From an optimization exercise on the open Yosys and OpenROAD flow, aimed at small area, a short achievable clock period and few clock cycles; shortcuts taken in it are not production practice.
At most, simulation tests tie the RTL to the original design; equivalence was not proved.
The series may have gaps, and a smaller design here may also do less where the tests do not look.
Function not checked in run 9: the RTL went through the layout flow alone.

$ cat flow/design.v
module aoc_day2 (
    input         clock,
    input         reset,
    input  [63:0] data_value,
    input         data_valid,
    output        data_ready,
    output        result_valid,
    output [63:0] result_value
);
    reg ready_q;
    reg phase;           
    always @(posedge clock) begin
        if (reset) begin
            ready_q <= 1'b0;
            phase   <= 1'b0;
        end else begin
            ready_q <= 1'b1;
            if (data_valid && ready_q) phase <= ~phase;
        end
    end
    assign data_ready = ready_q;
    function [3:0] add3;
        input [3:0] x;
        add3 = {x[3] | (x[2] & x[0]) | (x[2] & x[1]),
                (x[3] & x[0]) | (x[2] & ~x[1] & ~x[0]),
                (x[3] & ~x[0]) | (~x[2] & x[1]) | (x[1] & x[0]),
                (~x[3] & ~x[2] & x[0]) | (x[2] & x[1] & ~x[0]) | (x[3] & ~x[0])};
    endfunction
    wire [33:0] a_n = data_value[33:0];
    wire [9:0] ge;
    assign ge[0] = a_n >= 34'd10;
    assign ge[1] = a_n >= 34'd100;
    assign ge[2] = a_n >= 34'd1000;
    assign ge[3] = a_n >= 34'd10000;
    assign ge[4] = a_n >= 34'd100000;
    assign ge[5] = a_n >= 34'd1000000;
    assign ge[6] = a_n >= 34'd10000000;
    assign ge[7] = a_n >= 34'd100000000;
    assign ge[8] = a_n >= 34'd1000000000;
    assign ge[9] = a_n >= 34'd10000000000;
    wire [3:0] a_dg = ge[9] ? 4'd10 : ge[8] ? 4'd9 : ge[7] ? 4'd8 :
                      ge[6] ? 4'd7 : ge[5] ? 4'd6 : ge[4] ? 4'd5 :
                      ge[3] ? 4'd4 : ge[2] ? 4'd3 : ge[1] ? 4'd2 :
                      ge[0] ? 4'd1 : 4'd0;
    wire a_v = ~reset & data_valid & ready_q;
    wire a_e = phase;
    wire [3:0] dd1 = add3({1'b0, a_n[33], a_n[32], a_n[31]});
    wire [3:0] dd2 = add3({dd1[2], dd1[1], dd1[0], a_n[30]});
    wire [3:0] dd3 = add3({dd2[2], dd2[1], dd2[0], a_n[29]});
    wire [3:0] dd4 = add3({dd3[2], dd3[1], dd3[0], a_n[28]});
    wire [3:0] dd5 = add3({1'b0, dd1[3], dd2[3], dd3[3]});
    wire [3:0] dd6 = add3({dd4[2], dd4[1], dd4[0], a_n[27]});
    wire [3:0] dd7 = add3({dd5[2], dd5[1], dd5[0], dd4[3]});
    reg [9:0] c1_bcd;
    reg [25:0] c1_n;
    reg [3:0] c1_dg;
    reg c1_e, c1_v;
    always @(posedge clock) begin
        c1_bcd <= {dd5[3], dd7[3], dd7[2], dd7[1], dd7[0], dd6[3], dd6[2], dd6[1], dd6[0], a_n[26]};
        c1_n <= a_n[25:0];
        c1_dg <= a_dg;
        c1_e <= a_e;
        c1_v <= ~reset & a_v;
    end
    wire [3:0] dd8 = add3({c1_bcd[3], c1_bcd[2], c1_bcd[1], c1_bcd[0]});
    wire [3:0] dd9 = add3({c1_bcd[7], c1_bcd[6], c1_bcd[5], c1_bcd[4]});
    wire [3:0] dd10 = add3({dd8[2], dd8[1], dd8[0], c1_n[25]});
    wire [3:0] dd11 = add3({dd9[2], dd9[1], dd9[0], dd8[3]});
    wire [3:0] dd12 = add3({1'b0, c1_bcd[9], c1_bcd[8], dd9[3]});
    wire [3:0] dd13 = add3({dd10[2], dd10[1], dd10[0], c1_n[24]});
    wire [3:0] dd14 = add3({dd11[2], dd11[1], dd11[0], dd10[3]});
    wire [3:0] dd15 = add3({dd12[2], dd12[1], dd12[0], dd11[3]});
    wire [3:0] dd16 = add3({dd13[2], dd13[1], dd13[0], c1_n[23]});
    wire [3:0] dd17 = add3({dd14[2], dd14[1], dd14[0], dd13[3]});
    wire [3:0] dd18 = add3({dd15[2], dd15[1], dd15[0], dd14[3]});
    wire [3:0] dd19 = add3({dd16[2], dd16[1], dd16[0], c1_n[22]});
    wire [3:0] dd20 = add3({dd17[2], dd17[1], dd17[0], dd16[3]});
    wire [3:0] dd21 = add3({dd18[2], dd18[1], dd18[0], dd17[3]});
    wire [3:0] dd22 = add3({dd19[2], dd19[1], dd19[0], c1_n[21]});
    wire [3:0] dd23 = add3({dd20[2], dd20[1], dd20[0], dd19[3]});
    wire [3:0] dd24 = add3({dd21[2], dd21[1], dd21[0], dd20[3]});
    wire [3:0] dd25 = add3({dd12[3], dd15[3], dd18[3], dd21[3]});
    wire [3:0] dd26 = add3({dd22[2], dd22[1], dd22[0], c1_n[20]});
    wire [3:0] dd27 = add3({dd23[2], dd23[1], dd23[0], dd22[3]});
    wire [3:0] dd28 = add3({dd24[2], dd24[1], dd24[0], dd23[3]});
    wire [3:0] dd29 = add3({dd25[2], dd25[1], dd25[0], dd24[3]});
    wire [3:0] dd30 = add3({dd26[2], dd26[1], dd26[0], c1_n[19]});
    wire [3:0] dd31 = add3({dd27[2], dd27[1], dd27[0], dd26[3]});
    wire [3:0] dd32 = add3({dd28[2], dd28[1], dd28[0], dd27[3]});
    wire [3:0] dd33 = add3({dd29[2], dd29[1], dd29[0], dd28[3]});
    wire [3:0] dd34 = add3({dd30[2], dd30[1], dd30[0], c1_n[18]});
    wire [3:0] dd35 = add3({dd31[2], dd31[1], dd31[0], dd30[3]});
    wire [3:0] dd36 = add3({dd32[2], dd32[1], dd32[0], dd31[3]});
    wire [3:0] dd37 = add3({dd33[2], dd33[1], dd33[0], dd32[3]});
    wire [3:0] dd38 = add3({1'b0, dd25[3], dd29[3], dd33[3]});
    wire [3:0] dd39 = add3({dd34[2], dd34[1], dd34[0], c1_n[17]});
    wire [3:0] dd40 = add3({dd35[2], dd35[1], dd35[0], dd34[3]});
    wire [3:0] dd41 = add3({dd36[2], dd36[1], dd36[0], dd35[3]});
    wire [3:0] dd42 = add3({dd37[2], dd37[1], dd37[0], dd36[3]});
    wire [3:0] dd43 = add3({dd38[2], dd38[1], dd38[0], dd37[3]});
    reg [21:0] c2_bcd;
    reg [15:0] c2_n;
    reg [3:0] c2_dg;
    reg c2_e, c2_v;
    always @(posedge clock) begin
        c2_bcd <= {dd38[3], dd43[3], dd43[2], dd43[1], dd43[0], dd42[3], dd42[2], dd42[1], dd42[0], dd41[3], dd41[2], dd41[1], dd41[0], dd40[3], dd40[2], dd40[1], dd40[0], dd39[3], dd39[2], dd39[1], dd39[0], c1_n[16]};
        c2_n <= c1_n[15:0];
        c2_dg <= c1_dg;
        c2_e <= c1_e;
        c2_v <= ~reset & c1_v;
    end
    wire [3:0] dd44 = add3({c2_bcd[3], c2_bcd[2], c2_bcd[1], c2_bcd[0]});
    wire [3:0] dd45 = add3({c2_bcd[7], c2_bcd[6], c2_bcd[5], c2_bcd[4]});
    wire [3:0] dd46 = add3({c2_bcd[11], c2_bcd[10], c2_bcd[9], c2_bcd[8]});
    wire [3:0] dd47 = add3({c2_bcd[15], c2_bcd[14], c2_bcd[13], c2_bcd[12]});
    wire [3:0] dd48 = add3({c2_bcd[19], c2_bcd[18], c2_bcd[17], c2_bcd[16]});
    wire [3:0] dd49 = add3({dd44[2], dd44[1], dd44[0], c2_n[15]});
    wire [3:0] dd50 = add3({dd45[2], dd45[1], dd45[0], dd44[3]});
    wire [3:0] dd51 = add3({dd46[2], dd46[1], dd46[0], dd45[3]});
    wire [3:0] dd52 = add3({dd47[2], dd47[1], dd47[0], dd46[3]});
    wire [3:0] dd53 = add3({dd48[2], dd48[1], dd48[0], dd47[3]});
    wire [3:0] dd54 = add3({1'b0, c2_bcd[21], c2_bcd[20], dd48[3]});
    wire [3:0] dd55 = add3({dd49[2], dd49[1], dd49[0], c2_n[14]});
    wire [3:0] dd56 = add3({dd50[2], dd50[1], dd50[0], dd49[3]});
    wire [3:0] dd57 = add3({dd51[2], dd51[1], dd51[0], dd50[3]});
    wire [3:0] dd58 = add3({dd52[2], dd52[1], dd52[0], dd51[3]});
    wire [3:0] dd59 = add3({dd53[2], dd53[1], dd53[0], dd52[3]});
    wire [3:0] dd60 = add3({dd54[2], dd54[1], dd54[0], dd53[3]});
    wire [3:0] dd61 = add3({dd55[2], dd55[1], dd55[0], c2_n[13]});
    wire [3:0] dd62 = add3({dd56[2], dd56[1], dd56[0], dd55[3]});
    wire [3:0] dd63 = add3({dd57[2], dd57[1], dd57[0], dd56[3]});
    wire [3:0] dd64 = add3({dd58[2], dd58[1], dd58[0], dd57[3]});
    wire [3:0] dd65 = add3({dd59[2], dd59[1], dd59[0], dd58[3]});
    wire [3:0] dd66 = add3({dd60[2], dd60[1], dd60[0], dd59[3]});
    wire [3:0] dd67 = add3({dd61[2], dd61[1], dd61[0], c2_n[12]});
    wire [3:0] dd68 = add3({dd62[2], dd62[1], dd62[0], dd61[3]});
    wire [3:0] dd69 = add3({dd63[2], dd63[1], dd63[0], dd62[3]});
    wire [3:0] dd70 = add3({dd64[2], dd64[1], dd64[0], dd63[3]});
    wire [3:0] dd71 = add3({dd65[2], dd65[1], dd65[0], dd64[3]});
    wire [3:0] dd72 = add3({dd66[2], dd66[1], dd66[0], dd65[3]});
    wire [3:0] dd73 = add3({dd67[2], dd67[1], dd67[0], c2_n[11]});
    wire [3:0] dd74 = add3({dd68[2], dd68[1], dd68[0], dd67[3]});
    wire [3:0] dd75 = add3({dd69[2], dd69[1], dd69[0], dd68[3]});
    wire [3:0] dd76 = add3({dd70[2], dd70[1], dd70[0], dd69[3]});
    wire [3:0] dd77 = add3({dd71[2], dd71[1], dd71[0], dd70[3]});
    wire [3:0] dd78 = add3({dd72[2], dd72[1], dd72[0], dd71[3]});
    wire [3:0] dd79 = add3({dd54[3], dd60[3], dd66[3], dd72[3]});
    wire [3:0] dd80 = add3({dd73[2], dd73[1], dd73[0], c2_n[10]});
    wire [3:0] dd81 = add3({dd74[2], dd74[1], dd74[0], dd73[3]});
    wire [3:0] dd82 = add3({dd75[2], dd75[1], dd75[0], dd74[3]});
    wire [3:0] dd83 = add3({dd76[2], dd76[1], dd76[0], dd75[3]});
    wire [3:0] dd84 = add3({dd77[2], dd77[1], dd77[0], dd76[3]});
    wire [3:0] dd85 = add3({dd78[2], dd78[1], dd78[0], dd77[3]});
    wire [3:0] dd86 = add3({dd79[2], dd79[1], dd79[0], dd78[3]});
    wire [3:0] dd87 = add3({dd80[2], dd80[1], dd80[0], c2_n[9]});
    wire [3:0] dd88 = add3({dd81[2], dd81[1], dd81[0], dd80[3]});
    wire [3:0] dd89 = add3({dd82[2], dd82[1], dd82[0], dd81[3]});
    wire [3:0] dd90 = add3({dd83[2], dd83[1], dd83[0], dd82[3]});
    wire [3:0] dd91 = add3({dd84[2], dd84[1], dd84[0], dd83[3]});
    wire [3:0] dd92 = add3({dd85[2], dd85[1], dd85[0], dd84[3]});
    wire [3:0] dd93 = add3({dd86[2], dd86[1], dd86[0], dd85[3]});
    wire [3:0] dd94 = add3({dd87[2], dd87[1], dd87[0], c2_n[8]});
    wire [3:0] dd95 = add3({dd88[2], dd88[1], dd88[0], dd87[3]});
    wire [3:0] dd96 = add3({dd89[2], dd89[1], dd89[0], dd88[3]});
    wire [3:0] dd97 = add3({dd90[2], dd90[1], dd90[0], dd89[3]});
    wire [3:0] dd98 = add3({dd91[2], dd91[1], dd91[0], dd90[3]});
    wire [3:0] dd99 = add3({dd92[2], dd92[1], dd92[0], dd91[3]});
    wire [3:0] dd100 = add3({dd93[2], dd93[1], dd93[0], dd92[3]});
    wire [3:0] dd101 = add3({1'b0, dd79[3], dd86[3], dd93[3]});
    wire [3:0] dd102 = add3({dd94[2], dd94[1], dd94[0], c2_n[7]});
    wire [3:0] dd103 = add3({dd95[2], dd95[1], dd95[0], dd94[3]});
    wire [3:0] dd104 = add3({dd96[2], dd96[1], dd96[0], dd95[3]});
    wire [3:0] dd105 = add3({dd97[2], dd97[1], dd97[0], dd96[3]});
    wire [3:0] dd106 = add3({dd98[2], dd98[1], dd98[0], dd97[3]});
    wire [3:0] dd107 = add3({dd99[2], dd99[1], dd99[0], dd98[3]});
    wire [3:0] dd108 = add3({dd100[2], dd100[1], dd100[0], dd99[3]});
    wire [3:0] dd109 = add3({dd101[2], dd101[1], dd101[0], dd100[3]});
    reg [33:0] c3_bcd;
    reg [5:0] c3_n;
    reg [3:0] c3_dg;
    reg c3_e, c3_v;
    always @(posedge clock) begin
        c3_bcd <= {dd101[3], dd109[3], dd109[2], dd109[1], dd109[0], dd108[3], dd108[2], dd108[1], dd108[0], dd107[3], dd107[2], dd107[1], dd107[0], dd106[3], dd106[2], dd106[1], dd106[0], dd105[3], dd105[2], dd105[1], dd105[0], dd104[3], dd104[2], dd104[1], dd104[0], dd103[3], dd103[2], dd103[1], dd103[0], dd102[3], dd102[2], dd102[1], dd102[0], c2_n[6]};
        c3_n <= c2_n[5:0];
        c3_dg <= c2_dg;
        c3_e <= c2_e;
        c3_v <= ~reset & c2_v;
    end
    wire [3:0] dd110 = add3({c3_bcd[3], c3_bcd[2], c3_bcd[1], c3_bcd[0]});
    wire [3:0] dd111 = add3({c3_bcd[7], c3_bcd[6], c3_bcd[5], c3_bcd[4]});
    wire [3:0] dd112 = add3({c3_bcd[11], c3_bcd[10], c3_bcd[9], c3_bcd[8]});
    wire [3:0] dd113 = add3({c3_bcd[15], c3_bcd[14], c3_bcd[13], c3_bcd[12]});
    wire [3:0] dd114 = add3({c3_bcd[19], c3_bcd[18], c3_bcd[17], c3_bcd[16]});
    wire [3:0] dd115 = add3({c3_bcd[23], c3_bcd[22], c3_bcd[21], c3_bcd[20]});
    wire [3:0] dd116 = add3({c3_bcd[27], c3_bcd[26], c3_bcd[25], c3_bcd[24]});
    wire [3:0] dd117 = add3({c3_bcd[31], c3_bcd[30], c3_bcd[29], c3_bcd[28]});
    wire [3:0] dd118 = add3({dd110[2], dd110[1], dd110[0], c3_n[5]});
    wire [3:0] dd119 = add3({dd111[2], dd111[1], dd111[0], dd110[3]});
    wire [3:0] dd120 = add3({dd112[2], dd112[1], dd112[0], dd111[3]});
    wire [3:0] dd121 = add3({dd113[2], dd113[1], dd113[0], dd112[3]});
    wire [3:0] dd122 = add3({dd114[2], dd114[1], dd114[0], dd113[3]});
    wire [3:0] dd123 = add3({dd115[2], dd115[1], dd115[0], dd114[3]});
    wire [3:0] dd124 = add3({dd116[2], dd116[1], dd116[0], dd115[3]});
    wire [3:0] dd125 = add3({dd117[2], dd117[1], dd117[0], dd116[3]});
    wire [3:0] dd126 = add3({1'b0, c3_bcd[33], c3_bcd[32], dd117[3]});
    wire [3:0] dd127 = add3({dd118[2], dd118[1], dd118[0], c3_n[4]});
    wire [3:0] dd128 = add3({dd119[2], dd119[1], dd119[0], dd118[3]});
    wire [3:0] dd129 = add3({dd120[2], dd120[1], dd120[0], dd119[3]});
    wire [3:0] dd130 = add3({dd121[2], dd121[1], dd121[0], dd120[3]});
    wire [3:0] dd131 = add3({dd122[2], dd122[1], dd122[0], dd121[3]});
    wire [3:0] dd132 = add3({dd123[2], dd123[1], dd123[0], dd122[3]});
    wire [3:0] dd133 = add3({dd124[2], dd124[1], dd124[0], dd123[3]});
    wire [3:0] dd134 = add3({dd125[2], dd125[1], dd125[0], dd124[3]});
    wire [3:0] dd135 = add3({dd126[2], dd126[1], dd126[0], dd125[3]});
    wire [3:0] dd136 = add3({dd127[2], dd127[1], dd127[0], c3_n[3]});
    wire [3:0] dd137 = add3({dd128[2], dd128[1], dd128[0], dd127[3]});
    wire [3:0] dd138 = add3({dd129[2], dd129[1], dd129[0], dd128[3]});
    wire [3:0] dd139 = add3({dd130[2], dd130[1], dd130[0], dd129[3]});
    wire [3:0] dd140 = add3({dd131[2], dd131[1], dd131[0], dd130[3]});
    wire [3:0] dd141 = add3({dd132[2], dd132[1], dd132[0], dd131[3]});
    wire [3:0] dd142 = add3({dd133[2], dd133[1], dd133[0], dd132[3]});
    wire [3:0] dd143 = add3({dd134[2], dd134[1], dd134[0], dd133[3]});
    wire [3:0] dd144 = add3({dd135[2], dd135[1], dd135[0], dd134[3]});
    wire [3:0] dd145 = add3({dd136[2], dd136[1], dd136[0], c3_n[2]});
    wire [3:0] dd146 = add3({dd137[2], dd137[1], dd137[0], dd136[3]});
    wire [3:0] dd147 = add3({dd138[2], dd138[1], dd138[0], dd137[3]});
    wire [3:0] dd148 = add3({dd139[2], dd139[1], dd139[0], dd138[3]});
    wire [3:0] dd149 = add3({dd140[2], dd140[1], dd140[0], dd139[3]});
    wire [3:0] dd150 = add3({dd141[2], dd141[1], dd141[0], dd140[3]});
    wire [3:0] dd151 = add3({dd142[2], dd142[1], dd142[0], dd141[3]});
    wire [3:0] dd152 = add3({dd143[2], dd143[1], dd143[0], dd142[3]});
    wire [3:0] dd153 = add3({dd144[2], dd144[1], dd144[0], dd143[3]});
    wire [3:0] dd154 = add3({dd145[2], dd145[1], dd145[0], c3_n[1]});
    wire [3:0] dd155 = add3({dd146[2], dd146[1], dd146[0], dd145[3]});
    wire [3:0] dd156 = add3({dd147[2], dd147[1], dd147[0], dd146[3]});
    wire [3:0] dd157 = add3({dd148[2], dd148[1], dd148[0], dd147[3]});
    wire [3:0] dd158 = add3({dd149[2], dd149[1], dd149[0], dd148[3]});
    wire [3:0] dd159 = add3({dd150[2], dd150[1], dd150[0], dd149[3]});
    wire [3:0] dd160 = add3({dd151[2], dd151[1], dd151[0], dd150[3]});
    wire [3:0] dd161 = add3({dd152[2], dd152[1], dd152[0], dd151[3]});
    wire [3:0] dd162 = add3({dd153[2], dd153[1], dd153[0], dd152[3]});
    wire [3:0] dd163 = add3({dd126[3], dd135[3], dd144[3], dd153[3]});
    wire [3:0] z_d0 = {dd154[2], dd154[1], dd154[0], c3_n[0]};
    wire [3:0] z_d1 = {dd155[2], dd155[1], dd155[0], dd154[3]};
    wire [3:0] z_d2 = {dd156[2], dd156[1], dd156[0], dd155[3]};
    wire [3:0] z_d3 = {dd157[2], dd157[1], dd157[0], dd156[3]};
    wire [3:0] z_d4 = {dd158[2], dd158[1], dd158[0], dd157[3]};
    wire [3:0] z_d5 = {dd159[2], dd159[1], dd159[0], dd158[3]};
    wire [3:0] z_d6 = {dd160[2], dd160[1], dd160[0], dd159[3]};
    wire [3:0] z_d7 = {dd161[2], dd161[1], dd161[0], dd160[3]};
    wire [3:0] z_d8 = {dd162[2], dd162[1], dd162[0], dd161[3]};
    wire [3:0] z_d9 = {dd163[2], dd163[1], dd163[0], dd162[3]};
    wire [3:0] z_d10 = {1'b0, 1'b0, 1'b0, dd163[3]};
    wire z_k1 = (c3_dg == 4'd1) | (c3_dg == 4'd2);
    wire z_k2 = (c3_dg == 4'd3) | (c3_dg == 4'd4);
    wire z_k3 = (c3_dg == 4'd5) | (c3_dg == 4'd6);
    wire z_k4 = (c3_dg == 4'd7) | (c3_dg == 4'd8);
    wire z_even = c3_dg[0];
    wire [19:0] z_h = z_k1 ? {16'd0, {z_d1}} : z_k2 ? {12'd0, {z_d3, z_d2}} : z_k3 ? {8'd0, {z_d5, z_d4, z_d3}} : z_k4 ? {4'd0, {z_d7, z_d6, z_d5, z_d4}} : {z_d9, z_d8, z_d7, z_d6, z_d5};
    wire [19:0] z_l = z_k1 ? {16'd0, {z_d0}} : z_k2 ? {12'd0, {z_d1, z_d0}} : z_k3 ? {8'd0, {z_d2, z_d1, z_d0}} : z_k4 ? {4'd0, {z_d3, z_d2, z_d1, z_d0}} : {z_d4, z_d3, z_d2, z_d1, z_d0};
    wire z_b = c3_e ? (z_l < z_h) : (z_l <= z_h);
    reg        y_v, y_e, y_b, y_even;
    reg [3:0]  y_dg;
    reg [19:0] y_h;
    always @(posedge clock) begin
        y_v    <= ~reset & c3_v;
        y_e    <= c3_e;
        y_dg   <= c3_dg;
        y_h    <= z_h;
        y_b    <= z_b;
        y_even <= z_even;
    end
    wire hbs1 = y_h[7] ^ y_h[9];
    wire hbc2 = y_h[7] & y_h[9];
    wire hbs3 = y_h[10] ^ y_h[9];
    wire hbc4 = y_h[10] & y_h[9];
    wire hbs5 = y_h[11] ^ y_h[10] ^ y_h[15];
    wire hbc6 = (y_h[11] & y_h[10]) | (y_h[11] & y_h[15]) | (y_h[10] & y_h[15]);
    wire hbs7 = y_h[11] ^ y_h[15] ^ y_h[14];
    wire hbc8 = (y_h[11] & y_h[15]) | (y_h[11] & y_h[14]) | (y_h[15] & y_h[14]);
    wire hbs9 = y_h[15] ^ y_h[14];
    wire hbc10 = y_h[15] & y_h[14];
    wire hbs11 = y_h[3] ^ y_h[6];
    wire hbc12 = y_h[3] & y_h[6];
    wire hbs13 = y_h[7] ^ y_h[5] ^ y_h[10];
    wire hbc14 = (y_h[7] & y_h[5]) | (y_h[7] & y_h[10]) | (y_h[5] & y_h[10]);
    wire hbs15 = y_h[6] ^ y_h[11] ^ y_h[8];
    wire hbc16 = (y_h[6] & y_h[11]) | (y_h[6] & y_h[8]) | (y_h[11] & y_h[8]);
    wire hbs17 = y_h[14] ^ y_h[12];
    wire hbc18 = y_h[14] & y_h[12];
    wire hbs19 = hbs1 ^ y_h[8] ^ y_h[15];
    wire hbc20 = (hbs1 & y_h[8]) | (hbs1 & y_h[15]) | (y_h[8] & y_h[15]);
    wire hbs21 = y_h[13] ^ y_h[12] ^ y_h[18];
    wire hbc22 = (y_h[13] & y_h[12]) | (y_h[13] & y_h[18]) | (y_h[12] & y_h[18]);
    wire hbs23 = hbc2 ^ hbs3 ^ y_h[14];
    wire hbc24 = (hbc2 & hbs3) | (hbc2 & y_h[14]) | (hbs3 & y_h[14]);
    wire hbs25 = y_h[13] ^ y_h[12] ^ y_h[19];
    wire hbc26 = (y_h[13] & y_h[12]) | (y_h[13] & y_h[19]) | (y_h[12] & y_h[19]);
    wire hbs27 = hbc4 ^ hbs5 ^ y_h[14];
    wire hbc28 = (hbc4 & hbs5) | (hbc4 & y_h[14]) | (hbs5 & y_h[14]);
    wire hbs29 = y_h[13] ^ y_h[12] ^ y_h[16];
    wire hbc30 = (y_h[13] & y_h[12]) | (y_h[13] & y_h[16]) | (y_h[12] & y_h[16]);
    wire hbs31 = hbc6 ^ hbs7 ^ y_h[13];
    wire hbc32 = (hbc6 & hbs7) | (hbc6 & y_h[13]) | (hbs7 & y_h[13]);
    wire hbs33 = y_h[12] ^ y_h[17] ^ y_h[16];
    wire hbc34 = (y_h[12] & y_h[17]) | (y_h[12] & y_h[16]) | (y_h[17] & y_h[16]);
    wire hbs35 = hbc8 ^ hbs9 ^ y_h[13];
    wire hbc36 = (hbc8 & hbs9) | (hbc8 & y_h[13]) | (hbs9 & y_h[13]);
    wire hbs37 = y_h[18] ^ y_h[17] ^ y_h[16];
    wire hbc38 = (y_h[18] & y_h[17]) | (y_h[18] & y_h[16]) | (y_h[17] & y_h[16]);
    wire hbs39 = hbc10 ^ y_h[15] ^ y_h[14];
    wire hbc40 = (hbc10 & y_h[15]) | (hbc10 & y_h[14]) | (y_h[15] & y_h[14]);
    wire hbs41 = y_h[19] ^ y_h[18] ^ y_h[17];
    wire hbc42 = (y_h[19] & y_h[18]) | (y_h[19] & y_h[17]) | (y_h[18] & y_h[17]);
    wire hbs43 = y_h[15] ^ y_h[19];
    wire hbc44 = y_h[15] & y_h[19];
    wire hbs45 = hbs11 ^ y_h[4];
    wire hbc46 = hbs11 & y_h[4];
    wire hbs47 = hbc12 ^ hbs13 ^ y_h[13];
    wire hbc48 = (hbc12 & hbs13) | (hbc12 & y_h[13]) | (hbs13 & y_h[13]);
    wire hbs49 = hbc14 ^ hbs15 ^ hbs17;
    wire hbc50 = (hbc14 & hbs15) | (hbc14 & hbs17) | (hbs15 & hbs17);
    wire hbs51 = hbc16 ^ hbc18 ^ hbs19;
    wire hbc52 = (hbc16 & hbc18) | (hbc16 & hbs19) | (hbc18 & hbs19);
    wire hbs53 = hbc20 ^ hbc22 ^ hbs23;
    wire hbc54 = (hbc20 & hbc22) | (hbc20 & hbs23) | (hbc22 & hbs23);
    wire hbs55 = hbc24 ^ hbc26 ^ hbs27;
    wire hbc56 = (hbc24 & hbc26) | (hbc24 & hbs27) | (hbc26 & hbs27);
    wire hbs57 = hbc28 ^ hbc30 ^ hbs31;
    wire hbc58 = (hbc28 & hbc30) | (hbc28 & hbs31) | (hbc30 & hbs31);
    wire hbs59 = hbc32 ^ hbc34 ^ hbs35;
    wire hbc60 = (hbc32 & hbc34) | (hbc32 & hbs35) | (hbc34 & hbs35);
    wire hbs61 = hbc36 ^ hbc38 ^ hbs39;
    wire hbc62 = (hbc36 & hbc38) | (hbc36 & hbs39) | (hbc38 & hbs39);
    wire hbs63 = hbc40 ^ hbc42 ^ hbs43;
    wire hbc64 = (hbc40 & hbc42) | (hbc40 & hbs43) | (hbc42 & hbs43);
    wire hbs65 = hbc44 ^ y_h[19];
    wire hbc66 = hbc44 & y_h[19];
    wire hbs67 = y_h[2] ^ y_h[5];
    wire hbc68 = y_h[2] & y_h[5];
    wire hbs69 = hbs45 ^ y_h[9] ^ y_h[12];
    wire hbc70 = (hbs45 & y_h[9]) | (hbs45 & y_h[12]) | (y_h[9] & y_h[12]);
    wire hbs71 = hbc46 ^ hbs47 ^ y_h[16];
    wire hbc72 = (hbc46 & hbs47) | (hbc46 & y_h[16]) | (hbs47 & y_h[16]);
    wire hbs73 = hbc48 ^ hbs49 ^ y_h[17];
    wire hbc74 = (hbc48 & hbs49) | (hbc48 & y_h[17]) | (hbs49 & y_h[17]);
    wire hbs75 = hbc50 ^ hbs51 ^ hbs21;
    wire hbc76 = (hbc50 & hbs51) | (hbc50 & hbs21) | (hbs51 & hbs21);
    wire hbs77 = hbc52 ^ hbs53 ^ hbs25;
    wire hbc78 = (hbc52 & hbs53) | (hbc52 & hbs25) | (hbs53 & hbs25);
    wire hbs79 = hbc54 ^ hbs55 ^ hbs29;
    wire hbc80 = (hbc54 & hbs55) | (hbc54 & hbs29) | (hbs55 & hbs29);
    wire hbs81 = hbc56 ^ hbs57 ^ hbs33;
    wire hbc82 = (hbc56 & hbs57) | (hbc56 & hbs33) | (hbs57 & hbs33);
    wire hbs83 = hbc58 ^ hbs59 ^ hbs37;
    wire hbc84 = (hbc58 & hbs59) | (hbc58 & hbs37) | (hbs59 & hbs37);
    wire hbs85 = hbc60 ^ hbs61 ^ hbs41;
    wire hbc86 = (hbc60 & hbs61) | (hbc60 & hbs41) | (hbs61 & hbs41);
    wire hbs87 = hbc62 ^ hbs63 ^ y_h[18];
    wire hbc88 = (hbc62 & hbs63) | (hbc62 & y_h[18]) | (hbs63 & y_h[18]);
    wire hbs89 = hbc64 ^ hbs65 ^ y_h[16];
    wire hbc90 = (hbc64 & hbs65) | (hbc64 & y_h[16]) | (hbs65 & y_h[16]);
    wire hbs91 = hbc66 ^ y_h[17];
    wire hbc92 = hbc66 & y_h[17];
    wire [16:0] hbra93 = {y_h[19], hbc92, hbc90, hbc88, hbc86, hbc84, hbc82, hbc80, hbc78, hbc76, hbc74, hbc72, hbc70, hbc68, hbs67, y_h[1], y_h[0]};
    wire [16:0] hbrb94 = {1'b0, y_h[18], hbs91, hbs89, hbs87, hbs85, hbs83, hbs81, hbs79, hbs77, hbs75, hbs73, hbs71, hbs69, y_h[8], y_h[4], 1'b0};
    reg        p_v, p_e, p_b, p_even;
    reg [3:0]  p_dg;
    reg [16:0] p_ha, p_hb;
    always @(posedge clock) begin
        p_v    <= ~reset & y_v;
        p_e    <= y_e;
        p_dg   <= y_dg;
        p_b    <= y_b;
        p_even <= y_even;
        p_ha   <= hbra93;
        p_hb   <= hbrb94;
    end
    wire [16:0] y_hb = p_ha + p_hb;
    reg        q_v, q_e, q_b;
    reg [3:0]  q_dg;
    reg [16:0] q_h;
    always @(posedge clock) begin
        q_v  <= ~reset & p_v;
        q_e  <= p_e;
        q_dg <= p_dg;
        q_h  <= p_even ? y_hb : 17'd0;
        q_b  <= p_even & p_b;
    end
    wire pp95 = q_h[0] & q_h[1];
    wire pp96 = q_h[0] & q_h[2];
    wire pp97 = q_h[0] & q_h[3];
    wire pp98 = q_h[0] & q_h[4];
    wire pp99 = q_h[0] & q_h[5];
    wire pp100 = q_h[0] & q_h[6];
    wire pp101 = q_h[0] & q_h[7];
    wire pp102 = q_h[0] & q_h[8];
    wire pp103 = q_h[0] & q_h[9];
    wire pp104 = q_h[0] & q_h[10];
    wire pp105 = q_h[0] & q_h[11];
    wire pp106 = q_h[0] & q_h[12];
    wire pp107 = q_h[0] & q_h[13];
    wire pp108 = q_h[0] & q_h[14];
    wire pp109 = q_h[0] & q_h[15];
    wire pp110 = q_h[0] & q_h[16];
    wire pp111 = q_h[1] & q_h[2];
    wire pp112 = q_h[1] & q_h[3];
    wire pp113 = q_h[1] & q_h[4];
    wire pp114 = q_h[1] & q_h[5];
    wire pp115 = q_h[1] & q_h[6];
    wire pp116 = q_h[1] & q_h[7];
    wire pp117 = q_h[1] & q_h[8];
    wire pp118 = q_h[1] & q_h[9];
    wire pp119 = q_h[1] & q_h[10];
    wire pp120 = q_h[1] & q_h[11];
    wire pp121 = q_h[1] & q_h[12];
    wire pp122 = q_h[1] & q_h[13];
    wire pp123 = q_h[1] & q_h[14];
    wire pp124 = q_h[1] & q_h[15];
    wire pp125 = q_h[1] & q_h[16];
    wire pp126 = q_h[2] & q_h[3];
    wire pp127 = q_h[2] & q_h[4];
    wire pp128 = q_h[2] & q_h[5];
    wire pp129 = q_h[2] & q_h[6];
    wire pp130 = q_h[2] & q_h[7];
    wire pp131 = q_h[2] & q_h[8];
    wire pp132 = q_h[2] & q_h[9];
    wire pp133 = q_h[2] & q_h[10];
    wire pp134 = q_h[2] & q_h[11];
    wire pp135 = q_h[2] & q_h[12];
    wire pp136 = q_h[2] & q_h[13];
    wire pp137 = q_h[2] & q_h[14];
    wire pp138 = q_h[2] & q_h[15];
    wire pp139 = q_h[2] & q_h[16];
    wire pp140 = q_h[3] & q_h[4];
    wire pp141 = q_h[3] & q_h[5];
    wire pp142 = q_h[3] & q_h[6];
    wire pp143 = q_h[3] & q_h[7];
    wire pp144 = q_h[3] & q_h[8];
    wire pp145 = q_h[3] & q_h[9];
    wire pp146 = q_h[3] & q_h[10];
    wire pp147 = q_h[3] & q_h[11];
    wire pp148 = q_h[3] & q_h[12];
    wire pp149 = q_h[3] & q_h[13];
    wire pp150 = q_h[3] & q_h[14];
    wire pp151 = q_h[3] & q_h[15];
    wire pp152 = q_h[3] & q_h[16];
    wire pp153 = q_h[4] & q_h[5];
    wire pp154 = q_h[4] & q_h[6];
    wire pp155 = q_h[4] & q_h[7];
    wire pp156 = q_h[4] & q_h[8];
    wire pp157 = q_h[4] & q_h[9];
    wire pp158 = q_h[4] & q_h[10];
    wire pp159 = q_h[4] & q_h[11];
    wire pp160 = q_h[4] & q_h[12];
    wire pp161 = q_h[4] & q_h[13];
    wire pp162 = q_h[4] & q_h[14];
    wire pp163 = q_h[4] & q_h[15];
    wire pp164 = q_h[4] & q_h[16];
    wire pp165 = q_h[5] & q_h[6];
    wire pp166 = q_h[5] & q_h[7];
    wire pp167 = q_h[5] & q_h[8];
    wire pp168 = q_h[5] & q_h[9];
    wire pp169 = q_h[5] & q_h[10];
    wire pp170 = q_h[5] & q_h[11];
    wire pp171 = q_h[5] & q_h[12];
    wire pp172 = q_h[5] & q_h[13];
    wire pp173 = q_h[5] & q_h[14];
    wire pp174 = q_h[5] & q_h[15];
    wire pp175 = q_h[5] & q_h[16];
    wire pp176 = q_h[6] & q_h[7];
    wire pp177 = q_h[6] & q_h[8];
    wire pp178 = q_h[6] & q_h[9];
    wire pp179 = q_h[6] & q_h[10];
    wire pp180 = q_h[6] & q_h[11];
    wire pp181 = q_h[6] & q_h[12];
    wire pp182 = q_h[6] & q_h[13];
    wire pp183 = q_h[6] & q_h[14];
    wire pp184 = q_h[6] & q_h[15];
    wire pp185 = q_h[6] & q_h[16];
    wire pp186 = q_h[7] & q_h[8];
    wire pp187 = q_h[7] & q_h[9];
    wire pp188 = q_h[7] & q_h[10];
    wire pp189 = q_h[7] & q_h[11];
    wire pp190 = q_h[7] & q_h[12];
    wire pp191 = q_h[7] & q_h[13];
    wire pp192 = q_h[7] & q_h[14];
    wire pp193 = q_h[7] & q_h[15];
    wire pp194 = q_h[7] & q_h[16];
    wire pp195 = q_h[8] & q_h[9];
    wire pp196 = q_h[8] & q_h[10];
    wire pp197 = q_h[8] & q_h[11];
    wire pp198 = q_h[8] & q_h[12];
    wire pp199 = q_h[8] & q_h[13];
    wire pp200 = q_h[8] & q_h[14];
    wire pp201 = q_h[8] & q_h[15];
    wire pp202 = q_h[8] & q_h[16];
    wire pp203 = q_h[9] & q_h[10];
    wire pp204 = q_h[9] & q_h[11];
    wire pp205 = q_h[9] & q_h[12];
    wire pp206 = q_h[9] & q_h[13];
    wire pp207 = q_h[9] & q_h[14];
    wire pp208 = q_h[9] & q_h[15];
    wire pp209 = q_h[9] & q_h[16];
    wire pp210 = q_h[10] & q_h[11];
    wire pp211 = q_h[10] & q_h[12];
    wire pp212 = q_h[10] & q_h[13];
    wire pp213 = q_h[10] & q_h[14];
    wire pp214 = q_h[10] & q_h[15];
    wire pp215 = q_h[10] & q_h[16];
    wire pp216 = q_h[11] & q_h[12];
    wire pp217 = q_h[11] & q_h[13];
    wire pp218 = q_h[11] & q_h[14];
    wire pp219 = q_h[11] & q_h[15];
    wire pp220 = q_h[11] & q_h[16];
    wire pp221 = q_h[12] & q_h[13];
    wire pp222 = q_h[12] & q_h[14];
    wire pp223 = q_h[12] & q_h[15];
    wire pp224 = q_h[12] & q_h[16];
    wire pp225 = q_h[13] & q_h[14];
    wire pp226 = q_h[13] & q_h[15];
    wire pp227 = q_h[13] & q_h[16];
    wire pp228 = q_h[14] & q_h[15];
    wire pp229 = q_h[14] & q_h[16];
    wire pp230 = q_h[15] & q_h[16];
    wire hx231 = q_h[0] ^ q_b;
    wire hx232 = q_h[1] ^ q_b;
    wire hx233 = q_h[2] ^ q_b;
    wire hx234 = q_h[3] ^ q_b;
    wire hx235 = q_h[4] ^ q_b;
    wire hx236 = q_h[5] ^ q_b;
    wire hx237 = q_h[6] ^ q_b;
    wire hx238 = q_h[7] ^ q_b;
    wire hx239 = q_h[8] ^ q_b;
    wire hx240 = q_h[9] ^ q_b;
    wire hx241 = q_h[10] ^ q_b;
    wire hx242 = q_h[11] ^ q_b;
    wire hx243 = q_h[12] ^ q_b;
    wire hx244 = q_h[13] ^ q_b;
    wire hx245 = q_h[14] ^ q_b;
    wire hx246 = q_h[15] ^ q_b;
    wire hx247 = q_h[16] ^ q_b;
    wire sqs248 = pp109 ^ pp123;
    wire sqc249 = pp109 & pp123;
    wire sqs250 = pp110 ^ pp124;
    wire sqc251 = pp110 & pp124;
    wire sqs252 = pp125 ^ pp138 ^ pp150;
    wire sqc253 = (pp125 & pp138) | (pp125 & pp150) | (pp138 & pp150);
    wire sqs254 = pp103 ^ pp117;
    wire sqc255 = pp103 & pp117;
    wire sqs256 = pp104 ^ pp118;
    wire sqc257 = pp104 & pp118;
    wire sqs258 = pp105 ^ pp119 ^ pp132;
    wire sqc259 = (pp105 & pp119) | (pp105 & pp132) | (pp119 & pp132);
    wire sqs260 = pp144 ^ pp155;
    wire sqc261 = pp144 & pp155;
    wire sqs262 = pp106 ^ pp120 ^ pp133;
    wire sqc263 = (pp106 & pp120) | (pp106 & pp133) | (pp120 & pp133);
    wire sqs264 = pp145 ^ pp156;
    wire sqc265 = pp145 & pp156;
    wire sqs266 = pp107 ^ pp121 ^ pp134;
    wire sqc267 = (pp107 & pp121) | (pp107 & pp134) | (pp121 & pp134);
    wire sqs268 = pp146 ^ pp157 ^ pp167;
    wire sqc269 = (pp146 & pp157) | (pp146 & pp167) | (pp157 & pp167);
    wire sqs270 = pp176 ^ q_h[7];
    wire sqc271 = pp176 & q_h[7];
    wire sqs272 = pp108 ^ pp122 ^ pp135;
    wire sqc273 = (pp108 & pp122) | (pp108 & pp135) | (pp122 & pp135);
    wire sqs274 = pp147 ^ pp158 ^ pp168;
    wire sqc275 = (pp147 & pp158) | (pp147 & pp168) | (pp158 & pp168);
    wire sqs276 = pp177 ^ hx246;
    wire sqc277 = pp177 & hx246;
    wire sqs278 = sqs248 ^ pp136 ^ pp148;
    wire sqc279 = (sqs248 & pp136) | (sqs248 & pp148) | (pp136 & pp148);
    wire sqs280 = pp159 ^ pp169 ^ pp178;
    wire sqc281 = (pp159 & pp169) | (pp159 & pp178) | (pp169 & pp178);
    wire sqs282 = pp186 ^ q_h[8] ^ hx247;
    wire sqc283 = (pp186 & q_h[8]) | (pp186 & hx247) | (q_h[8] & hx247);
    wire sqs284 = sqc249 ^ sqs250 ^ pp137;
    wire sqc285 = (sqc249 & sqs250) | (sqc249 & pp137) | (sqs250 & pp137);
    wire sqs286 = pp149 ^ pp160 ^ pp170;
    wire sqc287 = (pp149 & pp160) | (pp149 & pp170) | (pp160 & pp170);
    wire sqs288 = pp179 ^ pp187 ^ q_b;
    wire sqc289 = (pp179 & pp187) | (pp179 & q_b) | (pp187 & q_b);
    wire sqs290 = sqc251 ^ sqs252 ^ pp161;
    wire sqc291 = (sqc251 & sqs252) | (sqc251 & pp161) | (sqs252 & pp161);
    wire sqs292 = pp171 ^ pp180 ^ pp188;
    wire sqc293 = (pp171 & pp180) | (pp171 & pp188) | (pp180 & pp188);
    wire sqs294 = pp195 ^ q_h[9] ^ q_b;
    wire sqc295 = (pp195 & q_h[9]) | (pp195 & q_b) | (q_h[9] & q_b);
    wire sqs296 = sqc253 ^ pp139 ^ pp151;
    wire sqc297 = (sqc253 & pp139) | (sqc253 & pp151) | (pp139 & pp151);
    wire sqs298 = pp162 ^ pp172 ^ pp181;
    wire sqc299 = (pp162 & pp172) | (pp162 & pp181) | (pp172 & pp181);
    wire sqs300 = pp189 ^ pp196 ^ q_b;
    wire sqc301 = (pp189 & pp196) | (pp189 & q_b) | (pp196 & q_b);
    wire sqs302 = pp152 ^ pp163 ^ pp173;
    wire sqc303 = (pp152 & pp163) | (pp152 & pp173) | (pp163 & pp173);
    wire sqs304 = pp182 ^ pp190 ^ pp197;
    wire sqc305 = (pp182 & pp190) | (pp182 & pp197) | (pp190 & pp197);
    wire sqs306 = pp203 ^ q_h[10] ^ q_b;
    wire sqc307 = (pp203 & q_h[10]) | (pp203 & q_b) | (q_h[10] & q_b);
    wire sqs308 = pp164 ^ pp174 ^ pp183;
    wire sqc309 = (pp164 & pp174) | (pp164 & pp183) | (pp174 & pp183);
    wire sqs310 = pp191 ^ pp198 ^ pp204;
    wire sqc311 = (pp191 & pp198) | (pp191 & pp204) | (pp198 & pp204);
    wire sqs312 = pp175 ^ pp184 ^ pp192;
    wire sqc313 = (pp175 & pp184) | (pp175 & pp192) | (pp184 & pp192);
    wire sqs314 = pp199 ^ pp205 ^ pp210;
    wire sqc315 = (pp199 & pp205) | (pp199 & pp210) | (pp205 & pp210);
    wire sqs316 = pp185 ^ pp193 ^ pp200;
    wire sqc317 = (pp185 & pp193) | (pp185 & pp200) | (pp193 & pp200);
    wire sqs318 = pp194 ^ pp201 ^ pp207;
    wire sqc319 = (pp194 & pp201) | (pp194 & pp207) | (pp201 & pp207);
    wire sqs320 = pp99 ^ pp113;
    wire sqc321 = pp99 & pp113;
    wire sqs322 = pp100 ^ pp114;
    wire sqc323 = pp100 & pp114;
    wire sqs324 = pp101 ^ pp115 ^ pp128;
    wire sqc325 = (pp101 & pp115) | (pp101 & pp128) | (pp115 & pp128);
    wire sqs326 = pp140 ^ q_h[4];
    wire sqc327 = pp140 & q_h[4];
    wire sqs328 = pp102 ^ pp116 ^ pp129;
    wire sqc329 = (pp102 & pp116) | (pp102 & pp129) | (pp116 & pp129);
    wire sqs330 = pp141 ^ hx240;
    wire sqc331 = pp141 & hx240;
    wire sqs332 = sqs254 ^ pp130 ^ pp142;
    wire sqc333 = (sqs254 & pp130) | (sqs254 & pp142) | (pp130 & pp142);
    wire sqs334 = pp153 ^ q_h[5] ^ hx241;
    wire sqc335 = (pp153 & q_h[5]) | (pp153 & hx241) | (q_h[5] & hx241);
    wire sqs336 = sqc255 ^ sqs256 ^ pp131;
    wire sqc337 = (sqc255 & sqs256) | (sqc255 & pp131) | (sqs256 & pp131);
    wire sqs338 = pp143 ^ pp154 ^ hx242;
    wire sqc339 = (pp143 & pp154) | (pp143 & hx242) | (pp154 & hx242);
    wire sqs340 = sqc257 ^ sqs258 ^ sqs260;
    wire sqc341 = (sqc257 & sqs258) | (sqc257 & sqs260) | (sqs258 & sqs260);
    wire sqs342 = pp165 ^ q_h[6] ^ hx243;
    wire sqc343 = (pp165 & q_h[6]) | (pp165 & hx243) | (q_h[6] & hx243);
    wire sqs344 = sqc259 ^ sqc261 ^ sqs262;
    wire sqc345 = (sqc259 & sqc261) | (sqc259 & sqs262) | (sqc261 & sqs262);
    wire sqs346 = sqs264 ^ pp166 ^ hx244;
    wire sqc347 = (sqs264 & pp166) | (sqs264 & hx244) | (pp166 & hx244);
    wire sqs348 = sqc263 ^ sqc265 ^ sqs266;
    wire sqc349 = (sqc263 & sqc265) | (sqc263 & sqs266) | (sqc265 & sqs266);
    wire sqs350 = sqs268 ^ sqs270 ^ hx245;
    wire sqc351 = (sqs268 & sqs270) | (sqs268 & hx245) | (sqs270 & hx245);
    wire sqs352 = sqc267 ^ sqc269 ^ sqc271;
    wire sqc353 = (sqc267 & sqc269) | (sqc267 & sqc271) | (sqc269 & sqc271);
    wire sqs354 = sqs272 ^ sqs274 ^ sqs276;
    wire sqc355 = (sqs272 & sqs274) | (sqs272 & sqs276) | (sqs274 & sqs276);
    wire sqs356 = sqc273 ^ sqc275 ^ sqc277;
    wire sqc357 = (sqc273 & sqc275) | (sqc273 & sqc277) | (sqc275 & sqc277);
    wire sqs358 = sqs278 ^ sqs280 ^ sqs282;
    wire sqc359 = (sqs278 & sqs280) | (sqs278 & sqs282) | (sqs280 & sqs282);
    wire sqs360 = sqc279 ^ sqc281 ^ sqc283;
    wire sqc361 = (sqc279 & sqc281) | (sqc279 & sqc283) | (sqc281 & sqc283);
    wire sqs362 = sqs284 ^ sqs286 ^ sqs288;
    wire sqc363 = (sqs284 & sqs286) | (sqs284 & sqs288) | (sqs286 & sqs288);
    wire sqs364 = sqc285 ^ sqc287 ^ sqc289;
    wire sqc365 = (sqc285 & sqc287) | (sqc285 & sqc289) | (sqc287 & sqc289);
    wire sqs366 = sqs290 ^ sqs292 ^ sqs294;
    wire sqc367 = (sqs290 & sqs292) | (sqs290 & sqs294) | (sqs292 & sqs294);
    wire sqs368 = sqc291 ^ sqc293 ^ sqc295;
    wire sqc369 = (sqc291 & sqc293) | (sqc291 & sqc295) | (sqc293 & sqc295);
    wire sqs370 = sqs296 ^ sqs298 ^ sqs300;
    wire sqc371 = (sqs296 & sqs298) | (sqs296 & sqs300) | (sqs298 & sqs300);
    wire sqs372 = sqc297 ^ sqc299 ^ sqc301;
    wire sqc373 = (sqc297 & sqc299) | (sqc297 & sqc301) | (sqc299 & sqc301);
    wire sqs374 = sqs302 ^ sqs304 ^ sqs306;
    wire sqc375 = (sqs302 & sqs304) | (sqs302 & sqs306) | (sqs304 & sqs306);
    wire sqs376 = sqc303 ^ sqc305 ^ sqc307;
    wire sqc377 = (sqc303 & sqc305) | (sqc303 & sqc307) | (sqc305 & sqc307);
    wire sqs378 = sqs308 ^ sqs310 ^ q_b;
    wire sqc379 = (sqs308 & sqs310) | (sqs308 & q_b) | (sqs310 & q_b);
    wire sqs380 = sqc309 ^ sqc311 ^ sqs312;
    wire sqc381 = (sqc309 & sqc311) | (sqc309 & sqs312) | (sqc311 & sqs312);
    wire sqs382 = sqs314 ^ q_h[11] ^ q_b;
    wire sqc383 = (sqs314 & q_h[11]) | (sqs314 & q_b) | (q_h[11] & q_b);
    wire sqs384 = sqc313 ^ sqc315 ^ sqs316;
    wire sqc385 = (sqc313 & sqc315) | (sqc313 & sqs316) | (sqc315 & sqs316);
    wire sqs386 = pp206 ^ pp211 ^ q_b;
    wire sqc387 = (pp206 & pp211) | (pp206 & q_b) | (pp211 & q_b);
    wire sqs388 = sqc317 ^ sqs318 ^ pp212;
    wire sqc389 = (sqc317 & sqs318) | (sqc317 & pp212) | (sqs318 & pp212);
    wire sqs390 = pp216 ^ q_h[12] ^ q_b;
    wire sqc391 = (pp216 & q_h[12]) | (pp216 & q_b) | (q_h[12] & q_b);
    wire sqs392 = sqc319 ^ pp202 ^ pp208;
    wire sqc393 = (sqc319 & pp202) | (sqc319 & pp208) | (pp202 & pp208);
    wire sqs394 = pp213 ^ pp217 ^ q_b;
    wire sqc395 = (pp213 & pp217) | (pp213 & q_b) | (pp217 & q_b);
    wire sqs396 = pp209 ^ pp214 ^ pp218;
    wire sqc397 = (pp209 & pp214) | (pp209 & pp218) | (pp214 & pp218);
    wire sqs398 = pp221 ^ q_h[13] ^ q_b;
    wire sqc399 = (pp221 & q_h[13]) | (pp221 & q_b) | (q_h[13] & q_b);
    wire sqs400 = pp215 ^ pp219 ^ pp222;
    wire sqc401 = (pp215 & pp219) | (pp215 & pp222) | (pp219 & pp222);
    wire sqs402 = pp220 ^ pp223 ^ pp225;
    wire sqc403 = (pp220 & pp223) | (pp220 & pp225) | (pp223 & pp225);
    wire sqs404 = pp97 ^ pp111;
    wire sqc405 = pp97 & pp111;
    wire sqs406 = pp98 ^ pp112;
    wire sqc407 = pp98 & pp112;
    wire sqs408 = sqs320 ^ pp126 ^ q_h[3];
    wire sqc409 = (sqs320 & pp126) | (sqs320 & q_h[3]) | (pp126 & q_h[3]);
    wire sqs410 = sqc321 ^ sqs322 ^ pp127;
    wire sqc411 = (sqc321 & sqs322) | (sqc321 & pp127) | (sqs322 & pp127);
    wire sqs412 = sqc323 ^ sqs324 ^ sqs326;
    wire sqc413 = (sqc323 & sqs324) | (sqc323 & sqs326) | (sqs324 & sqs326);
    wire sqs414 = sqc325 ^ sqc327 ^ sqs328;
    wire sqc415 = (sqc325 & sqc327) | (sqc325 & sqs328) | (sqc327 & sqs328);
    wire sqs416 = sqc329 ^ sqc331 ^ sqs332;
    wire sqc417 = (sqc329 & sqc331) | (sqc329 & sqs332) | (sqc331 & sqs332);
    wire sqs418 = sqc333 ^ sqc335 ^ sqs336;
    wire sqc419 = (sqc333 & sqc335) | (sqc333 & sqs336) | (sqc335 & sqs336);
    wire sqs420 = sqc337 ^ sqc339 ^ sqs340;
    wire sqc421 = (sqc337 & sqc339) | (sqc337 & sqs340) | (sqc339 & sqs340);
    wire sqs422 = sqc341 ^ sqc343 ^ sqs344;
    wire sqc423 = (sqc341 & sqc343) | (sqc341 & sqs344) | (sqc343 & sqs344);
    wire sqs424 = sqc345 ^ sqc347 ^ sqs348;
    wire sqc425 = (sqc345 & sqc347) | (sqc345 & sqs348) | (sqc347 & sqs348);
    wire sqs426 = sqc349 ^ sqc351 ^ sqs352;
    wire sqc427 = (sqc349 & sqc351) | (sqc349 & sqs352) | (sqc351 & sqs352);
    wire sqs428 = sqc353 ^ sqc355 ^ sqs356;
    wire sqc429 = (sqc353 & sqc355) | (sqc353 & sqs356) | (sqc355 & sqs356);
    wire sqs430 = sqc357 ^ sqc359 ^ sqs360;
    wire sqc431 = (sqc357 & sqc359) | (sqc357 & sqs360) | (sqc359 & sqs360);
    wire sqs432 = sqc361 ^ sqc363 ^ sqs364;
    wire sqc433 = (sqc361 & sqc363) | (sqc361 & sqs364) | (sqc363 & sqs364);
    wire sqs434 = sqc365 ^ sqc367 ^ sqs368;
    wire sqc435 = (sqc365 & sqc367) | (sqc365 & sqs368) | (sqc367 & sqs368);
    wire sqs436 = sqc369 ^ sqc371 ^ sqs372;
    wire sqc437 = (sqc369 & sqc371) | (sqc369 & sqs372) | (sqc371 & sqs372);
    wire sqs438 = sqc373 ^ sqc375 ^ sqs376;
    wire sqc439 = (sqc373 & sqc375) | (sqc373 & sqs376) | (sqc375 & sqs376);
    wire sqs440 = sqc377 ^ sqc379 ^ sqs380;
    wire sqc441 = (sqc377 & sqc379) | (sqc377 & sqs380) | (sqc379 & sqs380);
    wire sqs442 = sqc381 ^ sqc383 ^ sqs384;
    wire sqc443 = (sqc381 & sqc383) | (sqc381 & sqs384) | (sqc383 & sqs384);
    wire sqs444 = sqc385 ^ sqc387 ^ sqs388;
    wire sqc445 = (sqc385 & sqc387) | (sqc385 & sqs388) | (sqc387 & sqs388);
    wire sqs446 = sqc389 ^ sqc391 ^ sqs392;
    wire sqc447 = (sqc389 & sqc391) | (sqc389 & sqs392) | (sqc391 & sqs392);
    wire sqs448 = sqc393 ^ sqc395 ^ sqs396;
    wire sqc449 = (sqc393 & sqc395) | (sqc393 & sqs396) | (sqc395 & sqs396);
    wire sqs450 = sqc397 ^ sqc399 ^ sqs400;
    wire sqc451 = (sqc397 & sqc399) | (sqc397 & sqs400) | (sqc399 & sqs400);
    wire sqs452 = sqc401 ^ sqs402 ^ q_h[14];
    wire sqc453 = (sqc401 & sqs402) | (sqc401 & q_h[14]) | (sqs402 & q_h[14]);
    wire sqs454 = sqc403 ^ pp224 ^ pp226;
    wire sqc455 = (sqc403 & pp224) | (sqc403 & pp226) | (pp224 & pp226);
    wire sqs456 = pp227 ^ pp228 ^ q_h[15];
    wire sqc457 = (pp227 & pp228) | (pp227 & q_h[15]) | (pp228 & q_h[15]);
    wire sqs458 = q_h[0] ^ hx231;
    wire sqc459 = q_h[0] & hx231;
    wire sqs460 = pp95 ^ q_h[1];
    wire sqc461 = pp95 & q_h[1];
    wire sqs462 = pp96 ^ hx234;
    wire sqc463 = pp96 & hx234;
    wire sqs464 = sqs404 ^ q_h[2] ^ hx235;
    wire sqc465 = (sqs404 & q_h[2]) | (sqs404 & hx235) | (q_h[2] & hx235);
    wire sqs466 = sqc405 ^ sqs406 ^ hx236;
    wire sqc467 = (sqc405 & sqs406) | (sqc405 & hx236) | (sqs406 & hx236);
    wire sqs468 = sqc407 ^ sqs408 ^ hx237;
    wire sqc469 = (sqc407 & sqs408) | (sqc407 & hx237) | (sqs408 & hx237);
    wire sqs470 = sqc409 ^ sqs410 ^ hx238;
    wire sqc471 = (sqc409 & sqs410) | (sqc409 & hx238) | (sqs410 & hx238);
    wire sqs472 = sqc411 ^ sqs412 ^ hx239;
    wire sqc473 = (sqc411 & sqs412) | (sqc411 & hx239) | (sqs412 & hx239);
    wire sqs474 = sqc413 ^ sqs414 ^ sqs330;
    wire sqc475 = (sqc413 & sqs414) | (sqc413 & sqs330) | (sqs414 & sqs330);
    wire sqs476 = sqc415 ^ sqs416 ^ sqs334;
    wire sqc477 = (sqc415 & sqs416) | (sqc415 & sqs334) | (sqs416 & sqs334);
    wire sqs478 = sqc417 ^ sqs418 ^ sqs338;
    wire sqc479 = (sqc417 & sqs418) | (sqc417 & sqs338) | (sqs418 & sqs338);
    wire sqs480 = sqc419 ^ sqs420 ^ sqs342;
    wire sqc481 = (sqc419 & sqs420) | (sqc419 & sqs342) | (sqs420 & sqs342);
    wire sqs482 = sqc421 ^ sqs422 ^ sqs346;
    wire sqc483 = (sqc421 & sqs422) | (sqc421 & sqs346) | (sqs422 & sqs346);
    wire sqs484 = sqc423 ^ sqs424 ^ sqs350;
    wire sqc485 = (sqc423 & sqs424) | (sqc423 & sqs350) | (sqs424 & sqs350);
    wire sqs486 = sqc425 ^ sqs426 ^ sqs354;
    wire sqc487 = (sqc425 & sqs426) | (sqc425 & sqs354) | (sqs426 & sqs354);
    wire sqs488 = sqc427 ^ sqs428 ^ sqs358;
    wire sqc489 = (sqc427 & sqs428) | (sqc427 & sqs358) | (sqs428 & sqs358);
    wire sqs490 = sqc429 ^ sqs430 ^ sqs362;
    wire sqc491 = (sqc429 & sqs430) | (sqc429 & sqs362) | (sqs430 & sqs362);
    wire sqs492 = sqc431 ^ sqs432 ^ sqs366;
    wire sqc493 = (sqc431 & sqs432) | (sqc431 & sqs366) | (sqs432 & sqs366);
    wire sqs494 = sqc433 ^ sqs434 ^ sqs370;
    wire sqc495 = (sqc433 & sqs434) | (sqc433 & sqs370) | (sqs434 & sqs370);
    wire sqs496 = sqc435 ^ sqs436 ^ sqs374;
    wire sqc497 = (sqc435 & sqs436) | (sqc435 & sqs374) | (sqs436 & sqs374);
    wire sqs498 = sqc437 ^ sqs438 ^ sqs378;
    wire sqc499 = (sqc437 & sqs438) | (sqc437 & sqs378) | (sqs438 & sqs378);
    wire sqs500 = sqc439 ^ sqs440 ^ sqs382;
    wire sqc501 = (sqc439 & sqs440) | (sqc439 & sqs382) | (sqs440 & sqs382);
    wire sqs502 = sqc441 ^ sqs442 ^ sqs386;
    wire sqc503 = (sqc441 & sqs442) | (sqc441 & sqs386) | (sqs442 & sqs386);
    wire sqs504 = sqc443 ^ sqs444 ^ sqs390;
    wire sqc505 = (sqc443 & sqs444) | (sqc443 & sqs390) | (sqs444 & sqs390);
    wire sqs506 = sqc445 ^ sqs446 ^ sqs394;
    wire sqc507 = (sqc445 & sqs446) | (sqc445 & sqs394) | (sqs446 & sqs394);
    wire sqs508 = sqc447 ^ sqs448 ^ sqs398;
    wire sqc509 = (sqc447 & sqs448) | (sqc447 & sqs398) | (sqs448 & sqs398);
    wire sqs510 = sqc449 ^ sqs450 ^ q_b;
    wire sqc511 = (sqc449 & sqs450) | (sqc449 & q_b) | (sqs450 & q_b);
    wire sqs512 = sqc451 ^ sqs452 ^ q_b;
    wire sqc513 = (sqc451 & sqs452) | (sqc451 & q_b) | (sqs452 & q_b);
    wire sqs514 = sqc453 ^ sqs454 ^ q_b;
    wire sqc515 = (sqc453 & sqs454) | (sqc453 & q_b) | (sqs454 & q_b);
    wire sqs516 = sqc455 ^ sqs456 ^ q_b;
    wire sqc517 = (sqc455 & sqs456) | (sqc455 & q_b) | (sqs456 & q_b);
    wire sqs518 = sqc457 ^ pp229 ^ q_b;
    wire sqc519 = (sqc457 & pp229) | (sqc457 & q_b) | (pp229 & q_b);
    wire sqs520 = pp230 ^ q_h[16] ^ q_b;
    wire sqc521 = (pp230 & q_h[16]) | (pp230 & q_b) | (q_h[16] & q_b);
    wire [33:0] sqra522 = {sqc521, sqc519, sqc517, sqc515, sqc513, sqc511, sqc509, sqc507, sqc505, sqc503, sqc501, sqc499, sqc497, sqc495, sqc493, sqc491, sqc489, sqc487, sqc485, sqc483, sqc481, sqc479, sqc477, sqc475, sqc473, sqc471, sqc469, sqc467, sqc465, sqc463, sqc461, sqs460, sqc459, sqs458};
    wire [33:0] sqrb523 = {q_b, sqs520, sqs518, sqs516, sqs514, sqs512, sqs510, sqs508, sqs506, sqs504, sqs502, sqs500, sqs498, sqs496, sqs494, sqs492, sqs490, sqs488, sqs486, sqs484, sqs482, sqs480, sqs478, sqs476, sqs474, sqs472, sqs470, sqs468, sqs466, sqs464, sqs462, hx233, hx232, q_b};
    reg        r1_v, r1_e;
    reg [3:0]  r1_dg;
    reg [33:0] r1_a, r1_b;
    always @(posedge clock) begin
        r1_v  <= ~reset & q_v;
        r1_e  <= q_e;
        r1_dg <= q_dg;
        r1_a  <= sqra522;
        r1_b  <= sqrb523;
    end
    wire [33:0] r1_s = r1_a + r1_b;
    wire [32:0] r1_t = r1_s[33:1];
    wire r1_a1   = r1_dg == 4'd5;
    wire r1_a10  = r1_dg == 4'd1 || r1_dg == 4'd7;
    wire r1_a100 = ~(r1_a1 | r1_a10);
    wire mx524 = (r1_a1 & r1_t[0]);
    wire mx525 = (r1_a1 & r1_t[1]);
    wire mx526 = (r1_a1 & r1_t[2]);
    wire mx527 = (r1_a1 & r1_t[3]) | (r1_a10 & r1_t[0]);
    wire mx528 = (r1_a1 & r1_t[4]) | (r1_a10 & r1_t[1]);
    wire mx529 = (r1_a1 & r1_t[5]) | (r1_a10 & r1_t[2]);
    wire mx530 = (r1_a1 & r1_t[6]) | (r1_a10 & r1_t[3]) | (r1_a100 & r1_t[0]);
    wire mx531 = (r1_a1 & r1_t[7]) | (r1_a10 & r1_t[4]) | (r1_a100 & r1_t[1]);
    wire mx532 = (r1_a1 & r1_t[8]) | (r1_a10 & r1_t[5]) | (r1_a100 & r1_t[2]);
    wire mx533 = (r1_a1 & r1_t[9]) | (r1_a10 & r1_t[6]) | (r1_a100 & r1_t[3]);
    wire mx534 = (r1_a1 & r1_t[10]) | (r1_a10 & r1_t[7]) | (r1_a100 & r1_t[4]);
    wire mx535 = (r1_a1 & r1_t[11]) | (r1_a10 & r1_t[8]) | (r1_a100 & r1_t[5]);
    wire mx536 = (r1_a1 & r1_t[12]) | (r1_a10 & r1_t[9]) | (r1_a100 & r1_t[6]);
    wire mx537 = (r1_a1 & r1_t[13]) | (r1_a10 & r1_t[10]) | (r1_a100 & r1_t[7]);
    wire mx538 = (r1_a1 & r1_t[14]) | (r1_a10 & r1_t[11]) | (r1_a100 & r1_t[8]);
    wire mx539 = (r1_a1 & r1_t[15]) | (r1_a10 & r1_t[12]) | (r1_a100 & r1_t[9]);
    wire mx540 = (r1_a1 & r1_t[16]) | (r1_a10 & r1_t[13]) | (r1_a100 & r1_t[10]);
    wire mx541 = (r1_a1 & r1_t[17]) | (r1_a10 & r1_t[14]) | (r1_a100 & r1_t[11]);
    wire mx542 = (r1_a1 & r1_t[18]) | (r1_a10 & r1_t[15]) | (r1_a100 & r1_t[12]);
    wire mx543 = (r1_a1 & r1_t[19]) | (r1_a10 & r1_t[16]) | (r1_a100 & r1_t[13]);
    wire mx544 = (r1_a1 & r1_t[20]) | (r1_a10 & r1_t[17]) | (r1_a100 & r1_t[14]);
    wire mx545 = (r1_a1 & r1_t[21]) | (r1_a10 & r1_t[18]) | (r1_a100 & r1_t[15]);
    wire mx546 = (r1_a1 & r1_t[22]) | (r1_a10 & r1_t[19]) | (r1_a100 & r1_t[16]);
    wire mx547 = (r1_a1 & r1_t[23]) | (r1_a10 & r1_t[20]) | (r1_a100 & r1_t[17]);
    wire mx548 = (r1_a1 & r1_t[24]) | (r1_a10 & r1_t[21]) | (r1_a100 & r1_t[18]);
    wire mx549 = (r1_a1 & r1_t[25]) | (r1_a10 & r1_t[22]) | (r1_a100 & r1_t[19]);
    wire mx550 = (r1_a1 & r1_t[26]) | (r1_a10 & r1_t[23]) | (r1_a100 & r1_t[20]);
    wire mx551 = (r1_a1 & r1_t[27]) | (r1_a10 & r1_t[24]) | (r1_a100 & r1_t[21]);
    wire mx552 = (r1_a1 & r1_t[28]) | (r1_a10 & r1_t[25]) | (r1_a100 & r1_t[22]);
    wire mx553 = (r1_a1 & r1_t[29]) | (r1_a10 & r1_t[26]) | (r1_a100 & r1_t[23]);
    wire mx554 = (r1_a1 & r1_t[30]) | (r1_a10 & r1_t[27]) | (r1_a100 & r1_t[24]);
    wire mx555 = (r1_a1 & r1_t[31]) | (r1_a10 & r1_t[28]) | (r1_a100 & r1_t[25]);
    wire mx556 = (r1_a1 & r1_t[32]) | (r1_a10 & r1_t[29]) | (r1_a100 & r1_t[26]);
    wire mx557 = (r1_a10 & r1_t[30]) | (r1_a100 & r1_t[27]);
    wire mx558 = (r1_a10 & r1_t[31]) | (r1_a100 & r1_t[28]);
    wire mx559 = (r1_a10 & r1_t[32]) | (r1_a100 & r1_t[29]);
    wire mx560 = (r1_a100 & r1_t[30]);
    wire mx561 = (r1_a100 & r1_t[31]);
    wire mx562 = (r1_a100 & r1_t[32]);
    wire mx563 = (r1_a10 & r1_t[0]);
    wire mx564 = (r1_a10 & r1_t[1]);
    wire mx565 = (r1_a10 & r1_t[2]);
    wire mx566 = (r1_a10 & r1_t[3]);
    wire mx567 = (r1_a10 & r1_t[4]) | (r1_a100 & r1_t[0]);
    wire mx568 = (r1_a10 & r1_t[5]) | (r1_a100 & r1_t[1]);
    wire mx569 = (r1_a10 & r1_t[6]) | (r1_a100 & r1_t[2]);
    wire mx570 = (r1_a10 & r1_t[7]) | (r1_a100 & r1_t[3]);
    wire mx571 = (r1_a10 & r1_t[8]) | (r1_a100 & r1_t[4]);
    wire mx572 = (r1_a10 & r1_t[9]) | (r1_a100 & r1_t[5]);
    wire mx573 = (r1_a10 & r1_t[10]) | (r1_a100 & r1_t[6]);
    wire mx574 = (r1_a10 & r1_t[11]) | (r1_a100 & r1_t[7]);
    wire mx575 = (r1_a10 & r1_t[12]) | (r1_a100 & r1_t[8]);
    wire mx576 = (r1_a10 & r1_t[13]) | (r1_a100 & r1_t[9]);
    wire mx577 = (r1_a10 & r1_t[14]) | (r1_a100 & r1_t[10]);
    wire mx578 = (r1_a10 & r1_t[15]) | (r1_a100 & r1_t[11]);
    wire mx579 = (r1_a10 & r1_t[16]) | (r1_a100 & r1_t[12]);
    wire mx580 = (r1_a10 & r1_t[17]) | (r1_a100 & r1_t[13]);
    wire mx581 = (r1_a10 & r1_t[18]) | (r1_a100 & r1_t[14]);
    wire mx582 = (r1_a10 & r1_t[19]) | (r1_a100 & r1_t[15]);
    wire mx583 = (r1_a10 & r1_t[20]) | (r1_a100 & r1_t[16]);
    wire mx584 = (r1_a10 & r1_t[21]) | (r1_a100 & r1_t[17]);
    wire mx585 = (r1_a10 & r1_t[22]) | (r1_a100 & r1_t[18]);
    wire mx586 = (r1_a10 & r1_t[23]) | (r1_a100 & r1_t[19]);
    wire mx587 = (r1_a10 & r1_t[24]) | (r1_a100 & r1_t[20]);
    wire mx588 = (r1_a10 & r1_t[25]) | (r1_a100 & r1_t[21]);
    wire mx589 = (r1_a10 & r1_t[26]) | (r1_a100 & r1_t[22]);
    wire mx590 = (r1_a10 & r1_t[27]) | (r1_a100 & r1_t[23]);
    wire mx591 = (r1_a10 & r1_t[28]) | (r1_a100 & r1_t[24]);
    wire mx592 = (r1_a10 & r1_t[29]) | (r1_a100 & r1_t[25]);
    wire mx593 = (r1_a10 & r1_t[30]) | (r1_a100 & r1_t[26]);
    wire mx594 = (r1_a10 & r1_t[31]) | (r1_a100 & r1_t[27]);
    wire mx595 = (r1_a10 & r1_t[32]) | (r1_a100 & r1_t[28]);
    wire mx596 = (r1_a100 & r1_t[29]);
    wire mx597 = (r1_a100 & r1_t[30]);
    wire mx598 = (r1_a100 & r1_t[31]);
    wire mx599 = (r1_a100 & r1_t[32]);
    wire mx600 = (r1_a100 & r1_t[0]);
    wire mx601 = (r1_a100 & r1_t[1]);
    wire mx602 = (r1_a100 & r1_t[2]);
    wire mx603 = (r1_a100 & r1_t[3]);
    wire mx604 = (r1_a100 & r1_t[4]);
    wire mx605 = (r1_a100 & r1_t[5]);
    wire mx606 = (r1_a100 & r1_t[6]);
    wire mx607 = (r1_a100 & r1_t[7]);
    wire mx608 = (r1_a100 & r1_t[8]);
    wire mx609 = (r1_a100 & r1_t[9]);
    wire mx610 = (r1_a100 & r1_t[10]);
    wire mx611 = (r1_a100 & r1_t[11]);
    wire mx612 = (r1_a100 & r1_t[12]);
    wire mx613 = (r1_a100 & r1_t[13]);
    wire mx614 = (r1_a100 & r1_t[14]);
    wire mx615 = (r1_a100 & r1_t[15]);
    wire mx616 = (r1_a100 & r1_t[16]);
    wire mx617 = (r1_a100 & r1_t[17]);
    wire mx618 = (r1_a100 & r1_t[18]);
    wire mx619 = (r1_a100 & r1_t[19]);
    wire mx620 = (r1_a100 & r1_t[20]);
    wire mx621 = (r1_a100 & r1_t[21]);
    wire mx622 = (r1_a100 & r1_t[22]);
    wire mx623 = (r1_a100 & r1_t[23]);
    wire mx624 = (r1_a100 & r1_t[24]);
    wire mx625 = (r1_a100 & r1_t[25]);
    wire mx626 = (r1_a100 & r1_t[26]);
    wire mx627 = (r1_a100 & r1_t[27]);
    wire mx628 = (r1_a100 & r1_t[28]);
    wire mx629 = (r1_a100 & r1_t[29]);
    wire mx630 = (r1_a100 & r1_t[30]);
    wire mx631 = (r1_a100 & r1_t[31]);
    wire mx632 = (r1_a100 & r1_t[32]);
    wire ums633 = mx526 ^ mx564;
    wire umc634 = mx526 & mx564;
    wire ums635 = mx527 ^ mx565 ^ mx601;
    wire umc636 = (mx527 & mx565) | (mx527 & mx601) | (mx565 & mx601);
    wire ums637 = mx528 ^ mx566 ^ mx602;
    wire umc638 = (mx528 & mx566) | (mx528 & mx602) | (mx566 & mx602);
    wire ums639 = mx529 ^ mx567 ^ mx603;
    wire umc640 = (mx529 & mx567) | (mx529 & mx603) | (mx567 & mx603);
    wire ums641 = mx530 ^ mx568 ^ mx604;
    wire umc642 = (mx530 & mx568) | (mx530 & mx604) | (mx568 & mx604);
    wire ums643 = mx531 ^ mx569 ^ mx605;
    wire umc644 = (mx531 & mx569) | (mx531 & mx605) | (mx569 & mx605);
    wire ums645 = mx532 ^ mx570 ^ mx606;
    wire umc646 = (mx532 & mx570) | (mx532 & mx606) | (mx570 & mx606);
    wire ums647 = mx533 ^ mx571 ^ mx607;
    wire umc648 = (mx533 & mx571) | (mx533 & mx607) | (mx571 & mx607);
    wire ums649 = mx534 ^ mx572 ^ mx608;
    wire umc650 = (mx534 & mx572) | (mx534 & mx608) | (mx572 & mx608);
    wire ums651 = mx535 ^ mx573 ^ mx609;
    wire umc652 = (mx535 & mx573) | (mx535 & mx609) | (mx573 & mx609);
    wire ums653 = mx536 ^ mx574 ^ mx610;
    wire umc654 = (mx536 & mx574) | (mx536 & mx610) | (mx574 & mx610);
    wire ums655 = mx537 ^ mx575 ^ mx611;
    wire umc656 = (mx537 & mx575) | (mx537 & mx611) | (mx575 & mx611);
    wire ums657 = mx538 ^ mx576 ^ mx612;
    wire umc658 = (mx538 & mx576) | (mx538 & mx612) | (mx576 & mx612);
    wire ums659 = mx539 ^ mx577 ^ mx613;
    wire umc660 = (mx539 & mx577) | (mx539 & mx613) | (mx577 & mx613);
    wire ums661 = mx540 ^ mx578 ^ mx614;
    wire umc662 = (mx540 & mx578) | (mx540 & mx614) | (mx578 & mx614);
    wire ums663 = mx541 ^ mx579 ^ mx615;
    wire umc664 = (mx541 & mx579) | (mx541 & mx615) | (mx579 & mx615);
    wire ums665 = mx542 ^ mx580 ^ mx616;
    wire umc666 = (mx542 & mx580) | (mx542 & mx616) | (mx580 & mx616);
    wire ums667 = mx543 ^ mx581 ^ mx617;
    wire umc668 = (mx543 & mx581) | (mx543 & mx617) | (mx581 & mx617);
    wire ums669 = mx544 ^ mx582 ^ mx618;
    wire umc670 = (mx544 & mx582) | (mx544 & mx618) | (mx582 & mx618);
    wire ums671 = mx545 ^ mx583 ^ mx619;
    wire umc672 = (mx545 & mx583) | (mx545 & mx619) | (mx583 & mx619);
    wire ums673 = mx546 ^ mx584 ^ mx620;
    wire umc674 = (mx546 & mx584) | (mx546 & mx620) | (mx584 & mx620);
    wire ums675 = mx547 ^ mx585 ^ mx621;
    wire umc676 = (mx547 & mx585) | (mx547 & mx621) | (mx585 & mx621);
    wire ums677 = mx548 ^ mx586 ^ mx622;
    wire umc678 = (mx548 & mx586) | (mx548 & mx622) | (mx586 & mx622);
    wire ums679 = mx549 ^ mx587 ^ mx623;
    wire umc680 = (mx549 & mx587) | (mx549 & mx623) | (mx587 & mx623);
    wire ums681 = mx550 ^ mx588 ^ mx624;
    wire umc682 = (mx550 & mx588) | (mx550 & mx624) | (mx588 & mx624);
    wire ums683 = mx551 ^ mx589 ^ mx625;
    wire umc684 = (mx551 & mx589) | (mx551 & mx625) | (mx589 & mx625);
    wire ums685 = mx552 ^ mx590 ^ mx626;
    wire umc686 = (mx552 & mx590) | (mx552 & mx626) | (mx590 & mx626);
    wire ums687 = mx553 ^ mx591 ^ mx627;
    wire umc688 = (mx553 & mx591) | (mx553 & mx627) | (mx591 & mx627);
    wire ums689 = mx554 ^ mx592 ^ mx628;
    wire umc690 = (mx554 & mx592) | (mx554 & mx628) | (mx592 & mx628);
    wire ums691 = mx555 ^ mx593 ^ mx629;
    wire umc692 = (mx555 & mx593) | (mx555 & mx629) | (mx593 & mx629);
    wire ums693 = mx556 ^ mx594 ^ mx630;
    wire umc694 = (mx556 & mx594) | (mx556 & mx630) | (mx594 & mx630);
    wire ums695 = mx557 ^ mx595 ^ mx631;
    wire umc696 = (mx557 & mx595) | (mx557 & mx631) | (mx595 & mx631);
    wire ums697 = mx558 ^ mx596 ^ mx632;
    wire umc698 = (mx558 & mx596) | (mx558 & mx632) | (mx596 & mx632);
    wire ums699 = mx559 ^ mx597;
    wire umc700 = mx559 & mx597;
    wire ums701 = mx560 ^ mx598;
    wire umc702 = mx560 & mx598;
    wire ums703 = mx561 ^ mx599;
    wire umc704 = mx561 & mx599;
    wire [41:0] umra705 = {1'b0, 1'b0, 1'b0, umc704, umc702, umc700, umc698, umc696, umc694, umc692, umc690, umc688, umc686, umc684, umc682, umc680, umc678, umc676, umc674, umc672, umc670, umc668, umc666, umc664, umc662, umc660, umc658, umc656, umc654, umc652, umc650, umc648, umc646, umc644, umc642, umc640, umc638, umc636, umc634, ums633, mx525, mx524};
    wire [41:0] umrb706 = {1'b0, 1'b0, 1'b0, mx562, ums703, ums701, ums699, ums697, ums695, ums693, ums691, ums689, ums687, ums685, ums683, ums681, ums679, ums677, ums675, ums673, ums671, ums669, ums667, ums665, ums663, ums661, ums659, ums657, ums655, ums653, ums651, ums649, ums647, ums645, ums643, ums641, ums639, ums637, ums635, mx600, mx563, 1'b0};
    reg        r2_v, r2_e, r2_b1000;
    reg [3:0]  r2_dg;
    reg [32:0] r2_t;
    reg [41:0] r2_ua, r2_ub;
    always @(posedge clock) begin
        r2_v     <= ~reset & r1_v;
        r2_e     <= r1_e;
        r2_dg    <= r1_dg;
        r2_b1000 <= r1_dg >= 4'd5;
        r2_t     <= r1_t;
        r2_ua    <= umra705;
        r2_ub    <= umrb706;
    end
    wire [49:0] r2_k =
        (r2_dg == 4'd0) ? 50'h0000000000000 :
        (r2_dg == 4'd1) ? 50'h0000000000000 :
        (r2_dg == 4'd2) ? 50'h00000000001ef :
        (r2_dg == 4'd3) ? 50'h3fffffffff02e :
        (r2_dg == 4'd4) ? 50'h000000007911c :
        (r2_dg == 4'd5) ? 50'h33fffffbbf606 :
        (r2_dg == 4'd6) ? 50'h340001d895912 :
        (r2_dg == 4'd7) ? 50'h33ffef3c81326 :
        (r2_dg == 4'd8) ? 50'h340735e1a879e :
        (r2_dg == 4'd9) ? 50'h33be751b3bfa6 :
        (r2_dg == 4'd10) ? 50'h102a6a4163c56 :
        50'h0000000000000;
    wire mx707 = (~r2_b1000 & r2_ua[0]);
    wire mx708 = (~r2_b1000 & r2_ua[1]);
    wire mx709 = (~r2_b1000 & r2_ua[2]);
    wire mx710 = (~r2_b1000 & r2_ua[3]);
    wire mx711 = (~r2_b1000 & r2_ua[4]);
    wire mx712 = (~r2_b1000 & r2_ua[5]);
    wire mx713 = (~r2_b1000 & r2_ua[6]);
    wire mx714 = (~r2_b1000 & r2_ua[7]);
    wire mx715 = (~r2_b1000 & r2_ua[8]);
    wire mx716 = (~r2_b1000 & r2_ua[9]);
    wire mx717 = (~r2_b1000 & r2_ua[10]) | (r2_b1000 & r2_ua[0]);
    wire mx718 = (~r2_b1000 & r2_ua[11]) | (r2_b1000 & r2_ua[1]);
    wire mx719 = (~r2_b1000 & r2_ua[12]) | (r2_b1000 & r2_ua[2]);
    wire mx720 = (~r2_b1000 & r2_ua[13]) | (r2_b1000 & r2_ua[3]);
    wire mx721 = (~r2_b1000 & r2_ua[14]) | (r2_b1000 & r2_ua[4]);
    wire mx722 = (~r2_b1000 & r2_ua[15]) | (r2_b1000 & r2_ua[5]);
    wire mx723 = (~r2_b1000 & r2_ua[16]) | (r2_b1000 & r2_ua[6]);
    wire mx724 = (~r2_b1000 & r2_ua[17]) | (r2_b1000 & r2_ua[7]);
    wire mx725 = (~r2_b1000 & r2_ua[18]) | (r2_b1000 & r2_ua[8]);
    wire mx726 = (~r2_b1000 & r2_ua[19]) | (r2_b1000 & r2_ua[9]);
    wire mx727 = (~r2_b1000 & r2_ua[20]) | (r2_b1000 & r2_ua[10]);
    wire mx728 = (~r2_b1000 & r2_ua[21]) | (r2_b1000 & r2_ua[11]);
    wire mx729 = (~r2_b1000 & r2_ua[22]) | (r2_b1000 & r2_ua[12]);
    wire mx730 = (~r2_b1000 & r2_ua[23]) | (r2_b1000 & r2_ua[13]);
    wire mx731 = (~r2_b1000 & r2_ua[24]) | (r2_b1000 & r2_ua[14]);
    wire mx732 = (~r2_b1000 & r2_ua[25]) | (r2_b1000 & r2_ua[15]);
    wire mx733 = (~r2_b1000 & r2_ua[26]) | (r2_b1000 & r2_ua[16]);
    wire mx734 = (~r2_b1000 & r2_ua[27]) | (r2_b1000 & r2_ua[17]);
    wire mx735 = (~r2_b1000 & r2_ua[28]) | (r2_b1000 & r2_ua[18]);
    wire mx736 = (~r2_b1000 & r2_ua[29]) | (r2_b1000 & r2_ua[19]);
    wire mx737 = (~r2_b1000 & r2_ua[30]) | (r2_b1000 & r2_ua[20]);
    wire mx738 = (~r2_b1000 & r2_ua[31]) | (r2_b1000 & r2_ua[21]);
    wire mx739 = (~r2_b1000 & r2_ua[32]) | (r2_b1000 & r2_ua[22]);
    wire mx740 = (~r2_b1000 & r2_ua[33]) | (r2_b1000 & r2_ua[23]);
    wire mx741 = (~r2_b1000 & r2_ua[34]) | (r2_b1000 & r2_ua[24]);
    wire mx742 = (~r2_b1000 & r2_ua[35]) | (r2_b1000 & r2_ua[25]);
    wire mx743 = (~r2_b1000 & r2_ua[36]) | (r2_b1000 & r2_ua[26]);
    wire mx744 = (~r2_b1000 & r2_ua[37]) | (r2_b1000 & r2_ua[27]);
    wire mx745 = (~r2_b1000 & r2_ua[38]) | (r2_b1000 & r2_ua[28]);
    wire mx746 = (~r2_b1000 & r2_ua[39]) | (r2_b1000 & r2_ua[29]);
    wire mx747 = (~r2_b1000 & r2_ua[40]) | (r2_b1000 & r2_ua[30]);
    wire mx748 = (~r2_b1000 & r2_ua[41]) | (r2_b1000 & r2_ua[31]);
    wire mx749 = (r2_b1000 & r2_ua[32]);
    wire mx750 = (r2_b1000 & r2_ua[33]);
    wire mx751 = (r2_b1000 & r2_ua[34]);
    wire mx752 = (r2_b1000 & r2_ua[35]);
    wire mx753 = (r2_b1000 & r2_ua[36]);
    wire mx754 = (r2_b1000 & r2_ua[37]);
    wire mx755 = (r2_b1000 & r2_ua[38]);
    wire mx756 = (r2_b1000 & r2_ua[39]);
    wire nu757 = (r2_b1000 & ~r2_ua[0]);
    wire nu758 = (r2_b1000 & ~r2_ua[1]);
    wire nu759 = (r2_b1000 & ~r2_ua[2]);
    wire nu760 = (r2_b1000 & ~r2_ua[3]);
    wire nu761 = (r2_b1000 & ~r2_ua[4]);
    wire nu762 = (r2_b1000 & ~r2_ua[5]);
    wire nu763 = (r2_b1000 & ~r2_ua[6]);
    wire nu764 = (r2_b1000 & ~r2_ua[7]);
    wire nu765 = (r2_b1000 & ~r2_ua[8]);
    wire nu766 = (r2_b1000 & ~r2_ua[9]);
    wire nu767 = (r2_b1000 & ~r2_ua[10]);
    wire nu768 = (r2_b1000 & ~r2_ua[11]);
    wire nu769 = (r2_b1000 & ~r2_ua[12]);
    wire nu770 = (r2_b1000 & ~r2_ua[13]);
    wire nu771 = (r2_b1000 & ~r2_ua[14]);
    wire nu772 = (r2_b1000 & ~r2_ua[15]);
    wire nu773 = (r2_b1000 & ~r2_ua[16]);
    wire nu774 = (r2_b1000 & ~r2_ua[17]);
    wire nu775 = (r2_b1000 & ~r2_ua[18]);
    wire nu776 = (r2_b1000 & ~r2_ua[19]);
    wire nu777 = (r2_b1000 & ~r2_ua[20]);
    wire nu778 = (r2_b1000 & ~r2_ua[21]);
    wire nu779 = (r2_b1000 & ~r2_ua[22]);
    wire nu780 = (r2_b1000 & ~r2_ua[23]);
    wire nu781 = (r2_b1000 & ~r2_ua[24]);
    wire nu782 = (r2_b1000 & ~r2_ua[25]);
    wire nu783 = (r2_b1000 & ~r2_ua[26]);
    wire nu784 = (r2_b1000 & ~r2_ua[27]);
    wire nu785 = (r2_b1000 & ~r2_ua[28]);
    wire nu786 = (r2_b1000 & ~r2_ua[29]);
    wire nu787 = (r2_b1000 & ~r2_ua[30]);
    wire nu788 = (r2_b1000 & ~r2_ua[31]);
    wire nu789 = (r2_b1000 & ~r2_ua[32]);
    wire nu790 = (r2_b1000 & ~r2_ua[33]);
    wire nu791 = (r2_b1000 & ~r2_ua[34]);
    wire nu792 = (r2_b1000 & ~r2_ua[35]);
    wire nu793 = (r2_b1000 & ~r2_ua[36]);
    wire nu794 = (r2_b1000 & ~r2_ua[37]);
    wire nu795 = (r2_b1000 & ~r2_ua[38]);
    wire nu796 = (r2_b1000 & ~r2_ua[39]);
    wire nu797 = (r2_b1000 & ~r2_ua[40]);
    wire nu798 = (r2_b1000 & ~r2_ua[41]);
    wire nu799 = (r2_b1000 & ~r2_ua[0]);
    wire nu800 = (r2_b1000 & ~r2_ua[1]);
    wire nu801 = (r2_b1000 & ~r2_ua[2]);
    wire nu802 = (r2_b1000 & ~r2_ua[3]);
    wire nu803 = (r2_b1000 & ~r2_ua[4]);
    wire nu804 = (r2_b1000 & ~r2_ua[5]);
    wire nu805 = (r2_b1000 & ~r2_ua[6]);
    wire nu806 = (r2_b1000 & ~r2_ua[7]);
    wire nu807 = (r2_b1000 & ~r2_ua[8]);
    wire nu808 = (r2_b1000 & ~r2_ua[9]);
    wire nu809 = (r2_b1000 & ~r2_ua[10]);
    wire nu810 = (r2_b1000 & ~r2_ua[11]);
    wire nu811 = (r2_b1000 & ~r2_ua[12]);
    wire nu812 = (r2_b1000 & ~r2_ua[13]);
    wire nu813 = (r2_b1000 & ~r2_ua[14]);
    wire nu814 = (r2_b1000 & ~r2_ua[15]);
    wire nu815 = (r2_b1000 & ~r2_ua[16]);
    wire nu816 = (r2_b1000 & ~r2_ua[17]);
    wire nu817 = (r2_b1000 & ~r2_ua[18]);
    wire nu818 = (r2_b1000 & ~r2_ua[19]);
    wire nu819 = (r2_b1000 & ~r2_ua[20]);
    wire nu820 = (r2_b1000 & ~r2_ua[21]);
    wire nu821 = (r2_b1000 & ~r2_ua[22]);
    wire nu822 = (r2_b1000 & ~r2_ua[23]);
    wire nu823 = (r2_b1000 & ~r2_ua[24]);
    wire nu824 = (r2_b1000 & ~r2_ua[25]);
    wire nu825 = (r2_b1000 & ~r2_ua[26]);
    wire nu826 = (r2_b1000 & ~r2_ua[27]);
    wire nu827 = (r2_b1000 & ~r2_ua[28]);
    wire nu828 = (r2_b1000 & ~r2_ua[29]);
    wire nu829 = (r2_b1000 & ~r2_ua[30]);
    wire nu830 = (r2_b1000 & ~r2_ua[31]);
    wire nu831 = (r2_b1000 & ~r2_ua[32]);
    wire nu832 = (r2_b1000 & ~r2_ua[33]);
    wire nu833 = (r2_b1000 & ~r2_ua[34]);
    wire nu834 = (r2_b1000 & ~r2_ua[35]);
    wire nu835 = (r2_b1000 & ~r2_ua[36]);
    wire nu836 = (r2_b1000 & ~r2_ua[37]);
    wire nu837 = (r2_b1000 & ~r2_ua[38]);
    wire nu838 = (r2_b1000 & ~r2_ua[39]);
    wire nu839 = (r2_b1000 & ~r2_ua[40]);
    wire nu840 = (r2_b1000 & ~r2_ua[41]);
    wire mx841 = (~r2_b1000 & r2_ub[0]);
    wire mx842 = (~r2_b1000 & r2_ub[1]);
    wire mx843 = (~r2_b1000 & r2_ub[2]);
    wire mx844 = (~r2_b1000 & r2_ub[3]);
    wire mx845 = (~r2_b1000 & r2_ub[4]);
    wire mx846 = (~r2_b1000 & r2_ub[5]);
    wire mx847 = (~r2_b1000 & r2_ub[6]);
    wire mx848 = (~r2_b1000 & r2_ub[7]);
    wire mx849 = (~r2_b1000 & r2_ub[8]);
    wire mx850 = (~r2_b1000 & r2_ub[9]);
    wire mx851 = (~r2_b1000 & r2_ub[10]) | (r2_b1000 & r2_ub[0]);
    wire mx852 = (~r2_b1000 & r2_ub[11]) | (r2_b1000 & r2_ub[1]);
    wire mx853 = (~r2_b1000 & r2_ub[12]) | (r2_b1000 & r2_ub[2]);
    wire mx854 = (~r2_b1000 & r2_ub[13]) | (r2_b1000 & r2_ub[3]);
    wire mx855 = (~r2_b1000 & r2_ub[14]) | (r2_b1000 & r2_ub[4]);
    wire mx856 = (~r2_b1000 & r2_ub[15]) | (r2_b1000 & r2_ub[5]);
    wire mx857 = (~r2_b1000 & r2_ub[16]) | (r2_b1000 & r2_ub[6]);
    wire mx858 = (~r2_b1000 & r2_ub[17]) | (r2_b1000 & r2_ub[7]);
    wire mx859 = (~r2_b1000 & r2_ub[18]) | (r2_b1000 & r2_ub[8]);
    wire mx860 = (~r2_b1000 & r2_ub[19]) | (r2_b1000 & r2_ub[9]);
    wire mx861 = (~r2_b1000 & r2_ub[20]) | (r2_b1000 & r2_ub[10]);
    wire mx862 = (~r2_b1000 & r2_ub[21]) | (r2_b1000 & r2_ub[11]);
    wire mx863 = (~r2_b1000 & r2_ub[22]) | (r2_b1000 & r2_ub[12]);
    wire mx864 = (~r2_b1000 & r2_ub[23]) | (r2_b1000 & r2_ub[13]);
    wire mx865 = (~r2_b1000 & r2_ub[24]) | (r2_b1000 & r2_ub[14]);
    wire mx866 = (~r2_b1000 & r2_ub[25]) | (r2_b1000 & r2_ub[15]);
    wire mx867 = (~r2_b1000 & r2_ub[26]) | (r2_b1000 & r2_ub[16]);
    wire mx868 = (~r2_b1000 & r2_ub[27]) | (r2_b1000 & r2_ub[17]);
    wire mx869 = (~r2_b1000 & r2_ub[28]) | (r2_b1000 & r2_ub[18]);
    wire mx870 = (~r2_b1000 & r2_ub[29]) | (r2_b1000 & r2_ub[19]);
    wire mx871 = (~r2_b1000 & r2_ub[30]) | (r2_b1000 & r2_ub[20]);
    wire mx872 = (~r2_b1000 & r2_ub[31]) | (r2_b1000 & r2_ub[21]);
    wire mx873 = (~r2_b1000 & r2_ub[32]) | (r2_b1000 & r2_ub[22]);
    wire mx874 = (~r2_b1000 & r2_ub[33]) | (r2_b1000 & r2_ub[23]);
    wire mx875 = (~r2_b1000 & r2_ub[34]) | (r2_b1000 & r2_ub[24]);
    wire mx876 = (~r2_b1000 & r2_ub[35]) | (r2_b1000 & r2_ub[25]);
    wire mx877 = (~r2_b1000 & r2_ub[36]) | (r2_b1000 & r2_ub[26]);
    wire mx878 = (~r2_b1000 & r2_ub[37]) | (r2_b1000 & r2_ub[27]);
    wire mx879 = (~r2_b1000 & r2_ub[38]) | (r2_b1000 & r2_ub[28]);
    wire mx880 = (~r2_b1000 & r2_ub[39]) | (r2_b1000 & r2_ub[29]);
    wire mx881 = (~r2_b1000 & r2_ub[40]) | (r2_b1000 & r2_ub[30]);
    wire mx882 = (~r2_b1000 & r2_ub[41]) | (r2_b1000 & r2_ub[31]);
    wire mx883 = (r2_b1000 & r2_ub[32]);
    wire mx884 = (r2_b1000 & r2_ub[33]);
    wire mx885 = (r2_b1000 & r2_ub[34]);
    wire mx886 = (r2_b1000 & r2_ub[35]);
    wire mx887 = (r2_b1000 & r2_ub[36]);
    wire mx888 = (r2_b1000 & r2_ub[37]);
    wire mx889 = (r2_b1000 & r2_ub[38]);
    wire mx890 = (r2_b1000 & r2_ub[39]);
    wire nu891 = (r2_b1000 & ~r2_ub[0]);
    wire nu892 = (r2_b1000 & ~r2_ub[1]);
    wire nu893 = (r2_b1000 & ~r2_ub[2]);
    wire nu894 = (r2_b1000 & ~r2_ub[3]);
    wire nu895 = (r2_b1000 & ~r2_ub[4]);
    wire nu896 = (r2_b1000 & ~r2_ub[5]);
    wire nu897 = (r2_b1000 & ~r2_ub[6]);
    wire nu898 = (r2_b1000 & ~r2_ub[7]);
    wire nu899 = (r2_b1000 & ~r2_ub[8]);
    wire nu900 = (r2_b1000 & ~r2_ub[9]);
    wire nu901 = (r2_b1000 & ~r2_ub[10]);
    wire nu902 = (r2_b1000 & ~r2_ub[11]);
    wire nu903 = (r2_b1000 & ~r2_ub[12]);
    wire nu904 = (r2_b1000 & ~r2_ub[13]);
    wire nu905 = (r2_b1000 & ~r2_ub[14]);
    wire nu906 = (r2_b1000 & ~r2_ub[15]);
    wire nu907 = (r2_b1000 & ~r2_ub[16]);
    wire nu908 = (r2_b1000 & ~r2_ub[17]);
    wire nu909 = (r2_b1000 & ~r2_ub[18]);
    wire nu910 = (r2_b1000 & ~r2_ub[19]);
    wire nu911 = (r2_b1000 & ~r2_ub[20]);
    wire nu912 = (r2_b1000 & ~r2_ub[21]);
    wire nu913 = (r2_b1000 & ~r2_ub[22]);
    wire nu914 = (r2_b1000 & ~r2_ub[23]);
    wire nu915 = (r2_b1000 & ~r2_ub[24]);
    wire nu916 = (r2_b1000 & ~r2_ub[25]);
    wire nu917 = (r2_b1000 & ~r2_ub[26]);
    wire nu918 = (r2_b1000 & ~r2_ub[27]);
    wire nu919 = (r2_b1000 & ~r2_ub[28]);
    wire nu920 = (r2_b1000 & ~r2_ub[29]);
    wire nu921 = (r2_b1000 & ~r2_ub[30]);
    wire nu922 = (r2_b1000 & ~r2_ub[31]);
    wire nu923 = (r2_b1000 & ~r2_ub[32]);
    wire nu924 = (r2_b1000 & ~r2_ub[33]);
    wire nu925 = (r2_b1000 & ~r2_ub[34]);
    wire nu926 = (r2_b1000 & ~r2_ub[35]);
    wire nu927 = (r2_b1000 & ~r2_ub[36]);
    wire nu928 = (r2_b1000 & ~r2_ub[37]);
    wire nu929 = (r2_b1000 & ~r2_ub[38]);
    wire nu930 = (r2_b1000 & ~r2_ub[39]);
    wire nu931 = (r2_b1000 & ~r2_ub[40]);
    wire nu932 = (r2_b1000 & ~r2_ub[41]);
    wire nu933 = (r2_b1000 & ~r2_ub[0]);
    wire nu934 = (r2_b1000 & ~r2_ub[1]);
    wire nu935 = (r2_b1000 & ~r2_ub[2]);
    wire nu936 = (r2_b1000 & ~r2_ub[3]);
    wire nu937 = (r2_b1000 & ~r2_ub[4]);
    wire nu938 = (r2_b1000 & ~r2_ub[5]);
    wire nu939 = (r2_b1000 & ~r2_ub[6]);
    wire nu940 = (r2_b1000 & ~r2_ub[7]);
    wire nu941 = (r2_b1000 & ~r2_ub[8]);
    wire nu942 = (r2_b1000 & ~r2_ub[9]);
    wire nu943 = (r2_b1000 & ~r2_ub[10]);
    wire nu944 = (r2_b1000 & ~r2_ub[11]);
    wire nu945 = (r2_b1000 & ~r2_ub[12]);
    wire nu946 = (r2_b1000 & ~r2_ub[13]);
    wire nu947 = (r2_b1000 & ~r2_ub[14]);
    wire nu948 = (r2_b1000 & ~r2_ub[15]);
    wire nu949 = (r2_b1000 & ~r2_ub[16]);
    wire nu950 = (r2_b1000 & ~r2_ub[17]);
    wire nu951 = (r2_b1000 & ~r2_ub[18]);
    wire nu952 = (r2_b1000 & ~r2_ub[19]);
    wire nu953 = (r2_b1000 & ~r2_ub[20]);
    wire nu954 = (r2_b1000 & ~r2_ub[21]);
    wire nu955 = (r2_b1000 & ~r2_ub[22]);
    wire nu956 = (r2_b1000 & ~r2_ub[23]);
    wire nu957 = (r2_b1000 & ~r2_ub[24]);
    wire nu958 = (r2_b1000 & ~r2_ub[25]);
    wire nu959 = (r2_b1000 & ~r2_ub[26]);
    wire nu960 = (r2_b1000 & ~r2_ub[27]);
    wire nu961 = (r2_b1000 & ~r2_ub[28]);
    wire nu962 = (r2_b1000 & ~r2_ub[29]);
    wire nu963 = (r2_b1000 & ~r2_ub[30]);
    wire nu964 = (r2_b1000 & ~r2_ub[31]);
    wire nu965 = (r2_b1000 & ~r2_ub[32]);
    wire nu966 = (r2_b1000 & ~r2_ub[33]);
    wire nu967 = (r2_b1000 & ~r2_ub[34]);
    wire nu968 = (r2_b1000 & ~r2_ub[35]);
    wire nu969 = (r2_b1000 & ~r2_ub[36]);
    wire nu970 = (r2_b1000 & ~r2_ub[37]);
    wire nu971 = (r2_b1000 & ~r2_ub[38]);
    wire nu972 = (r2_b1000 & ~r2_ub[39]);
    wire nu973 = (r2_b1000 & ~r2_ub[40]);
    wire nu974 = (r2_b1000 & ~r2_ub[41]);
    wire vms975 = mx711 ^ nu757 ^ nu800;
    wire vmc976 = (mx711 & nu757) | (mx711 & nu800) | (nu757 & nu800);
    wire vms977 = mx712 ^ nu758 ^ nu801;
    wire vmc978 = (mx712 & nu758) | (mx712 & nu801) | (nu758 & nu801);
    wire vms979 = mx846 ^ nu892;
    wire vmc980 = mx846 & nu892;
    wire vms981 = mx713 ^ nu759 ^ nu802;
    wire vmc982 = (mx713 & nu759) | (mx713 & nu802) | (nu759 & nu802);
    wire vms983 = mx847 ^ nu893 ^ nu936;
    wire vmc984 = (mx847 & nu893) | (mx847 & nu936) | (nu893 & nu936);
    wire vms985 = mx714 ^ nu760 ^ nu803;
    wire vmc986 = (mx714 & nu760) | (mx714 & nu803) | (nu760 & nu803);
    wire vms987 = mx848 ^ nu894 ^ nu937;
    wire vmc988 = (mx848 & nu894) | (mx848 & nu937) | (nu894 & nu937);
    wire vms989 = mx715 ^ nu761 ^ nu804;
    wire vmc990 = (mx715 & nu761) | (mx715 & nu804) | (nu761 & nu804);
    wire vms991 = mx849 ^ nu895 ^ nu938;
    wire vmc992 = (mx849 & nu895) | (mx849 & nu938) | (nu895 & nu938);
    wire vms993 = mx716 ^ nu762 ^ nu805;
    wire vmc994 = (mx716 & nu762) | (mx716 & nu805) | (nu762 & nu805);
    wire vms995 = mx850 ^ nu896 ^ nu939;
    wire vmc996 = (mx850 & nu896) | (mx850 & nu939) | (nu896 & nu939);
    wire vms997 = mx717 ^ nu763 ^ nu806;
    wire vmc998 = (mx717 & nu763) | (mx717 & nu806) | (nu763 & nu806);
    wire vms999 = mx851 ^ nu897 ^ nu940;
    wire vmc1000 = (mx851 & nu897) | (mx851 & nu940) | (nu897 & nu940);
    wire vms1001 = mx718 ^ nu764 ^ nu807;
    wire vmc1002 = (mx718 & nu764) | (mx718 & nu807) | (nu764 & nu807);
    wire vms1003 = mx852 ^ nu898 ^ nu941;
    wire vmc1004 = (mx852 & nu898) | (mx852 & nu941) | (nu898 & nu941);
    wire vms1005 = mx719 ^ nu765 ^ nu808;
    wire vmc1006 = (mx719 & nu765) | (mx719 & nu808) | (nu765 & nu808);
    wire vms1007 = mx853 ^ nu899 ^ nu942;
    wire vmc1008 = (mx853 & nu899) | (mx853 & nu942) | (nu899 & nu942);
    wire vms1009 = mx720 ^ nu766 ^ nu809;
    wire vmc1010 = (mx720 & nu766) | (mx720 & nu809) | (nu766 & nu809);
    wire vms1011 = mx854 ^ nu900 ^ nu943;
    wire vmc1012 = (mx854 & nu900) | (mx854 & nu943) | (nu900 & nu943);
    wire vms1013 = mx721 ^ nu767 ^ nu810;
    wire vmc1014 = (mx721 & nu767) | (mx721 & nu810) | (nu767 & nu810);
    wire vms1015 = mx855 ^ nu901 ^ nu944;
    wire vmc1016 = (mx855 & nu901) | (mx855 & nu944) | (nu901 & nu944);
    wire vms1017 = mx722 ^ nu768 ^ nu811;
    wire vmc1018 = (mx722 & nu768) | (mx722 & nu811) | (nu768 & nu811);
    wire vms1019 = mx856 ^ nu902 ^ nu945;
    wire vmc1020 = (mx856 & nu902) | (mx856 & nu945) | (nu902 & nu945);
    wire vms1021 = mx723 ^ nu769 ^ nu812;
    wire vmc1022 = (mx723 & nu769) | (mx723 & nu812) | (nu769 & nu812);
    wire vms1023 = mx857 ^ nu903 ^ nu946;
    wire vmc1024 = (mx857 & nu903) | (mx857 & nu946) | (nu903 & nu946);
    wire vms1025 = mx724 ^ nu770 ^ nu813;
    wire vmc1026 = (mx724 & nu770) | (mx724 & nu813) | (nu770 & nu813);
    wire vms1027 = mx858 ^ nu904 ^ nu947;
    wire vmc1028 = (mx858 & nu904) | (mx858 & nu947) | (nu904 & nu947);
    wire vms1029 = mx725 ^ nu771 ^ nu814;
    wire vmc1030 = (mx725 & nu771) | (mx725 & nu814) | (nu771 & nu814);
    wire vms1031 = mx859 ^ nu905 ^ nu948;
    wire vmc1032 = (mx859 & nu905) | (mx859 & nu948) | (nu905 & nu948);
    wire vms1033 = mx726 ^ nu772 ^ nu815;
    wire vmc1034 = (mx726 & nu772) | (mx726 & nu815) | (nu772 & nu815);
    wire vms1035 = mx860 ^ nu906 ^ nu949;
    wire vmc1036 = (mx860 & nu906) | (mx860 & nu949) | (nu906 & nu949);
    wire vms1037 = mx727 ^ nu773 ^ nu816;
    wire vmc1038 = (mx727 & nu773) | (mx727 & nu816) | (nu773 & nu816);
    wire vms1039 = mx861 ^ nu907 ^ nu950;
    wire vmc1040 = (mx861 & nu907) | (mx861 & nu950) | (nu907 & nu950);
    wire vms1041 = mx728 ^ nu774 ^ nu817;
    wire vmc1042 = (mx728 & nu774) | (mx728 & nu817) | (nu774 & nu817);
    wire vms1043 = mx862 ^ nu908 ^ nu951;
    wire vmc1044 = (mx862 & nu908) | (mx862 & nu951) | (nu908 & nu951);
    wire vms1045 = mx729 ^ nu775 ^ nu818;
    wire vmc1046 = (mx729 & nu775) | (mx729 & nu818) | (nu775 & nu818);
    wire vms1047 = mx863 ^ nu909 ^ nu952;
    wire vmc1048 = (mx863 & nu909) | (mx863 & nu952) | (nu909 & nu952);
    wire vms1049 = mx730 ^ nu776 ^ nu819;
    wire vmc1050 = (mx730 & nu776) | (mx730 & nu819) | (nu776 & nu819);
    wire vms1051 = mx864 ^ nu910 ^ nu953;
    wire vmc1052 = (mx864 & nu910) | (mx864 & nu953) | (nu910 & nu953);
    wire vms1053 = mx731 ^ nu777 ^ nu820;
    wire vmc1054 = (mx731 & nu777) | (mx731 & nu820) | (nu777 & nu820);
    wire vms1055 = mx865 ^ nu911 ^ nu954;
    wire vmc1056 = (mx865 & nu911) | (mx865 & nu954) | (nu911 & nu954);
    wire vms1057 = mx732 ^ nu778 ^ nu821;
    wire vmc1058 = (mx732 & nu778) | (mx732 & nu821) | (nu778 & nu821);
    wire vms1059 = mx866 ^ nu912 ^ nu955;
    wire vmc1060 = (mx866 & nu912) | (mx866 & nu955) | (nu912 & nu955);
    wire vms1061 = mx733 ^ nu779 ^ nu822;
    wire vmc1062 = (mx733 & nu779) | (mx733 & nu822) | (nu779 & nu822);
    wire vms1063 = mx867 ^ nu913 ^ nu956;
    wire vmc1064 = (mx867 & nu913) | (mx867 & nu956) | (nu913 & nu956);
    wire vms1065 = mx734 ^ nu780 ^ nu823;
    wire vmc1066 = (mx734 & nu780) | (mx734 & nu823) | (nu780 & nu823);
    wire vms1067 = mx868 ^ nu914 ^ nu957;
    wire vmc1068 = (mx868 & nu914) | (mx868 & nu957) | (nu914 & nu957);
    wire vms1069 = mx735 ^ nu781 ^ nu824;
    wire vmc1070 = (mx735 & nu781) | (mx735 & nu824) | (nu781 & nu824);
    wire vms1071 = mx869 ^ nu915 ^ nu958;
    wire vmc1072 = (mx869 & nu915) | (mx869 & nu958) | (nu915 & nu958);
    wire vms1073 = mx736 ^ nu782 ^ nu825;
    wire vmc1074 = (mx736 & nu782) | (mx736 & nu825) | (nu782 & nu825);
    wire vms1075 = mx870 ^ nu916 ^ nu959;
    wire vmc1076 = (mx870 & nu916) | (mx870 & nu959) | (nu916 & nu959);
    wire vms1077 = mx737 ^ nu783 ^ nu826;
    wire vmc1078 = (mx737 & nu783) | (mx737 & nu826) | (nu783 & nu826);
    wire vms1079 = mx871 ^ nu917 ^ nu960;
    wire vmc1080 = (mx871 & nu917) | (mx871 & nu960) | (nu917 & nu960);
    wire vms1081 = mx738 ^ nu784 ^ nu827;
    wire vmc1082 = (mx738 & nu784) | (mx738 & nu827) | (nu784 & nu827);
    wire vms1083 = mx872 ^ nu918 ^ nu961;
    wire vmc1084 = (mx872 & nu918) | (mx872 & nu961) | (nu918 & nu961);
    wire vms1085 = mx739 ^ nu785 ^ nu828;
    wire vmc1086 = (mx739 & nu785) | (mx739 & nu828) | (nu785 & nu828);
    wire vms1087 = mx873 ^ nu919 ^ nu962;
    wire vmc1088 = (mx873 & nu919) | (mx873 & nu962) | (nu919 & nu962);
    wire vms1089 = mx740 ^ nu786 ^ nu829;
    wire vmc1090 = (mx740 & nu786) | (mx740 & nu829) | (nu786 & nu829);
    wire vms1091 = mx874 ^ nu920;
    wire vmc1092 = mx874 & nu920;
    wire vms1093 = mx741 ^ nu787 ^ nu830;
    wire vmc1094 = (mx741 & nu787) | (mx741 & nu830) | (nu787 & nu830);
    wire vms1095 = mx875 ^ nu921;
    wire vmc1096 = mx875 & nu921;
    wire vms1097 = mx742 ^ nu788 ^ nu831;
    wire vmc1098 = (mx742 & nu788) | (mx742 & nu831) | (nu788 & nu831);
    wire vms1099 = mx876 ^ nu922;
    wire vmc1100 = mx876 & nu922;
    wire vms1101 = mx743 ^ nu789 ^ nu832;
    wire vmc1102 = (mx743 & nu789) | (mx743 & nu832) | (nu789 & nu832);
    wire vms1103 = mx877 ^ nu923;
    wire vmc1104 = mx877 & nu923;
    wire vms1105 = mx744 ^ nu790 ^ nu833;
    wire vmc1106 = (mx744 & nu790) | (mx744 & nu833) | (nu790 & nu833);
    wire vms1107 = mx878 ^ nu924;
    wire vmc1108 = mx878 & nu924;
    wire vms1109 = mx745 ^ nu791 ^ nu834;
    wire vmc1110 = (mx745 & nu791) | (mx745 & nu834) | (nu791 & nu834);
    wire vms1111 = mx879 ^ nu925;
    wire vmc1112 = mx879 & nu925;
    wire vms1113 = mx746 ^ nu792 ^ nu835;
    wire vmc1114 = (mx746 & nu792) | (mx746 & nu835) | (nu792 & nu835);
    wire vms1115 = mx880 ^ nu926;
    wire vmc1116 = mx880 & nu926;
    wire vms1117 = mx747 ^ nu793 ^ nu836;
    wire vmc1118 = (mx747 & nu793) | (mx747 & nu836) | (nu793 & nu836);
    wire vms1119 = mx881 ^ nu927;
    wire vmc1120 = mx881 & nu927;
    wire vms1121 = mx748 ^ nu794 ^ nu837;
    wire vmc1122 = (mx748 & nu794) | (mx748 & nu837) | (nu794 & nu837);
    wire vms1123 = mx882 ^ nu928;
    wire vmc1124 = mx882 & nu928;
    wire vms1125 = mx749 ^ nu795 ^ nu838;
    wire vmc1126 = (mx749 & nu795) | (mx749 & nu838) | (nu795 & nu838);
    wire vms1127 = mx883 ^ nu929;
    wire vmc1128 = mx883 & nu929;
    wire vms1129 = mx750 ^ nu796 ^ nu839;
    wire vmc1130 = (mx750 & nu796) | (mx750 & nu839) | (nu796 & nu839);
    wire vms1131 = mx884 ^ nu930;
    wire vmc1132 = mx884 & nu930;
    wire vms1133 = mx751 ^ nu797 ^ nu840;
    wire vmc1134 = (mx751 & nu797) | (mx751 & nu840) | (nu797 & nu840);
    wire vms1135 = mx885 ^ nu931;
    wire vmc1136 = mx885 & nu931;
    wire vms1137 = mx752 ^ nu798;
    wire vmc1138 = mx752 & nu798;
    wire vms1139 = mx710 ^ nu799 ^ mx844;
    wire vmc1140 = (mx710 & nu799) | (mx710 & mx844) | (nu799 & mx844);
    wire vms1141 = vms975 ^ mx845 ^ nu891;
    wire vmc1142 = (vms975 & mx845) | (vms975 & nu891) | (mx845 & nu891);
    wire vms1143 = nu934 ^ r2_t[4];
    wire vmc1144 = nu934 & r2_t[4];
    wire vms1145 = vmc976 ^ vms977 ^ vms979;
    wire vmc1146 = (vmc976 & vms977) | (vmc976 & vms979) | (vms977 & vms979);
    wire vms1147 = nu935 ^ r2_t[5] ^ r2_k[5];
    wire vmc1148 = (nu935 & r2_t[5]) | (nu935 & r2_k[5]) | (r2_t[5] & r2_k[5]);
    wire vms1149 = vmc978 ^ vmc980 ^ vms981;
    wire vmc1150 = (vmc978 & vmc980) | (vmc978 & vms981) | (vmc980 & vms981);
    wire vms1151 = vms983 ^ r2_t[6] ^ r2_k[6];
    wire vmc1152 = (vms983 & r2_t[6]) | (vms983 & r2_k[6]) | (r2_t[6] & r2_k[6]);
    wire vms1153 = vmc982 ^ vmc984 ^ vms985;
    wire vmc1154 = (vmc982 & vmc984) | (vmc982 & vms985) | (vmc984 & vms985);
    wire vms1155 = vms987 ^ r2_t[7] ^ r2_k[7];
    wire vmc1156 = (vms987 & r2_t[7]) | (vms987 & r2_k[7]) | (r2_t[7] & r2_k[7]);
    wire vms1157 = vmc986 ^ vmc988 ^ vms989;
    wire vmc1158 = (vmc986 & vmc988) | (vmc986 & vms989) | (vmc988 & vms989);
    wire vms1159 = vms991 ^ r2_t[8] ^ r2_k[8];
    wire vmc1160 = (vms991 & r2_t[8]) | (vms991 & r2_k[8]) | (r2_t[8] & r2_k[8]);
    wire vms1161 = vmc990 ^ vmc992 ^ vms993;
    wire vmc1162 = (vmc990 & vmc992) | (vmc990 & vms993) | (vmc992 & vms993);
    wire vms1163 = vms995 ^ r2_t[9] ^ r2_k[9];
    wire vmc1164 = (vms995 & r2_t[9]) | (vms995 & r2_k[9]) | (r2_t[9] & r2_k[9]);
    wire vms1165 = vmc994 ^ vmc996 ^ vms997;
    wire vmc1166 = (vmc994 & vmc996) | (vmc994 & vms997) | (vmc996 & vms997);
    wire vms1167 = vms999 ^ r2_t[10] ^ r2_k[10];
    wire vmc1168 = (vms999 & r2_t[10]) | (vms999 & r2_k[10]) | (r2_t[10] & r2_k[10]);
    wire vms1169 = vmc998 ^ vmc1000 ^ vms1001;
    wire vmc1170 = (vmc998 & vmc1000) | (vmc998 & vms1001) | (vmc1000 & vms1001);
    wire vms1171 = vms1003 ^ r2_t[11] ^ r2_k[11];
    wire vmc1172 = (vms1003 & r2_t[11]) | (vms1003 & r2_k[11]) | (r2_t[11] & r2_k[11]);
    wire vms1173 = vmc1002 ^ vmc1004 ^ vms1005;
    wire vmc1174 = (vmc1002 & vmc1004) | (vmc1002 & vms1005) | (vmc1004 & vms1005);
    wire vms1175 = vms1007 ^ r2_t[12] ^ r2_k[12];
    wire vmc1176 = (vms1007 & r2_t[12]) | (vms1007 & r2_k[12]) | (r2_t[12] & r2_k[12]);
    wire vms1177 = vmc1006 ^ vmc1008 ^ vms1009;
    wire vmc1178 = (vmc1006 & vmc1008) | (vmc1006 & vms1009) | (vmc1008 & vms1009);
    wire vms1179 = vms1011 ^ r2_t[13] ^ r2_k[13];
    wire vmc1180 = (vms1011 & r2_t[13]) | (vms1011 & r2_k[13]) | (r2_t[13] & r2_k[13]);
    wire vms1181 = vmc1010 ^ vmc1012 ^ vms1013;
    wire vmc1182 = (vmc1010 & vmc1012) | (vmc1010 & vms1013) | (vmc1012 & vms1013);
    wire vms1183 = vms1015 ^ r2_t[14] ^ r2_k[14];
    wire vmc1184 = (vms1015 & r2_t[14]) | (vms1015 & r2_k[14]) | (r2_t[14] & r2_k[14]);
    wire vms1185 = vmc1014 ^ vmc1016 ^ vms1017;
    wire vmc1186 = (vmc1014 & vmc1016) | (vmc1014 & vms1017) | (vmc1016 & vms1017);
    wire vms1187 = vms1019 ^ r2_t[15] ^ r2_k[15];
    wire vmc1188 = (vms1019 & r2_t[15]) | (vms1019 & r2_k[15]) | (r2_t[15] & r2_k[15]);
    wire vms1189 = vmc1018 ^ vmc1020 ^ vms1021;
    wire vmc1190 = (vmc1018 & vmc1020) | (vmc1018 & vms1021) | (vmc1020 & vms1021);
    wire vms1191 = vms1023 ^ r2_t[16] ^ r2_k[16];
    wire vmc1192 = (vms1023 & r2_t[16]) | (vms1023 & r2_k[16]) | (r2_t[16] & r2_k[16]);
    wire vms1193 = vmc1022 ^ vmc1024 ^ vms1025;
    wire vmc1194 = (vmc1022 & vmc1024) | (vmc1022 & vms1025) | (vmc1024 & vms1025);
    wire vms1195 = vms1027 ^ r2_t[17] ^ r2_k[17];
    wire vmc1196 = (vms1027 & r2_t[17]) | (vms1027 & r2_k[17]) | (r2_t[17] & r2_k[17]);
    wire vms1197 = vmc1026 ^ vmc1028 ^ vms1029;
    wire vmc1198 = (vmc1026 & vmc1028) | (vmc1026 & vms1029) | (vmc1028 & vms1029);
    wire vms1199 = vms1031 ^ r2_t[18] ^ r2_k[18];
    wire vmc1200 = (vms1031 & r2_t[18]) | (vms1031 & r2_k[18]) | (r2_t[18] & r2_k[18]);
    wire vms1201 = vmc1030 ^ vmc1032 ^ vms1033;
    wire vmc1202 = (vmc1030 & vmc1032) | (vmc1030 & vms1033) | (vmc1032 & vms1033);
    wire vms1203 = vms1035 ^ r2_t[19] ^ r2_k[19];
    wire vmc1204 = (vms1035 & r2_t[19]) | (vms1035 & r2_k[19]) | (r2_t[19] & r2_k[19]);
    wire vms1205 = vmc1034 ^ vmc1036 ^ vms1037;
    wire vmc1206 = (vmc1034 & vmc1036) | (vmc1034 & vms1037) | (vmc1036 & vms1037);
    wire vms1207 = vms1039 ^ r2_t[20] ^ r2_k[20];
    wire vmc1208 = (vms1039 & r2_t[20]) | (vms1039 & r2_k[20]) | (r2_t[20] & r2_k[20]);
    wire vms1209 = vmc1038 ^ vmc1040 ^ vms1041;
    wire vmc1210 = (vmc1038 & vmc1040) | (vmc1038 & vms1041) | (vmc1040 & vms1041);
    wire vms1211 = vms1043 ^ r2_t[21] ^ r2_k[21];
    wire vmc1212 = (vms1043 & r2_t[21]) | (vms1043 & r2_k[21]) | (r2_t[21] & r2_k[21]);
    wire vms1213 = vmc1042 ^ vmc1044 ^ vms1045;
    wire vmc1214 = (vmc1042 & vmc1044) | (vmc1042 & vms1045) | (vmc1044 & vms1045);
    wire vms1215 = vms1047 ^ r2_t[22] ^ r2_k[22];
    wire vmc1216 = (vms1047 & r2_t[22]) | (vms1047 & r2_k[22]) | (r2_t[22] & r2_k[22]);
    wire vms1217 = vmc1046 ^ vmc1048 ^ vms1049;
    wire vmc1218 = (vmc1046 & vmc1048) | (vmc1046 & vms1049) | (vmc1048 & vms1049);
    wire vms1219 = vms1051 ^ r2_t[23] ^ r2_k[23];
    wire vmc1220 = (vms1051 & r2_t[23]) | (vms1051 & r2_k[23]) | (r2_t[23] & r2_k[23]);
    wire vms1221 = vmc1050 ^ vmc1052 ^ vms1053;
    wire vmc1222 = (vmc1050 & vmc1052) | (vmc1050 & vms1053) | (vmc1052 & vms1053);
    wire vms1223 = vms1055 ^ r2_t[24] ^ r2_k[24];
    wire vmc1224 = (vms1055 & r2_t[24]) | (vms1055 & r2_k[24]) | (r2_t[24] & r2_k[24]);
    wire vms1225 = vmc1054 ^ vmc1056 ^ vms1057;
    wire vmc1226 = (vmc1054 & vmc1056) | (vmc1054 & vms1057) | (vmc1056 & vms1057);
    wire vms1227 = vms1059 ^ r2_t[25] ^ r2_k[25];
    wire vmc1228 = (vms1059 & r2_t[25]) | (vms1059 & r2_k[25]) | (r2_t[25] & r2_k[25]);
    wire vms1229 = vmc1058 ^ vmc1060 ^ vms1061;
    wire vmc1230 = (vmc1058 & vmc1060) | (vmc1058 & vms1061) | (vmc1060 & vms1061);
    wire vms1231 = vms1063 ^ r2_t[26] ^ r2_k[26];
    wire vmc1232 = (vms1063 & r2_t[26]) | (vms1063 & r2_k[26]) | (r2_t[26] & r2_k[26]);
    wire vms1233 = vmc1062 ^ vmc1064 ^ vms1065;
    wire vmc1234 = (vmc1062 & vmc1064) | (vmc1062 & vms1065) | (vmc1064 & vms1065);
    wire vms1235 = vms1067 ^ r2_t[27] ^ r2_k[27];
    wire vmc1236 = (vms1067 & r2_t[27]) | (vms1067 & r2_k[27]) | (r2_t[27] & r2_k[27]);
    wire vms1237 = vmc1066 ^ vmc1068 ^ vms1069;
    wire vmc1238 = (vmc1066 & vmc1068) | (vmc1066 & vms1069) | (vmc1068 & vms1069);
    wire vms1239 = vms1071 ^ r2_t[28] ^ r2_k[28];
    wire vmc1240 = (vms1071 & r2_t[28]) | (vms1071 & r2_k[28]) | (r2_t[28] & r2_k[28]);
    wire vms1241 = vmc1070 ^ vmc1072 ^ vms1073;
    wire vmc1242 = (vmc1070 & vmc1072) | (vmc1070 & vms1073) | (vmc1072 & vms1073);
    wire vms1243 = vms1075 ^ r2_t[29] ^ r2_k[29];
    wire vmc1244 = (vms1075 & r2_t[29]) | (vms1075 & r2_k[29]) | (r2_t[29] & r2_k[29]);
    wire vms1245 = vmc1074 ^ vmc1076 ^ vms1077;
    wire vmc1246 = (vmc1074 & vmc1076) | (vmc1074 & vms1077) | (vmc1076 & vms1077);
    wire vms1247 = vms1079 ^ r2_t[30] ^ r2_k[30];
    wire vmc1248 = (vms1079 & r2_t[30]) | (vms1079 & r2_k[30]) | (r2_t[30] & r2_k[30]);
    wire vms1249 = vmc1078 ^ vmc1080 ^ vms1081;
    wire vmc1250 = (vmc1078 & vmc1080) | (vmc1078 & vms1081) | (vmc1080 & vms1081);
    wire vms1251 = vms1083 ^ r2_t[31] ^ r2_k[31];
    wire vmc1252 = (vms1083 & r2_t[31]) | (vms1083 & r2_k[31]) | (r2_t[31] & r2_k[31]);
    wire vms1253 = vmc1082 ^ vmc1084 ^ vms1085;
    wire vmc1254 = (vmc1082 & vmc1084) | (vmc1082 & vms1085) | (vmc1084 & vms1085);
    wire vms1255 = vms1087 ^ r2_t[32] ^ r2_k[32];
    wire vmc1256 = (vms1087 & r2_t[32]) | (vms1087 & r2_k[32]) | (r2_t[32] & r2_k[32]);
    wire vms1257 = vmc1086 ^ vmc1088 ^ vms1089;
    wire vmc1258 = (vmc1086 & vmc1088) | (vmc1086 & vms1089) | (vmc1088 & vms1089);
    wire vms1259 = vms1091 ^ nu963 ^ r2_k[33];
    wire vmc1260 = (vms1091 & nu963) | (vms1091 & r2_k[33]) | (nu963 & r2_k[33]);
    wire vms1261 = vmc1090 ^ vmc1092 ^ vms1093;
    wire vmc1262 = (vmc1090 & vmc1092) | (vmc1090 & vms1093) | (vmc1092 & vms1093);
    wire vms1263 = vms1095 ^ nu964 ^ r2_k[34];
    wire vmc1264 = (vms1095 & nu964) | (vms1095 & r2_k[34]) | (nu964 & r2_k[34]);
    wire vms1265 = vmc1094 ^ vmc1096 ^ vms1097;
    wire vmc1266 = (vmc1094 & vmc1096) | (vmc1094 & vms1097) | (vmc1096 & vms1097);
    wire vms1267 = vms1099 ^ nu965 ^ r2_k[35];
    wire vmc1268 = (vms1099 & nu965) | (vms1099 & r2_k[35]) | (nu965 & r2_k[35]);
    wire vms1269 = vmc1098 ^ vmc1100 ^ vms1101;
    wire vmc1270 = (vmc1098 & vmc1100) | (vmc1098 & vms1101) | (vmc1100 & vms1101);
    wire vms1271 = vms1103 ^ nu966 ^ r2_k[36];
    wire vmc1272 = (vms1103 & nu966) | (vms1103 & r2_k[36]) | (nu966 & r2_k[36]);
    wire vms1273 = vmc1102 ^ vmc1104 ^ vms1105;
    wire vmc1274 = (vmc1102 & vmc1104) | (vmc1102 & vms1105) | (vmc1104 & vms1105);
    wire vms1275 = vms1107 ^ nu967 ^ r2_k[37];
    wire vmc1276 = (vms1107 & nu967) | (vms1107 & r2_k[37]) | (nu967 & r2_k[37]);
    wire vms1277 = vmc1106 ^ vmc1108 ^ vms1109;
    wire vmc1278 = (vmc1106 & vmc1108) | (vmc1106 & vms1109) | (vmc1108 & vms1109);
    wire vms1279 = vms1111 ^ nu968 ^ r2_k[38];
    wire vmc1280 = (vms1111 & nu968) | (vms1111 & r2_k[38]) | (nu968 & r2_k[38]);
    wire vms1281 = vmc1110 ^ vmc1112 ^ vms1113;
    wire vmc1282 = (vmc1110 & vmc1112) | (vmc1110 & vms1113) | (vmc1112 & vms1113);
    wire vms1283 = vms1115 ^ nu969 ^ r2_k[39];
    wire vmc1284 = (vms1115 & nu969) | (vms1115 & r2_k[39]) | (nu969 & r2_k[39]);
    wire vms1285 = vmc1114 ^ vmc1116 ^ vms1117;
    wire vmc1286 = (vmc1114 & vmc1116) | (vmc1114 & vms1117) | (vmc1116 & vms1117);
    wire vms1287 = vms1119 ^ nu970 ^ r2_k[40];
    wire vmc1288 = (vms1119 & nu970) | (vms1119 & r2_k[40]) | (nu970 & r2_k[40]);
    wire vms1289 = vmc1118 ^ vmc1120 ^ vms1121;
    wire vmc1290 = (vmc1118 & vmc1120) | (vmc1118 & vms1121) | (vmc1120 & vms1121);
    wire vms1291 = vms1123 ^ nu971 ^ r2_k[41];
    wire vmc1292 = (vms1123 & nu971) | (vms1123 & r2_k[41]) | (nu971 & r2_k[41]);
    wire vms1293 = vmc1122 ^ vmc1124 ^ vms1125;
    wire vmc1294 = (vmc1122 & vmc1124) | (vmc1122 & vms1125) | (vmc1124 & vms1125);
    wire vms1295 = vms1127 ^ nu972 ^ r2_k[42];
    wire vmc1296 = (vms1127 & nu972) | (vms1127 & r2_k[42]) | (nu972 & r2_k[42]);
    wire vms1297 = vmc1126 ^ vmc1128 ^ vms1129;
    wire vmc1298 = (vmc1126 & vmc1128) | (vmc1126 & vms1129) | (vmc1128 & vms1129);
    wire vms1299 = vms1131 ^ nu973 ^ r2_k[43];
    wire vmc1300 = (vms1131 & nu973) | (vms1131 & r2_k[43]) | (nu973 & r2_k[43]);
    wire vms1301 = vmc1130 ^ vmc1132 ^ vms1133;
    wire vmc1302 = (vmc1130 & vmc1132) | (vmc1130 & vms1133) | (vmc1132 & vms1133);
    wire vms1303 = vms1135 ^ nu974 ^ r2_k[44];
    wire vmc1304 = (vms1135 & nu974) | (vms1135 & r2_k[44]) | (nu974 & r2_k[44]);
    wire vms1305 = vmc1134 ^ vmc1136 ^ vms1137;
    wire vmc1306 = (vmc1134 & vmc1136) | (vmc1134 & vms1137) | (vmc1136 & vms1137);
    wire vms1307 = mx886 ^ nu932 ^ r2_k[45];
    wire vmc1308 = (mx886 & nu932) | (mx886 & r2_k[45]) | (nu932 & r2_k[45]);
    wire vms1309 = vmc1138 ^ mx753 ^ mx887;
    wire vmc1310 = (vmc1138 & mx753) | (vmc1138 & mx887) | (mx753 & mx887);
    wire vms1311 = mx707 ^ mx841;
    wire vmc1312 = mx707 & mx841;
    wire vms1313 = mx708 ^ mx842 ^ r2_t[1];
    wire vmc1314 = (mx708 & mx842) | (mx708 & r2_t[1]) | (mx842 & r2_t[1]);
    wire vms1315 = mx709 ^ mx843 ^ r2_t[2];
    wire vmc1316 = (mx709 & mx843) | (mx709 & r2_t[2]) | (mx843 & r2_t[2]);
    wire vms1317 = vms1139 ^ nu933 ^ r2_t[3];
    wire vmc1318 = (vms1139 & nu933) | (vms1139 & r2_t[3]) | (nu933 & r2_t[3]);
    wire vms1319 = vmc1140 ^ vms1141 ^ vms1143;
    wire vmc1320 = (vmc1140 & vms1141) | (vmc1140 & vms1143) | (vms1141 & vms1143);
    wire vms1321 = vmc1142 ^ vmc1144 ^ vms1145;
    wire vmc1322 = (vmc1142 & vmc1144) | (vmc1142 & vms1145) | (vmc1144 & vms1145);
    wire vms1323 = vmc1146 ^ vmc1148 ^ vms1149;
    wire vmc1324 = (vmc1146 & vmc1148) | (vmc1146 & vms1149) | (vmc1148 & vms1149);
    wire vms1325 = vmc1150 ^ vmc1152 ^ vms1153;
    wire vmc1326 = (vmc1150 & vmc1152) | (vmc1150 & vms1153) | (vmc1152 & vms1153);
    wire vms1327 = vmc1154 ^ vmc1156 ^ vms1157;
    wire vmc1328 = (vmc1154 & vmc1156) | (vmc1154 & vms1157) | (vmc1156 & vms1157);
    wire vms1329 = vmc1158 ^ vmc1160 ^ vms1161;
    wire vmc1330 = (vmc1158 & vmc1160) | (vmc1158 & vms1161) | (vmc1160 & vms1161);
    wire vms1331 = vmc1162 ^ vmc1164 ^ vms1165;
    wire vmc1332 = (vmc1162 & vmc1164) | (vmc1162 & vms1165) | (vmc1164 & vms1165);
    wire vms1333 = vmc1166 ^ vmc1168 ^ vms1169;
    wire vmc1334 = (vmc1166 & vmc1168) | (vmc1166 & vms1169) | (vmc1168 & vms1169);
    wire vms1335 = vmc1170 ^ vmc1172 ^ vms1173;
    wire vmc1336 = (vmc1170 & vmc1172) | (vmc1170 & vms1173) | (vmc1172 & vms1173);
    wire vms1337 = vmc1174 ^ vmc1176 ^ vms1177;
    wire vmc1338 = (vmc1174 & vmc1176) | (vmc1174 & vms1177) | (vmc1176 & vms1177);
    wire vms1339 = vmc1178 ^ vmc1180 ^ vms1181;
    wire vmc1340 = (vmc1178 & vmc1180) | (vmc1178 & vms1181) | (vmc1180 & vms1181);
    wire vms1341 = vmc1182 ^ vmc1184 ^ vms1185;
    wire vmc1342 = (vmc1182 & vmc1184) | (vmc1182 & vms1185) | (vmc1184 & vms1185);
    wire vms1343 = vmc1186 ^ vmc1188 ^ vms1189;
    wire vmc1344 = (vmc1186 & vmc1188) | (vmc1186 & vms1189) | (vmc1188 & vms1189);
    wire vms1345 = vmc1190 ^ vmc1192 ^ vms1193;
    wire vmc1346 = (vmc1190 & vmc1192) | (vmc1190 & vms1193) | (vmc1192 & vms1193);
    wire vms1347 = vmc1194 ^ vmc1196 ^ vms1197;
    wire vmc1348 = (vmc1194 & vmc1196) | (vmc1194 & vms1197) | (vmc1196 & vms1197);
    wire vms1349 = vmc1198 ^ vmc1200 ^ vms1201;
    wire vmc1350 = (vmc1198 & vmc1200) | (vmc1198 & vms1201) | (vmc1200 & vms1201);
    wire vms1351 = vmc1202 ^ vmc1204 ^ vms1205;
    wire vmc1352 = (vmc1202 & vmc1204) | (vmc1202 & vms1205) | (vmc1204 & vms1205);
    wire vms1353 = vmc1206 ^ vmc1208 ^ vms1209;
    wire vmc1354 = (vmc1206 & vmc1208) | (vmc1206 & vms1209) | (vmc1208 & vms1209);
    wire vms1355 = vmc1210 ^ vmc1212 ^ vms1213;
    wire vmc1356 = (vmc1210 & vmc1212) | (vmc1210 & vms1213) | (vmc1212 & vms1213);
    wire vms1357 = vmc1214 ^ vmc1216 ^ vms1217;
    wire vmc1358 = (vmc1214 & vmc1216) | (vmc1214 & vms1217) | (vmc1216 & vms1217);
    wire vms1359 = vmc1218 ^ vmc1220 ^ vms1221;
    wire vmc1360 = (vmc1218 & vmc1220) | (vmc1218 & vms1221) | (vmc1220 & vms1221);
    wire vms1361 = vmc1222 ^ vmc1224 ^ vms1225;
    wire vmc1362 = (vmc1222 & vmc1224) | (vmc1222 & vms1225) | (vmc1224 & vms1225);
    wire vms1363 = vmc1226 ^ vmc1228 ^ vms1229;
    wire vmc1364 = (vmc1226 & vmc1228) | (vmc1226 & vms1229) | (vmc1228 & vms1229);
    wire vms1365 = vmc1230 ^ vmc1232 ^ vms1233;
    wire vmc1366 = (vmc1230 & vmc1232) | (vmc1230 & vms1233) | (vmc1232 & vms1233);
    wire vms1367 = vmc1234 ^ vmc1236 ^ vms1237;
    wire vmc1368 = (vmc1234 & vmc1236) | (vmc1234 & vms1237) | (vmc1236 & vms1237);
    wire vms1369 = vmc1238 ^ vmc1240 ^ vms1241;
    wire vmc1370 = (vmc1238 & vmc1240) | (vmc1238 & vms1241) | (vmc1240 & vms1241);
    wire vms1371 = vmc1242 ^ vmc1244 ^ vms1245;
    wire vmc1372 = (vmc1242 & vmc1244) | (vmc1242 & vms1245) | (vmc1244 & vms1245);
    wire vms1373 = vmc1246 ^ vmc1248 ^ vms1249;
    wire vmc1374 = (vmc1246 & vmc1248) | (vmc1246 & vms1249) | (vmc1248 & vms1249);
    wire vms1375 = vmc1250 ^ vmc1252 ^ vms1253;
    wire vmc1376 = (vmc1250 & vmc1252) | (vmc1250 & vms1253) | (vmc1252 & vms1253);
    wire vms1377 = vmc1254 ^ vmc1256 ^ vms1257;
    wire vmc1378 = (vmc1254 & vmc1256) | (vmc1254 & vms1257) | (vmc1256 & vms1257);
    wire vms1379 = vmc1258 ^ vmc1260 ^ vms1261;
    wire vmc1380 = (vmc1258 & vmc1260) | (vmc1258 & vms1261) | (vmc1260 & vms1261);
    wire vms1381 = vmc1262 ^ vmc1264 ^ vms1265;
    wire vmc1382 = (vmc1262 & vmc1264) | (vmc1262 & vms1265) | (vmc1264 & vms1265);
    wire vms1383 = vmc1266 ^ vmc1268 ^ vms1269;
    wire vmc1384 = (vmc1266 & vmc1268) | (vmc1266 & vms1269) | (vmc1268 & vms1269);
    wire vms1385 = vmc1270 ^ vmc1272 ^ vms1273;
    wire vmc1386 = (vmc1270 & vmc1272) | (vmc1270 & vms1273) | (vmc1272 & vms1273);
    wire vms1387 = vmc1274 ^ vmc1276 ^ vms1277;
    wire vmc1388 = (vmc1274 & vmc1276) | (vmc1274 & vms1277) | (vmc1276 & vms1277);
    wire vms1389 = vmc1278 ^ vmc1280 ^ vms1281;
    wire vmc1390 = (vmc1278 & vmc1280) | (vmc1278 & vms1281) | (vmc1280 & vms1281);
    wire vms1391 = vmc1282 ^ vmc1284 ^ vms1285;
    wire vmc1392 = (vmc1282 & vmc1284) | (vmc1282 & vms1285) | (vmc1284 & vms1285);
    wire vms1393 = vmc1286 ^ vmc1288 ^ vms1289;
    wire vmc1394 = (vmc1286 & vmc1288) | (vmc1286 & vms1289) | (vmc1288 & vms1289);
    wire vms1395 = vmc1290 ^ vmc1292 ^ vms1293;
    wire vmc1396 = (vmc1290 & vmc1292) | (vmc1290 & vms1293) | (vmc1292 & vms1293);
    wire vms1397 = vmc1294 ^ vmc1296 ^ vms1297;
    wire vmc1398 = (vmc1294 & vmc1296) | (vmc1294 & vms1297) | (vmc1296 & vms1297);
    wire vms1399 = vmc1298 ^ vmc1300 ^ vms1301;
    wire vmc1400 = (vmc1298 & vmc1300) | (vmc1298 & vms1301) | (vmc1300 & vms1301);
    wire vms1401 = vmc1302 ^ vmc1304 ^ vms1305;
    wire vmc1402 = (vmc1302 & vmc1304) | (vmc1302 & vms1305) | (vmc1304 & vms1305);
    wire vms1403 = vmc1306 ^ vmc1308 ^ vms1309;
    wire vmc1404 = (vmc1306 & vmc1308) | (vmc1306 & vms1309) | (vmc1308 & vms1309);
    wire vms1405 = vmc1310 ^ mx754 ^ mx888;
    wire vmc1406 = (vmc1310 & mx754) | (vmc1310 & mx888) | (mx754 & mx888);
    wire vms1407 = mx755 ^ mx889;
    wire vmc1408 = mx755 & mx889;
    wire vms1409 = mx756 ^ mx890;
    wire vms1410 = vms1311 ^ r2_t[0];
    wire vmc1411 = vms1311 & r2_t[0];
    wire vms1412 = vmc1312 ^ vms1313 ^ r2_k[1];
    wire vmc1413 = (vmc1312 & vms1313) | (vmc1312 & r2_k[1]) | (vms1313 & r2_k[1]);
    wire vms1414 = vmc1314 ^ vms1315 ^ r2_k[2];
    wire vmc1415 = (vmc1314 & vms1315) | (vmc1314 & r2_k[2]) | (vms1315 & r2_k[2]);
    wire vms1416 = vmc1316 ^ vms1317 ^ r2_k[3];
    wire vmc1417 = (vmc1316 & vms1317) | (vmc1316 & r2_k[3]) | (vms1317 & r2_k[3]);
    wire vms1418 = vmc1318 ^ vms1319 ^ r2_k[4];
    wire vmc1419 = (vmc1318 & vms1319) | (vmc1318 & r2_k[4]) | (vms1319 & r2_k[4]);
    wire vms1420 = vmc1320 ^ vms1321 ^ vms1147;
    wire vmc1421 = (vmc1320 & vms1321) | (vmc1320 & vms1147) | (vms1321 & vms1147);
    wire vms1422 = vmc1322 ^ vms1323 ^ vms1151;
    wire vmc1423 = (vmc1322 & vms1323) | (vmc1322 & vms1151) | (vms1323 & vms1151);
    wire vms1424 = vmc1324 ^ vms1325 ^ vms1155;
    wire vmc1425 = (vmc1324 & vms1325) | (vmc1324 & vms1155) | (vms1325 & vms1155);
    wire vms1426 = vmc1326 ^ vms1327 ^ vms1159;
    wire vmc1427 = (vmc1326 & vms1327) | (vmc1326 & vms1159) | (vms1327 & vms1159);
    wire vms1428 = vmc1328 ^ vms1329 ^ vms1163;
    wire vmc1429 = (vmc1328 & vms1329) | (vmc1328 & vms1163) | (vms1329 & vms1163);
    wire vms1430 = vmc1330 ^ vms1331 ^ vms1167;
    wire vmc1431 = (vmc1330 & vms1331) | (vmc1330 & vms1167) | (vms1331 & vms1167);
    wire vms1432 = vmc1332 ^ vms1333 ^ vms1171;
    wire vmc1433 = (vmc1332 & vms1333) | (vmc1332 & vms1171) | (vms1333 & vms1171);
    wire vms1434 = vmc1334 ^ vms1335 ^ vms1175;
    wire vmc1435 = (vmc1334 & vms1335) | (vmc1334 & vms1175) | (vms1335 & vms1175);
    wire vms1436 = vmc1336 ^ vms1337 ^ vms1179;
    wire vmc1437 = (vmc1336 & vms1337) | (vmc1336 & vms1179) | (vms1337 & vms1179);
    wire vms1438 = vmc1338 ^ vms1339 ^ vms1183;
    wire vmc1439 = (vmc1338 & vms1339) | (vmc1338 & vms1183) | (vms1339 & vms1183);
    wire vms1440 = vmc1340 ^ vms1341 ^ vms1187;
    wire vmc1441 = (vmc1340 & vms1341) | (vmc1340 & vms1187) | (vms1341 & vms1187);
    wire vms1442 = vmc1342 ^ vms1343 ^ vms1191;
    wire vmc1443 = (vmc1342 & vms1343) | (vmc1342 & vms1191) | (vms1343 & vms1191);
    wire vms1444 = vmc1344 ^ vms1345 ^ vms1195;
    wire vmc1445 = (vmc1344 & vms1345) | (vmc1344 & vms1195) | (vms1345 & vms1195);
    wire vms1446 = vmc1346 ^ vms1347 ^ vms1199;
    wire vmc1447 = (vmc1346 & vms1347) | (vmc1346 & vms1199) | (vms1347 & vms1199);
    wire vms1448 = vmc1348 ^ vms1349 ^ vms1203;
    wire vmc1449 = (vmc1348 & vms1349) | (vmc1348 & vms1203) | (vms1349 & vms1203);
    wire vms1450 = vmc1350 ^ vms1351 ^ vms1207;
    wire vmc1451 = (vmc1350 & vms1351) | (vmc1350 & vms1207) | (vms1351 & vms1207);
    wire vms1452 = vmc1352 ^ vms1353 ^ vms1211;
    wire vmc1453 = (vmc1352 & vms1353) | (vmc1352 & vms1211) | (vms1353 & vms1211);
    wire vms1454 = vmc1354 ^ vms1355 ^ vms1215;
    wire vmc1455 = (vmc1354 & vms1355) | (vmc1354 & vms1215) | (vms1355 & vms1215);
    wire vms1456 = vmc1356 ^ vms1357 ^ vms1219;
    wire vmc1457 = (vmc1356 & vms1357) | (vmc1356 & vms1219) | (vms1357 & vms1219);
    wire vms1458 = vmc1358 ^ vms1359 ^ vms1223;
    wire vmc1459 = (vmc1358 & vms1359) | (vmc1358 & vms1223) | (vms1359 & vms1223);
    wire vms1460 = vmc1360 ^ vms1361 ^ vms1227;
    wire vmc1461 = (vmc1360 & vms1361) | (vmc1360 & vms1227) | (vms1361 & vms1227);
    wire vms1462 = vmc1362 ^ vms1363 ^ vms1231;
    wire vmc1463 = (vmc1362 & vms1363) | (vmc1362 & vms1231) | (vms1363 & vms1231);
    wire vms1464 = vmc1364 ^ vms1365 ^ vms1235;
    wire vmc1465 = (vmc1364 & vms1365) | (vmc1364 & vms1235) | (vms1365 & vms1235);
    wire vms1466 = vmc1366 ^ vms1367 ^ vms1239;
    wire vmc1467 = (vmc1366 & vms1367) | (vmc1366 & vms1239) | (vms1367 & vms1239);
    wire vms1468 = vmc1368 ^ vms1369 ^ vms1243;
    wire vmc1469 = (vmc1368 & vms1369) | (vmc1368 & vms1243) | (vms1369 & vms1243);
    wire vms1470 = vmc1370 ^ vms1371 ^ vms1247;
    wire vmc1471 = (vmc1370 & vms1371) | (vmc1370 & vms1247) | (vms1371 & vms1247);
    wire vms1472 = vmc1372 ^ vms1373 ^ vms1251;
    wire vmc1473 = (vmc1372 & vms1373) | (vmc1372 & vms1251) | (vms1373 & vms1251);
    wire vms1474 = vmc1374 ^ vms1375 ^ vms1255;
    wire vmc1475 = (vmc1374 & vms1375) | (vmc1374 & vms1255) | (vms1375 & vms1255);
    wire vms1476 = vmc1376 ^ vms1377 ^ vms1259;
    wire vmc1477 = (vmc1376 & vms1377) | (vmc1376 & vms1259) | (vms1377 & vms1259);
    wire vms1478 = vmc1378 ^ vms1379 ^ vms1263;
    wire vmc1479 = (vmc1378 & vms1379) | (vmc1378 & vms1263) | (vms1379 & vms1263);
    wire vms1480 = vmc1380 ^ vms1381 ^ vms1267;
    wire vmc1481 = (vmc1380 & vms1381) | (vmc1380 & vms1267) | (vms1381 & vms1267);
    wire vms1482 = vmc1382 ^ vms1383 ^ vms1271;
    wire vmc1483 = (vmc1382 & vms1383) | (vmc1382 & vms1271) | (vms1383 & vms1271);
    wire vms1484 = vmc1384 ^ vms1385 ^ vms1275;
    wire vmc1485 = (vmc1384 & vms1385) | (vmc1384 & vms1275) | (vms1385 & vms1275);
    wire vms1486 = vmc1386 ^ vms1387 ^ vms1279;
    wire vmc1487 = (vmc1386 & vms1387) | (vmc1386 & vms1279) | (vms1387 & vms1279);
    wire vms1488 = vmc1388 ^ vms1389 ^ vms1283;
    wire vmc1489 = (vmc1388 & vms1389) | (vmc1388 & vms1283) | (vms1389 & vms1283);
    wire vms1490 = vmc1390 ^ vms1391 ^ vms1287;
    wire vmc1491 = (vmc1390 & vms1391) | (vmc1390 & vms1287) | (vms1391 & vms1287);
    wire vms1492 = vmc1392 ^ vms1393 ^ vms1291;
    wire vmc1493 = (vmc1392 & vms1393) | (vmc1392 & vms1291) | (vms1393 & vms1291);
    wire vms1494 = vmc1394 ^ vms1395 ^ vms1295;
    wire vmc1495 = (vmc1394 & vms1395) | (vmc1394 & vms1295) | (vms1395 & vms1295);
    wire vms1496 = vmc1396 ^ vms1397 ^ vms1299;
    wire vmc1497 = (vmc1396 & vms1397) | (vmc1396 & vms1299) | (vms1397 & vms1299);
    wire vms1498 = vmc1398 ^ vms1399 ^ vms1303;
    wire vmc1499 = (vmc1398 & vms1399) | (vmc1398 & vms1303) | (vms1399 & vms1303);
    wire vms1500 = vmc1400 ^ vms1401 ^ vms1307;
    wire vmc1501 = (vmc1400 & vms1401) | (vmc1400 & vms1307) | (vms1401 & vms1307);
    wire vms1502 = vmc1402 ^ vms1403 ^ r2_k[46];
    wire vmc1503 = (vmc1402 & vms1403) | (vmc1402 & r2_k[46]) | (vms1403 & r2_k[46]);
    wire vms1504 = vmc1404 ^ vms1405 ^ r2_k[47];
    wire vmc1505 = (vmc1404 & vms1405) | (vmc1404 & r2_k[47]) | (vms1405 & r2_k[47]);
    wire vms1506 = vmc1406 ^ vms1407 ^ r2_k[48];
    wire vmc1507 = (vmc1406 & vms1407) | (vmc1406 & r2_k[48]) | (vms1407 & r2_k[48]);
    wire vms1508 = vmc1408 ^ vms1409 ^ r2_k[49];
    wire [49:0] vmra1509 = {vmc1507, vmc1505, vmc1503, vmc1501, vmc1499, vmc1497, vmc1495, vmc1493, vmc1491, vmc1489, vmc1487, vmc1485, vmc1483, vmc1481, vmc1479, vmc1477, vmc1475, vmc1473, vmc1471, vmc1469, vmc1467, vmc1465, vmc1463, vmc1461, vmc1459, vmc1457, vmc1455, vmc1453, vmc1451, vmc1449, vmc1447, vmc1445, vmc1443, vmc1441, vmc1439, vmc1437, vmc1435, vmc1433, vmc1431, vmc1429, vmc1427, vmc1425, vmc1423, vmc1421, vmc1419, vmc1417, vmc1415, vmc1413, vmc1411, vms1410};
    wire [49:0] vmrb1510 = {vms1508, vms1506, vms1504, vms1502, vms1500, vms1498, vms1496, vms1494, vms1492, vms1490, vms1488, vms1486, vms1484, vms1482, vms1480, vms1478, vms1476, vms1474, vms1472, vms1470, vms1468, vms1466, vms1464, vms1462, vms1460, vms1458, vms1456, vms1454, vms1452, vms1450, vms1448, vms1446, vms1444, vms1442, vms1440, vms1438, vms1436, vms1434, vms1432, vms1430, vms1428, vms1426, vms1424, vms1422, vms1420, vms1418, vms1416, vms1414, vms1412, r2_k[0]};
    reg        r3_v, r3_e;
    reg [49:0] r3_a, r3_b;
    always @(posedge clock) begin
        r3_v <= ~reset & r2_v;
        r3_e <= r2_e;
        r3_a <= vmra1509;
        r3_b <= vmrb1510;
    end
    reg        r4_v, r4_s;
    reg [49:0] r4_g;
    always @(posedge clock) begin
        r4_v <= ~reset & r3_v;
        r4_s <= ~r3_e;
        r4_g <= r3_a + r3_b;
    end
    reg  [63:0] total;
    reg         done;
    wire [64:0] f_sum = {total, 1'b1} + {{14{r4_s}}, r4_g ^ {50{r4_s}}, r4_s};
    always @(posedge clock) begin
        if (reset) begin
            total <= 64'd0;
            done  <= 1'b0;
        end else begin
            if (r4_v) total <= f_sum[64:1];
            done <= r4_v & ~r4_s;
        end
    end
    assign result_valid = done;
    assign result_value = total;
endmodule
$ cat flow/run.sh
#!/bin/bash
# synth_recipe.tcl (not shown) runs the flow's synth.tcl, then flattens the netlist and writes it again
# the make line also repeats each setting of config.mk as NAME=value (left out here)
make -C /OpenROAD-flow-scripts/flow DESIGN_CONFIG=/design/flow/config.mk WORK_HOME=/design/flow/orfs CLKGATE_MAP_FILE= SYNTH_SCRIPT=/design/flow/synth_recipe.tcl finish
$ cat flow/config.mk
export PLATFORM = sky130hd
export DESIGN_NAME = aoc_day2
export DESIGN_NICKNAME = aoc_day2
export VERILOG_FILES = /design/flow/design.v
export SDC_FILE = /design/flow/constraint.sdc
export NUM_CORES = 4
export LEC_CHECK = 0
export ABC_AREA = 1
export CAP_MARGIN = 20
export CORE_MARGIN = 2
export CORE_UTILIZATION = 40
export SETUP_SLACK_MARGIN = 1.6
export SLEW_MARGIN = 20
$ cat flow/constraint.sdc
create_clock -name core_clock -period 5.0 [get_ports {clock}]
set_input_delay 1.0000 -clock core_clock [delete_from_list [all_inputs] [get_ports {clock}]]
set_output_delay 1.0000 -clock core_clock [all_outputs]
set_load 0.01 [all_outputs]
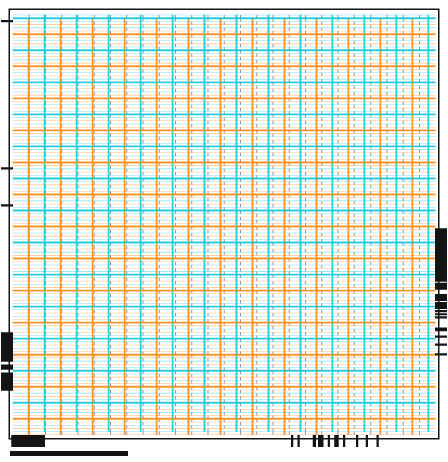
Fig. 1. PDN straps and rails (run 1).
Bar = 100 um. Pins as bars on the die edge. Tap cells in gray.
Key: orange = VSS; cyan = VDD
26 straps on met5. 132 met1 rails follow the rows.

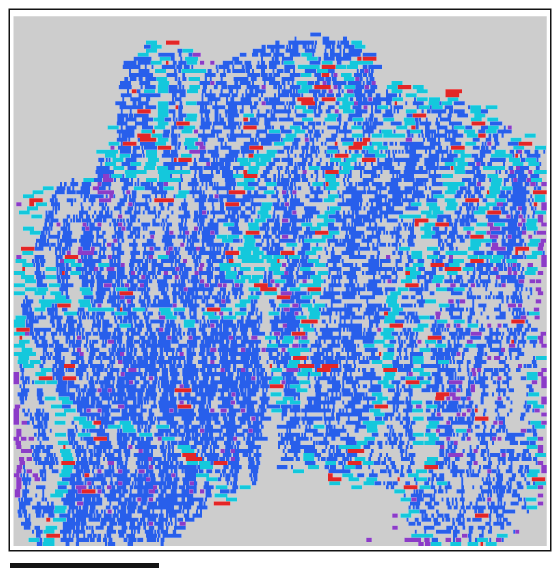
Fig. 2. Cells colored by class (run 1).
Bar = 100 um. Fill, decap, tap and diode cells in gray.
Key: purple = other buffers and delay cells [cells 401, share of their area 5.5%]; red = clock drivers and dummy loads [cells 137, share of their area 4.2%]; cyan = flip-flops [cells 633, share of their area 20%]; blue = all other logic [cells 6666, share of their area 71%]

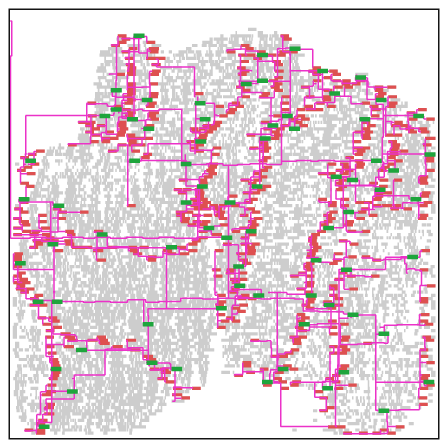
Fig. 3. Clock distribution (run 1).
Key: red = flip-flops [count 633]; green = cells driving clock nets [count 76]; magenta = clock wires [length 9380 um]
There are 77 routed clock nets.

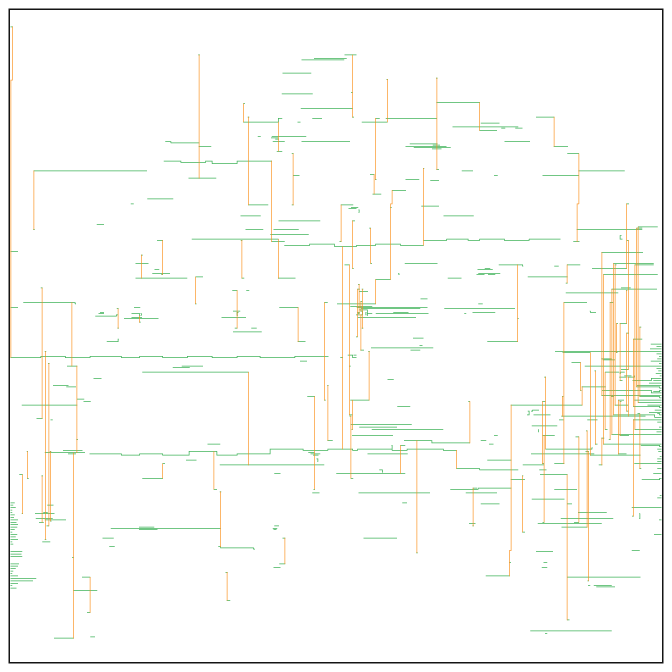
Fig. 4. Wiring by layer (run 1).
Two of the layers only.
Key: orange = met4 [wire length 4390 um]; green = met3 [wire length 4630 um]

==> out/metrics.csv, run 1 <==
metric,value,unit
viasPerCell,4.946,
firstDrtPassIters,5,
setup_violations,0,
gr-usage-met2,37.07,%
regMostFlops,total,
path_buf_inv,8,
layout-drive-gt1-share,27.13,%
slowest_delay,0.36,ns
post_cts_resized,479,
timing.final.crit_share,77.06,%
yosys.area.top_type,dfxtp_1,
routed_wl,142.4,mm
vias,46980,
synthArstFlopShare,0,%
yosys_warnings,1,
dominant_cells,multi-input gates,
fmax,0.2595,GHz
status,no timing/DRC/antenna violations,
multi_input_area,40180,um^2
holdWs,0.3094,ns
cp.depth,28,
grt_antenna_before_repair,2,
use_met1,24.43,%
multi_input_area_share,60.13,%
flops_and_latches,633,
hold_end,p_e,
synthAdderAreaFrac,21.76,%
multi_input_gates,5220,
relSlewSlack,36.15,%
grt_remaining_overflow,0,
r2r_cells,28,
largest_reg_flops,64,
drt_iter0_drc,2219,
grt_pass1_wl,221.3,mm
yosys.area_share.xor_xnor,2.849,%
rsz0062_at_grt,yes,
critPathLaunch,c3_bcd[12],
grt_max_degree,94,
place_area,54650,um^2
setup_tns,0,ns
hp-start,y_e,
grt_usage,20.27,%
synth_seq_cells,633,
dieHeight,363.3,um
rows,131,
synthSimpleGateAreaFrac,29.72,%
gr-usage-met3,2.688,%
fillCellCount,12020,
wirelength_met1,60.10,mm
crit_top_cell,nand2_1,
highest_layer,met4,
clkSlewWorstSetupHoldPaths,0.06,ns
h-tree-depth,3,
route.detailed.drc,0,
synthMuxAreaShare,0,%
Testbench counts for the RTL of run 1, summed over its fixed seeds: cycles 464.
==> run 2: changes to the inputs <==
--- a/flow/config.mk
+++ b/flow/config.mk
@@ -11,3 +11,3 @@
 export CORE_UTILIZATION = 40
-export SETUP_SLACK_MARGIN = 1.6
+export SETUP_SLACK_MARGIN = 0.8
 export SLEW_MARGIN = 20
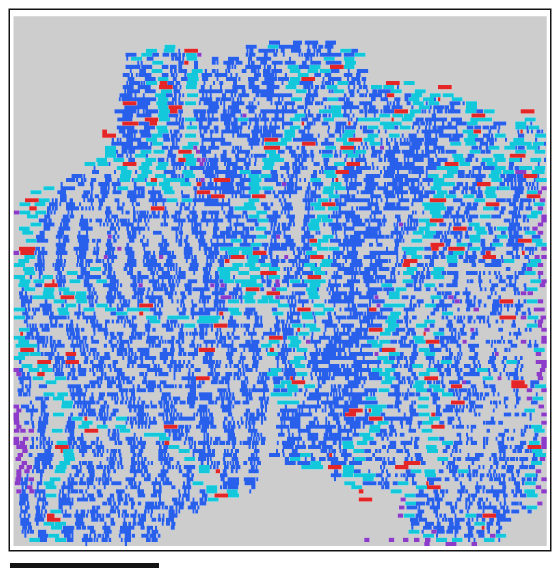
Fig. 5. Cells colored by class (run 2).
Bar = 100 um. Fill, decap, tap and diode cells in gray.
Key: red = clock drivers and dummy loads [cells 137, share of their area 4.8%]; purple = other buffers and delay cells [cells 139, share of their area 2.4%]; blue = all other logic [cells 6666, share of their area 70%]; cyan = flip-flops [cells 633, share of their area 23%]

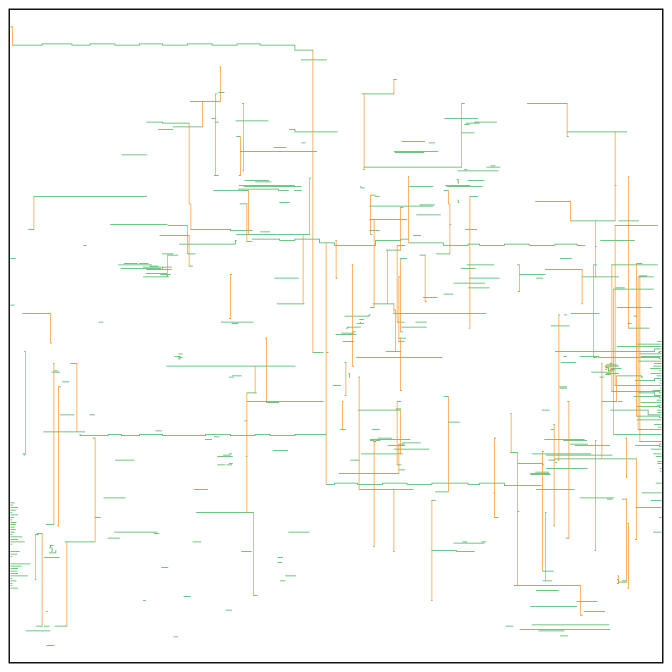
Fig. 6. Wiring by layer (run 2).
Two of the layers only.
Key: orange = met4 [wire length 3900 um]; green = met3 [wire length 4570 um]

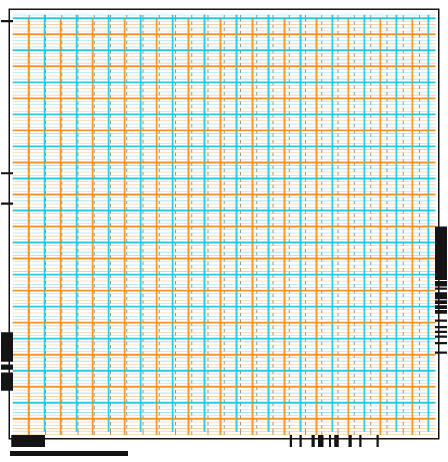
Fig. 7. PDN straps and rails (run 2).
Bar = 100 um. Pins as bars on the die edge. Tap cells in gray.
Key: cyan = VDD; orange = VSS
133 signal pins sit on the boundary. The core has 131 rows. 26 straps on met4.

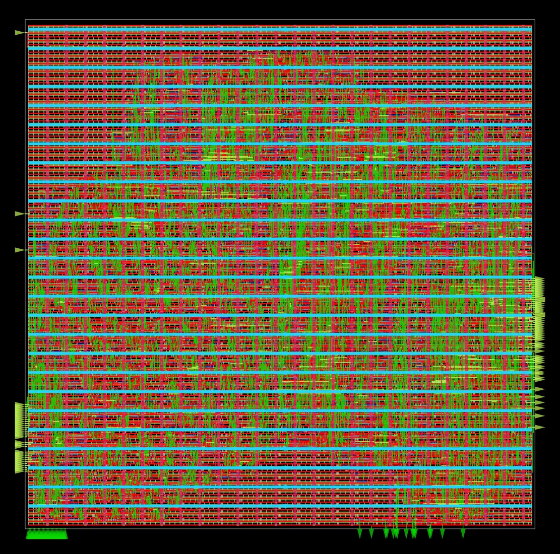
Fig. 8. Full-chip view from the flow's report step (run 2).
row count: 131
Die Footprint: 132000 um^2

==> out/metrics.csv, run 2 <==
metric,value,unit
cts-root-buf,clkbuf_16,
cp_data_required_time,5.64,ns
inverters_excl_clock,1446,
synth_top_family_by_area,simple AND/OR/NAND/NOR gates,
clkSlewWorstSetupHoldPaths,0.06,ns
crit_end,total[35],
yosysTopAreaCellShare,24.54,%
layout-drive-gt1-share,8.766,%
routed_wl,129.2,mm
grt_pass1_vias,43590,
gr-usage-met2,35.40,%
maxCapViolCount,0,
nets,8231,
taps,1662,
hold_viol_final,0,
syn_area_per_cell,6.986,um^2
layoutNonFillerInstCount,9238,
min_period,4.042,ns
worst_pin_slew,1.046,ns
antenna_cells,1,
synth_seq_cells,633,
path_buf_inv,4,
synth.distinct_cells,65,
yosys_warnings,1,
slew_violations,0,
fillCellCount,12990,
post_cts_resized,10,
multi_input_gates,5220,
synthAdderAreaFrac,21.76,%
buffer_area_share,2.283,%
fmax,0.2474,GHz
grt_max_degree,94,
critPathKind,flop to flop,
fin_area,57990,um^2
end_kind,flop,
met3_wirelength,4.566,mm
holdWs,0.3198,ns
hp-start,y_dg[0],
portBuffers,102,
h-tree-depth,3,
pin_count,133,
skew,0.02726,ns
yosysMostFrequentCell,nand2_1,
syn_to_final_growth,12.28,%
dieHeight,363.3,um
synth_edf_count,0,
yosys-top-cells-area,"dfxtp_1 (25%), fa_1 (16%), nand2_1 (13%), inv_1 (10%), ha_1 (5.6%)",
synthSimpleGateAreaFrac,29.72,%
postLayoutCoreUtil,45.36,%
multi_input_area,33750,um^2
critPathLaunch,r4_s,
regArea,12690,um^2
postCtsSetupBuffers,2,
pre_cts_ws,0.5785,ns
regMostFlops,total,
synthMuxAreaShare,0,%
route.detailed.drc,0,
n_all_buffers,139,
crit_top_cell,nand2_1,
grt_antenna_before_repair,2,
crit_arrival,4.68,ns
highest_layer,met4,
yosys.area_share.xor_xnor,2.849,%
hold_path_class,flop to flop,
yosys.area.top_type,dfxtp_1,
dominant_cells,multi-input gates,
gr-max-usage-layer,met2,
avgRoutedWirePerCell,13.99,um
cp.depth,22,
rsz0062_at_grt,yes,
cts_sinks,633,
hpwlAfterDp,105.7,mm
netlist_area,51640,um^2
place_congestion,0.9500,
synthCells,7393,
viasPerCell,4.853,
synth_commonest_cells,"nand2_1 (1789), inv_1 (1383), nor2_1 (762), dfxtp_1 (633), nand3_1 (545)",
yosysSeqAreaShare,24.54,%
setup_violations,0,
firstDrtPassIters,8,
grt_remaining_overflow,0,
gr-usage-met3,2.826,%
largest_reg_flops,64,
ant_nets,0,
cp_cell_sequence,xor2_1 -> ha_1 -> inv_1 -> nor2_1 -> a21boi_1 -> nor2_1 -> nor2_1 -> o21ai_1 -> nand2_1 -> nand2_1 -> inv_1 -> o21ai_1 -> a21oi_1 -> o21ai_1 -> a21oi_1 -> buf_4 -> o21ai_0 -> nand2_1 -> nand2_1 -> xor2_1 -> o21ai_0 -> inv_1,
vias,44830,
slowest_delay,0.38,ns
hold_buffers,0,
setup_tns,0,ns
synthArstFlopShare,0,%
sh_seq_area,21.88,%
wirelength_met1,57.00,mm
cts_tree,built,
r2r-start,r4_s,
nClkBuffers,102,
flops_and_latches,633,
route.met2.wl,63.73,mm
insertion_delay,0.69,ns
use_met1,23.38,%
relSlewSlack,30.16,%
layout_common_cells,"nand2_1 (1781), inv_1 (1373), nor2_1 (744)",
worst_slack,0.9583,ns
hold_end,p_dg[0],
drt_iter0_drc,2333,
dp.cells,9090,
ctsLongestPathBuffers,3,
start_util,40.40,%
min_path_cells,0,
status,no timing/DRC/antenna violations,
place_area,54620,um^2
grt_pass1_wl,211.9,mm
synth_flop_cell,dfxtp_1,
critPathSlowestCell,dfxtp_4,
cts_made_buffers,76,
grt_usage,19.44,%
timing.final.crit_share,80.83,%
path_delay_family,compound AO/OA/AOI/OAI gates,
r2r_cells,22,
multi_input_area_share,58.21,%
==> run 3: changes to the inputs <==
--- a/flow/config.mk
+++ b/flow/config.mk
@@ -11,3 +11,3 @@
 export CORE_UTILIZATION = 40
-export SETUP_SLACK_MARGIN = 0.8
+export SETUP_SLACK_MARGIN = 1.2
 export SLEW_MARGIN = 20
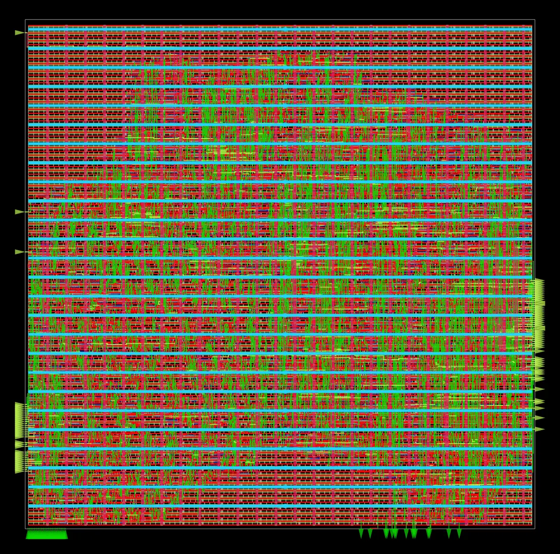
Fig. 9. Full-chip view from the flow's report step (run 3).
post-layout util: 46.01%
fin area: 58830 um^2
Die W: 363.3 um
final WL: 130.7 mm
I/O Pins: 133

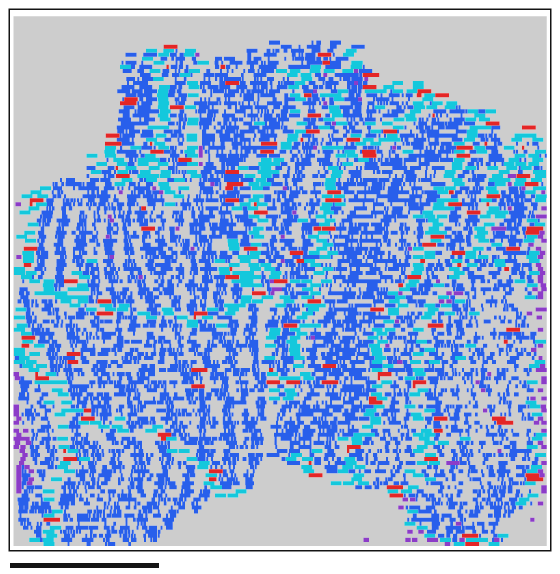
Fig. 10. Cells colored by class (run 3).
Bar = 100 um. Fill, decap, tap and diode cells in gray.
Key: cyan = flip-flops [cells 633, share of their area 22%]; blue = all other logic [cells 6666, share of their area 70%]; purple = other buffers and delay cells [cells 157, share of their area 2.6%]; red = clock drivers and dummy loads [cells 135, share of their area 4.8%]

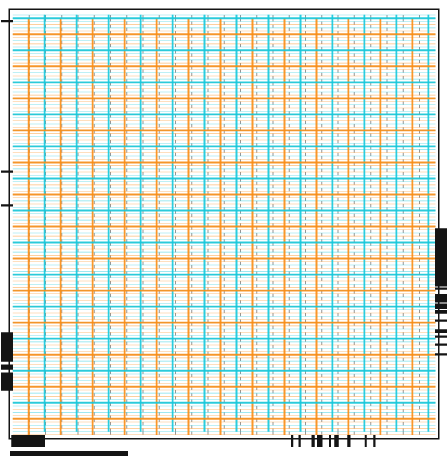
Fig. 11. PDN straps and rails (run 3).
Bar = 100 um. Pins as bars on the die edge. Tap cells in gray.
Key: orange = VSS; cyan = VDD
133 signal pins sit on the boundary. 26 straps on met4. 132 met1 rails follow the rows. 26 straps on met5.

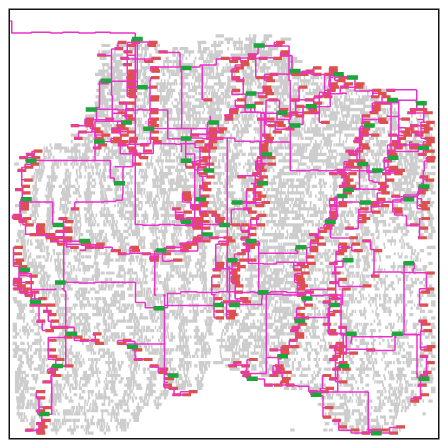
Fig. 12. Clock distribution (run 3).
Key: magenta = clock wires [length 9260 um]; red = flip-flops [count 633]; green = cells driving clock nets [count 75]
Position of the flops: widely spread.

==> out/metrics.csv, run 3 <==
metric,value,unit
grt_usage,19.56,%
hp-start,q_dg[3],
gr-usage-met2,35.52,%
grt_remaining_overflow,0,
inverters_excl_clock,1446,
critPathKind,flop to flop,
place_congestion,0.9466,
relSlewSlack,34.43,%
layout-drive-gt1-share,10.87,%
critPathSlowestCell,dfxtp_4,
gr-usage-met3,2.575,%
start_util,40.40,%
netlist_area,51640,um^2
place_area,54580,um^2
crit_top_cell,nand2_1,
route.detailed.drc,0,
hold_end,r1_dg[3],
yosysSeqAreaShare,24.54,%
insertion_delay,0.70,ns
r2r-start,c3_bcd[12],
synthAdderAreaFrac,21.76,%
yosys.area.top_type,dfxtp_1,
slew_violations,0,
yosysTopAreaCellShare,24.54,%
dp.cells,9087,
worst_pin_slew,0.9835,ns
yosys.area_share.xor_xnor,2.849,%
avgRoutedWirePerCell,14.12,um
regMostFlops,total,
viasPerCell,4.876,
setup_violations,0,
gr-max-usage-layer,met2,
worst_slack,1.107,ns
synthMuxAreaShare,0,%
antenna_cells,0,
nets,8248,
drt_iter0_drc,2363,
synth_flop_cell,dfxtp_1,
cts_tree,built,
regArea,12720,um^2
rows,131,
grt_max_degree,94,
min_path_cells,0,
postCtsSetupBuffers,10,
syn_area_per_cell,6.986,um^2
cp.depth,25,
path_delay_family,simple AND/OR/NAND/NOR gates,
multi_input_area_share,58.44,%
sh_seq_area,21.62,%
synthCells,7393,
synth_commonest_cells,"nand2_1 (1789), inv_1 (1383), nor2_1 (762), dfxtp_1 (633), nand3_1 (545)",
buffer_area_share,2.520,%
crit_arrival,4.46,ns
synth_edf_count,0,
taps,1662,
ant_nets,0,
multi_input_gates,5220,
hold_buffers,0,
path_buf_inv,2,
ctsLongestPathBuffers,3,
largest_reg_flops,64,
post_cts_resized,147,
cp_data_required_time,5.57,ns
pre_cts_ws,0.5380,ns
synthArstFlopShare,0,%
cts-root-buf,clkbuf_16,
status,no timing/DRC/antenna violations,
yosysMostFrequentCell,nand2_1,
synthSimpleGateAreaFrac,29.72,%
hold_viol_final,0,
timing.final.crit_share,77.87,%
firstDrtPassIters,7,
highest_layer,met4,
skew,0.04924,ns
clkSlewWorstSetupHoldPaths,0.06,ns
wirelength_met1,57.71,mm
## Run 4: large edit since run 3, in outline
flow/design.v: 1876 -> 2041 lines; modules unchanged: 0
  aoc_add3: new, 9 lines
  aoc_day2: edited, 1876 -> 2032 lines
==> module aoc_add3 as of run 4 <==
module aoc_add3 (
    input  [3:0] x,
    output [3:0] y
);
    assign y = {x[3] | (x[2] & x[0]) | (x[2] & x[1]),
                (x[3] & x[0]) | (x[2] & ~x[1] & ~x[0]),
                (x[3] & ~x[0]) | (~x[2] & x[1]) | (x[1] & x[0]),
                (~x[3] & ~x[2] & x[0]) | (x[2] & x[1] & ~x[0]) | (x[3] & ~x[0])};
endmodule
--- a/flow/config.mk
+++ b/flow/config.mk
@@ -6,5 +6,4 @@
 export NUM_CORES = 4
 export LEC_CHECK = 0
-export ABC_AREA = 1
 export CAP_MARGIN = 20
 export CORE_MARGIN = 2
@@ -12,2 +11,4 @@
 export SETUP_SLACK_MARGIN = 1.2
 export SLEW_MARGIN = 20
+export SYNTH_HIERARCHICAL = 1
+export SYNTH_MINIMUM_KEEP_SIZE = 0
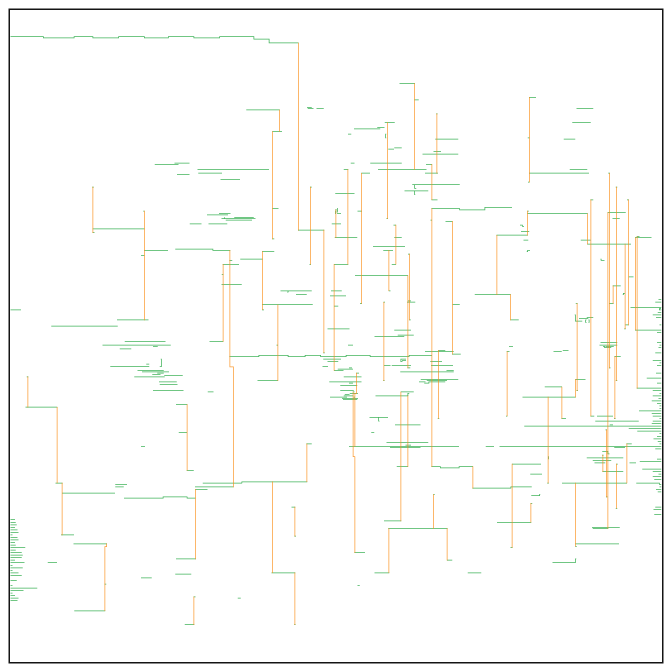
Fig. 13. Wiring by layer (run 4).
Two of the layers only.
Key: green = met3 [wire length 3240 um]; orange = met4 [wire length 3230 um]

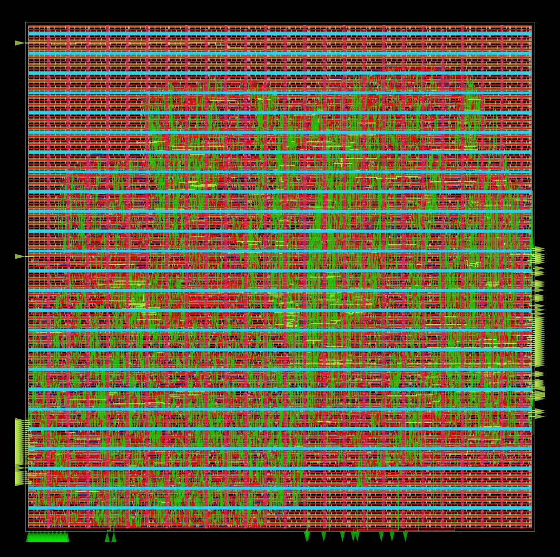
Fig. 14. Full-chip view from the flow's report step (run 4).
final WL: 120.5 mm
Post-Layout Cell Count: 7559
row count: 127

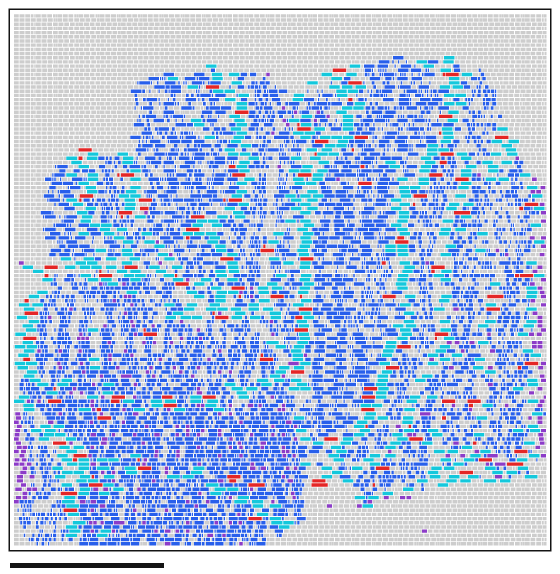
Fig. 15. Cells colored by class (run 4).
Bar = 100 um. Fill, decap, tap and diode cells in gray.
Key: red = clock drivers and dummy loads [cells 132, share of their area 4.2%]; purple = other buffers and delay cells [cells 332, share of their area 5.0%]; cyan = flip-flops [cells 633, share of their area 22%]; blue = all other logic [cells 4850, share of their area 69%]

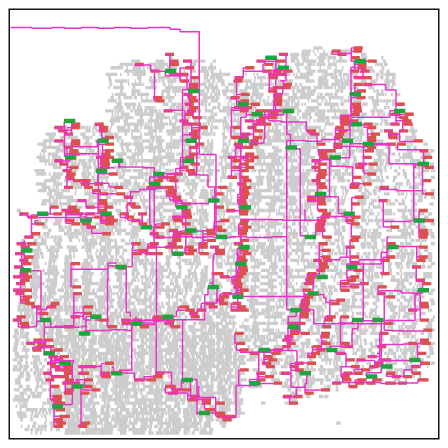
Fig. 16. Clock distribution (run 4).
Key: green = cells driving clock nets [count 75]; red = flip-flops [count 633]; magenta = clock wires [length 8950 um]
Position of the flops: widely spread.

==> out/metrics.csv, run 4 <==
metric,value,unit
maxCapViolCount,0,
fmax,0.2299,GHz
grt_usage,18.61,%
clkSlewWorstSetupHoldPaths,0.07,ns
gr-usage-met2,32.90,%
wirelength_met1,54.01,mm
netlist_area,48050,um^2
multi_input_gates,4131,
cts_tree,built,
firstDrtPassIters,5,
critPathKind,flop to flop,
cts-root-buf,clkbuf_16,
nets,6607,
min_path_cells,0,
syn_area_per_cell,8.604,um^2
path_delay_family,compound AO/OA/AOI/OAI gates,
layout_common_cells,"inv_1 (665), dfxtp_1 (583), nand2_1 (417)",
inverters_excl_clock,719,
synthCells,5584,
hpwlAfterDp,89.50,mm
relSlewSlack,29.07,%
timing.final.crit_share,86.98,%
fillCellCount,11040,
n_all_buffers,332,
grt_antenna_before_repair,0,
place_area,51140,um^2
crit_end,y_b,
regMostFlops,total,
route.detailed.drc,0,
avgRoutedWirePerCell,15.94,um
gr-usage-met3,2.062,%
pre_cts_ws,0.4497,ns
die_w,350.6,um
holdWs,0.3236,ns
cts_sinks,633,
largest_reg_flops,64,
insertion_delay,0.65,ns
hold_end,c3_n[1],
syn_to_final_growth,25.29,%
postCtsSetupBuffers,41,
crit_arrival,4.92,ns
vias,38840,
skew,0.03513,ns
critPathSlowestCell,dfxtp_4,
regArea,12760,um^2
setup_tns,0,ns
met3_wirelength,3.236,mm
critPathLaunch,c3_bcd[8],
dominant_cells,multi-input gates,
ctsLongestPathBuffers,3,
start_util,40.21,%
pin_count,133,
status,no timing/DRC/antenna violations,
sh_seq_area,21.20,%
yosys_warnings,7,
grt_max_degree,125,
r2r-start,c3_bcd[8],
multi_input_area,37330,um^2
gr-max-usage-layer,met2,
hp-start,c2_n[1],
setup_violations,0,
buffer_area_share,4.851,%
crit_top_cell,a21o_1,
h-tree-depth,3,
nClkBuffers,95,
cp.depth,26,
cp_data_required_time,5.57,ns
path_buf_inv,2,
use_met1,23.75,%
worst_slack,0.6511,ns
highest_layer,met4,
dp.cells,7222,
layout-drive-gt1-share,21.73,%
cts_made_buffers,75,
r2r_cells,26,
slowest_delay,0.36,ns
grt_pass1_wl,189.4,mm
Testbench counts for the RTL of run 4, summed over its fixed seeds: cycles 464.
==> run 5: changes to the inputs <==
--- a/flow/config.mk
+++ b/flow/config.mk
@@ -10,3 +10,3 @@
 export CORE_UTILIZATION = 40
-export SETUP_SLACK_MARGIN = 1.2
+export SETUP_SLACK_MARGIN = 1.6
 export SLEW_MARGIN = 20
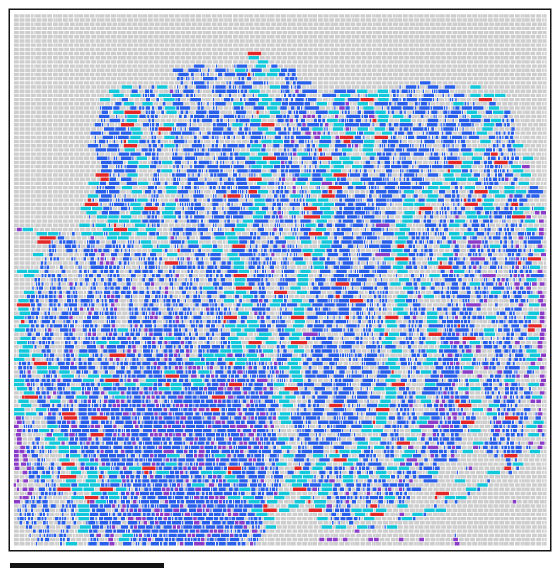
Fig. 17. Cells colored by class (run 5).
Bar = 100 um. Fill, decap, tap and diode cells in gray.
Key: purple = other buffers and delay cells [cells 519, share of their area 7.5%]; red = clock drivers and dummy loads [cells 135, share of their area 4.1%]; cyan = flip-flops [cells 633, share of their area 21%]; blue = all other logic [cells 4850, share of their area 68%]

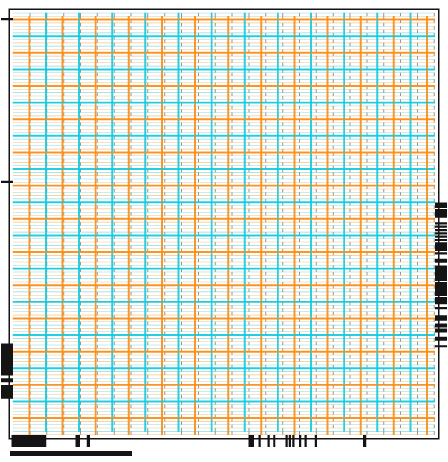
Fig. 18. PDN straps and rails (run 5).
Bar = 100 um. Pins as bars on the die edge. Tap cells in gray.
Key: orange = VSS; cyan = VDD
25 straps on met4. The core has 127 rows. 25 straps on met5. 133 signal pins sit on the boundary. 1612 tap cells.

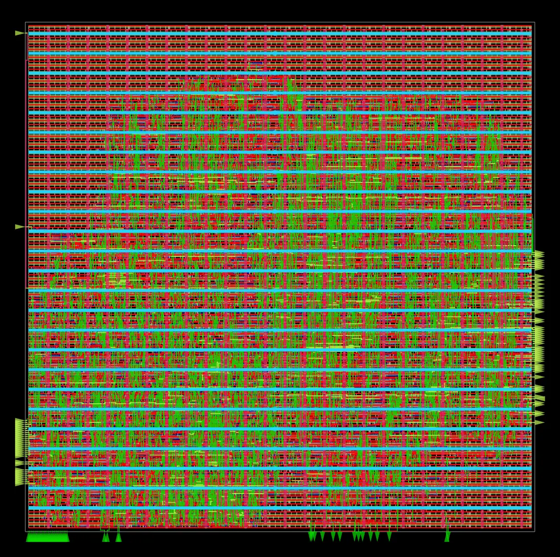
Fig. 19. Full-chip view from the flow's report step (run 5).
die height: 350.6 um
final WL: 129.4 mm
fin area: 63550 um^2
Post-Layout Cell Count: 7751
Die W: 350.6 um

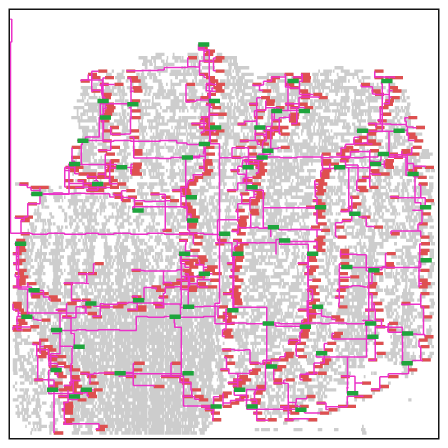
Fig. 20. Clock distribution (run 5).
Key: green = cells driving clock nets [count 74]; red = flip-flops [count 633]; magenta = clock wires [length 8950 um]
Position of the flops: widely spread. There are 75 routed clock nets.

==> out/metrics.csv, run 5 <==
metric,value,unit
status,no timing/DRC/antenna violations,
grt_pass1_vias,39960,
crit_arrival,4.87,ns
hold_buffers,0,
multi_input_gates,4131,
slew_violations,0,
layout-drive-gt1-share,27.51,%
regMostFlops,total,
path_buf_inv,1,
ant_nets,0,
postLayoutCoreUtil,53.18,%
hpwlAfterDp,88.35,mm
start_util,40.21,%
cp_data_required_time,5.58,ns
crit_end,y_b,
hold_viol_final,0,
clkCellAreaFrac,4.004,%
grt_remaining_overflow,0,
multi_input_area,38850,um^2
maxCapViolCount,0,
yosys_warnings,7,
cp.depth,25,
core_area,119500,um^2
final_common_cell,inv_1,
slowest_delay,0.34,ns
critPathSlowestCell,dfxtp_2,
layout_common_cells,"inv_1 (652), dfxtp_1 (570), fa_1 (406)",
setup_violations,0,
cts_sinks,633,
avgRoutedWirePerCell,16.69,um
sh_seq_area,20.13,%
cts_made_buffers,74,
worst_pin_slew,0.9953,ns
start_kind,flop,
reg2reg_to,y_b,
timing.final.crit_share,85.86,%
worst_slack,0.7072,ns
antenna_cells,2,
largest_reg_flops,64,
grt_max_degree,63,
skew,0.04011,ns
r2r-start,c3_bcd[12],
gr-max-usage-layer,met2,
path_delay_family,compound AO/OA/AOI/OAI gates,
pre_cts_ws,0.5095,ns
hp-start,p_e,
vias,40510,
hold_path_class,flop to flop,
cts-root-buf,clkbuf_16,
buffer_area_share,7.284,%
min_path_cells,0,
grt_antenna_before_repair,0,
regArea,12800,um^2
critPathLaunch,c3_bcd[12],
syn_area_per_cell,8.604,um^2
regToRegSetupSlack,0.71,ns
relSlewSlack,32.94,%
nets,6793,
highest_layer,met4,
route.met2.wl,66.56,mm
synthCells,5584,
inverters_excl_clock,719,
nClkBuffers,98,
pin_count,133,
clkSlewWorstSetupHoldPaths,0.06,ns
multi_input_area_share,61.12,%
fmax,0.2330,GHz
viasPerCell,5.227,
syn_to_final_growth,32.27,%
postCtsSetupBuffers,237,
place_congestion,0.8730,
setup_tns,0,ns
fillCellCount,10530,
n_all_buffers,519,
netlist_area,48050,um^2
min_period,4.293,ns
place_area,51440,um^2
gr-usage-met2,36.15,%
portBuffers,102,
dp.cells,7218,
grt_usage,19.58,%
rows,127,
grt_pass1_wl,199.2,mm
holdWs,0.3052,ns
taps,1612,
flops_and_latches,633,
path_max_fanout,5,
fp.dieArea,122900,um^2
dominant_cells,multi-input gates,
cts_tree,built,
gr-usage-met3,2.571,%
route.detailed.drc,0,
r2r_cells,25,
hold_end,q_e,
post_cts_resized,773,
wirelength_met1,54.31,mm
met3_wirelength,4.219,mm
firstDrtPassIters,5,
use_met1,23.48,%
ctsLongestPathBuffers,3,
h-tree-depth,3,
drt_iter0_drc,1680,
insertion_delay,0.67,ns
rsz0062_at_grt,yes,
crit_top_cell,a21o_1,
critPathKind,flop to flop,
end_kind,flop,
==> run 6: changes to the inputs <==
--- a/flow/config.mk
+++ b/flow/config.mk
@@ -7,2 +7,3 @@
 export LEC_CHECK = 0
+export ABC_AREA = 1
 export CAP_MARGIN = 20
@@ -10,3 +11,3 @@
 export CORE_UTILIZATION = 40
-export SETUP_SLACK_MARGIN = 1.6
+export SETUP_SLACK_MARGIN = 1.4
 export SLEW_MARGIN = 20
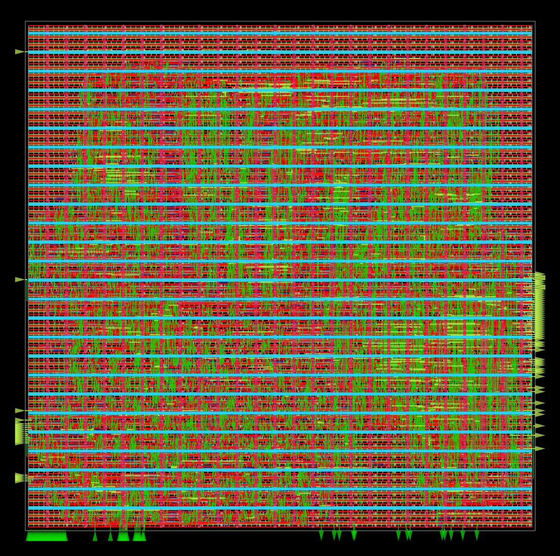
Fig. 21. Full-chip view from the flow's report step (run 6).
Die Footprint: 133100 um^2
row count: 132
post-layout util: 46.61%
final WL: 145.2 mm
Die W: 364.9 um

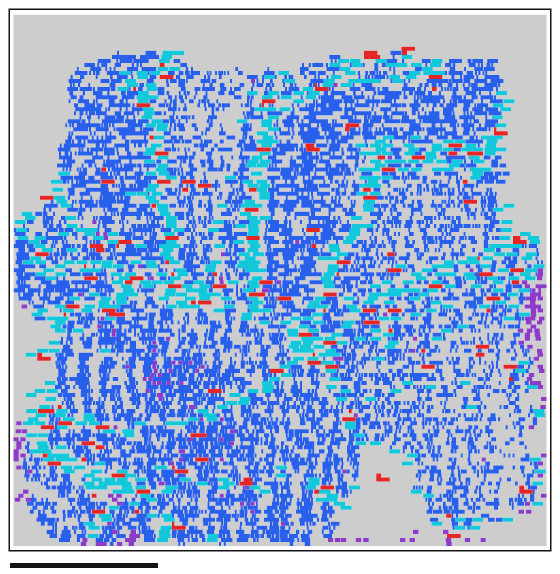
Fig. 22. Cells colored by class (run 6).
Bar = 100 um. Fill, decap, tap and diode cells in gray.
Key: blue = all other logic [cells 6872, share of their area 71%]; purple = other buffers and delay cells [cells 175, share of their area 2.8%]; cyan = flip-flops [cells 633, share of their area 22%]; red = clock drivers and dummy loads [cells 138, share of their area 4.4%]

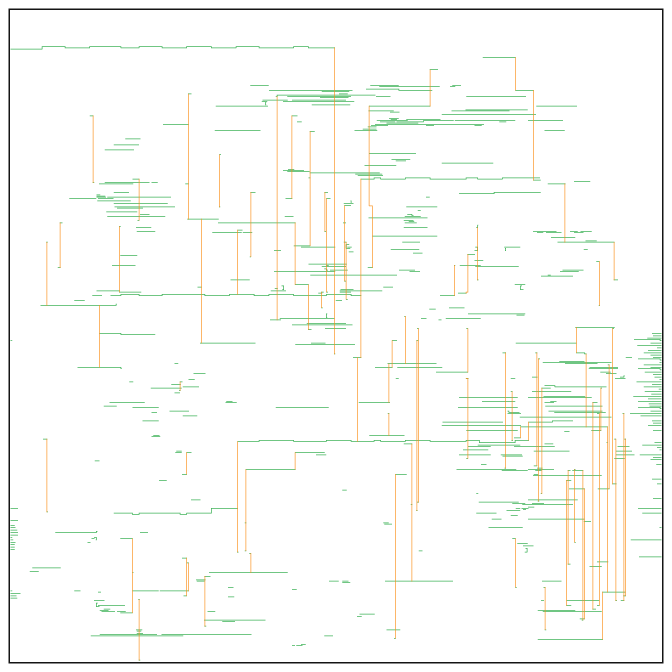
Fig. 23. Wiring by layer (run 6).
Two of the layers only.
Key: green = met3 [wire length 6220 um]; orange = met4 [wire length 3910 um]

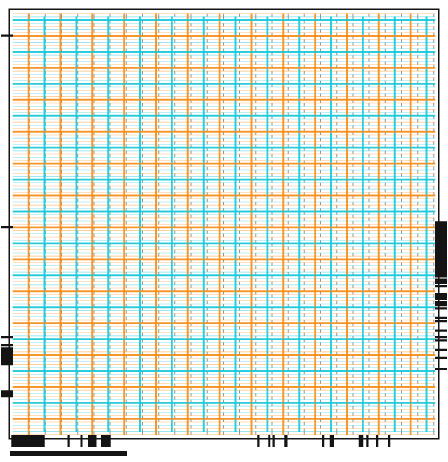
Fig. 24. PDN straps and rails (run 6).
Bar = 100 um. Pins as bars on the die edge. Tap cells in gray.
Key: orange = VSS; cyan = VDD
The core has 132 rows. 133 signal pins sit on the boundary. 26 straps on met5.

==> out/metrics.csv, run 6 <==
metric,value,unit
route.met2.wl,68.38,mm
cp_data_required_time,5.56,ns
avgRoutedWirePerCell,15.18,um
gr-usage-met3,2.631,%
grt_pass1_vias,44920,
h-tree-depth,3,
grt_max_degree,94,
fmax,0.2637,GHz
clkCellAreaFrac,4.264,%
min_period,3.792,ns
grt_pass1_wl,228.5,mm
setup_violations,0,
wirelength_met1,66.66,mm
antenna_cells,0,
taps,1742,
insertion_delay,0.69,ns
status,no timing/DRC/antenna violations,
cp.depth,27,
rsz0062_at_grt,yes,
hold_buffers,0,
flops_and_latches,633,
ant_nets,0,
setup_tns,0,ns
drt_iter0_drc,2604,
post_cts_resized,104,
hold_path_class,flop to flop,
nClkBuffers,94,
cts-root-buf,clkbuf_16,
cts_sinks,633,
syn_to_final_growth,15.70,%
crit_top_cell,nand2_1,
multi_input_area,36360,um^2
largest_reg_flops,64,
relSlewSlack,40.46,%
n_all_buffers,175,
r2r-start,c3_bcd[8],
hpwlAfterDp,118.0,mm
syn_area_per_cell,6.874,um^2
netlist_area,52100,um^2
critPathSlowestCell,a2111oi_4,
met3_wirelength,6.222,mm
core_area,129300,um^2
viasPerCell,4.929,
critPathKind,flop to flop,
route.detailed.drc,0,
pin_count,133,
firstDrtPassIters,6,
inverters_excl_clock,1282,
buffer_area_share,2.657,%
reg2reg_to,y_b,
start_kind,flop,
postCtsSetupBuffers,21,
crit_end,y_b,
worst_pin_slew,0.8918,ns
fillCellCount,13140,
cts_made_buffers,75,
path_buf_inv,4,
gr-max-usage-layer,met2,
fin_area,60280,um^2
layoutNonFillerInstCount,9560,
crit_arrival,4.35,ns
layout_common_cells,"nand2_1 (1879), inv_1 (1106), nor2_1 (866)",
dp.cells,9372,
hold_end,c2_n[10],
highest_layer,met4,
multi_input_gates,5590,
min_path_cells,0,
hold_viol_final,0,
vias,47120,
place_congestion,0.9666,
maxCapViolCount,0,
dominant_cells,multi-input gates,
holdWs,0.3197,ns
slew_violations,0,
multi_input_area_share,60.33,%
regToRegSetupSlack,1.21,ns
skew,0.03865,ns
grt_remaining_overflow,0,
nets,8472,
ctsLongestPathBuffers,3,
timing.final.crit_share,75.84,%
path_delay_family,simple AND/OR/NAND/NOR gates,
yosys_warnings,7,
grt_usage,21.31,%
cts_tree,built,
synthCells,7579,
path_max_fanout,5,
place_area,55160,um^2
portBuffers,102,
worst_slack,1.208,ns
use_met1,28.38,%
end_kind,flop,
r2r_cells,27,
sh_seq_area,21.13,%
gr-usage-met2,36.11,%
regMostFlops,total,
hp-start,c1_n[10],
pre_cts_ws,0.9019,ns
grt_antenna_before_repair,0,
clkSlewWorstSetupHoldPaths,0.06,ns
layout-drive-gt1-share,15.76,%
regArea,12730,um^2
final_common_cell,nand2_1,
start_util,40.29,%
slowest_delay,0.38,ns
critPathLaunch,c3_bcd[8],
==> run 7: changes to the inputs <==
--- a/flow/config.mk
+++ b/flow/config.mk
@@ -11,3 +11,3 @@
 export CORE_UTILIZATION = 40
-export SETUP_SLACK_MARGIN = 1.4
+export SETUP_SLACK_MARGIN = 1.0
 export SLEW_MARGIN = 20
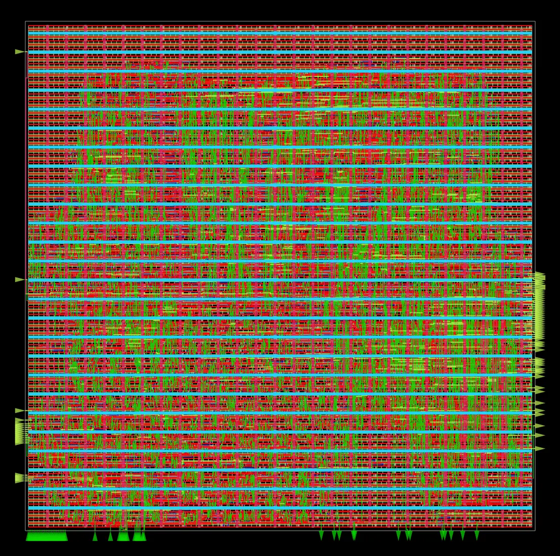
Fig. 25. Full-chip view from the flow's report step (run 7).
die height: 364.9 um
final WL: 142.2 mm

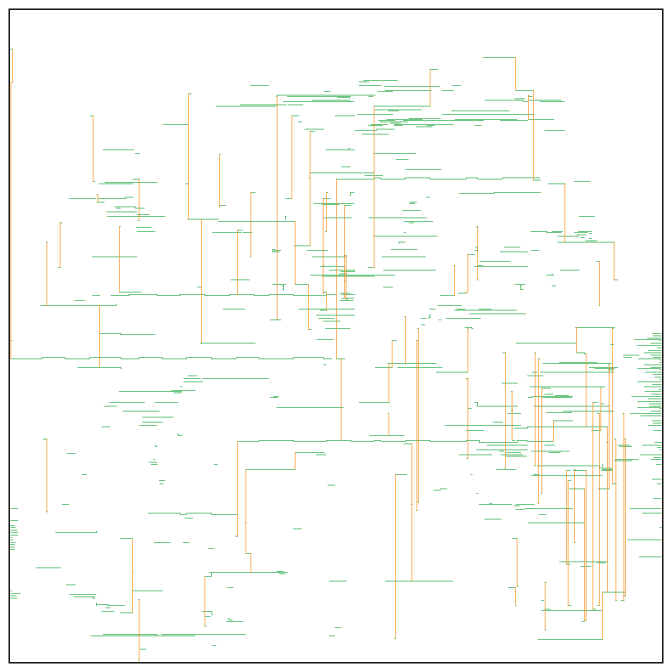
Fig. 26. Wiring by layer (run 7).
Two of the layers only.
Key: green = met3 [wire length 5830 um]; orange = met4 [wire length 3880 um]

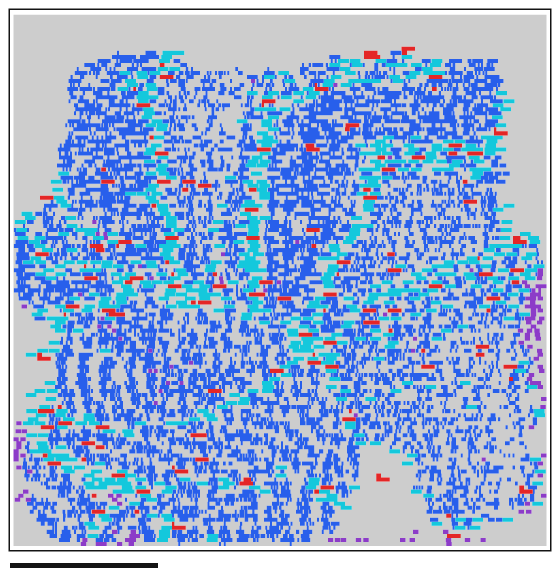
Fig. 27. Cells colored by class (run 7).
Bar = 100 um. Fill, decap, tap and diode cells in gray.
Key: cyan = flip-flops [cells 633, share of their area 23%]; purple = other buffers and delay cells [cells 139, share of their area 2.3%]; red = clock drivers and dummy loads [cells 138, share of their area 4.6%]; blue = all other logic [cells 6872, share of their area 71%]

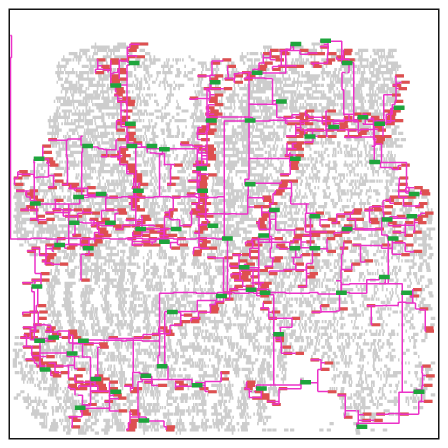
Fig. 28. Clock distribution (run 7).
Key: green = cells driving clock nets [count 75]; magenta = clock wires [length 9380 um]; red = flip-flops [count 633]
Position of the flops: widely spread.

==> out/metrics.csv, run 7 <==
metric,value,unit
n_all_buffers,139,
holdWs,0.3193,ns
pin_count,133,
antenna_cells,0,
hold_viol_final,0,
h-tree-depth,3,
ant_nets,0,
highest_layer,met4,
multi_input_area,34800,um^2
nets,8436,
hold_path_class,flop to flop,
crit_arrival,4.38,ns
hpwlAfterDp,118.0,mm
fillCellCount,13290,
portBuffers,102,
gr-usage-met3,2.665,%
wirelength_met1,66.50,mm
layout_common_cells,"nand2_1 (2035), inv_1 (1106), nor2_1 (870)",
place_area,55160,um^2
grt_antenna_before_repair,0,
regArea,12700,um^2
synthCells,7579,
rows,132,
hp-start,c1_n[3],
critPathSlowestCell,a2111oi_4,
syn_to_final_growth,12.03,%
grt_usage,21.24,%
clkSlewWorstSetupHoldPaths,0.06,ns
avgRoutedWirePerCell,14.93,um
die_w,364.9,um
r2r_cells,30,
netlist_area,52100,um^2
cts_tree,built,
met3_wirelength,5.829,mm
timing.final.crit_share,75.35,%
multi_input_gates,5590,
setup_violations,0,
cts_sinks,633,
path_buf_inv,6,
min_path_cells,0,
nClkBuffers,94,
drt_iter0_drc,2601,
status,no timing/DRC/antenna violations,
cp_data_required_time,5.61,ns
crit_end,y_b,
firstDrtPassIters,7,
path_max_fanout,5,
crit_top_cell,nand2_2,
grt_max_degree,94,
slowest_delay,0.38,ns
skew,0.03955,ns
path_delay_family,compound AO/OA/AOI/OAI gates,
fmax,0.2654,GHz
hold_end,c2_n[3],
route.detailed.drc,0,
syn_area_per_cell,6.874,um^2
buffer_area_share,2.217,%
worst_slack,1.232,ns
core_area,129300,um^2
setup_tns,0,ns
regMostFlops,total,
clkCellAreaFrac,4.403,%
use_met1,28.31,%
hold_buffers,0,
critPathKind,flop to flop,
min_period,3.768,ns
postCtsSetupBuffers,6,
grt_pass1_vias,44720,
largest_reg_flops,64,
start_kind,flop,
vias,46480,
place_congestion,0.9666,
layout-drive-gt1-share,11.37,%
final_common_cell,nand2_1,
reg2reg_to,y_b,
taps,1742,
fin_area,58360,um^2
route.met2.wl,65.99,mm
grt_pass1_wl,227.7,mm
grt_remaining_overflow,0,
dominant_cells,multi-input gates,
gr-usage-met2,35.93,%
yosys_warnings,7,
layoutNonFillerInstCount,9524,
relSlewSlack,32.65,%
ctsLongestPathBuffers,3,
insertion_delay,0.68,ns
flops_and_latches,633,
post_cts_resized,17,
inverters_excl_clock,1282,
postLayoutCoreUtil,45.13,%
fp.dieArea,133100,um^2
rsz0062_at_grt,yes,
viasPerCell,4.881,
maxCapViolCount,0,
sh_seq_area,21.77,%
critPathLaunch,c3_bcd[8],
end_kind,flop,
start_util,40.29,%
slew_violations,0,
gr-max-usage-layer,met2,
cts-root-buf,clkbuf_16,
dp.cells,9372,
worst_pin_slew,1.010,ns
pre_cts_ws,0.9019,ns
cp.depth,30,
multi_input_area_share,59.63,%
regToRegSetupSlack,1.23,ns
r2r-start,c3_bcd[8],
cts_made_buffers,75,
==> run 8: changes to the inputs <==
--- a/flow/config.mk
+++ b/flow/config.mk
@@ -11,3 +11,3 @@
 export CORE_UTILIZATION = 40
-export SETUP_SLACK_MARGIN = 1.0
+export SETUP_SLACK_MARGIN = 1.2
 export SLEW_MARGIN = 20
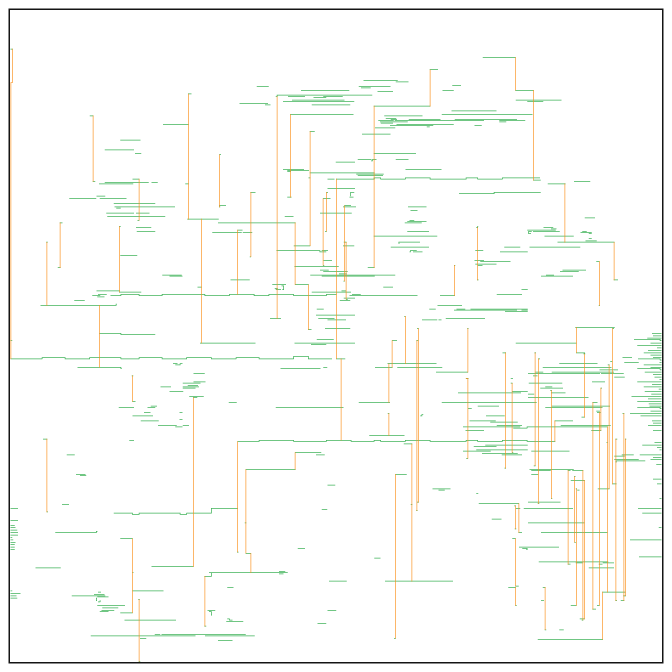
Fig. 29. Wiring by layer (run 8).
Two of the layers only.
Key: green = met3 [wire length 5910 um]; orange = met4 [wire length 3950 um]

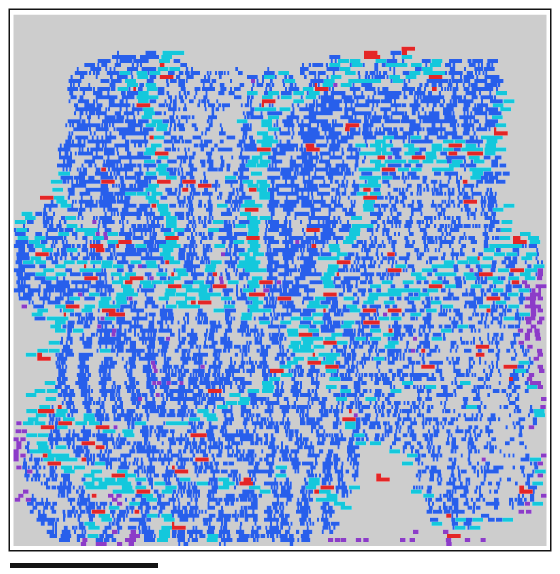
Fig. 30. Cells colored by class (run 8).
Bar = 100 um. Fill, decap, tap and diode cells in gray.
Key: purple = other buffers and delay cells [cells 142, share of their area 2.3%]; cyan = flip-flops [cells 633, share of their area 22%]; blue = all other logic [cells 6872, share of their area 71%]; red = clock drivers and dummy loads [cells 138, share of their area 4.5%]

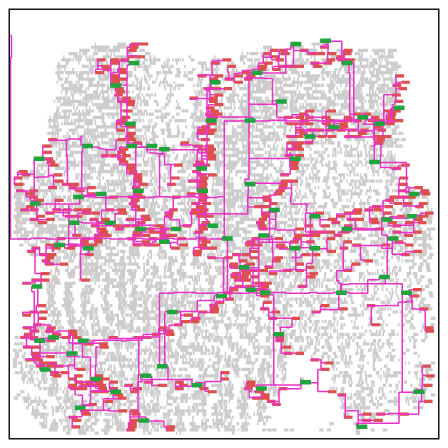
Fig. 31. Clock distribution (run 8).
Key: green = cells driving clock nets [count 75]; red = flip-flops [count 633]; magenta = clock wires [length 9380 um]
Position of the flops: widely spread.

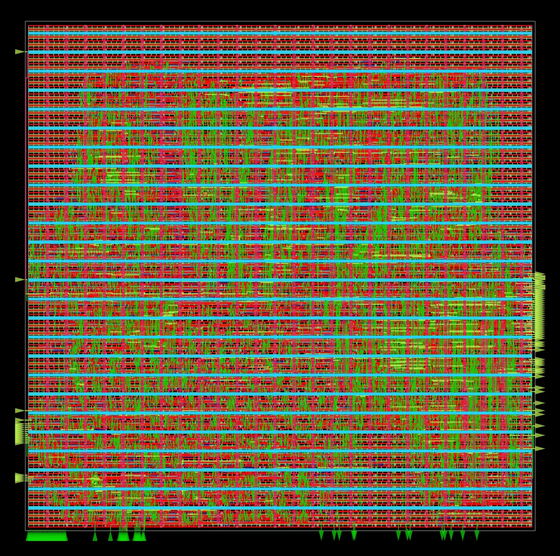
Fig. 32. Full-chip view from the flow's report step (run 8).
final WL: 143.0 mm
Post-Layout Cell Count: 9527
fin area: 58970 um^2
post-layout util: 45.60%

==> out/metrics.csv, run 8 <==
metric,value,unit
layout-drive-gt1-share,13.24,%
skew,0.03936,ns
gr-usage-met2,36.02,%
cp_data_required_time,5.56,ns
place_area,55160,um^2
critPathKind,flop to flop,
start_kind,flop,
ctsLongestPathBuffers,3,
nets,8439,
dp.cells,9372,
pre_cts_ws,0.9019,ns
cts_sinks,633,
multi_input_area_share,59.97,%
ant_nets,0,
crit_arrival,4.28,ns
setup_violations,0,
relSlewSlack,39.53,%
syn_to_final_growth,13.19,%
min_period,3.722,ns
dieHeight,364.9,um
regMostFlops,total,
vias,46750,
grt_remaining_overflow,0,
viasPerCell,4.907,
fp.dieArea,133100,um^2
met3_wirelength,5.908,mm
firstDrtPassIters,5,
grt_pass1_vias,44790,
crit_top_cell,nand2_2,
reg2reg_to,y_b,
post_cts_resized,59,
multi_input_area,35370,um^2
synthCells,7579,
worst_pin_slew,0.9058,ns
rows,132,
n_all_buffers,142,
min_path_cells,0,
dominant_cells,multi-input gates,
netlist_area,52100,um^2
hold_viol_final,0,
setup_tns,0,ns
nClkBuffers,94,
die_w,364.9,um
multi_input_gates,5590,
taps,1742,
worst_slack,1.278,ns
place_congestion,0.9666,
timing.final.crit_share,74.44,%
wirelength_met1,66.42,mm
use_met1,28.36,%
path_buf_inv,6,
layout_common_cells,"nand2_1 (1965), inv_1 (1107), nor2_1 (868)",
inverters_excl_clock,1282,
sh_seq_area,21.57,%
fmax,0.2687,GHz
yosys_warnings,7,
syn_area_per_cell,6.874,um^2
cts_made_buffers,75,
crit_end,y_b,
drt_iter0_drc,2625,
hp-start,c1_n[3],
critPathLaunch,c3_bcd[8],
postCtsSetupBuffers,14,
status,no timing/DRC/antenna violations,
hpwlAfterDp,118.0,mm
grt_usage,21.28,%
avgRoutedWirePerCell,15.01,um
grt_max_degree,94,
buffer_area_share,2.238,%
pin_count,133,
cts_tree,built,
hold_buffers,0,
highest_layer,met4,
==> run 9: too many edits to list; what changed since run 8 <==
flow/design.v: 2041 -> 2299 lines; modules unchanged: 1
  aoc_day2: edited, 2032 -> 2290 lines
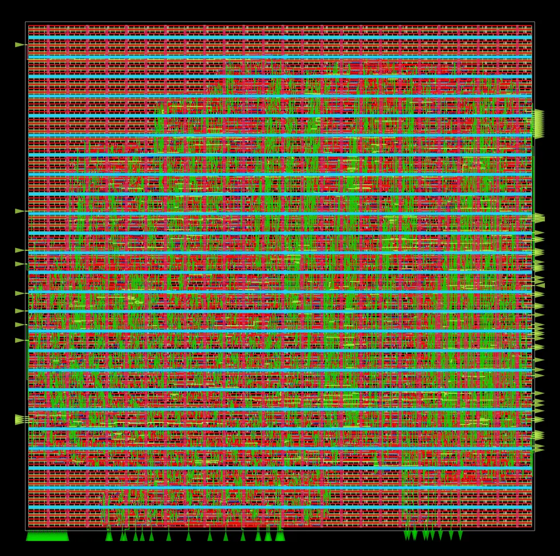
Fig. 33. Full-chip view from the flow's report step (run 9).
die height: 353.6 um
row count: 128
Die Footprint: 125000 um^2
Post-Layout Cell Count: 8740

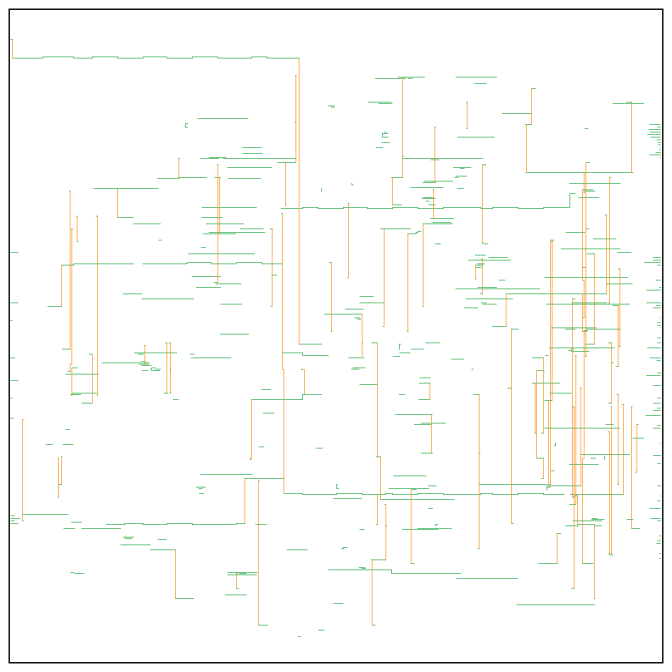
Fig. 34. Wiring by layer (run 9).
Two of the layers only.
Key: orange = met4 [wire length 3950 um]; green = met3 [wire length 3840 um]

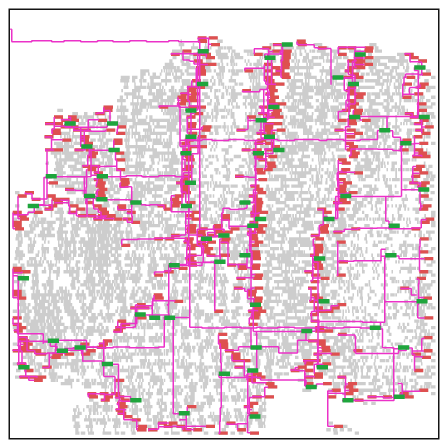
Fig. 35. Clock distribution (run 9).
Key: red = flip-flops [count 571]; magenta = clock wires [length 8570 um]; green = cells driving clock nets [count 71]
Position of the flops: widely spread.

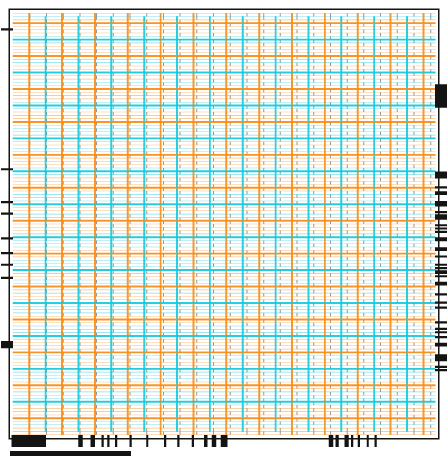
Fig. 36. PDN straps and rails (run 9).
Bar = 100 um. Pins as bars on the die edge. Tap cells in gray.
Key: cyan = VDD; orange = VSS
129 met1 rails follow the rows. 1625 tap cells. 25 straps on met5. The core has 128 rows. 133 signal pins sit on the boundary.

==> out/metrics.csv, run 9 <==
metric,value,unit
status,no timing/DRC/antenna violations,
yosys.area_share.xor_xnor,3.619,%
hold_buffers,0,
nets,7775,
multi_input_area,34810,um^2
ctsLongestPathBuffers,3,
start_util,40.22,%
synthMuxAreaShare,0.02048,%
yosysMostFrequentCell,nand2_1,
flops_and_latches,571,
gr-usage-met3,2.361,%
maxCapViolCount,0,
highest_layer,met4,
place_congestion,0.9345,
r2r-start,c3_bcd[0],
avgRoutedWirePerCell,14.48,um
hpwlAfterDp,102.0,mm
synth_flop_cell,dfxtp_1,
netlist_area,48880,um^2
min_path_cells,0,
drt_iter0_drc,2012,
path_buf_inv,6,
relSlewSlack,39.28,%
grt_pass1_vias,41110,
grt_usage,19.93,%
crit_end,y_b,
fin_area,57250,um^2
largest_reg_flops,64,
synthArstFlopShare,0,%
sh_seq_area,20.09,%
r2r_cells,35,
setup_violations,0,
critPathKind,flop to flop,
pin_count,133,
multi_input_gates,5037,
yosysSeqAreaShare,23.38,%
synth_edf_count,0,
post_cts_resized,144,
multi_input_area_share,60.80,%
firstDrtPassIters,5,
route.detailed.drc,0,
synth_commonest_cells,"nand2_1 (1820), inv_1 (992), nor2_1 (710), dfxtp_1 (571), nand3_1 (466)",
syn_area_per_cell,7.121,um^2
grt_remaining_overflow,0,
synth_top_family_by_area,simple AND/OR/NAND/NOR gates,
routed_wl,126.6,mm
grt_pass1_wl,204.8,mm
ant_nets,0,
path_max_fanout,7,
core_area,121600,um^2
route.met2.wl,63.09,mm
cp_data_required_time,5.54,ns
viasPerCell,4.797,
postCtsSetupBuffers,45,
yosys.area.top_type,dfxtp_1,
use_met1,24.54,%
grt_max_degree,77,
yosys_warnings,7,
yosysTopAreaCellShare,23.38,%
postLayoutCoreUtil,47.10,%
regToRegSetupSlack,0.25,ns
slowest_delay,0.36,ns
final_common_cell,nand2_1,
synthCells,6865,
timing.final.crit_share,94.99,%
slew_violations,0,
h-tree-depth,3,
worst_pin_slew,0.9096,ns
fillCellCount,12000,
crit_arrival,5.29,ns
reg2reg_to,y_b,
cts_made_buffers,71,
die_w,353.6,um
setup_tns,0,ns
path_delay_family,simple AND/OR/NAND/NOR gates,
cp.depth,35,
vias,41920,
synth_compound_area_share,10.73,%
grt_antenna_before_repair,1,
cts_sinks,571,
synth_seq_cells,571,
hold_viol_final,0,
synthSimpleGateAreaFrac,28.40,%
skew,0.03920,ns
end_kind,flop,
syn_to_final_growth,17.11,%
gr-usage-met2,36.22,%
regMostFlops,total,
hold_end,r1_dg[2],
rsz0062_at_grt,yes,
layout-drive-gt1-share,18.89,%
fmax,0.2105,GHz
pre_cts_ws,0.1234,ns
hp-start,q_dg[2],
synth.distinct_cells,63,
layout_common_cells,"nand2_1 (1602), inv_1 (977), nor2_1 (650)",
min_period,4.750,ns
clkCellAreaFrac,4.432,%
taps,1625,
gr-max-usage-layer,met2,
wirelength_met1,55.69,mm
insertion_delay,0.67,ns
hold_path_class,flop to flop,
critPathSlowestCell,dfxtp_4,
worst_slack,0.2503,ns
nClkBuffers,87,
regArea,11500,um^2
antenna_cells,1,
start_kind,flop,
==> run 10: changes to the inputs <==
--- a/flow/design.v
+++ b/flow/design.v
@@ -31,2 +31,17 @@
     wire [33:0] a_n = data_value[33:0];
+    wire [9:0] ge;
+    assign ge[0] = a_n >= 34'd10;
+    assign ge[1] = a_n >= 34'd100;
+    assign ge[2] = a_n >= 34'd1000;
+    assign ge[3] = a_n >= 34'd10000;
+    assign ge[4] = a_n >= 34'd100000;
+    assign ge[5] = a_n >= 34'd1000000;
+    assign ge[6] = a_n >= 34'd10000000;
+    assign ge[7] = a_n >= 34'd100000000;
+    assign ge[8] = a_n >= 34'd1000000000;
+    assign ge[9] = a_n >= 34'd10000000000;
+    wire [3:0] a_dg = ge[9] ? 4'd10 : ge[8] ? 4'd9 : ge[7] ? 4'd8 :
+                      ge[6] ? 4'd7 : ge[5] ? 4'd6 : ge[4] ? 4'd5 :
+                      ge[3] ? 4'd4 : ge[2] ? 4'd3 : ge[1] ? 4'd2 :
+                      ge[0] ? 4'd1 : 4'd0;
     wire a_v = ~reset & data_valid & ready_q;
@@ -49,2 +64,3 @@
     reg [25:0] c1_n;
+    reg [3:0] c1_dg;
     reg c1_e, c1_v;
@@ -53,2 +69,3 @@
         c1_n <= a_n[25:0];
+        c1_dg <= a_dg;
         c1_e <= a_e;
@@ -130,2 +147,3 @@
     reg [15:0] c2_n;
+    reg [3:0] c2_dg;
     reg c2_e, c2_v;
@@ -134,2 +152,3 @@
         c2_n <= c1_n[15:0];
+        c2_dg <= c1_dg;
         c2_e <= c1_e;
@@ -271,2 +290,3 @@
     reg [5:0] c3_n;
+    reg [3:0] c3_dg;
     reg c3_e, c3_v;
@@ -275,2 +295,3 @@
         c3_n <= c2_n[5:0];
+        c3_dg <= c2_dg;
         c3_e <= c2_e;
@@ -397,8 +418,7 @@
     wire [3:0] z_d10 = {1'b0, 1'b0, 1'b0, dd163[3]};
-    wire [3:0] z_dg = (z_d10 != 4'd0) ? 4'd10 : (z_d9 != 4'd0) ? 4'd9 : (z_d8 != 4'd0) ? 4'd8 : (z_d7 != 4'd0) ? 4'd7 : (z_d6 != 4'd0) ? 4'd6 : (z_d5 != 4'd0) ? 4'd5 : (z_d4 != 4'd0) ? 4'd4 : (z_d3 != 4'd0) ? 4'd3 : (z_d2 != 4'd0) ? 4'd2 : (z_d1 != 4'd0) ? 4'd1 : 4'd0;
-    wire z_k1 = (z_dg == 4'd1) | (z_dg == 4'd2);
-    wire z_k2 = (z_dg == 4'd3) | (z_dg == 4'd4);
-    wire z_k3 = (z_dg == 4'd5) | (z_dg == 4'd6);
-    wire z_k4 = (z_dg == 4'd7) | (z_dg == 4'd8);
-    wire z_even = z_dg[0];
+    wire z_k1 = (c3_dg == 4'd1) | (c3_dg == 4'd2);
+    wire z_k2 = (c3_dg == 4'd3) | (c3_dg == 4'd4);
+    wire z_k3 = (c3_dg == 4'd5) | (c3_dg == 4'd6);
+    wire z_k4 = (c3_dg == 4'd7) | (c3_dg == 4'd8);
+    wire z_even = c3_dg[0];
     wire [19:0] z_h = z_k1 ? {16'd0, {z_d1}} : z_k2 ? {12'd0, {z_d3, z_d2}} : z_k3 ? {8'd0, {z_d5, z_d4, z_d3}} : z_k4 ? {4'd0, {z_d7, z_d6, z_d5, z_d4}} : {z_d9, z_d8, z_d7, z_d6, z_d5};
@@ -412,3 +432,3 @@
         y_e    <= c3_e;
-        y_dg   <= z_dg;
+        y_dg   <= c3_dg;
         y_h    <= z_h;
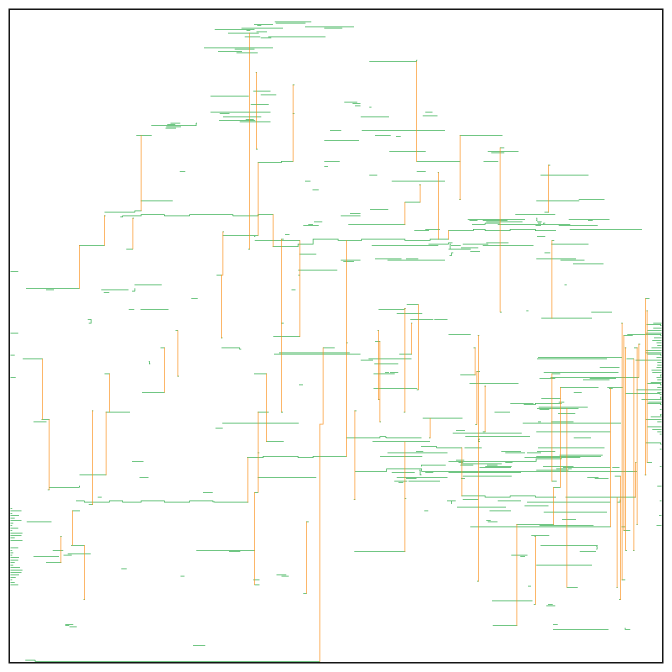
Fig. 37. Wiring by layer (run 10).
Two of the layers only.
Key: orange = met4 [wire length 3520 um]; green = met3 [wire length 5500 um]

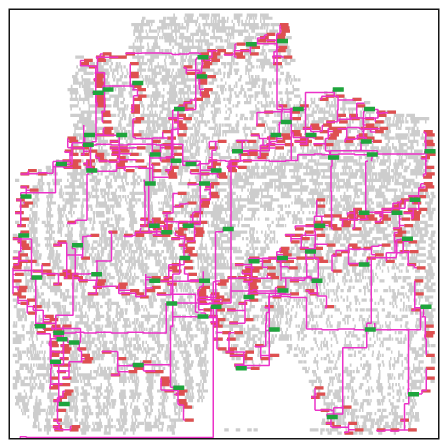
Fig. 38. Clock distribution (run 10).
Key: green = cells driving clock nets [count 71]; magenta = clock wires [length 8570 um]; red = flip-flops [count 583]
Position of the flops: widely spread.

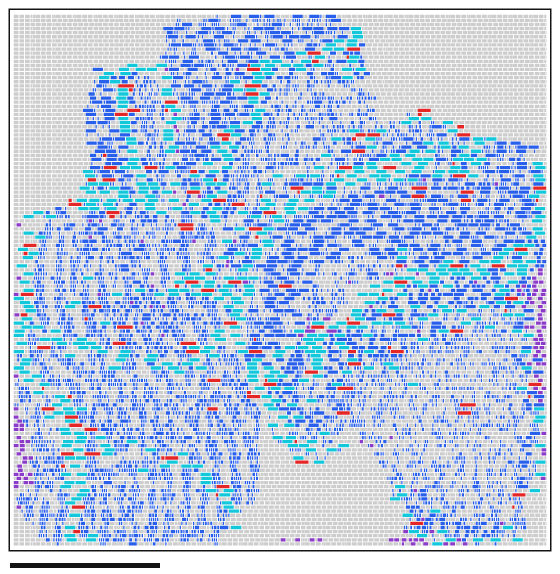
Fig. 39. Cells colored by class (run 10).
Bar = 100 um. Fill, decap, tap and diode cells in gray.
Key: purple = other buffers and delay cells [cells 154, share of their area 2.6%]; cyan = flip-flops [cells 583, share of their area 21%]; red = clock drivers and dummy loads [cells 127, share of their area 4.5%]; blue = all other logic [cells 6570, share of their area 72%]

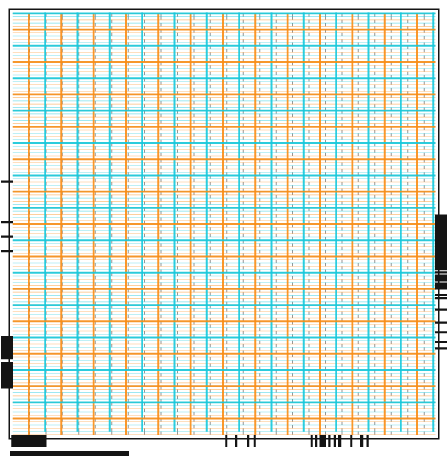
Fig. 40. PDN straps and rails (run 10).
Bar = 100 um. Pins as bars on the die edge. Tap cells in gray.
Key: cyan = VDD; orange = VSS
133 signal pins sit on the boundary. 1650 tap cells. The core has 130 rows.

==> out/metrics.csv, run 10 <==
metric,value,unit
met3_wirelength,5.496,mm
fmax,0.2687,GHz
inverters_excl_clock,1248,
crit_arrival,4.30,ns
end_kind,flop,
relSlewSlack,37.26,%
layoutNonFillerInstCount,9084,
yosys_warnings,7,
taps,1650,
netlist_area,50460,um^2
gr-usage-met3,2.525,%
hold_buffers,0,
wirelength_met1,61.00,mm
clkCellAreaFrac,4.313,%
worst_pin_slew,0.9411,ns
avgRoutedWirePerCell,15.17,um
r2r_cells,15,
portBuffers,102,
hold_path_class,flop to flop,
hpwlAfterDp,114.2,mm
multi_input_area,34720,um^2
gr-max-usage-layer,met2,
timing.final.crit_share,74.44,%
dieHeight,359.2,um
critPathKind,flop to flop,
grt_usage,21.12,%
ctsLongestPathBuffers,3,
grt_remaining_overflow,0,
grt_max_degree,79,
slowest_delay,0.53,ns
drt_iter0_drc,2385,
hold_end,c2_n[13],
r2r-start,r3_s,
syn_area_per_cell,6.966,um^2
die_w,359.2,um
path_buf_inv,3,
rsz0062_at_grt,yes,
worst_slack,1.278,ns
final_common_cell,nand2_1,
fin_area,57120,um^2
route.detailed.drc,0,
critPathLaunch,r3_s,
slew_violations,0,
clkSlewWorstSetupHoldPaths,0.06,ns
post_cts_resized,7,
sh_seq_area,20.53,%
core_area,125400,um^2
dp.cells,8939,
postLayoutCoreUtil,45.55,%
largest_reg_flops,64,
hold_viol_final,0,
start_util,40.23,%
multi_input_area_share,60.79,%
grt_pass1_vias,43740,
pre_cts_ws,1.070,ns
rows,130,
min_period,3.722,ns
cts_made_buffers,71,
vias,44580,
insertion_delay,0.68,ns
setup_violations,0,
layout-drive-gt1-share,14.22,%
critPathSlowestCell,fa_1,
status,no timing/DRC/antenna violations,
path_max_fanout,10,
cp.depth,15,
setup_tns,0,ns
n_all_buffers,154,
regArea,11730,um^2
nClkBuffers,89,
Testbench counts for the RTL of run 10, summed over its fixed seeds: cycles 456.
==> run 11: too many edits to list; what changed since run 10 <==
flow/design.v: 2319 -> 2304 lines; modules unchanged: 1
  aoc_day2: edited, 2310 -> 2295 lines
--- a/flow/config.mk
+++ b/flow/config.mk
@@ -10,5 +10,5 @@
 export CORE_MARGIN = 2
 export CORE_UTILIZATION = 40
-export SETUP_SLACK_MARGIN = 1.2
+export SETUP_SLACK_MARGIN = 1.0
 export SLEW_MARGIN = 20
 export SYNTH_HIERARCHICAL = 1
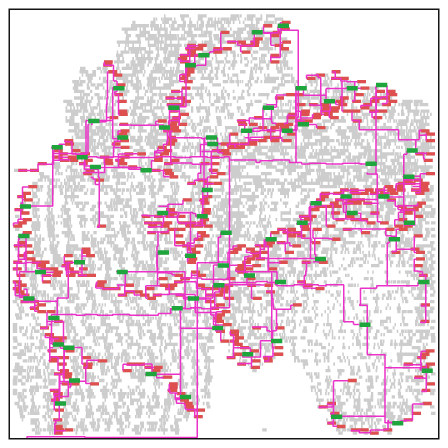
Fig. 41. Clock distribution (run 11).
Key: magenta = clock wires [length 8410 um]; red = flip-flops [count 544]; green = cells driving clock nets [count 68]
Position of the flops: widely spread. There are 69 routed clock nets.

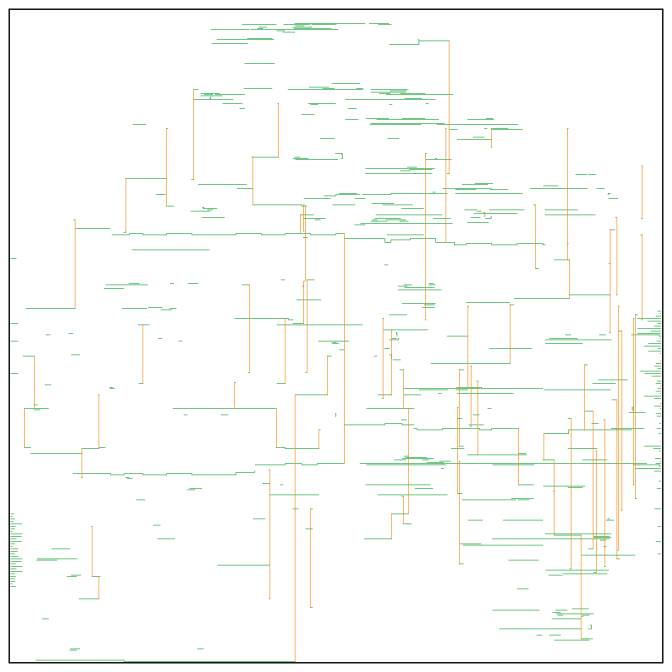
Fig. 42. Wiring by layer (run 11).
Two of the layers only.
Key: green = met3 [wire length 5440 um]; orange = met4 [wire length 3070 um]

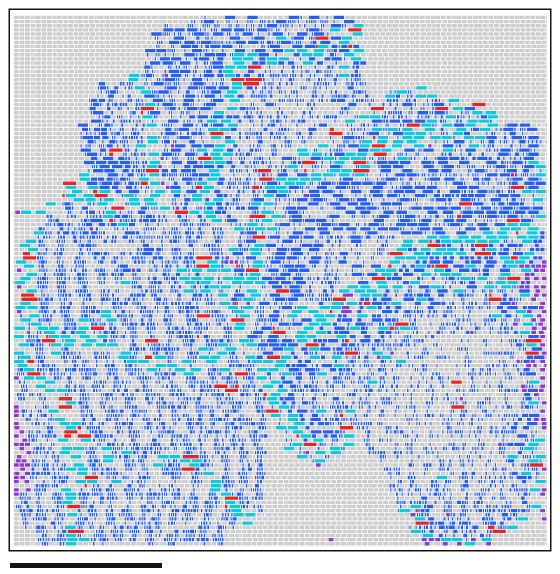
Fig. 43. Cells colored by class (run 11).
Bar = 100 um. Fill, decap, tap and diode cells in gray.
Key: cyan = flip-flops [cells 544, share of their area 21%]; purple = other buffers and delay cells [cells 134, share of their area 2.4%]; red = clock drivers and dummy loads [cells 126, share of their area 4.6%]; blue = all other logic [cells 6534, share of their area 72%]

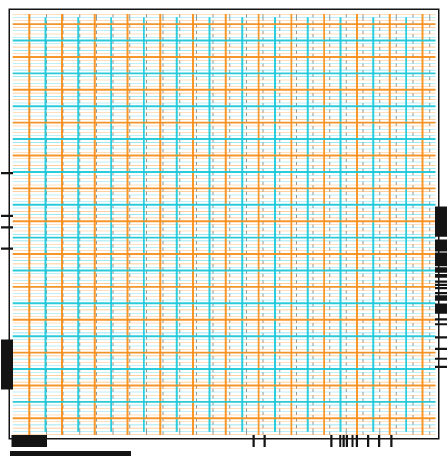
Fig. 44. PDN straps and rails (run 11).
Bar = 100 um. Pins as bars on the die edge. Tap cells in gray.
Key: cyan = VDD; orange = VSS
25 straps on met4. 129 met1 rails follow the rows. The core has 128 rows. 133 signal pins sit on the boundary.

==> out/metrics.csv, run 11 <==
metric,value,unit
status,no timing/DRC/antenna violations,
grt_pass1_vias,42630,
wirelength_met1,60.94,mm
portBuffers,102,
r2r-start,r2_b1000,
routed_wl,136.2,mm
timing.final.crit_share,76.70,%
critPathKind,flop to flop,
maxCapViolCount,0,
place_congestion,0.9706,
fmax,0.2608,GHz
synthCells,7162,
postCtsSetupBuffers,1,
min_path_cells,0,
dp.cells,8834,
n_all_buffers,134,
hold_buffers,0,
grt_usage,21.59,%
grt_antenna_before_repair,3,
clkCellAreaFrac,4.442,%
largest_reg_flops,64,
start_kind,flop,
vias,43800,
multi_input_gates,5291,
fillCellCount,12550,
slew_violations,0,
path_max_fanout,55,
gr-max-usage-layer,met2,
worst_pin_slew,0.9823,ns
inverters_excl_clock,1243,
firstDrtPassIters,6,
slowest_delay,0.66,ns
insertion_delay,0.67,ns
buffer_area_share,2.357,%
path_buf_inv,4,
core_area,121900,um^2
taps,1625,
multi_input_area_share,61.05,%
avgRoutedWirePerCell,15.20,um
ant_nets,0,
die_w,354.4,um
drt_iter0_drc,2513,
regToRegSetupSlack,1.17,ns
holdWs,0.3192,ns
clkSlewWorstSetupHoldPaths,0.06,ns
highest_layer,met4,
met3_wirelength,5.436,mm
nets,7992,
crit_arrival,4.36,ns
relSlewSlack,34.21,%
place_area,52030,um^2
critPathLaunch,r2_b1000,
sh_seq_area,19.92,%
layout_common_cells,"nand2_1 (2066), inv_1 (1066), nor2_1 (706)",
route.detailed.drc,0,
cts_tree,built,
gr-usage-met3,2.524,%
hold_path_class,flop to flop,
grt_pass1_wl,219.2,mm
Testbench counts for the RTL of run 11, summed over its fixed seeds: cycles 448.
==> run 12: changes to the inputs <==
--- a/flow/config.mk
+++ b/flow/config.mk
@@ -11,3 +11,3 @@
 export CORE_UTILIZATION = 40
-export SETUP_SLACK_MARGIN = 1.0
+export SETUP_SLACK_MARGIN = 1.4
 export SLEW_MARGIN = 20
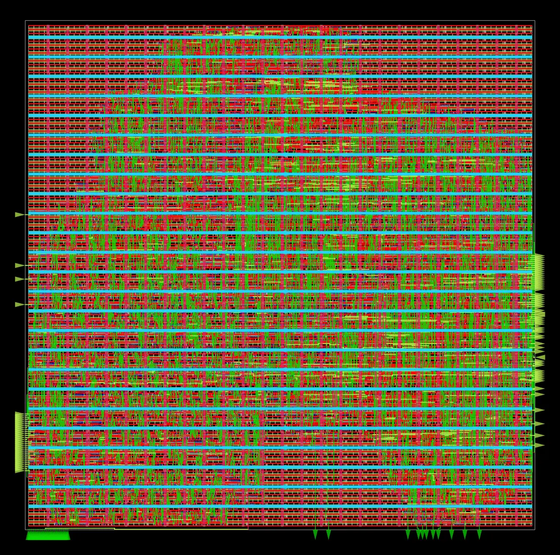
Fig. 45. Full-chip view from the flow's report step (run 12).
Die W: 354.4 um
Post-Layout Cell Count: 9009

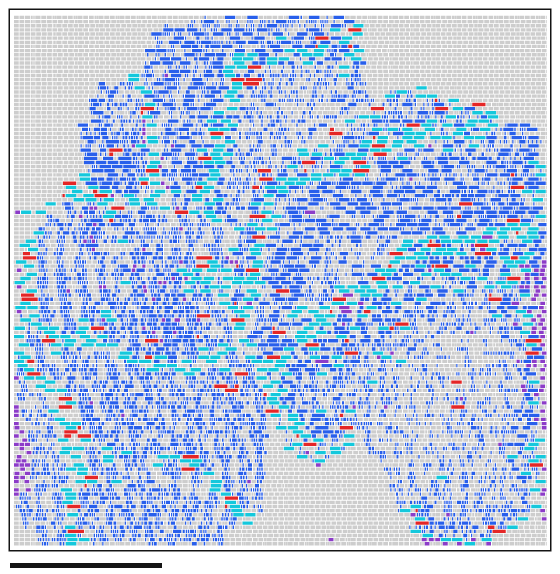
Fig. 46. Cells colored by class (run 12).
Bar = 100 um. Fill, decap, tap and diode cells in gray.
Key: red = clock drivers and dummy loads [cells 126, share of their area 4.4%]; cyan = flip-flops [cells 544, share of their area 20%]; blue = all other logic [cells 6534, share of their area 73%]; purple = other buffers and delay cells [cells 180, share of their area 3.1%]

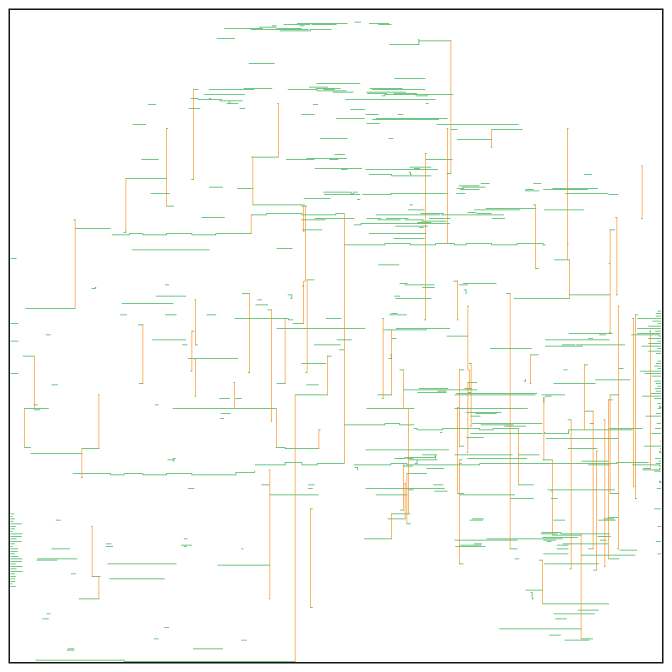
Fig. 47. Wiring by layer (run 12).
Two of the layers only.
Key: orange = met4 [wire length 3430 um]; green = met3 [wire length 5870 um]

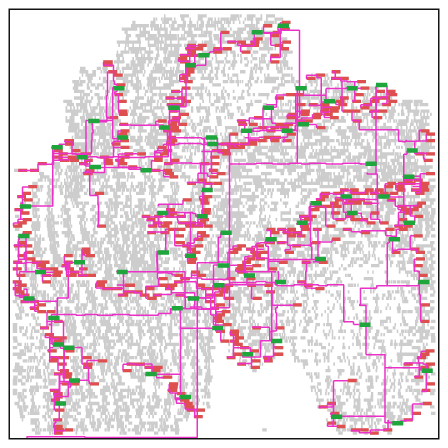
Fig. 48. Clock distribution (run 12).
Key: magenta = clock wires [length 8440 um]; green = cells driving clock nets [count 68]; red = flip-flops [count 544]
There are 69 routed clock nets.

==> out/metrics.csv, run 12 <==
metric,value,unit
status,no timing/DRC/antenna violations,
hpwlAfterDp,114.4,mm
flops_and_latches,544,
synthCells,7162,
path_delay_family,simple AND/OR/NAND/NOR gates,
pre_cts_ws,0.9384,ns
avgRoutedWirePerCell,15.47,um
slew_violations,0,
syn_area_per_cell,6.857,um^2
critPathSlowestCell,dfxtp_4,
cts-root-buf,clkbuf_16,
grt_antenna_before_repair,3,
setup_violations,0,
regToRegSetupSlack,1.35,ns
route.detailed.drc,0,
dp.cells,8834,
slowest_delay,0.36,ns
min_period,3.649,ns
path_buf_inv,3,
critPathKind,flop to flop,
layout-drive-gt1-share,18.58,%
gr-usage-met3,2.514,%
critPathLaunch,c3_bcd[16],
portBuffers,102,
maxCapViolCount,0,
grt_remaining_overflow,0,
cts_sinks,544,
crit_top_cell,nand2_2,
firstDrtPassIters,6,
postCtsSetupBuffers,25,
h-tree-depth,3,
gr-max-usage-layer,met2,
hold_viol_final,0,
sh_seq_area,19.05,%
insertion_delay,0.67,ns
worst_slack,1.351,ns
start_kind,flop,
layout_common_cells,"nand2_1 (1862), inv_1 (1062), nor2_1 (667)",
multi_input_area,35740,um^2
post_cts_resized,119,
path_max_fanout,5,
cts_made_buffers,68,
skew,0.02410,ns
netlist_area,49110,um^2
fillCellCount,12350,
rows,128,
end_kind,flop,
pin_count,133,
nClkBuffers,93,
largest_reg_flops,64,
grt_max_degree,72,
ant_nets,0,
use_met1,28.02,%
viasPerCell,4.935,
start_util,40.30,%
postLayoutCoreUtil,47.24,%
cp_data_required_time,5.59,ns
route.met2.wl,68.99,mm
clkSlewWorstSetupHoldPaths,0.06,ns
syn_to_final_growth,17.22,%
crit_arrival,4.24,ns
hold_end,c2_n[11],
drt_iter0_drc,2408,
place_area,52030,um^2
wirelength_met1,61.05,mm
vias,44460,
fp.dieArea,125600,um^2
yosys_warnings,7,
worst_pin_slew,1.025,ns
ctsLongestPathBuffers,3,
r2r-start,c3_bcd[16],
nets,8038,
n_all_buffers,180,
crit_end,y_b,
place_congestion,0.9706,
dominant_cells,multi-input gates,
holdWs,0.3192,ns
buffer_area_share,2.960,%
final_common_cell,nand2_1,
rsz0062_at_grt,yes,
reg2reg_to,y_b,
clkCellAreaFrac,4.231,%
==> run 13: changes to the inputs <==
--- a/flow/config.mk
+++ b/flow/config.mk
@@ -11,3 +11,3 @@
 export CORE_UTILIZATION = 40
-export SETUP_SLACK_MARGIN = 1.4
+export SETUP_SLACK_MARGIN = 1.2
 export SLEW_MARGIN = 20
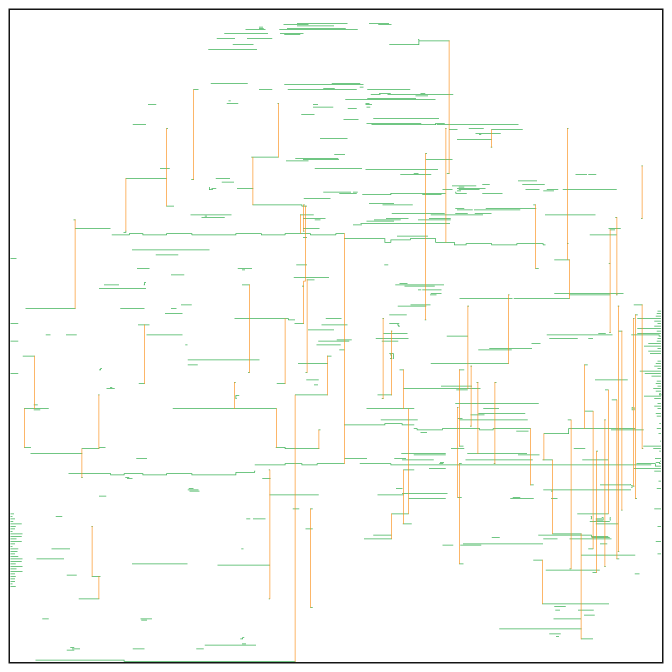
Fig. 49. Wiring by layer (run 13).
Two of the layers only.
Key: green = met3 [wire length 5490 um]; orange = met4 [wire length 3260 um]

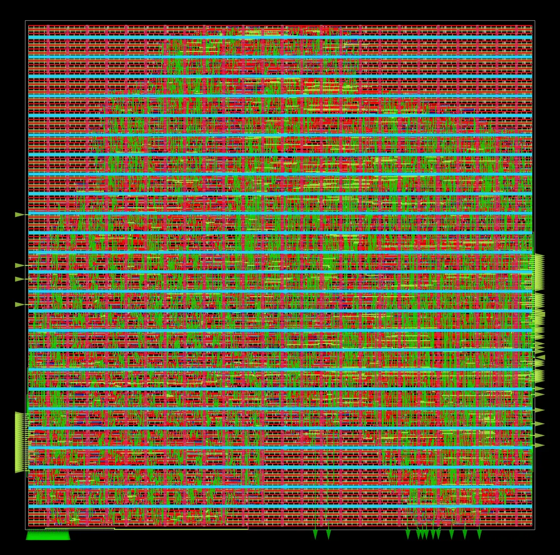
Fig. 50. Full-chip view from the flow's report step (run 13).
fin area: 55720 um^2
final WL: 137.3 mm
Post-Layout Cell Count: 8975
post-layout util: 45.72%
die height: 354.4 um

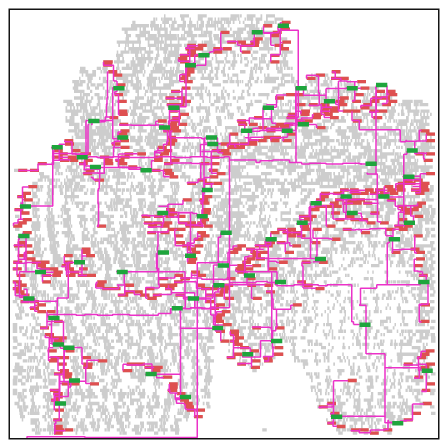
Fig. 51. Clock distribution (run 13).
Key: red = flip-flops [count 544]; green = cells driving clock nets [count 68]; magenta = clock wires [length 8440 um]
Position of the flops: widely spread.

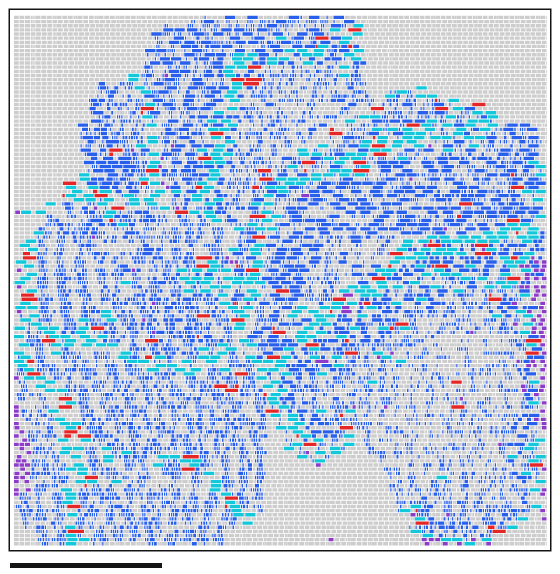
Fig. 52. Cells colored by class (run 13).
Bar = 100 um. Fill, decap, tap and diode cells in gray.
Key: cyan = flip-flops [cells 544, share of their area 20%]; red = clock drivers and dummy loads [cells 126, share of their area 4.5%]; purple = other buffers and delay cells [cells 145, share of their area 2.6%]; blue = all other logic [cells 6534, share of their area 72%]

==> out/metrics.csv, run 13 <==
metric,value,unit
status,no timing/DRC/antenna violations,
relSlewSlack,34.48,%
cp.depth,7,
place_area,52030,um^2
regMostFlops,total,
slowest_delay,0.90,ns
clkCellAreaFrac,4.372,%
buffer_area_share,2.513,%
syn_area_per_cell,6.857,um^2
gr-max-usage-layer,met2,
taps,1625,
setup_tns,0,ns
r2r-start,q_h[14],
cts_tree,built,
core_area,121900,um^2
grt_remaining_overflow,0,
nets,8003,
cts_made_buffers,68,
fp.dieArea,125600,um^2
n_all_buffers,145,
clkSlewWorstSetupHoldPaths,0.06,ns
netlist_area,49110,um^2
holdWs,0.3193,ns
worst_pin_slew,0.9782,ns
grt_antenna_before_repair,3,
cts_sinks,544,
multi_input_gates,5291,
end_kind,flop,
min_period,3.683,ns
drt_iter0_drc,2449,
firstDrtPassIters,5,
path_max_fanout,18,
crit_top_cell,fa_1,
route.detailed.drc,0,
r2r_cells,7,
critPathSlowestCell,dfxtp_1,
layout-drive-gt1-share,13.97,%
timing.final.crit_share,73.66,%
pin_count,133,
rows,128,
final_common_cell,nand2_1,
post_cts_resized,14,
grt_max_degree,72,
crit_end,r1_b[19],
cp_cell_sequence,nand2_1 -> fa_1 -> fa_1 -> fa_1 -> fa_1 -> inv_1 -> fa_1,
largest_reg_flops,64,
gr-usage-met2,38.26,%
worst_slack,1.317,ns
wirelength_met1,61.00,mm
postCtsSetupBuffers,4,
h-tree-depth,3,
yosys_warnings,7,
route.met2.wl,67.56,mm
regArea,10940,um^2
regToRegSetupSlack,1.32,ns
hold_viol_final,0,
hp-start,c1_n[11],
gr-usage-met3,2.524,%
portBuffers,102,
critPathKind,flop to flop,
use_met1,27.88,%
flops_and_latches,544,
multi_input_area_share,61.44,%
die_w,354.4,um
start_util,40.30,%
critPathLaunch,q_h[14],
skew,0.02018,ns
syn_to_final_growth,13.45,%
multi_input_area,34240,um^2
setup_violations,0,
dominant_cells,multi-input gates,
antenna_cells,1,
highest_layer,met4,
path_delay_family,adder cells,
maxCapViolCount,0,
grt_pass1_vias,42650,
cp_data_required_time,5.53,ns
avgRoutedWirePerCell,15.30,um
min_path_cells,0,
hpwlAfterDp,114.4,mm
crit_arrival,4.22,ns
path_buf_inv,1,
ctsLongestPathBuffers,3,
inverters_excl_clock,1243,
layout_common_cells,"nand2_1 (1981), inv_1 (1065), nor2_1 (699)",
slew_violations,0,
cts-root-buf,clkbuf_16,
vias,44030,
viasPerCell,4.906,
ant_nets,0,
hold_buffers,0,
place_congestion,0.9706,
met3_wirelength,5.489,mm
insertion_delay,0.67,ns
==> run 14: changes to the inputs <==
--- a/flow/config.mk
+++ b/flow/config.mk
@@ -10,3 +10,4 @@
 export CORE_MARGIN = 2
-export CORE_UTILIZATION = 40
+export CORE_UTILIZATION = 55
+export PLACE_DENSITY = 0.72
 export SETUP_SLACK_MARGIN = 1.2
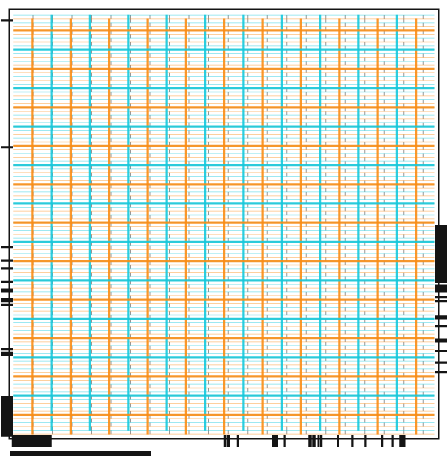
Fig. 53. PDN straps and rails (run 14).
Bar = 100 um. Pins as bars on the die edge. Tap cells in gray.
Key: cyan = VDD; orange = VSS
110 met1 rails follow the rows. The core has 109 rows. 133 signal pins sit on the boundary.

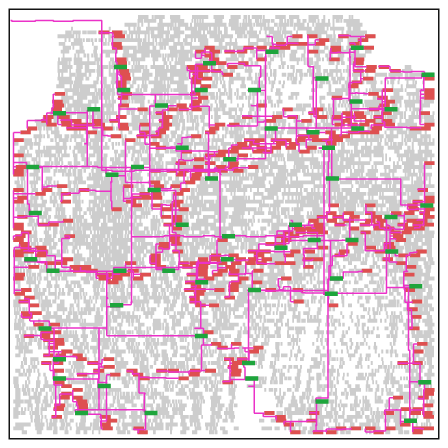
Fig. 54. Clock distribution (run 14).
Key: magenta = clock wires [length 7570 um]; green = cells driving clock nets [count 59]; red = flip-flops [count 544]
Position of the flops: widely spread. There are 60 routed clock nets.

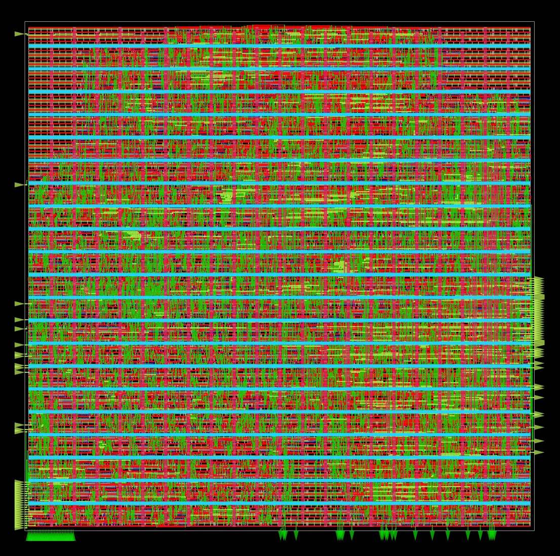
Fig. 55. Full-chip view from the flow's report step (run 14).
post-layout util: 62.39%
final WL: 131.3 mm
fin area: 55140 um^2

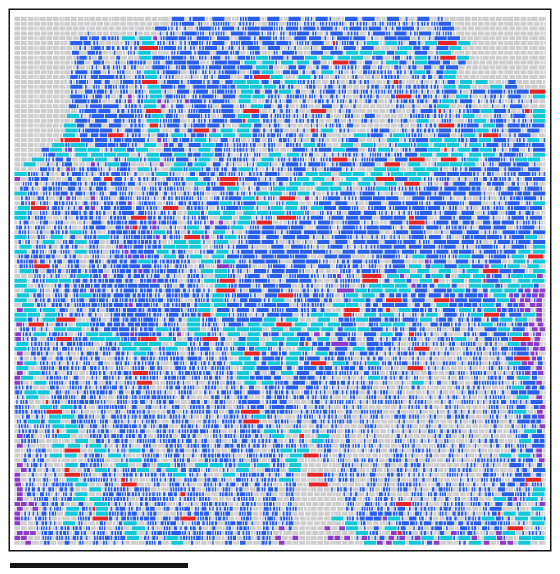
Fig. 56. Cells colored by class (run 14).
Bar = 100 um. Fill, decap, tap and diode cells in gray.
Key: purple = other buffers and delay cells [cells 161, share of their area 2.8%]; cyan = flip-flops [cells 544, share of their area 20%]; red = clock drivers and dummy loads [cells 107, share of their area 3.9%]; blue = all other logic [cells 6534, share of their area 73%]

==> out/metrics.csv, run 14 <==
metric,value,unit
met3_wirelength,7.498,mm
syn_area_per_cell,6.857,um^2
gr-usage-met3,3.530,%
multi_input_area_share,62.42,%
path_buf_inv,4,
status,no timing/DRC/antenna violations,
portBuffers,102,
insertion_delay,0.66,ns
maxCapViolCount,0,
holdWs,0.3245,ns
route.met2.wl,62.09,mm
grt_max_degree,97,
cts-root-buf,clkbuf_16,
postCtsSetupBuffers,1,
regMostFlops,total,
timing.final.crit_share,75.78,%
worst_slack,1.211,ns
multi_input_gates,5291,
start_kind,flop,
rows,109,
min_period,3.789,ns
gr-max-usage-layer,met2,
die_w,302.8,um
cts_sinks,544,
buffer_area_share,2.748,%
place_area,51430,um^2
clkSlewWorstSetupHoldPaths,0.06,ns
grt_usage,28.05,%
layoutNonFillerInstCount,8511,
regArea,10960,um^2
cts_tree,built,
core_area,88370,um^2
ctsLongestPathBuffers,3,
layout-drive-gt1-share,14.12,%
avgRoutedWirePerCell,15.43,um
route.detailed.drc,0,
layout_common_cells,"nand2_1 (1957), inv_1 (1062), nor2_1 (703)",
sh_seq_area,19.87,%
flops_and_latches,544,
hold_buffers,0,
path_max_fanout,5,
pin_count,133,
largest_reg_flops,64,
clkCellAreaFrac,3.815,%
start_util,55.57,%
grt_pass1_vias,41620,
fp.dieArea,91700,um^2
antenna_cells,0,
critPathKind,flop to flop,
netlist_area,49110,um^2
ant_nets,0,
final_common_cell,nand2_1,
synthCells,7162,
crit_end,y_b,
setup_violations,0,
hold_end,c2_e,
fmax,0.2639,GHz
place_congestion,0.9709,
firstDrtPassIters,6,
dominant_cells,multi-input gates,
yosys_warnings,7,
grt_remaining_overflow,0,
setup_tns,0,ns
gr-usage-met2,47.22,%
regToRegSetupSlack,1.21,ns
hold_path_class,flop to flop,
cts_made_buffers,59,
wirelength_met1,56.79,mm
hp-start,c1_e,
dp.cells,8369,
worst_pin_slew,1.084,ns
fillCellCount,8115,
grt_pass1_wl,207.1,mm
min_path_cells,0,
==> run 15: changes to the inputs <==
--- a/flow/config.mk
+++ b/flow/config.mk
@@ -10,4 +10,4 @@
 export CORE_MARGIN = 2
-export CORE_UTILIZATION = 55
-export PLACE_DENSITY = 0.72
+export CORE_UTILIZATION = 40
+export CTS_BUF_LIST = sky130_fd_sc_hd__clkbuf_4 sky130_fd_sc_hd__clkbuf_8
 export SETUP_SLACK_MARGIN = 1.2
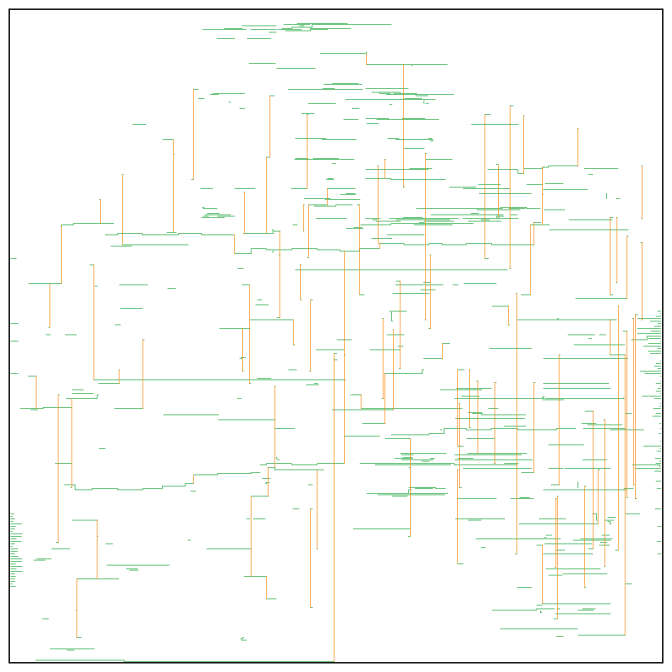
Fig. 57. Wiring by layer (run 15).
Two of the layers only.
Key: orange = met4 [wire length 3950 um]; green = met3 [wire length 6180 um]

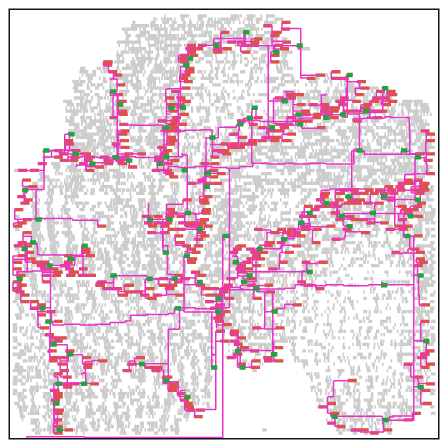
Fig. 58. Clock distribution (run 15).
Key: magenta = clock wires [length 8670 um]; green = cells driving clock nets [count 100]; red = flip-flops [count 544]
Position of the flops: widely spread.

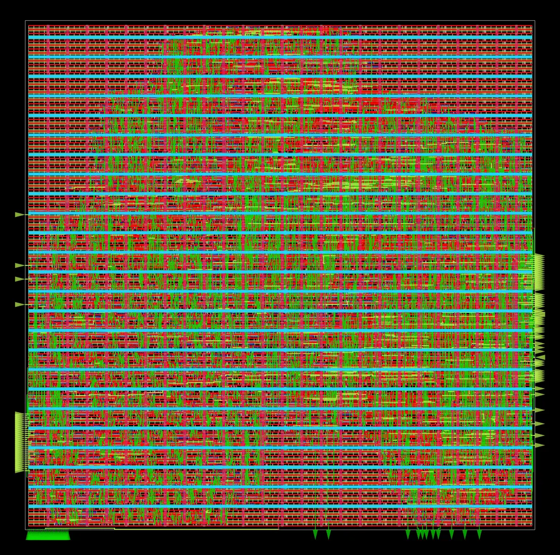
Fig. 59. Full-chip view from the flow's report step (run 15).
Die Footprint: 125600 um^2
fin area: 55720 um^2

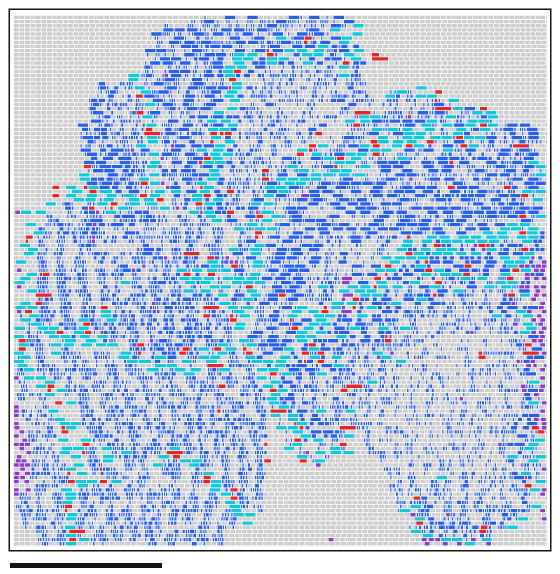
Fig. 60. Cells colored by class (run 15).
Bar = 100 um. Fill, decap, tap and diode cells in gray.
Key: purple = other buffers and delay cells [cells 147, share of their area 2.6%]; red = clock drivers and dummy loads [cells 184, share of their area 4.6%]; blue = all other logic [cells 6534, share of their area 72%]; cyan = flip-flops [cells 544, share of their area 20%]

==> out/metrics.csv, run 15 <==
metric,value,unit
cts_sinks,544,
avgRoutedWirePerCell,15.20,um
use_met1,27.67,%
route.detailed.drc,0,
hold_path_class,flop to flop,
timing.final.crit_share,74.18,%
multi_input_area,34200,um^2
hold_end,q_dg[1],
gr-usage-met3,2.936,%
route.met2.wl,66.86,mm
netlist_area,49110,um^2
status,no timing/DRC/antenna violations,
postCtsSetupBuffers,5,
holdWs,0.3173,ns
setup_violations,0,
maxCapViolCount,0,
setup_tns,0,ns
hold_buffers,0,
buffer_area_share,2.524,%
slew_violations,0,
post_cts_resized,17,
layout-drive-gt1-share,14.67,%
clkCellAreaFrac,4.384,%
cts_made_buffers,100,
hpwlAfterDp,114.4,mm
gr-usage-met2,37.83,%
clkSlewWorstSetupHoldPaths,0.06,ns
fmax,0.2696,GHz
inverters_excl_clock,1243,
grt_pass1_wl,219.2,mm
nClkBuffers,143,
skew,0.04633,ns
crit_top_cell,fa_1,
multi_input_area_share,61.38,%
crit_arrival,4.35,ns
cp_cell_sequence,nand2_1 -> fa_1 -> fa_1 -> fa_1 -> fa_1 -> inv_1 -> fa_1,
grt_max_degree,72,
hold_viol_final,0,
final_common_cell,nand2_1,
critPathKind,flop to flop,
pre_cts_ws,0.9384,ns
grt_pass1_vias,42980,
syn_area_per_cell,6.857,um^2
cp.depth,7,
fillCellCount,12530,
grt_usage,21.61,%
highest_layer,met4,
grt_remaining_overflow,0,
regArea,10940,um^2
syn_to_final_growth,13.45,%
flops_and_latches,544,
rows,128,
multi_input_gates,5291,
r2r_cells,7,
regToRegSetupSlack,1.29,ns
grt_antenna_before_repair,5,
postLayoutCoreUtil,45.71,%
synthCells,7162,
path_max_fanout,18,
==> run 16: changes to the inputs <==
--- a/flow/config.mk
+++ b/flow/config.mk
@@ -11,3 +11,3 @@
 export CORE_UTILIZATION = 40
-export CTS_BUF_LIST = sky130_fd_sc_hd__clkbuf_4 sky130_fd_sc_hd__clkbuf_8
+export CTS_BUF_LIST = sky130_fd_sc_hd__clkbuf_8
 export SETUP_SLACK_MARGIN = 1.2
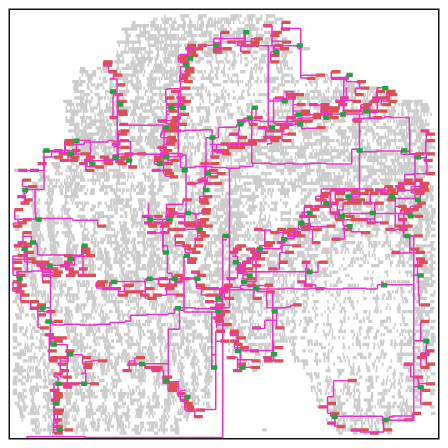
Fig. 61. Clock distribution (run 16).
Key: green = cells driving clock nets [count 100]; magenta = clock wires [length 8640 um]; red = flip-flops [count 544]
There are 101 routed clock nets. Position of the flops: widely spread.

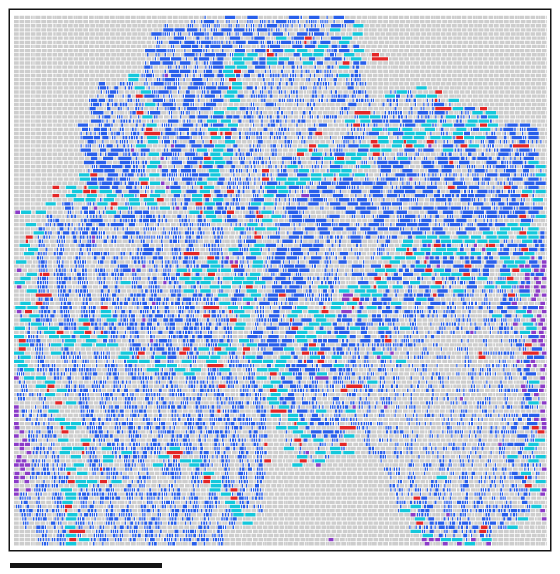
Fig. 62. Cells colored by class (run 16).
Bar = 100 um. Fill, decap, tap and diode cells in gray.
Key: red = clock drivers and dummy loads [cells 184, share of their area 4.4%]; cyan = flip-flops [cells 544, share of their area 20%]; purple = other buffers and delay cells [cells 149, share of their area 2.7%]; blue = all other logic [cells 6534, share of their area 73%]

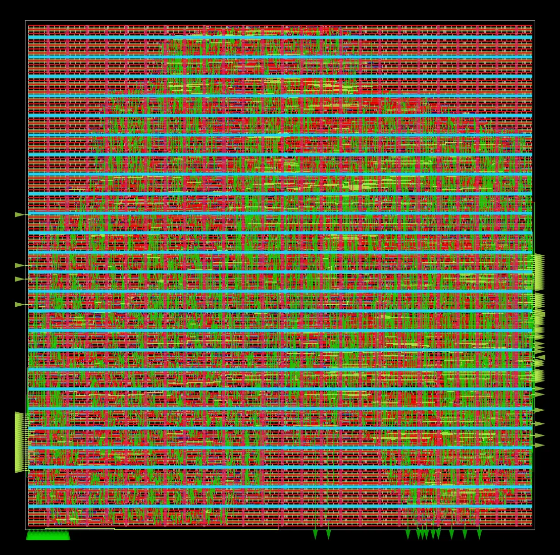
Fig. 63. Full-chip view from the flow's report step (run 16).
Post-Layout Cell Count: 9039
post-layout util: 45.72%

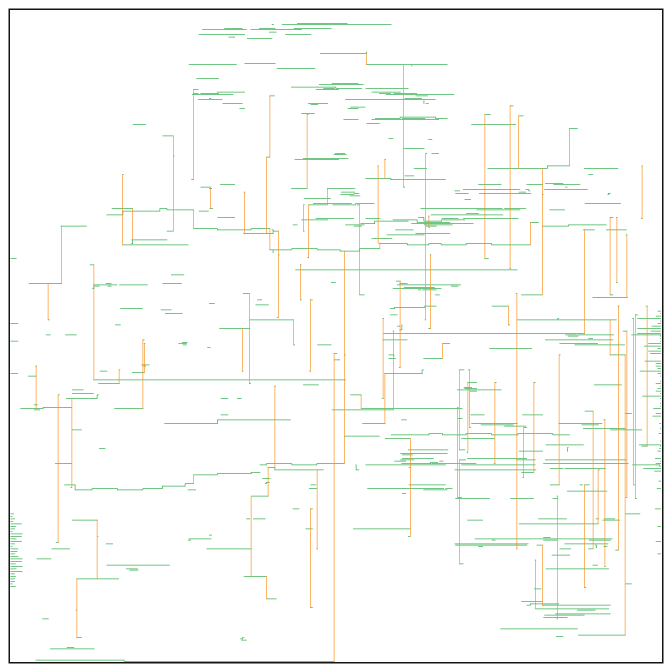
Fig. 64. Wiring by layer (run 16).
Two of the layers only.
Key: green = met3 [wire length 6210 um]; orange = met4 [wire length 4080 um]

==> out/metrics.csv, run 16 <==
metric,value,unit
min_period,3.668,ns
insertion_delay,0.81,ns
skew,0.04680,ns
avgRoutedWirePerCell,15.24,um
grt_remaining_overflow,0,
regArea,10940,um^2
crit_top_cell,fa_1,
grt_usage,21.61,%
fin_area,55720,um^2
route.detailed.drc,0,
hold_end,q_dg[1],
multi_input_area_share,61.50,%
path_buf_inv,1,
cts_tree,built,
rows,128,
holdWs,0.3170,ns
grt_max_degree,72,
fmax,0.2726,GHz
rsz0062_at_grt,yes,
relSlewSlack,34.12,%
min_path_cells,0,
grt_pass1_wl,219.1,mm
firstDrtPassIters,9,
cts_made_buffers,100,
worst_slack,1.332,ns
nets,8039,
nClkBuffers,122,
dominant_cells,multi-input gates,
worst_pin_slew,0.9836,ns
hold_path_class,flop to flop,
cp_data_required_time,5.65,ns
antenna_cells,3,
timing.final.crit_share,73.37,%
pre_cts_ws,0.9384,ns
h-tree-depth,3,
hold_buffers,0,
post_cts_resized,17,
hold_viol_final,0,
vias,44250,
clkCellAreaFrac,4.242,%
ant_nets,0,
hpwlAfterDp,114.4,mm
reg2reg_to,r1_b[19],
crit_end,r1_b[19],
crit_arrival,4.32,ns
path_delay_family,adder cells,
wirelength_met1,60.31,mm
inverters_excl_clock,1243,
synthCells,7162,
syn_area_per_cell,6.857,um^2
regToRegSetupSlack,1.33,ns
netlist_area,49110,um^2
end_kind,flop,
clkSlewWorstSetupHoldPaths,0.06,ns
dieHeight,354.4,um
grt_pass1_vias,43000,
sh_seq_area,19.64,%
status,no timing/DRC/antenna violations,
drt_iter0_drc,2505,
dp.cells,8834,
n_all_buffers,149,
start_kind,flop,
critPathKind,flop to flop,
cts-root-buf,clkbuf_8,
hp-start,y_dg[1],
postCtsSetupBuffers,4,
cp.depth,7,
cp_cell_sequence,nand2_1 -> fa_1 -> fa_1 -> fa_1 -> fa_1 -> inv_1 -> fa_1,
critPathLaunch,q_h[14],
viasPerCell,4.895,
gr-max-usage-layer,met2,
flops_and_latches,544,
cts_sinks,544,
buffer_area_share,2.567,%
route.met2.wl,67.13,mm

## separate check: timing with driven ports
No port has a modelled driver above. Below, the same layouts with a new extraction and two added sets of constraints. Step 1 (the two cells are an assumption about what drives the block):
set clk [get_ports {clock}]
set_driving_cell -lib_cell sky130_fd_sc_hd__clkbuf_16 $clk
set_driving_cell -lib_cell sky130_fd_sc_hd__buf_2 [delete_from_list [all_inputs] $clk]
Step 2 adds t to the input delays and takes it off the output delays; t is the mean of the earliest and latest rising clock arrival at the registers after step 1. Input paths then give back, and output paths get back, about the clock's delay inside the block. Three values: ideal, step 1, step 2; two values: the first two.
run | t (ns) | setup WS [ns] | worst setup path at the end | latest minus earliest clock arrival (ns)
run 1 | 0.752 | 1.147 / 1.147 / 1.147 | register to register | 0.034 / 0.035
run 2 | 0.753 | 0.958 / 0.958 / 0.958 | register to register | 0.037 / 0.036
run 3 | 0.754 | 1.107 / 1.107 / 1.107 | register to register | 0.060 / 0.061
run 4 | 0.704 | 0.651 / 0.651 / 0.651 | register to register | 0.039 / 0.040
run 5 | 0.724 | 0.707 / 0.707 / 0.707 | register to register | 0.043 / 0.043
run 6 | 0.746 | 1.208 / 1.208 / 1.208 | register to register | 0.045 / 0.045
run 7 | 0.738 | 1.232 / 1.232 / 1.232 | register to register | 0.046 / 0.045
run 8 | 0.740 | 1.278 / 1.278 / 1.278 | register to register | 0.049 / 0.049
run 9 | 0.726 | 0.250 / 0.250 / 0.250 | register to register | 0.042 / 0.042
run 10 | 0.738 | 1.278 / 1.278 / 1.278 | register to register | 0.023 / 0.023
run 11 | 0.723 | 1.165 / 1.165 / 1.165 | register to register | 0.027 / 0.026
run 12 | 0.722 | 1.351 / 1.351 / 1.351 | register to register | 0.029 / 0.029
run 13 | 0.723 | 1.317 / 1.317 / 1.317 | register to register | 0.028 / 0.028
run 14 | 0.716 | 1.211 / 1.211 / 1.211 | register to register | 0.027 / 0.027
run 15 | 0.843 | 1.291 / 1.291 / 1.291 | register to register | 0.060 / 0.060
run 16 | 0.845 | 1.332 / 1.332 / 1.332 | register to register | 0.067 / 0.067
After both steps setup and hold are still met in every run listed.
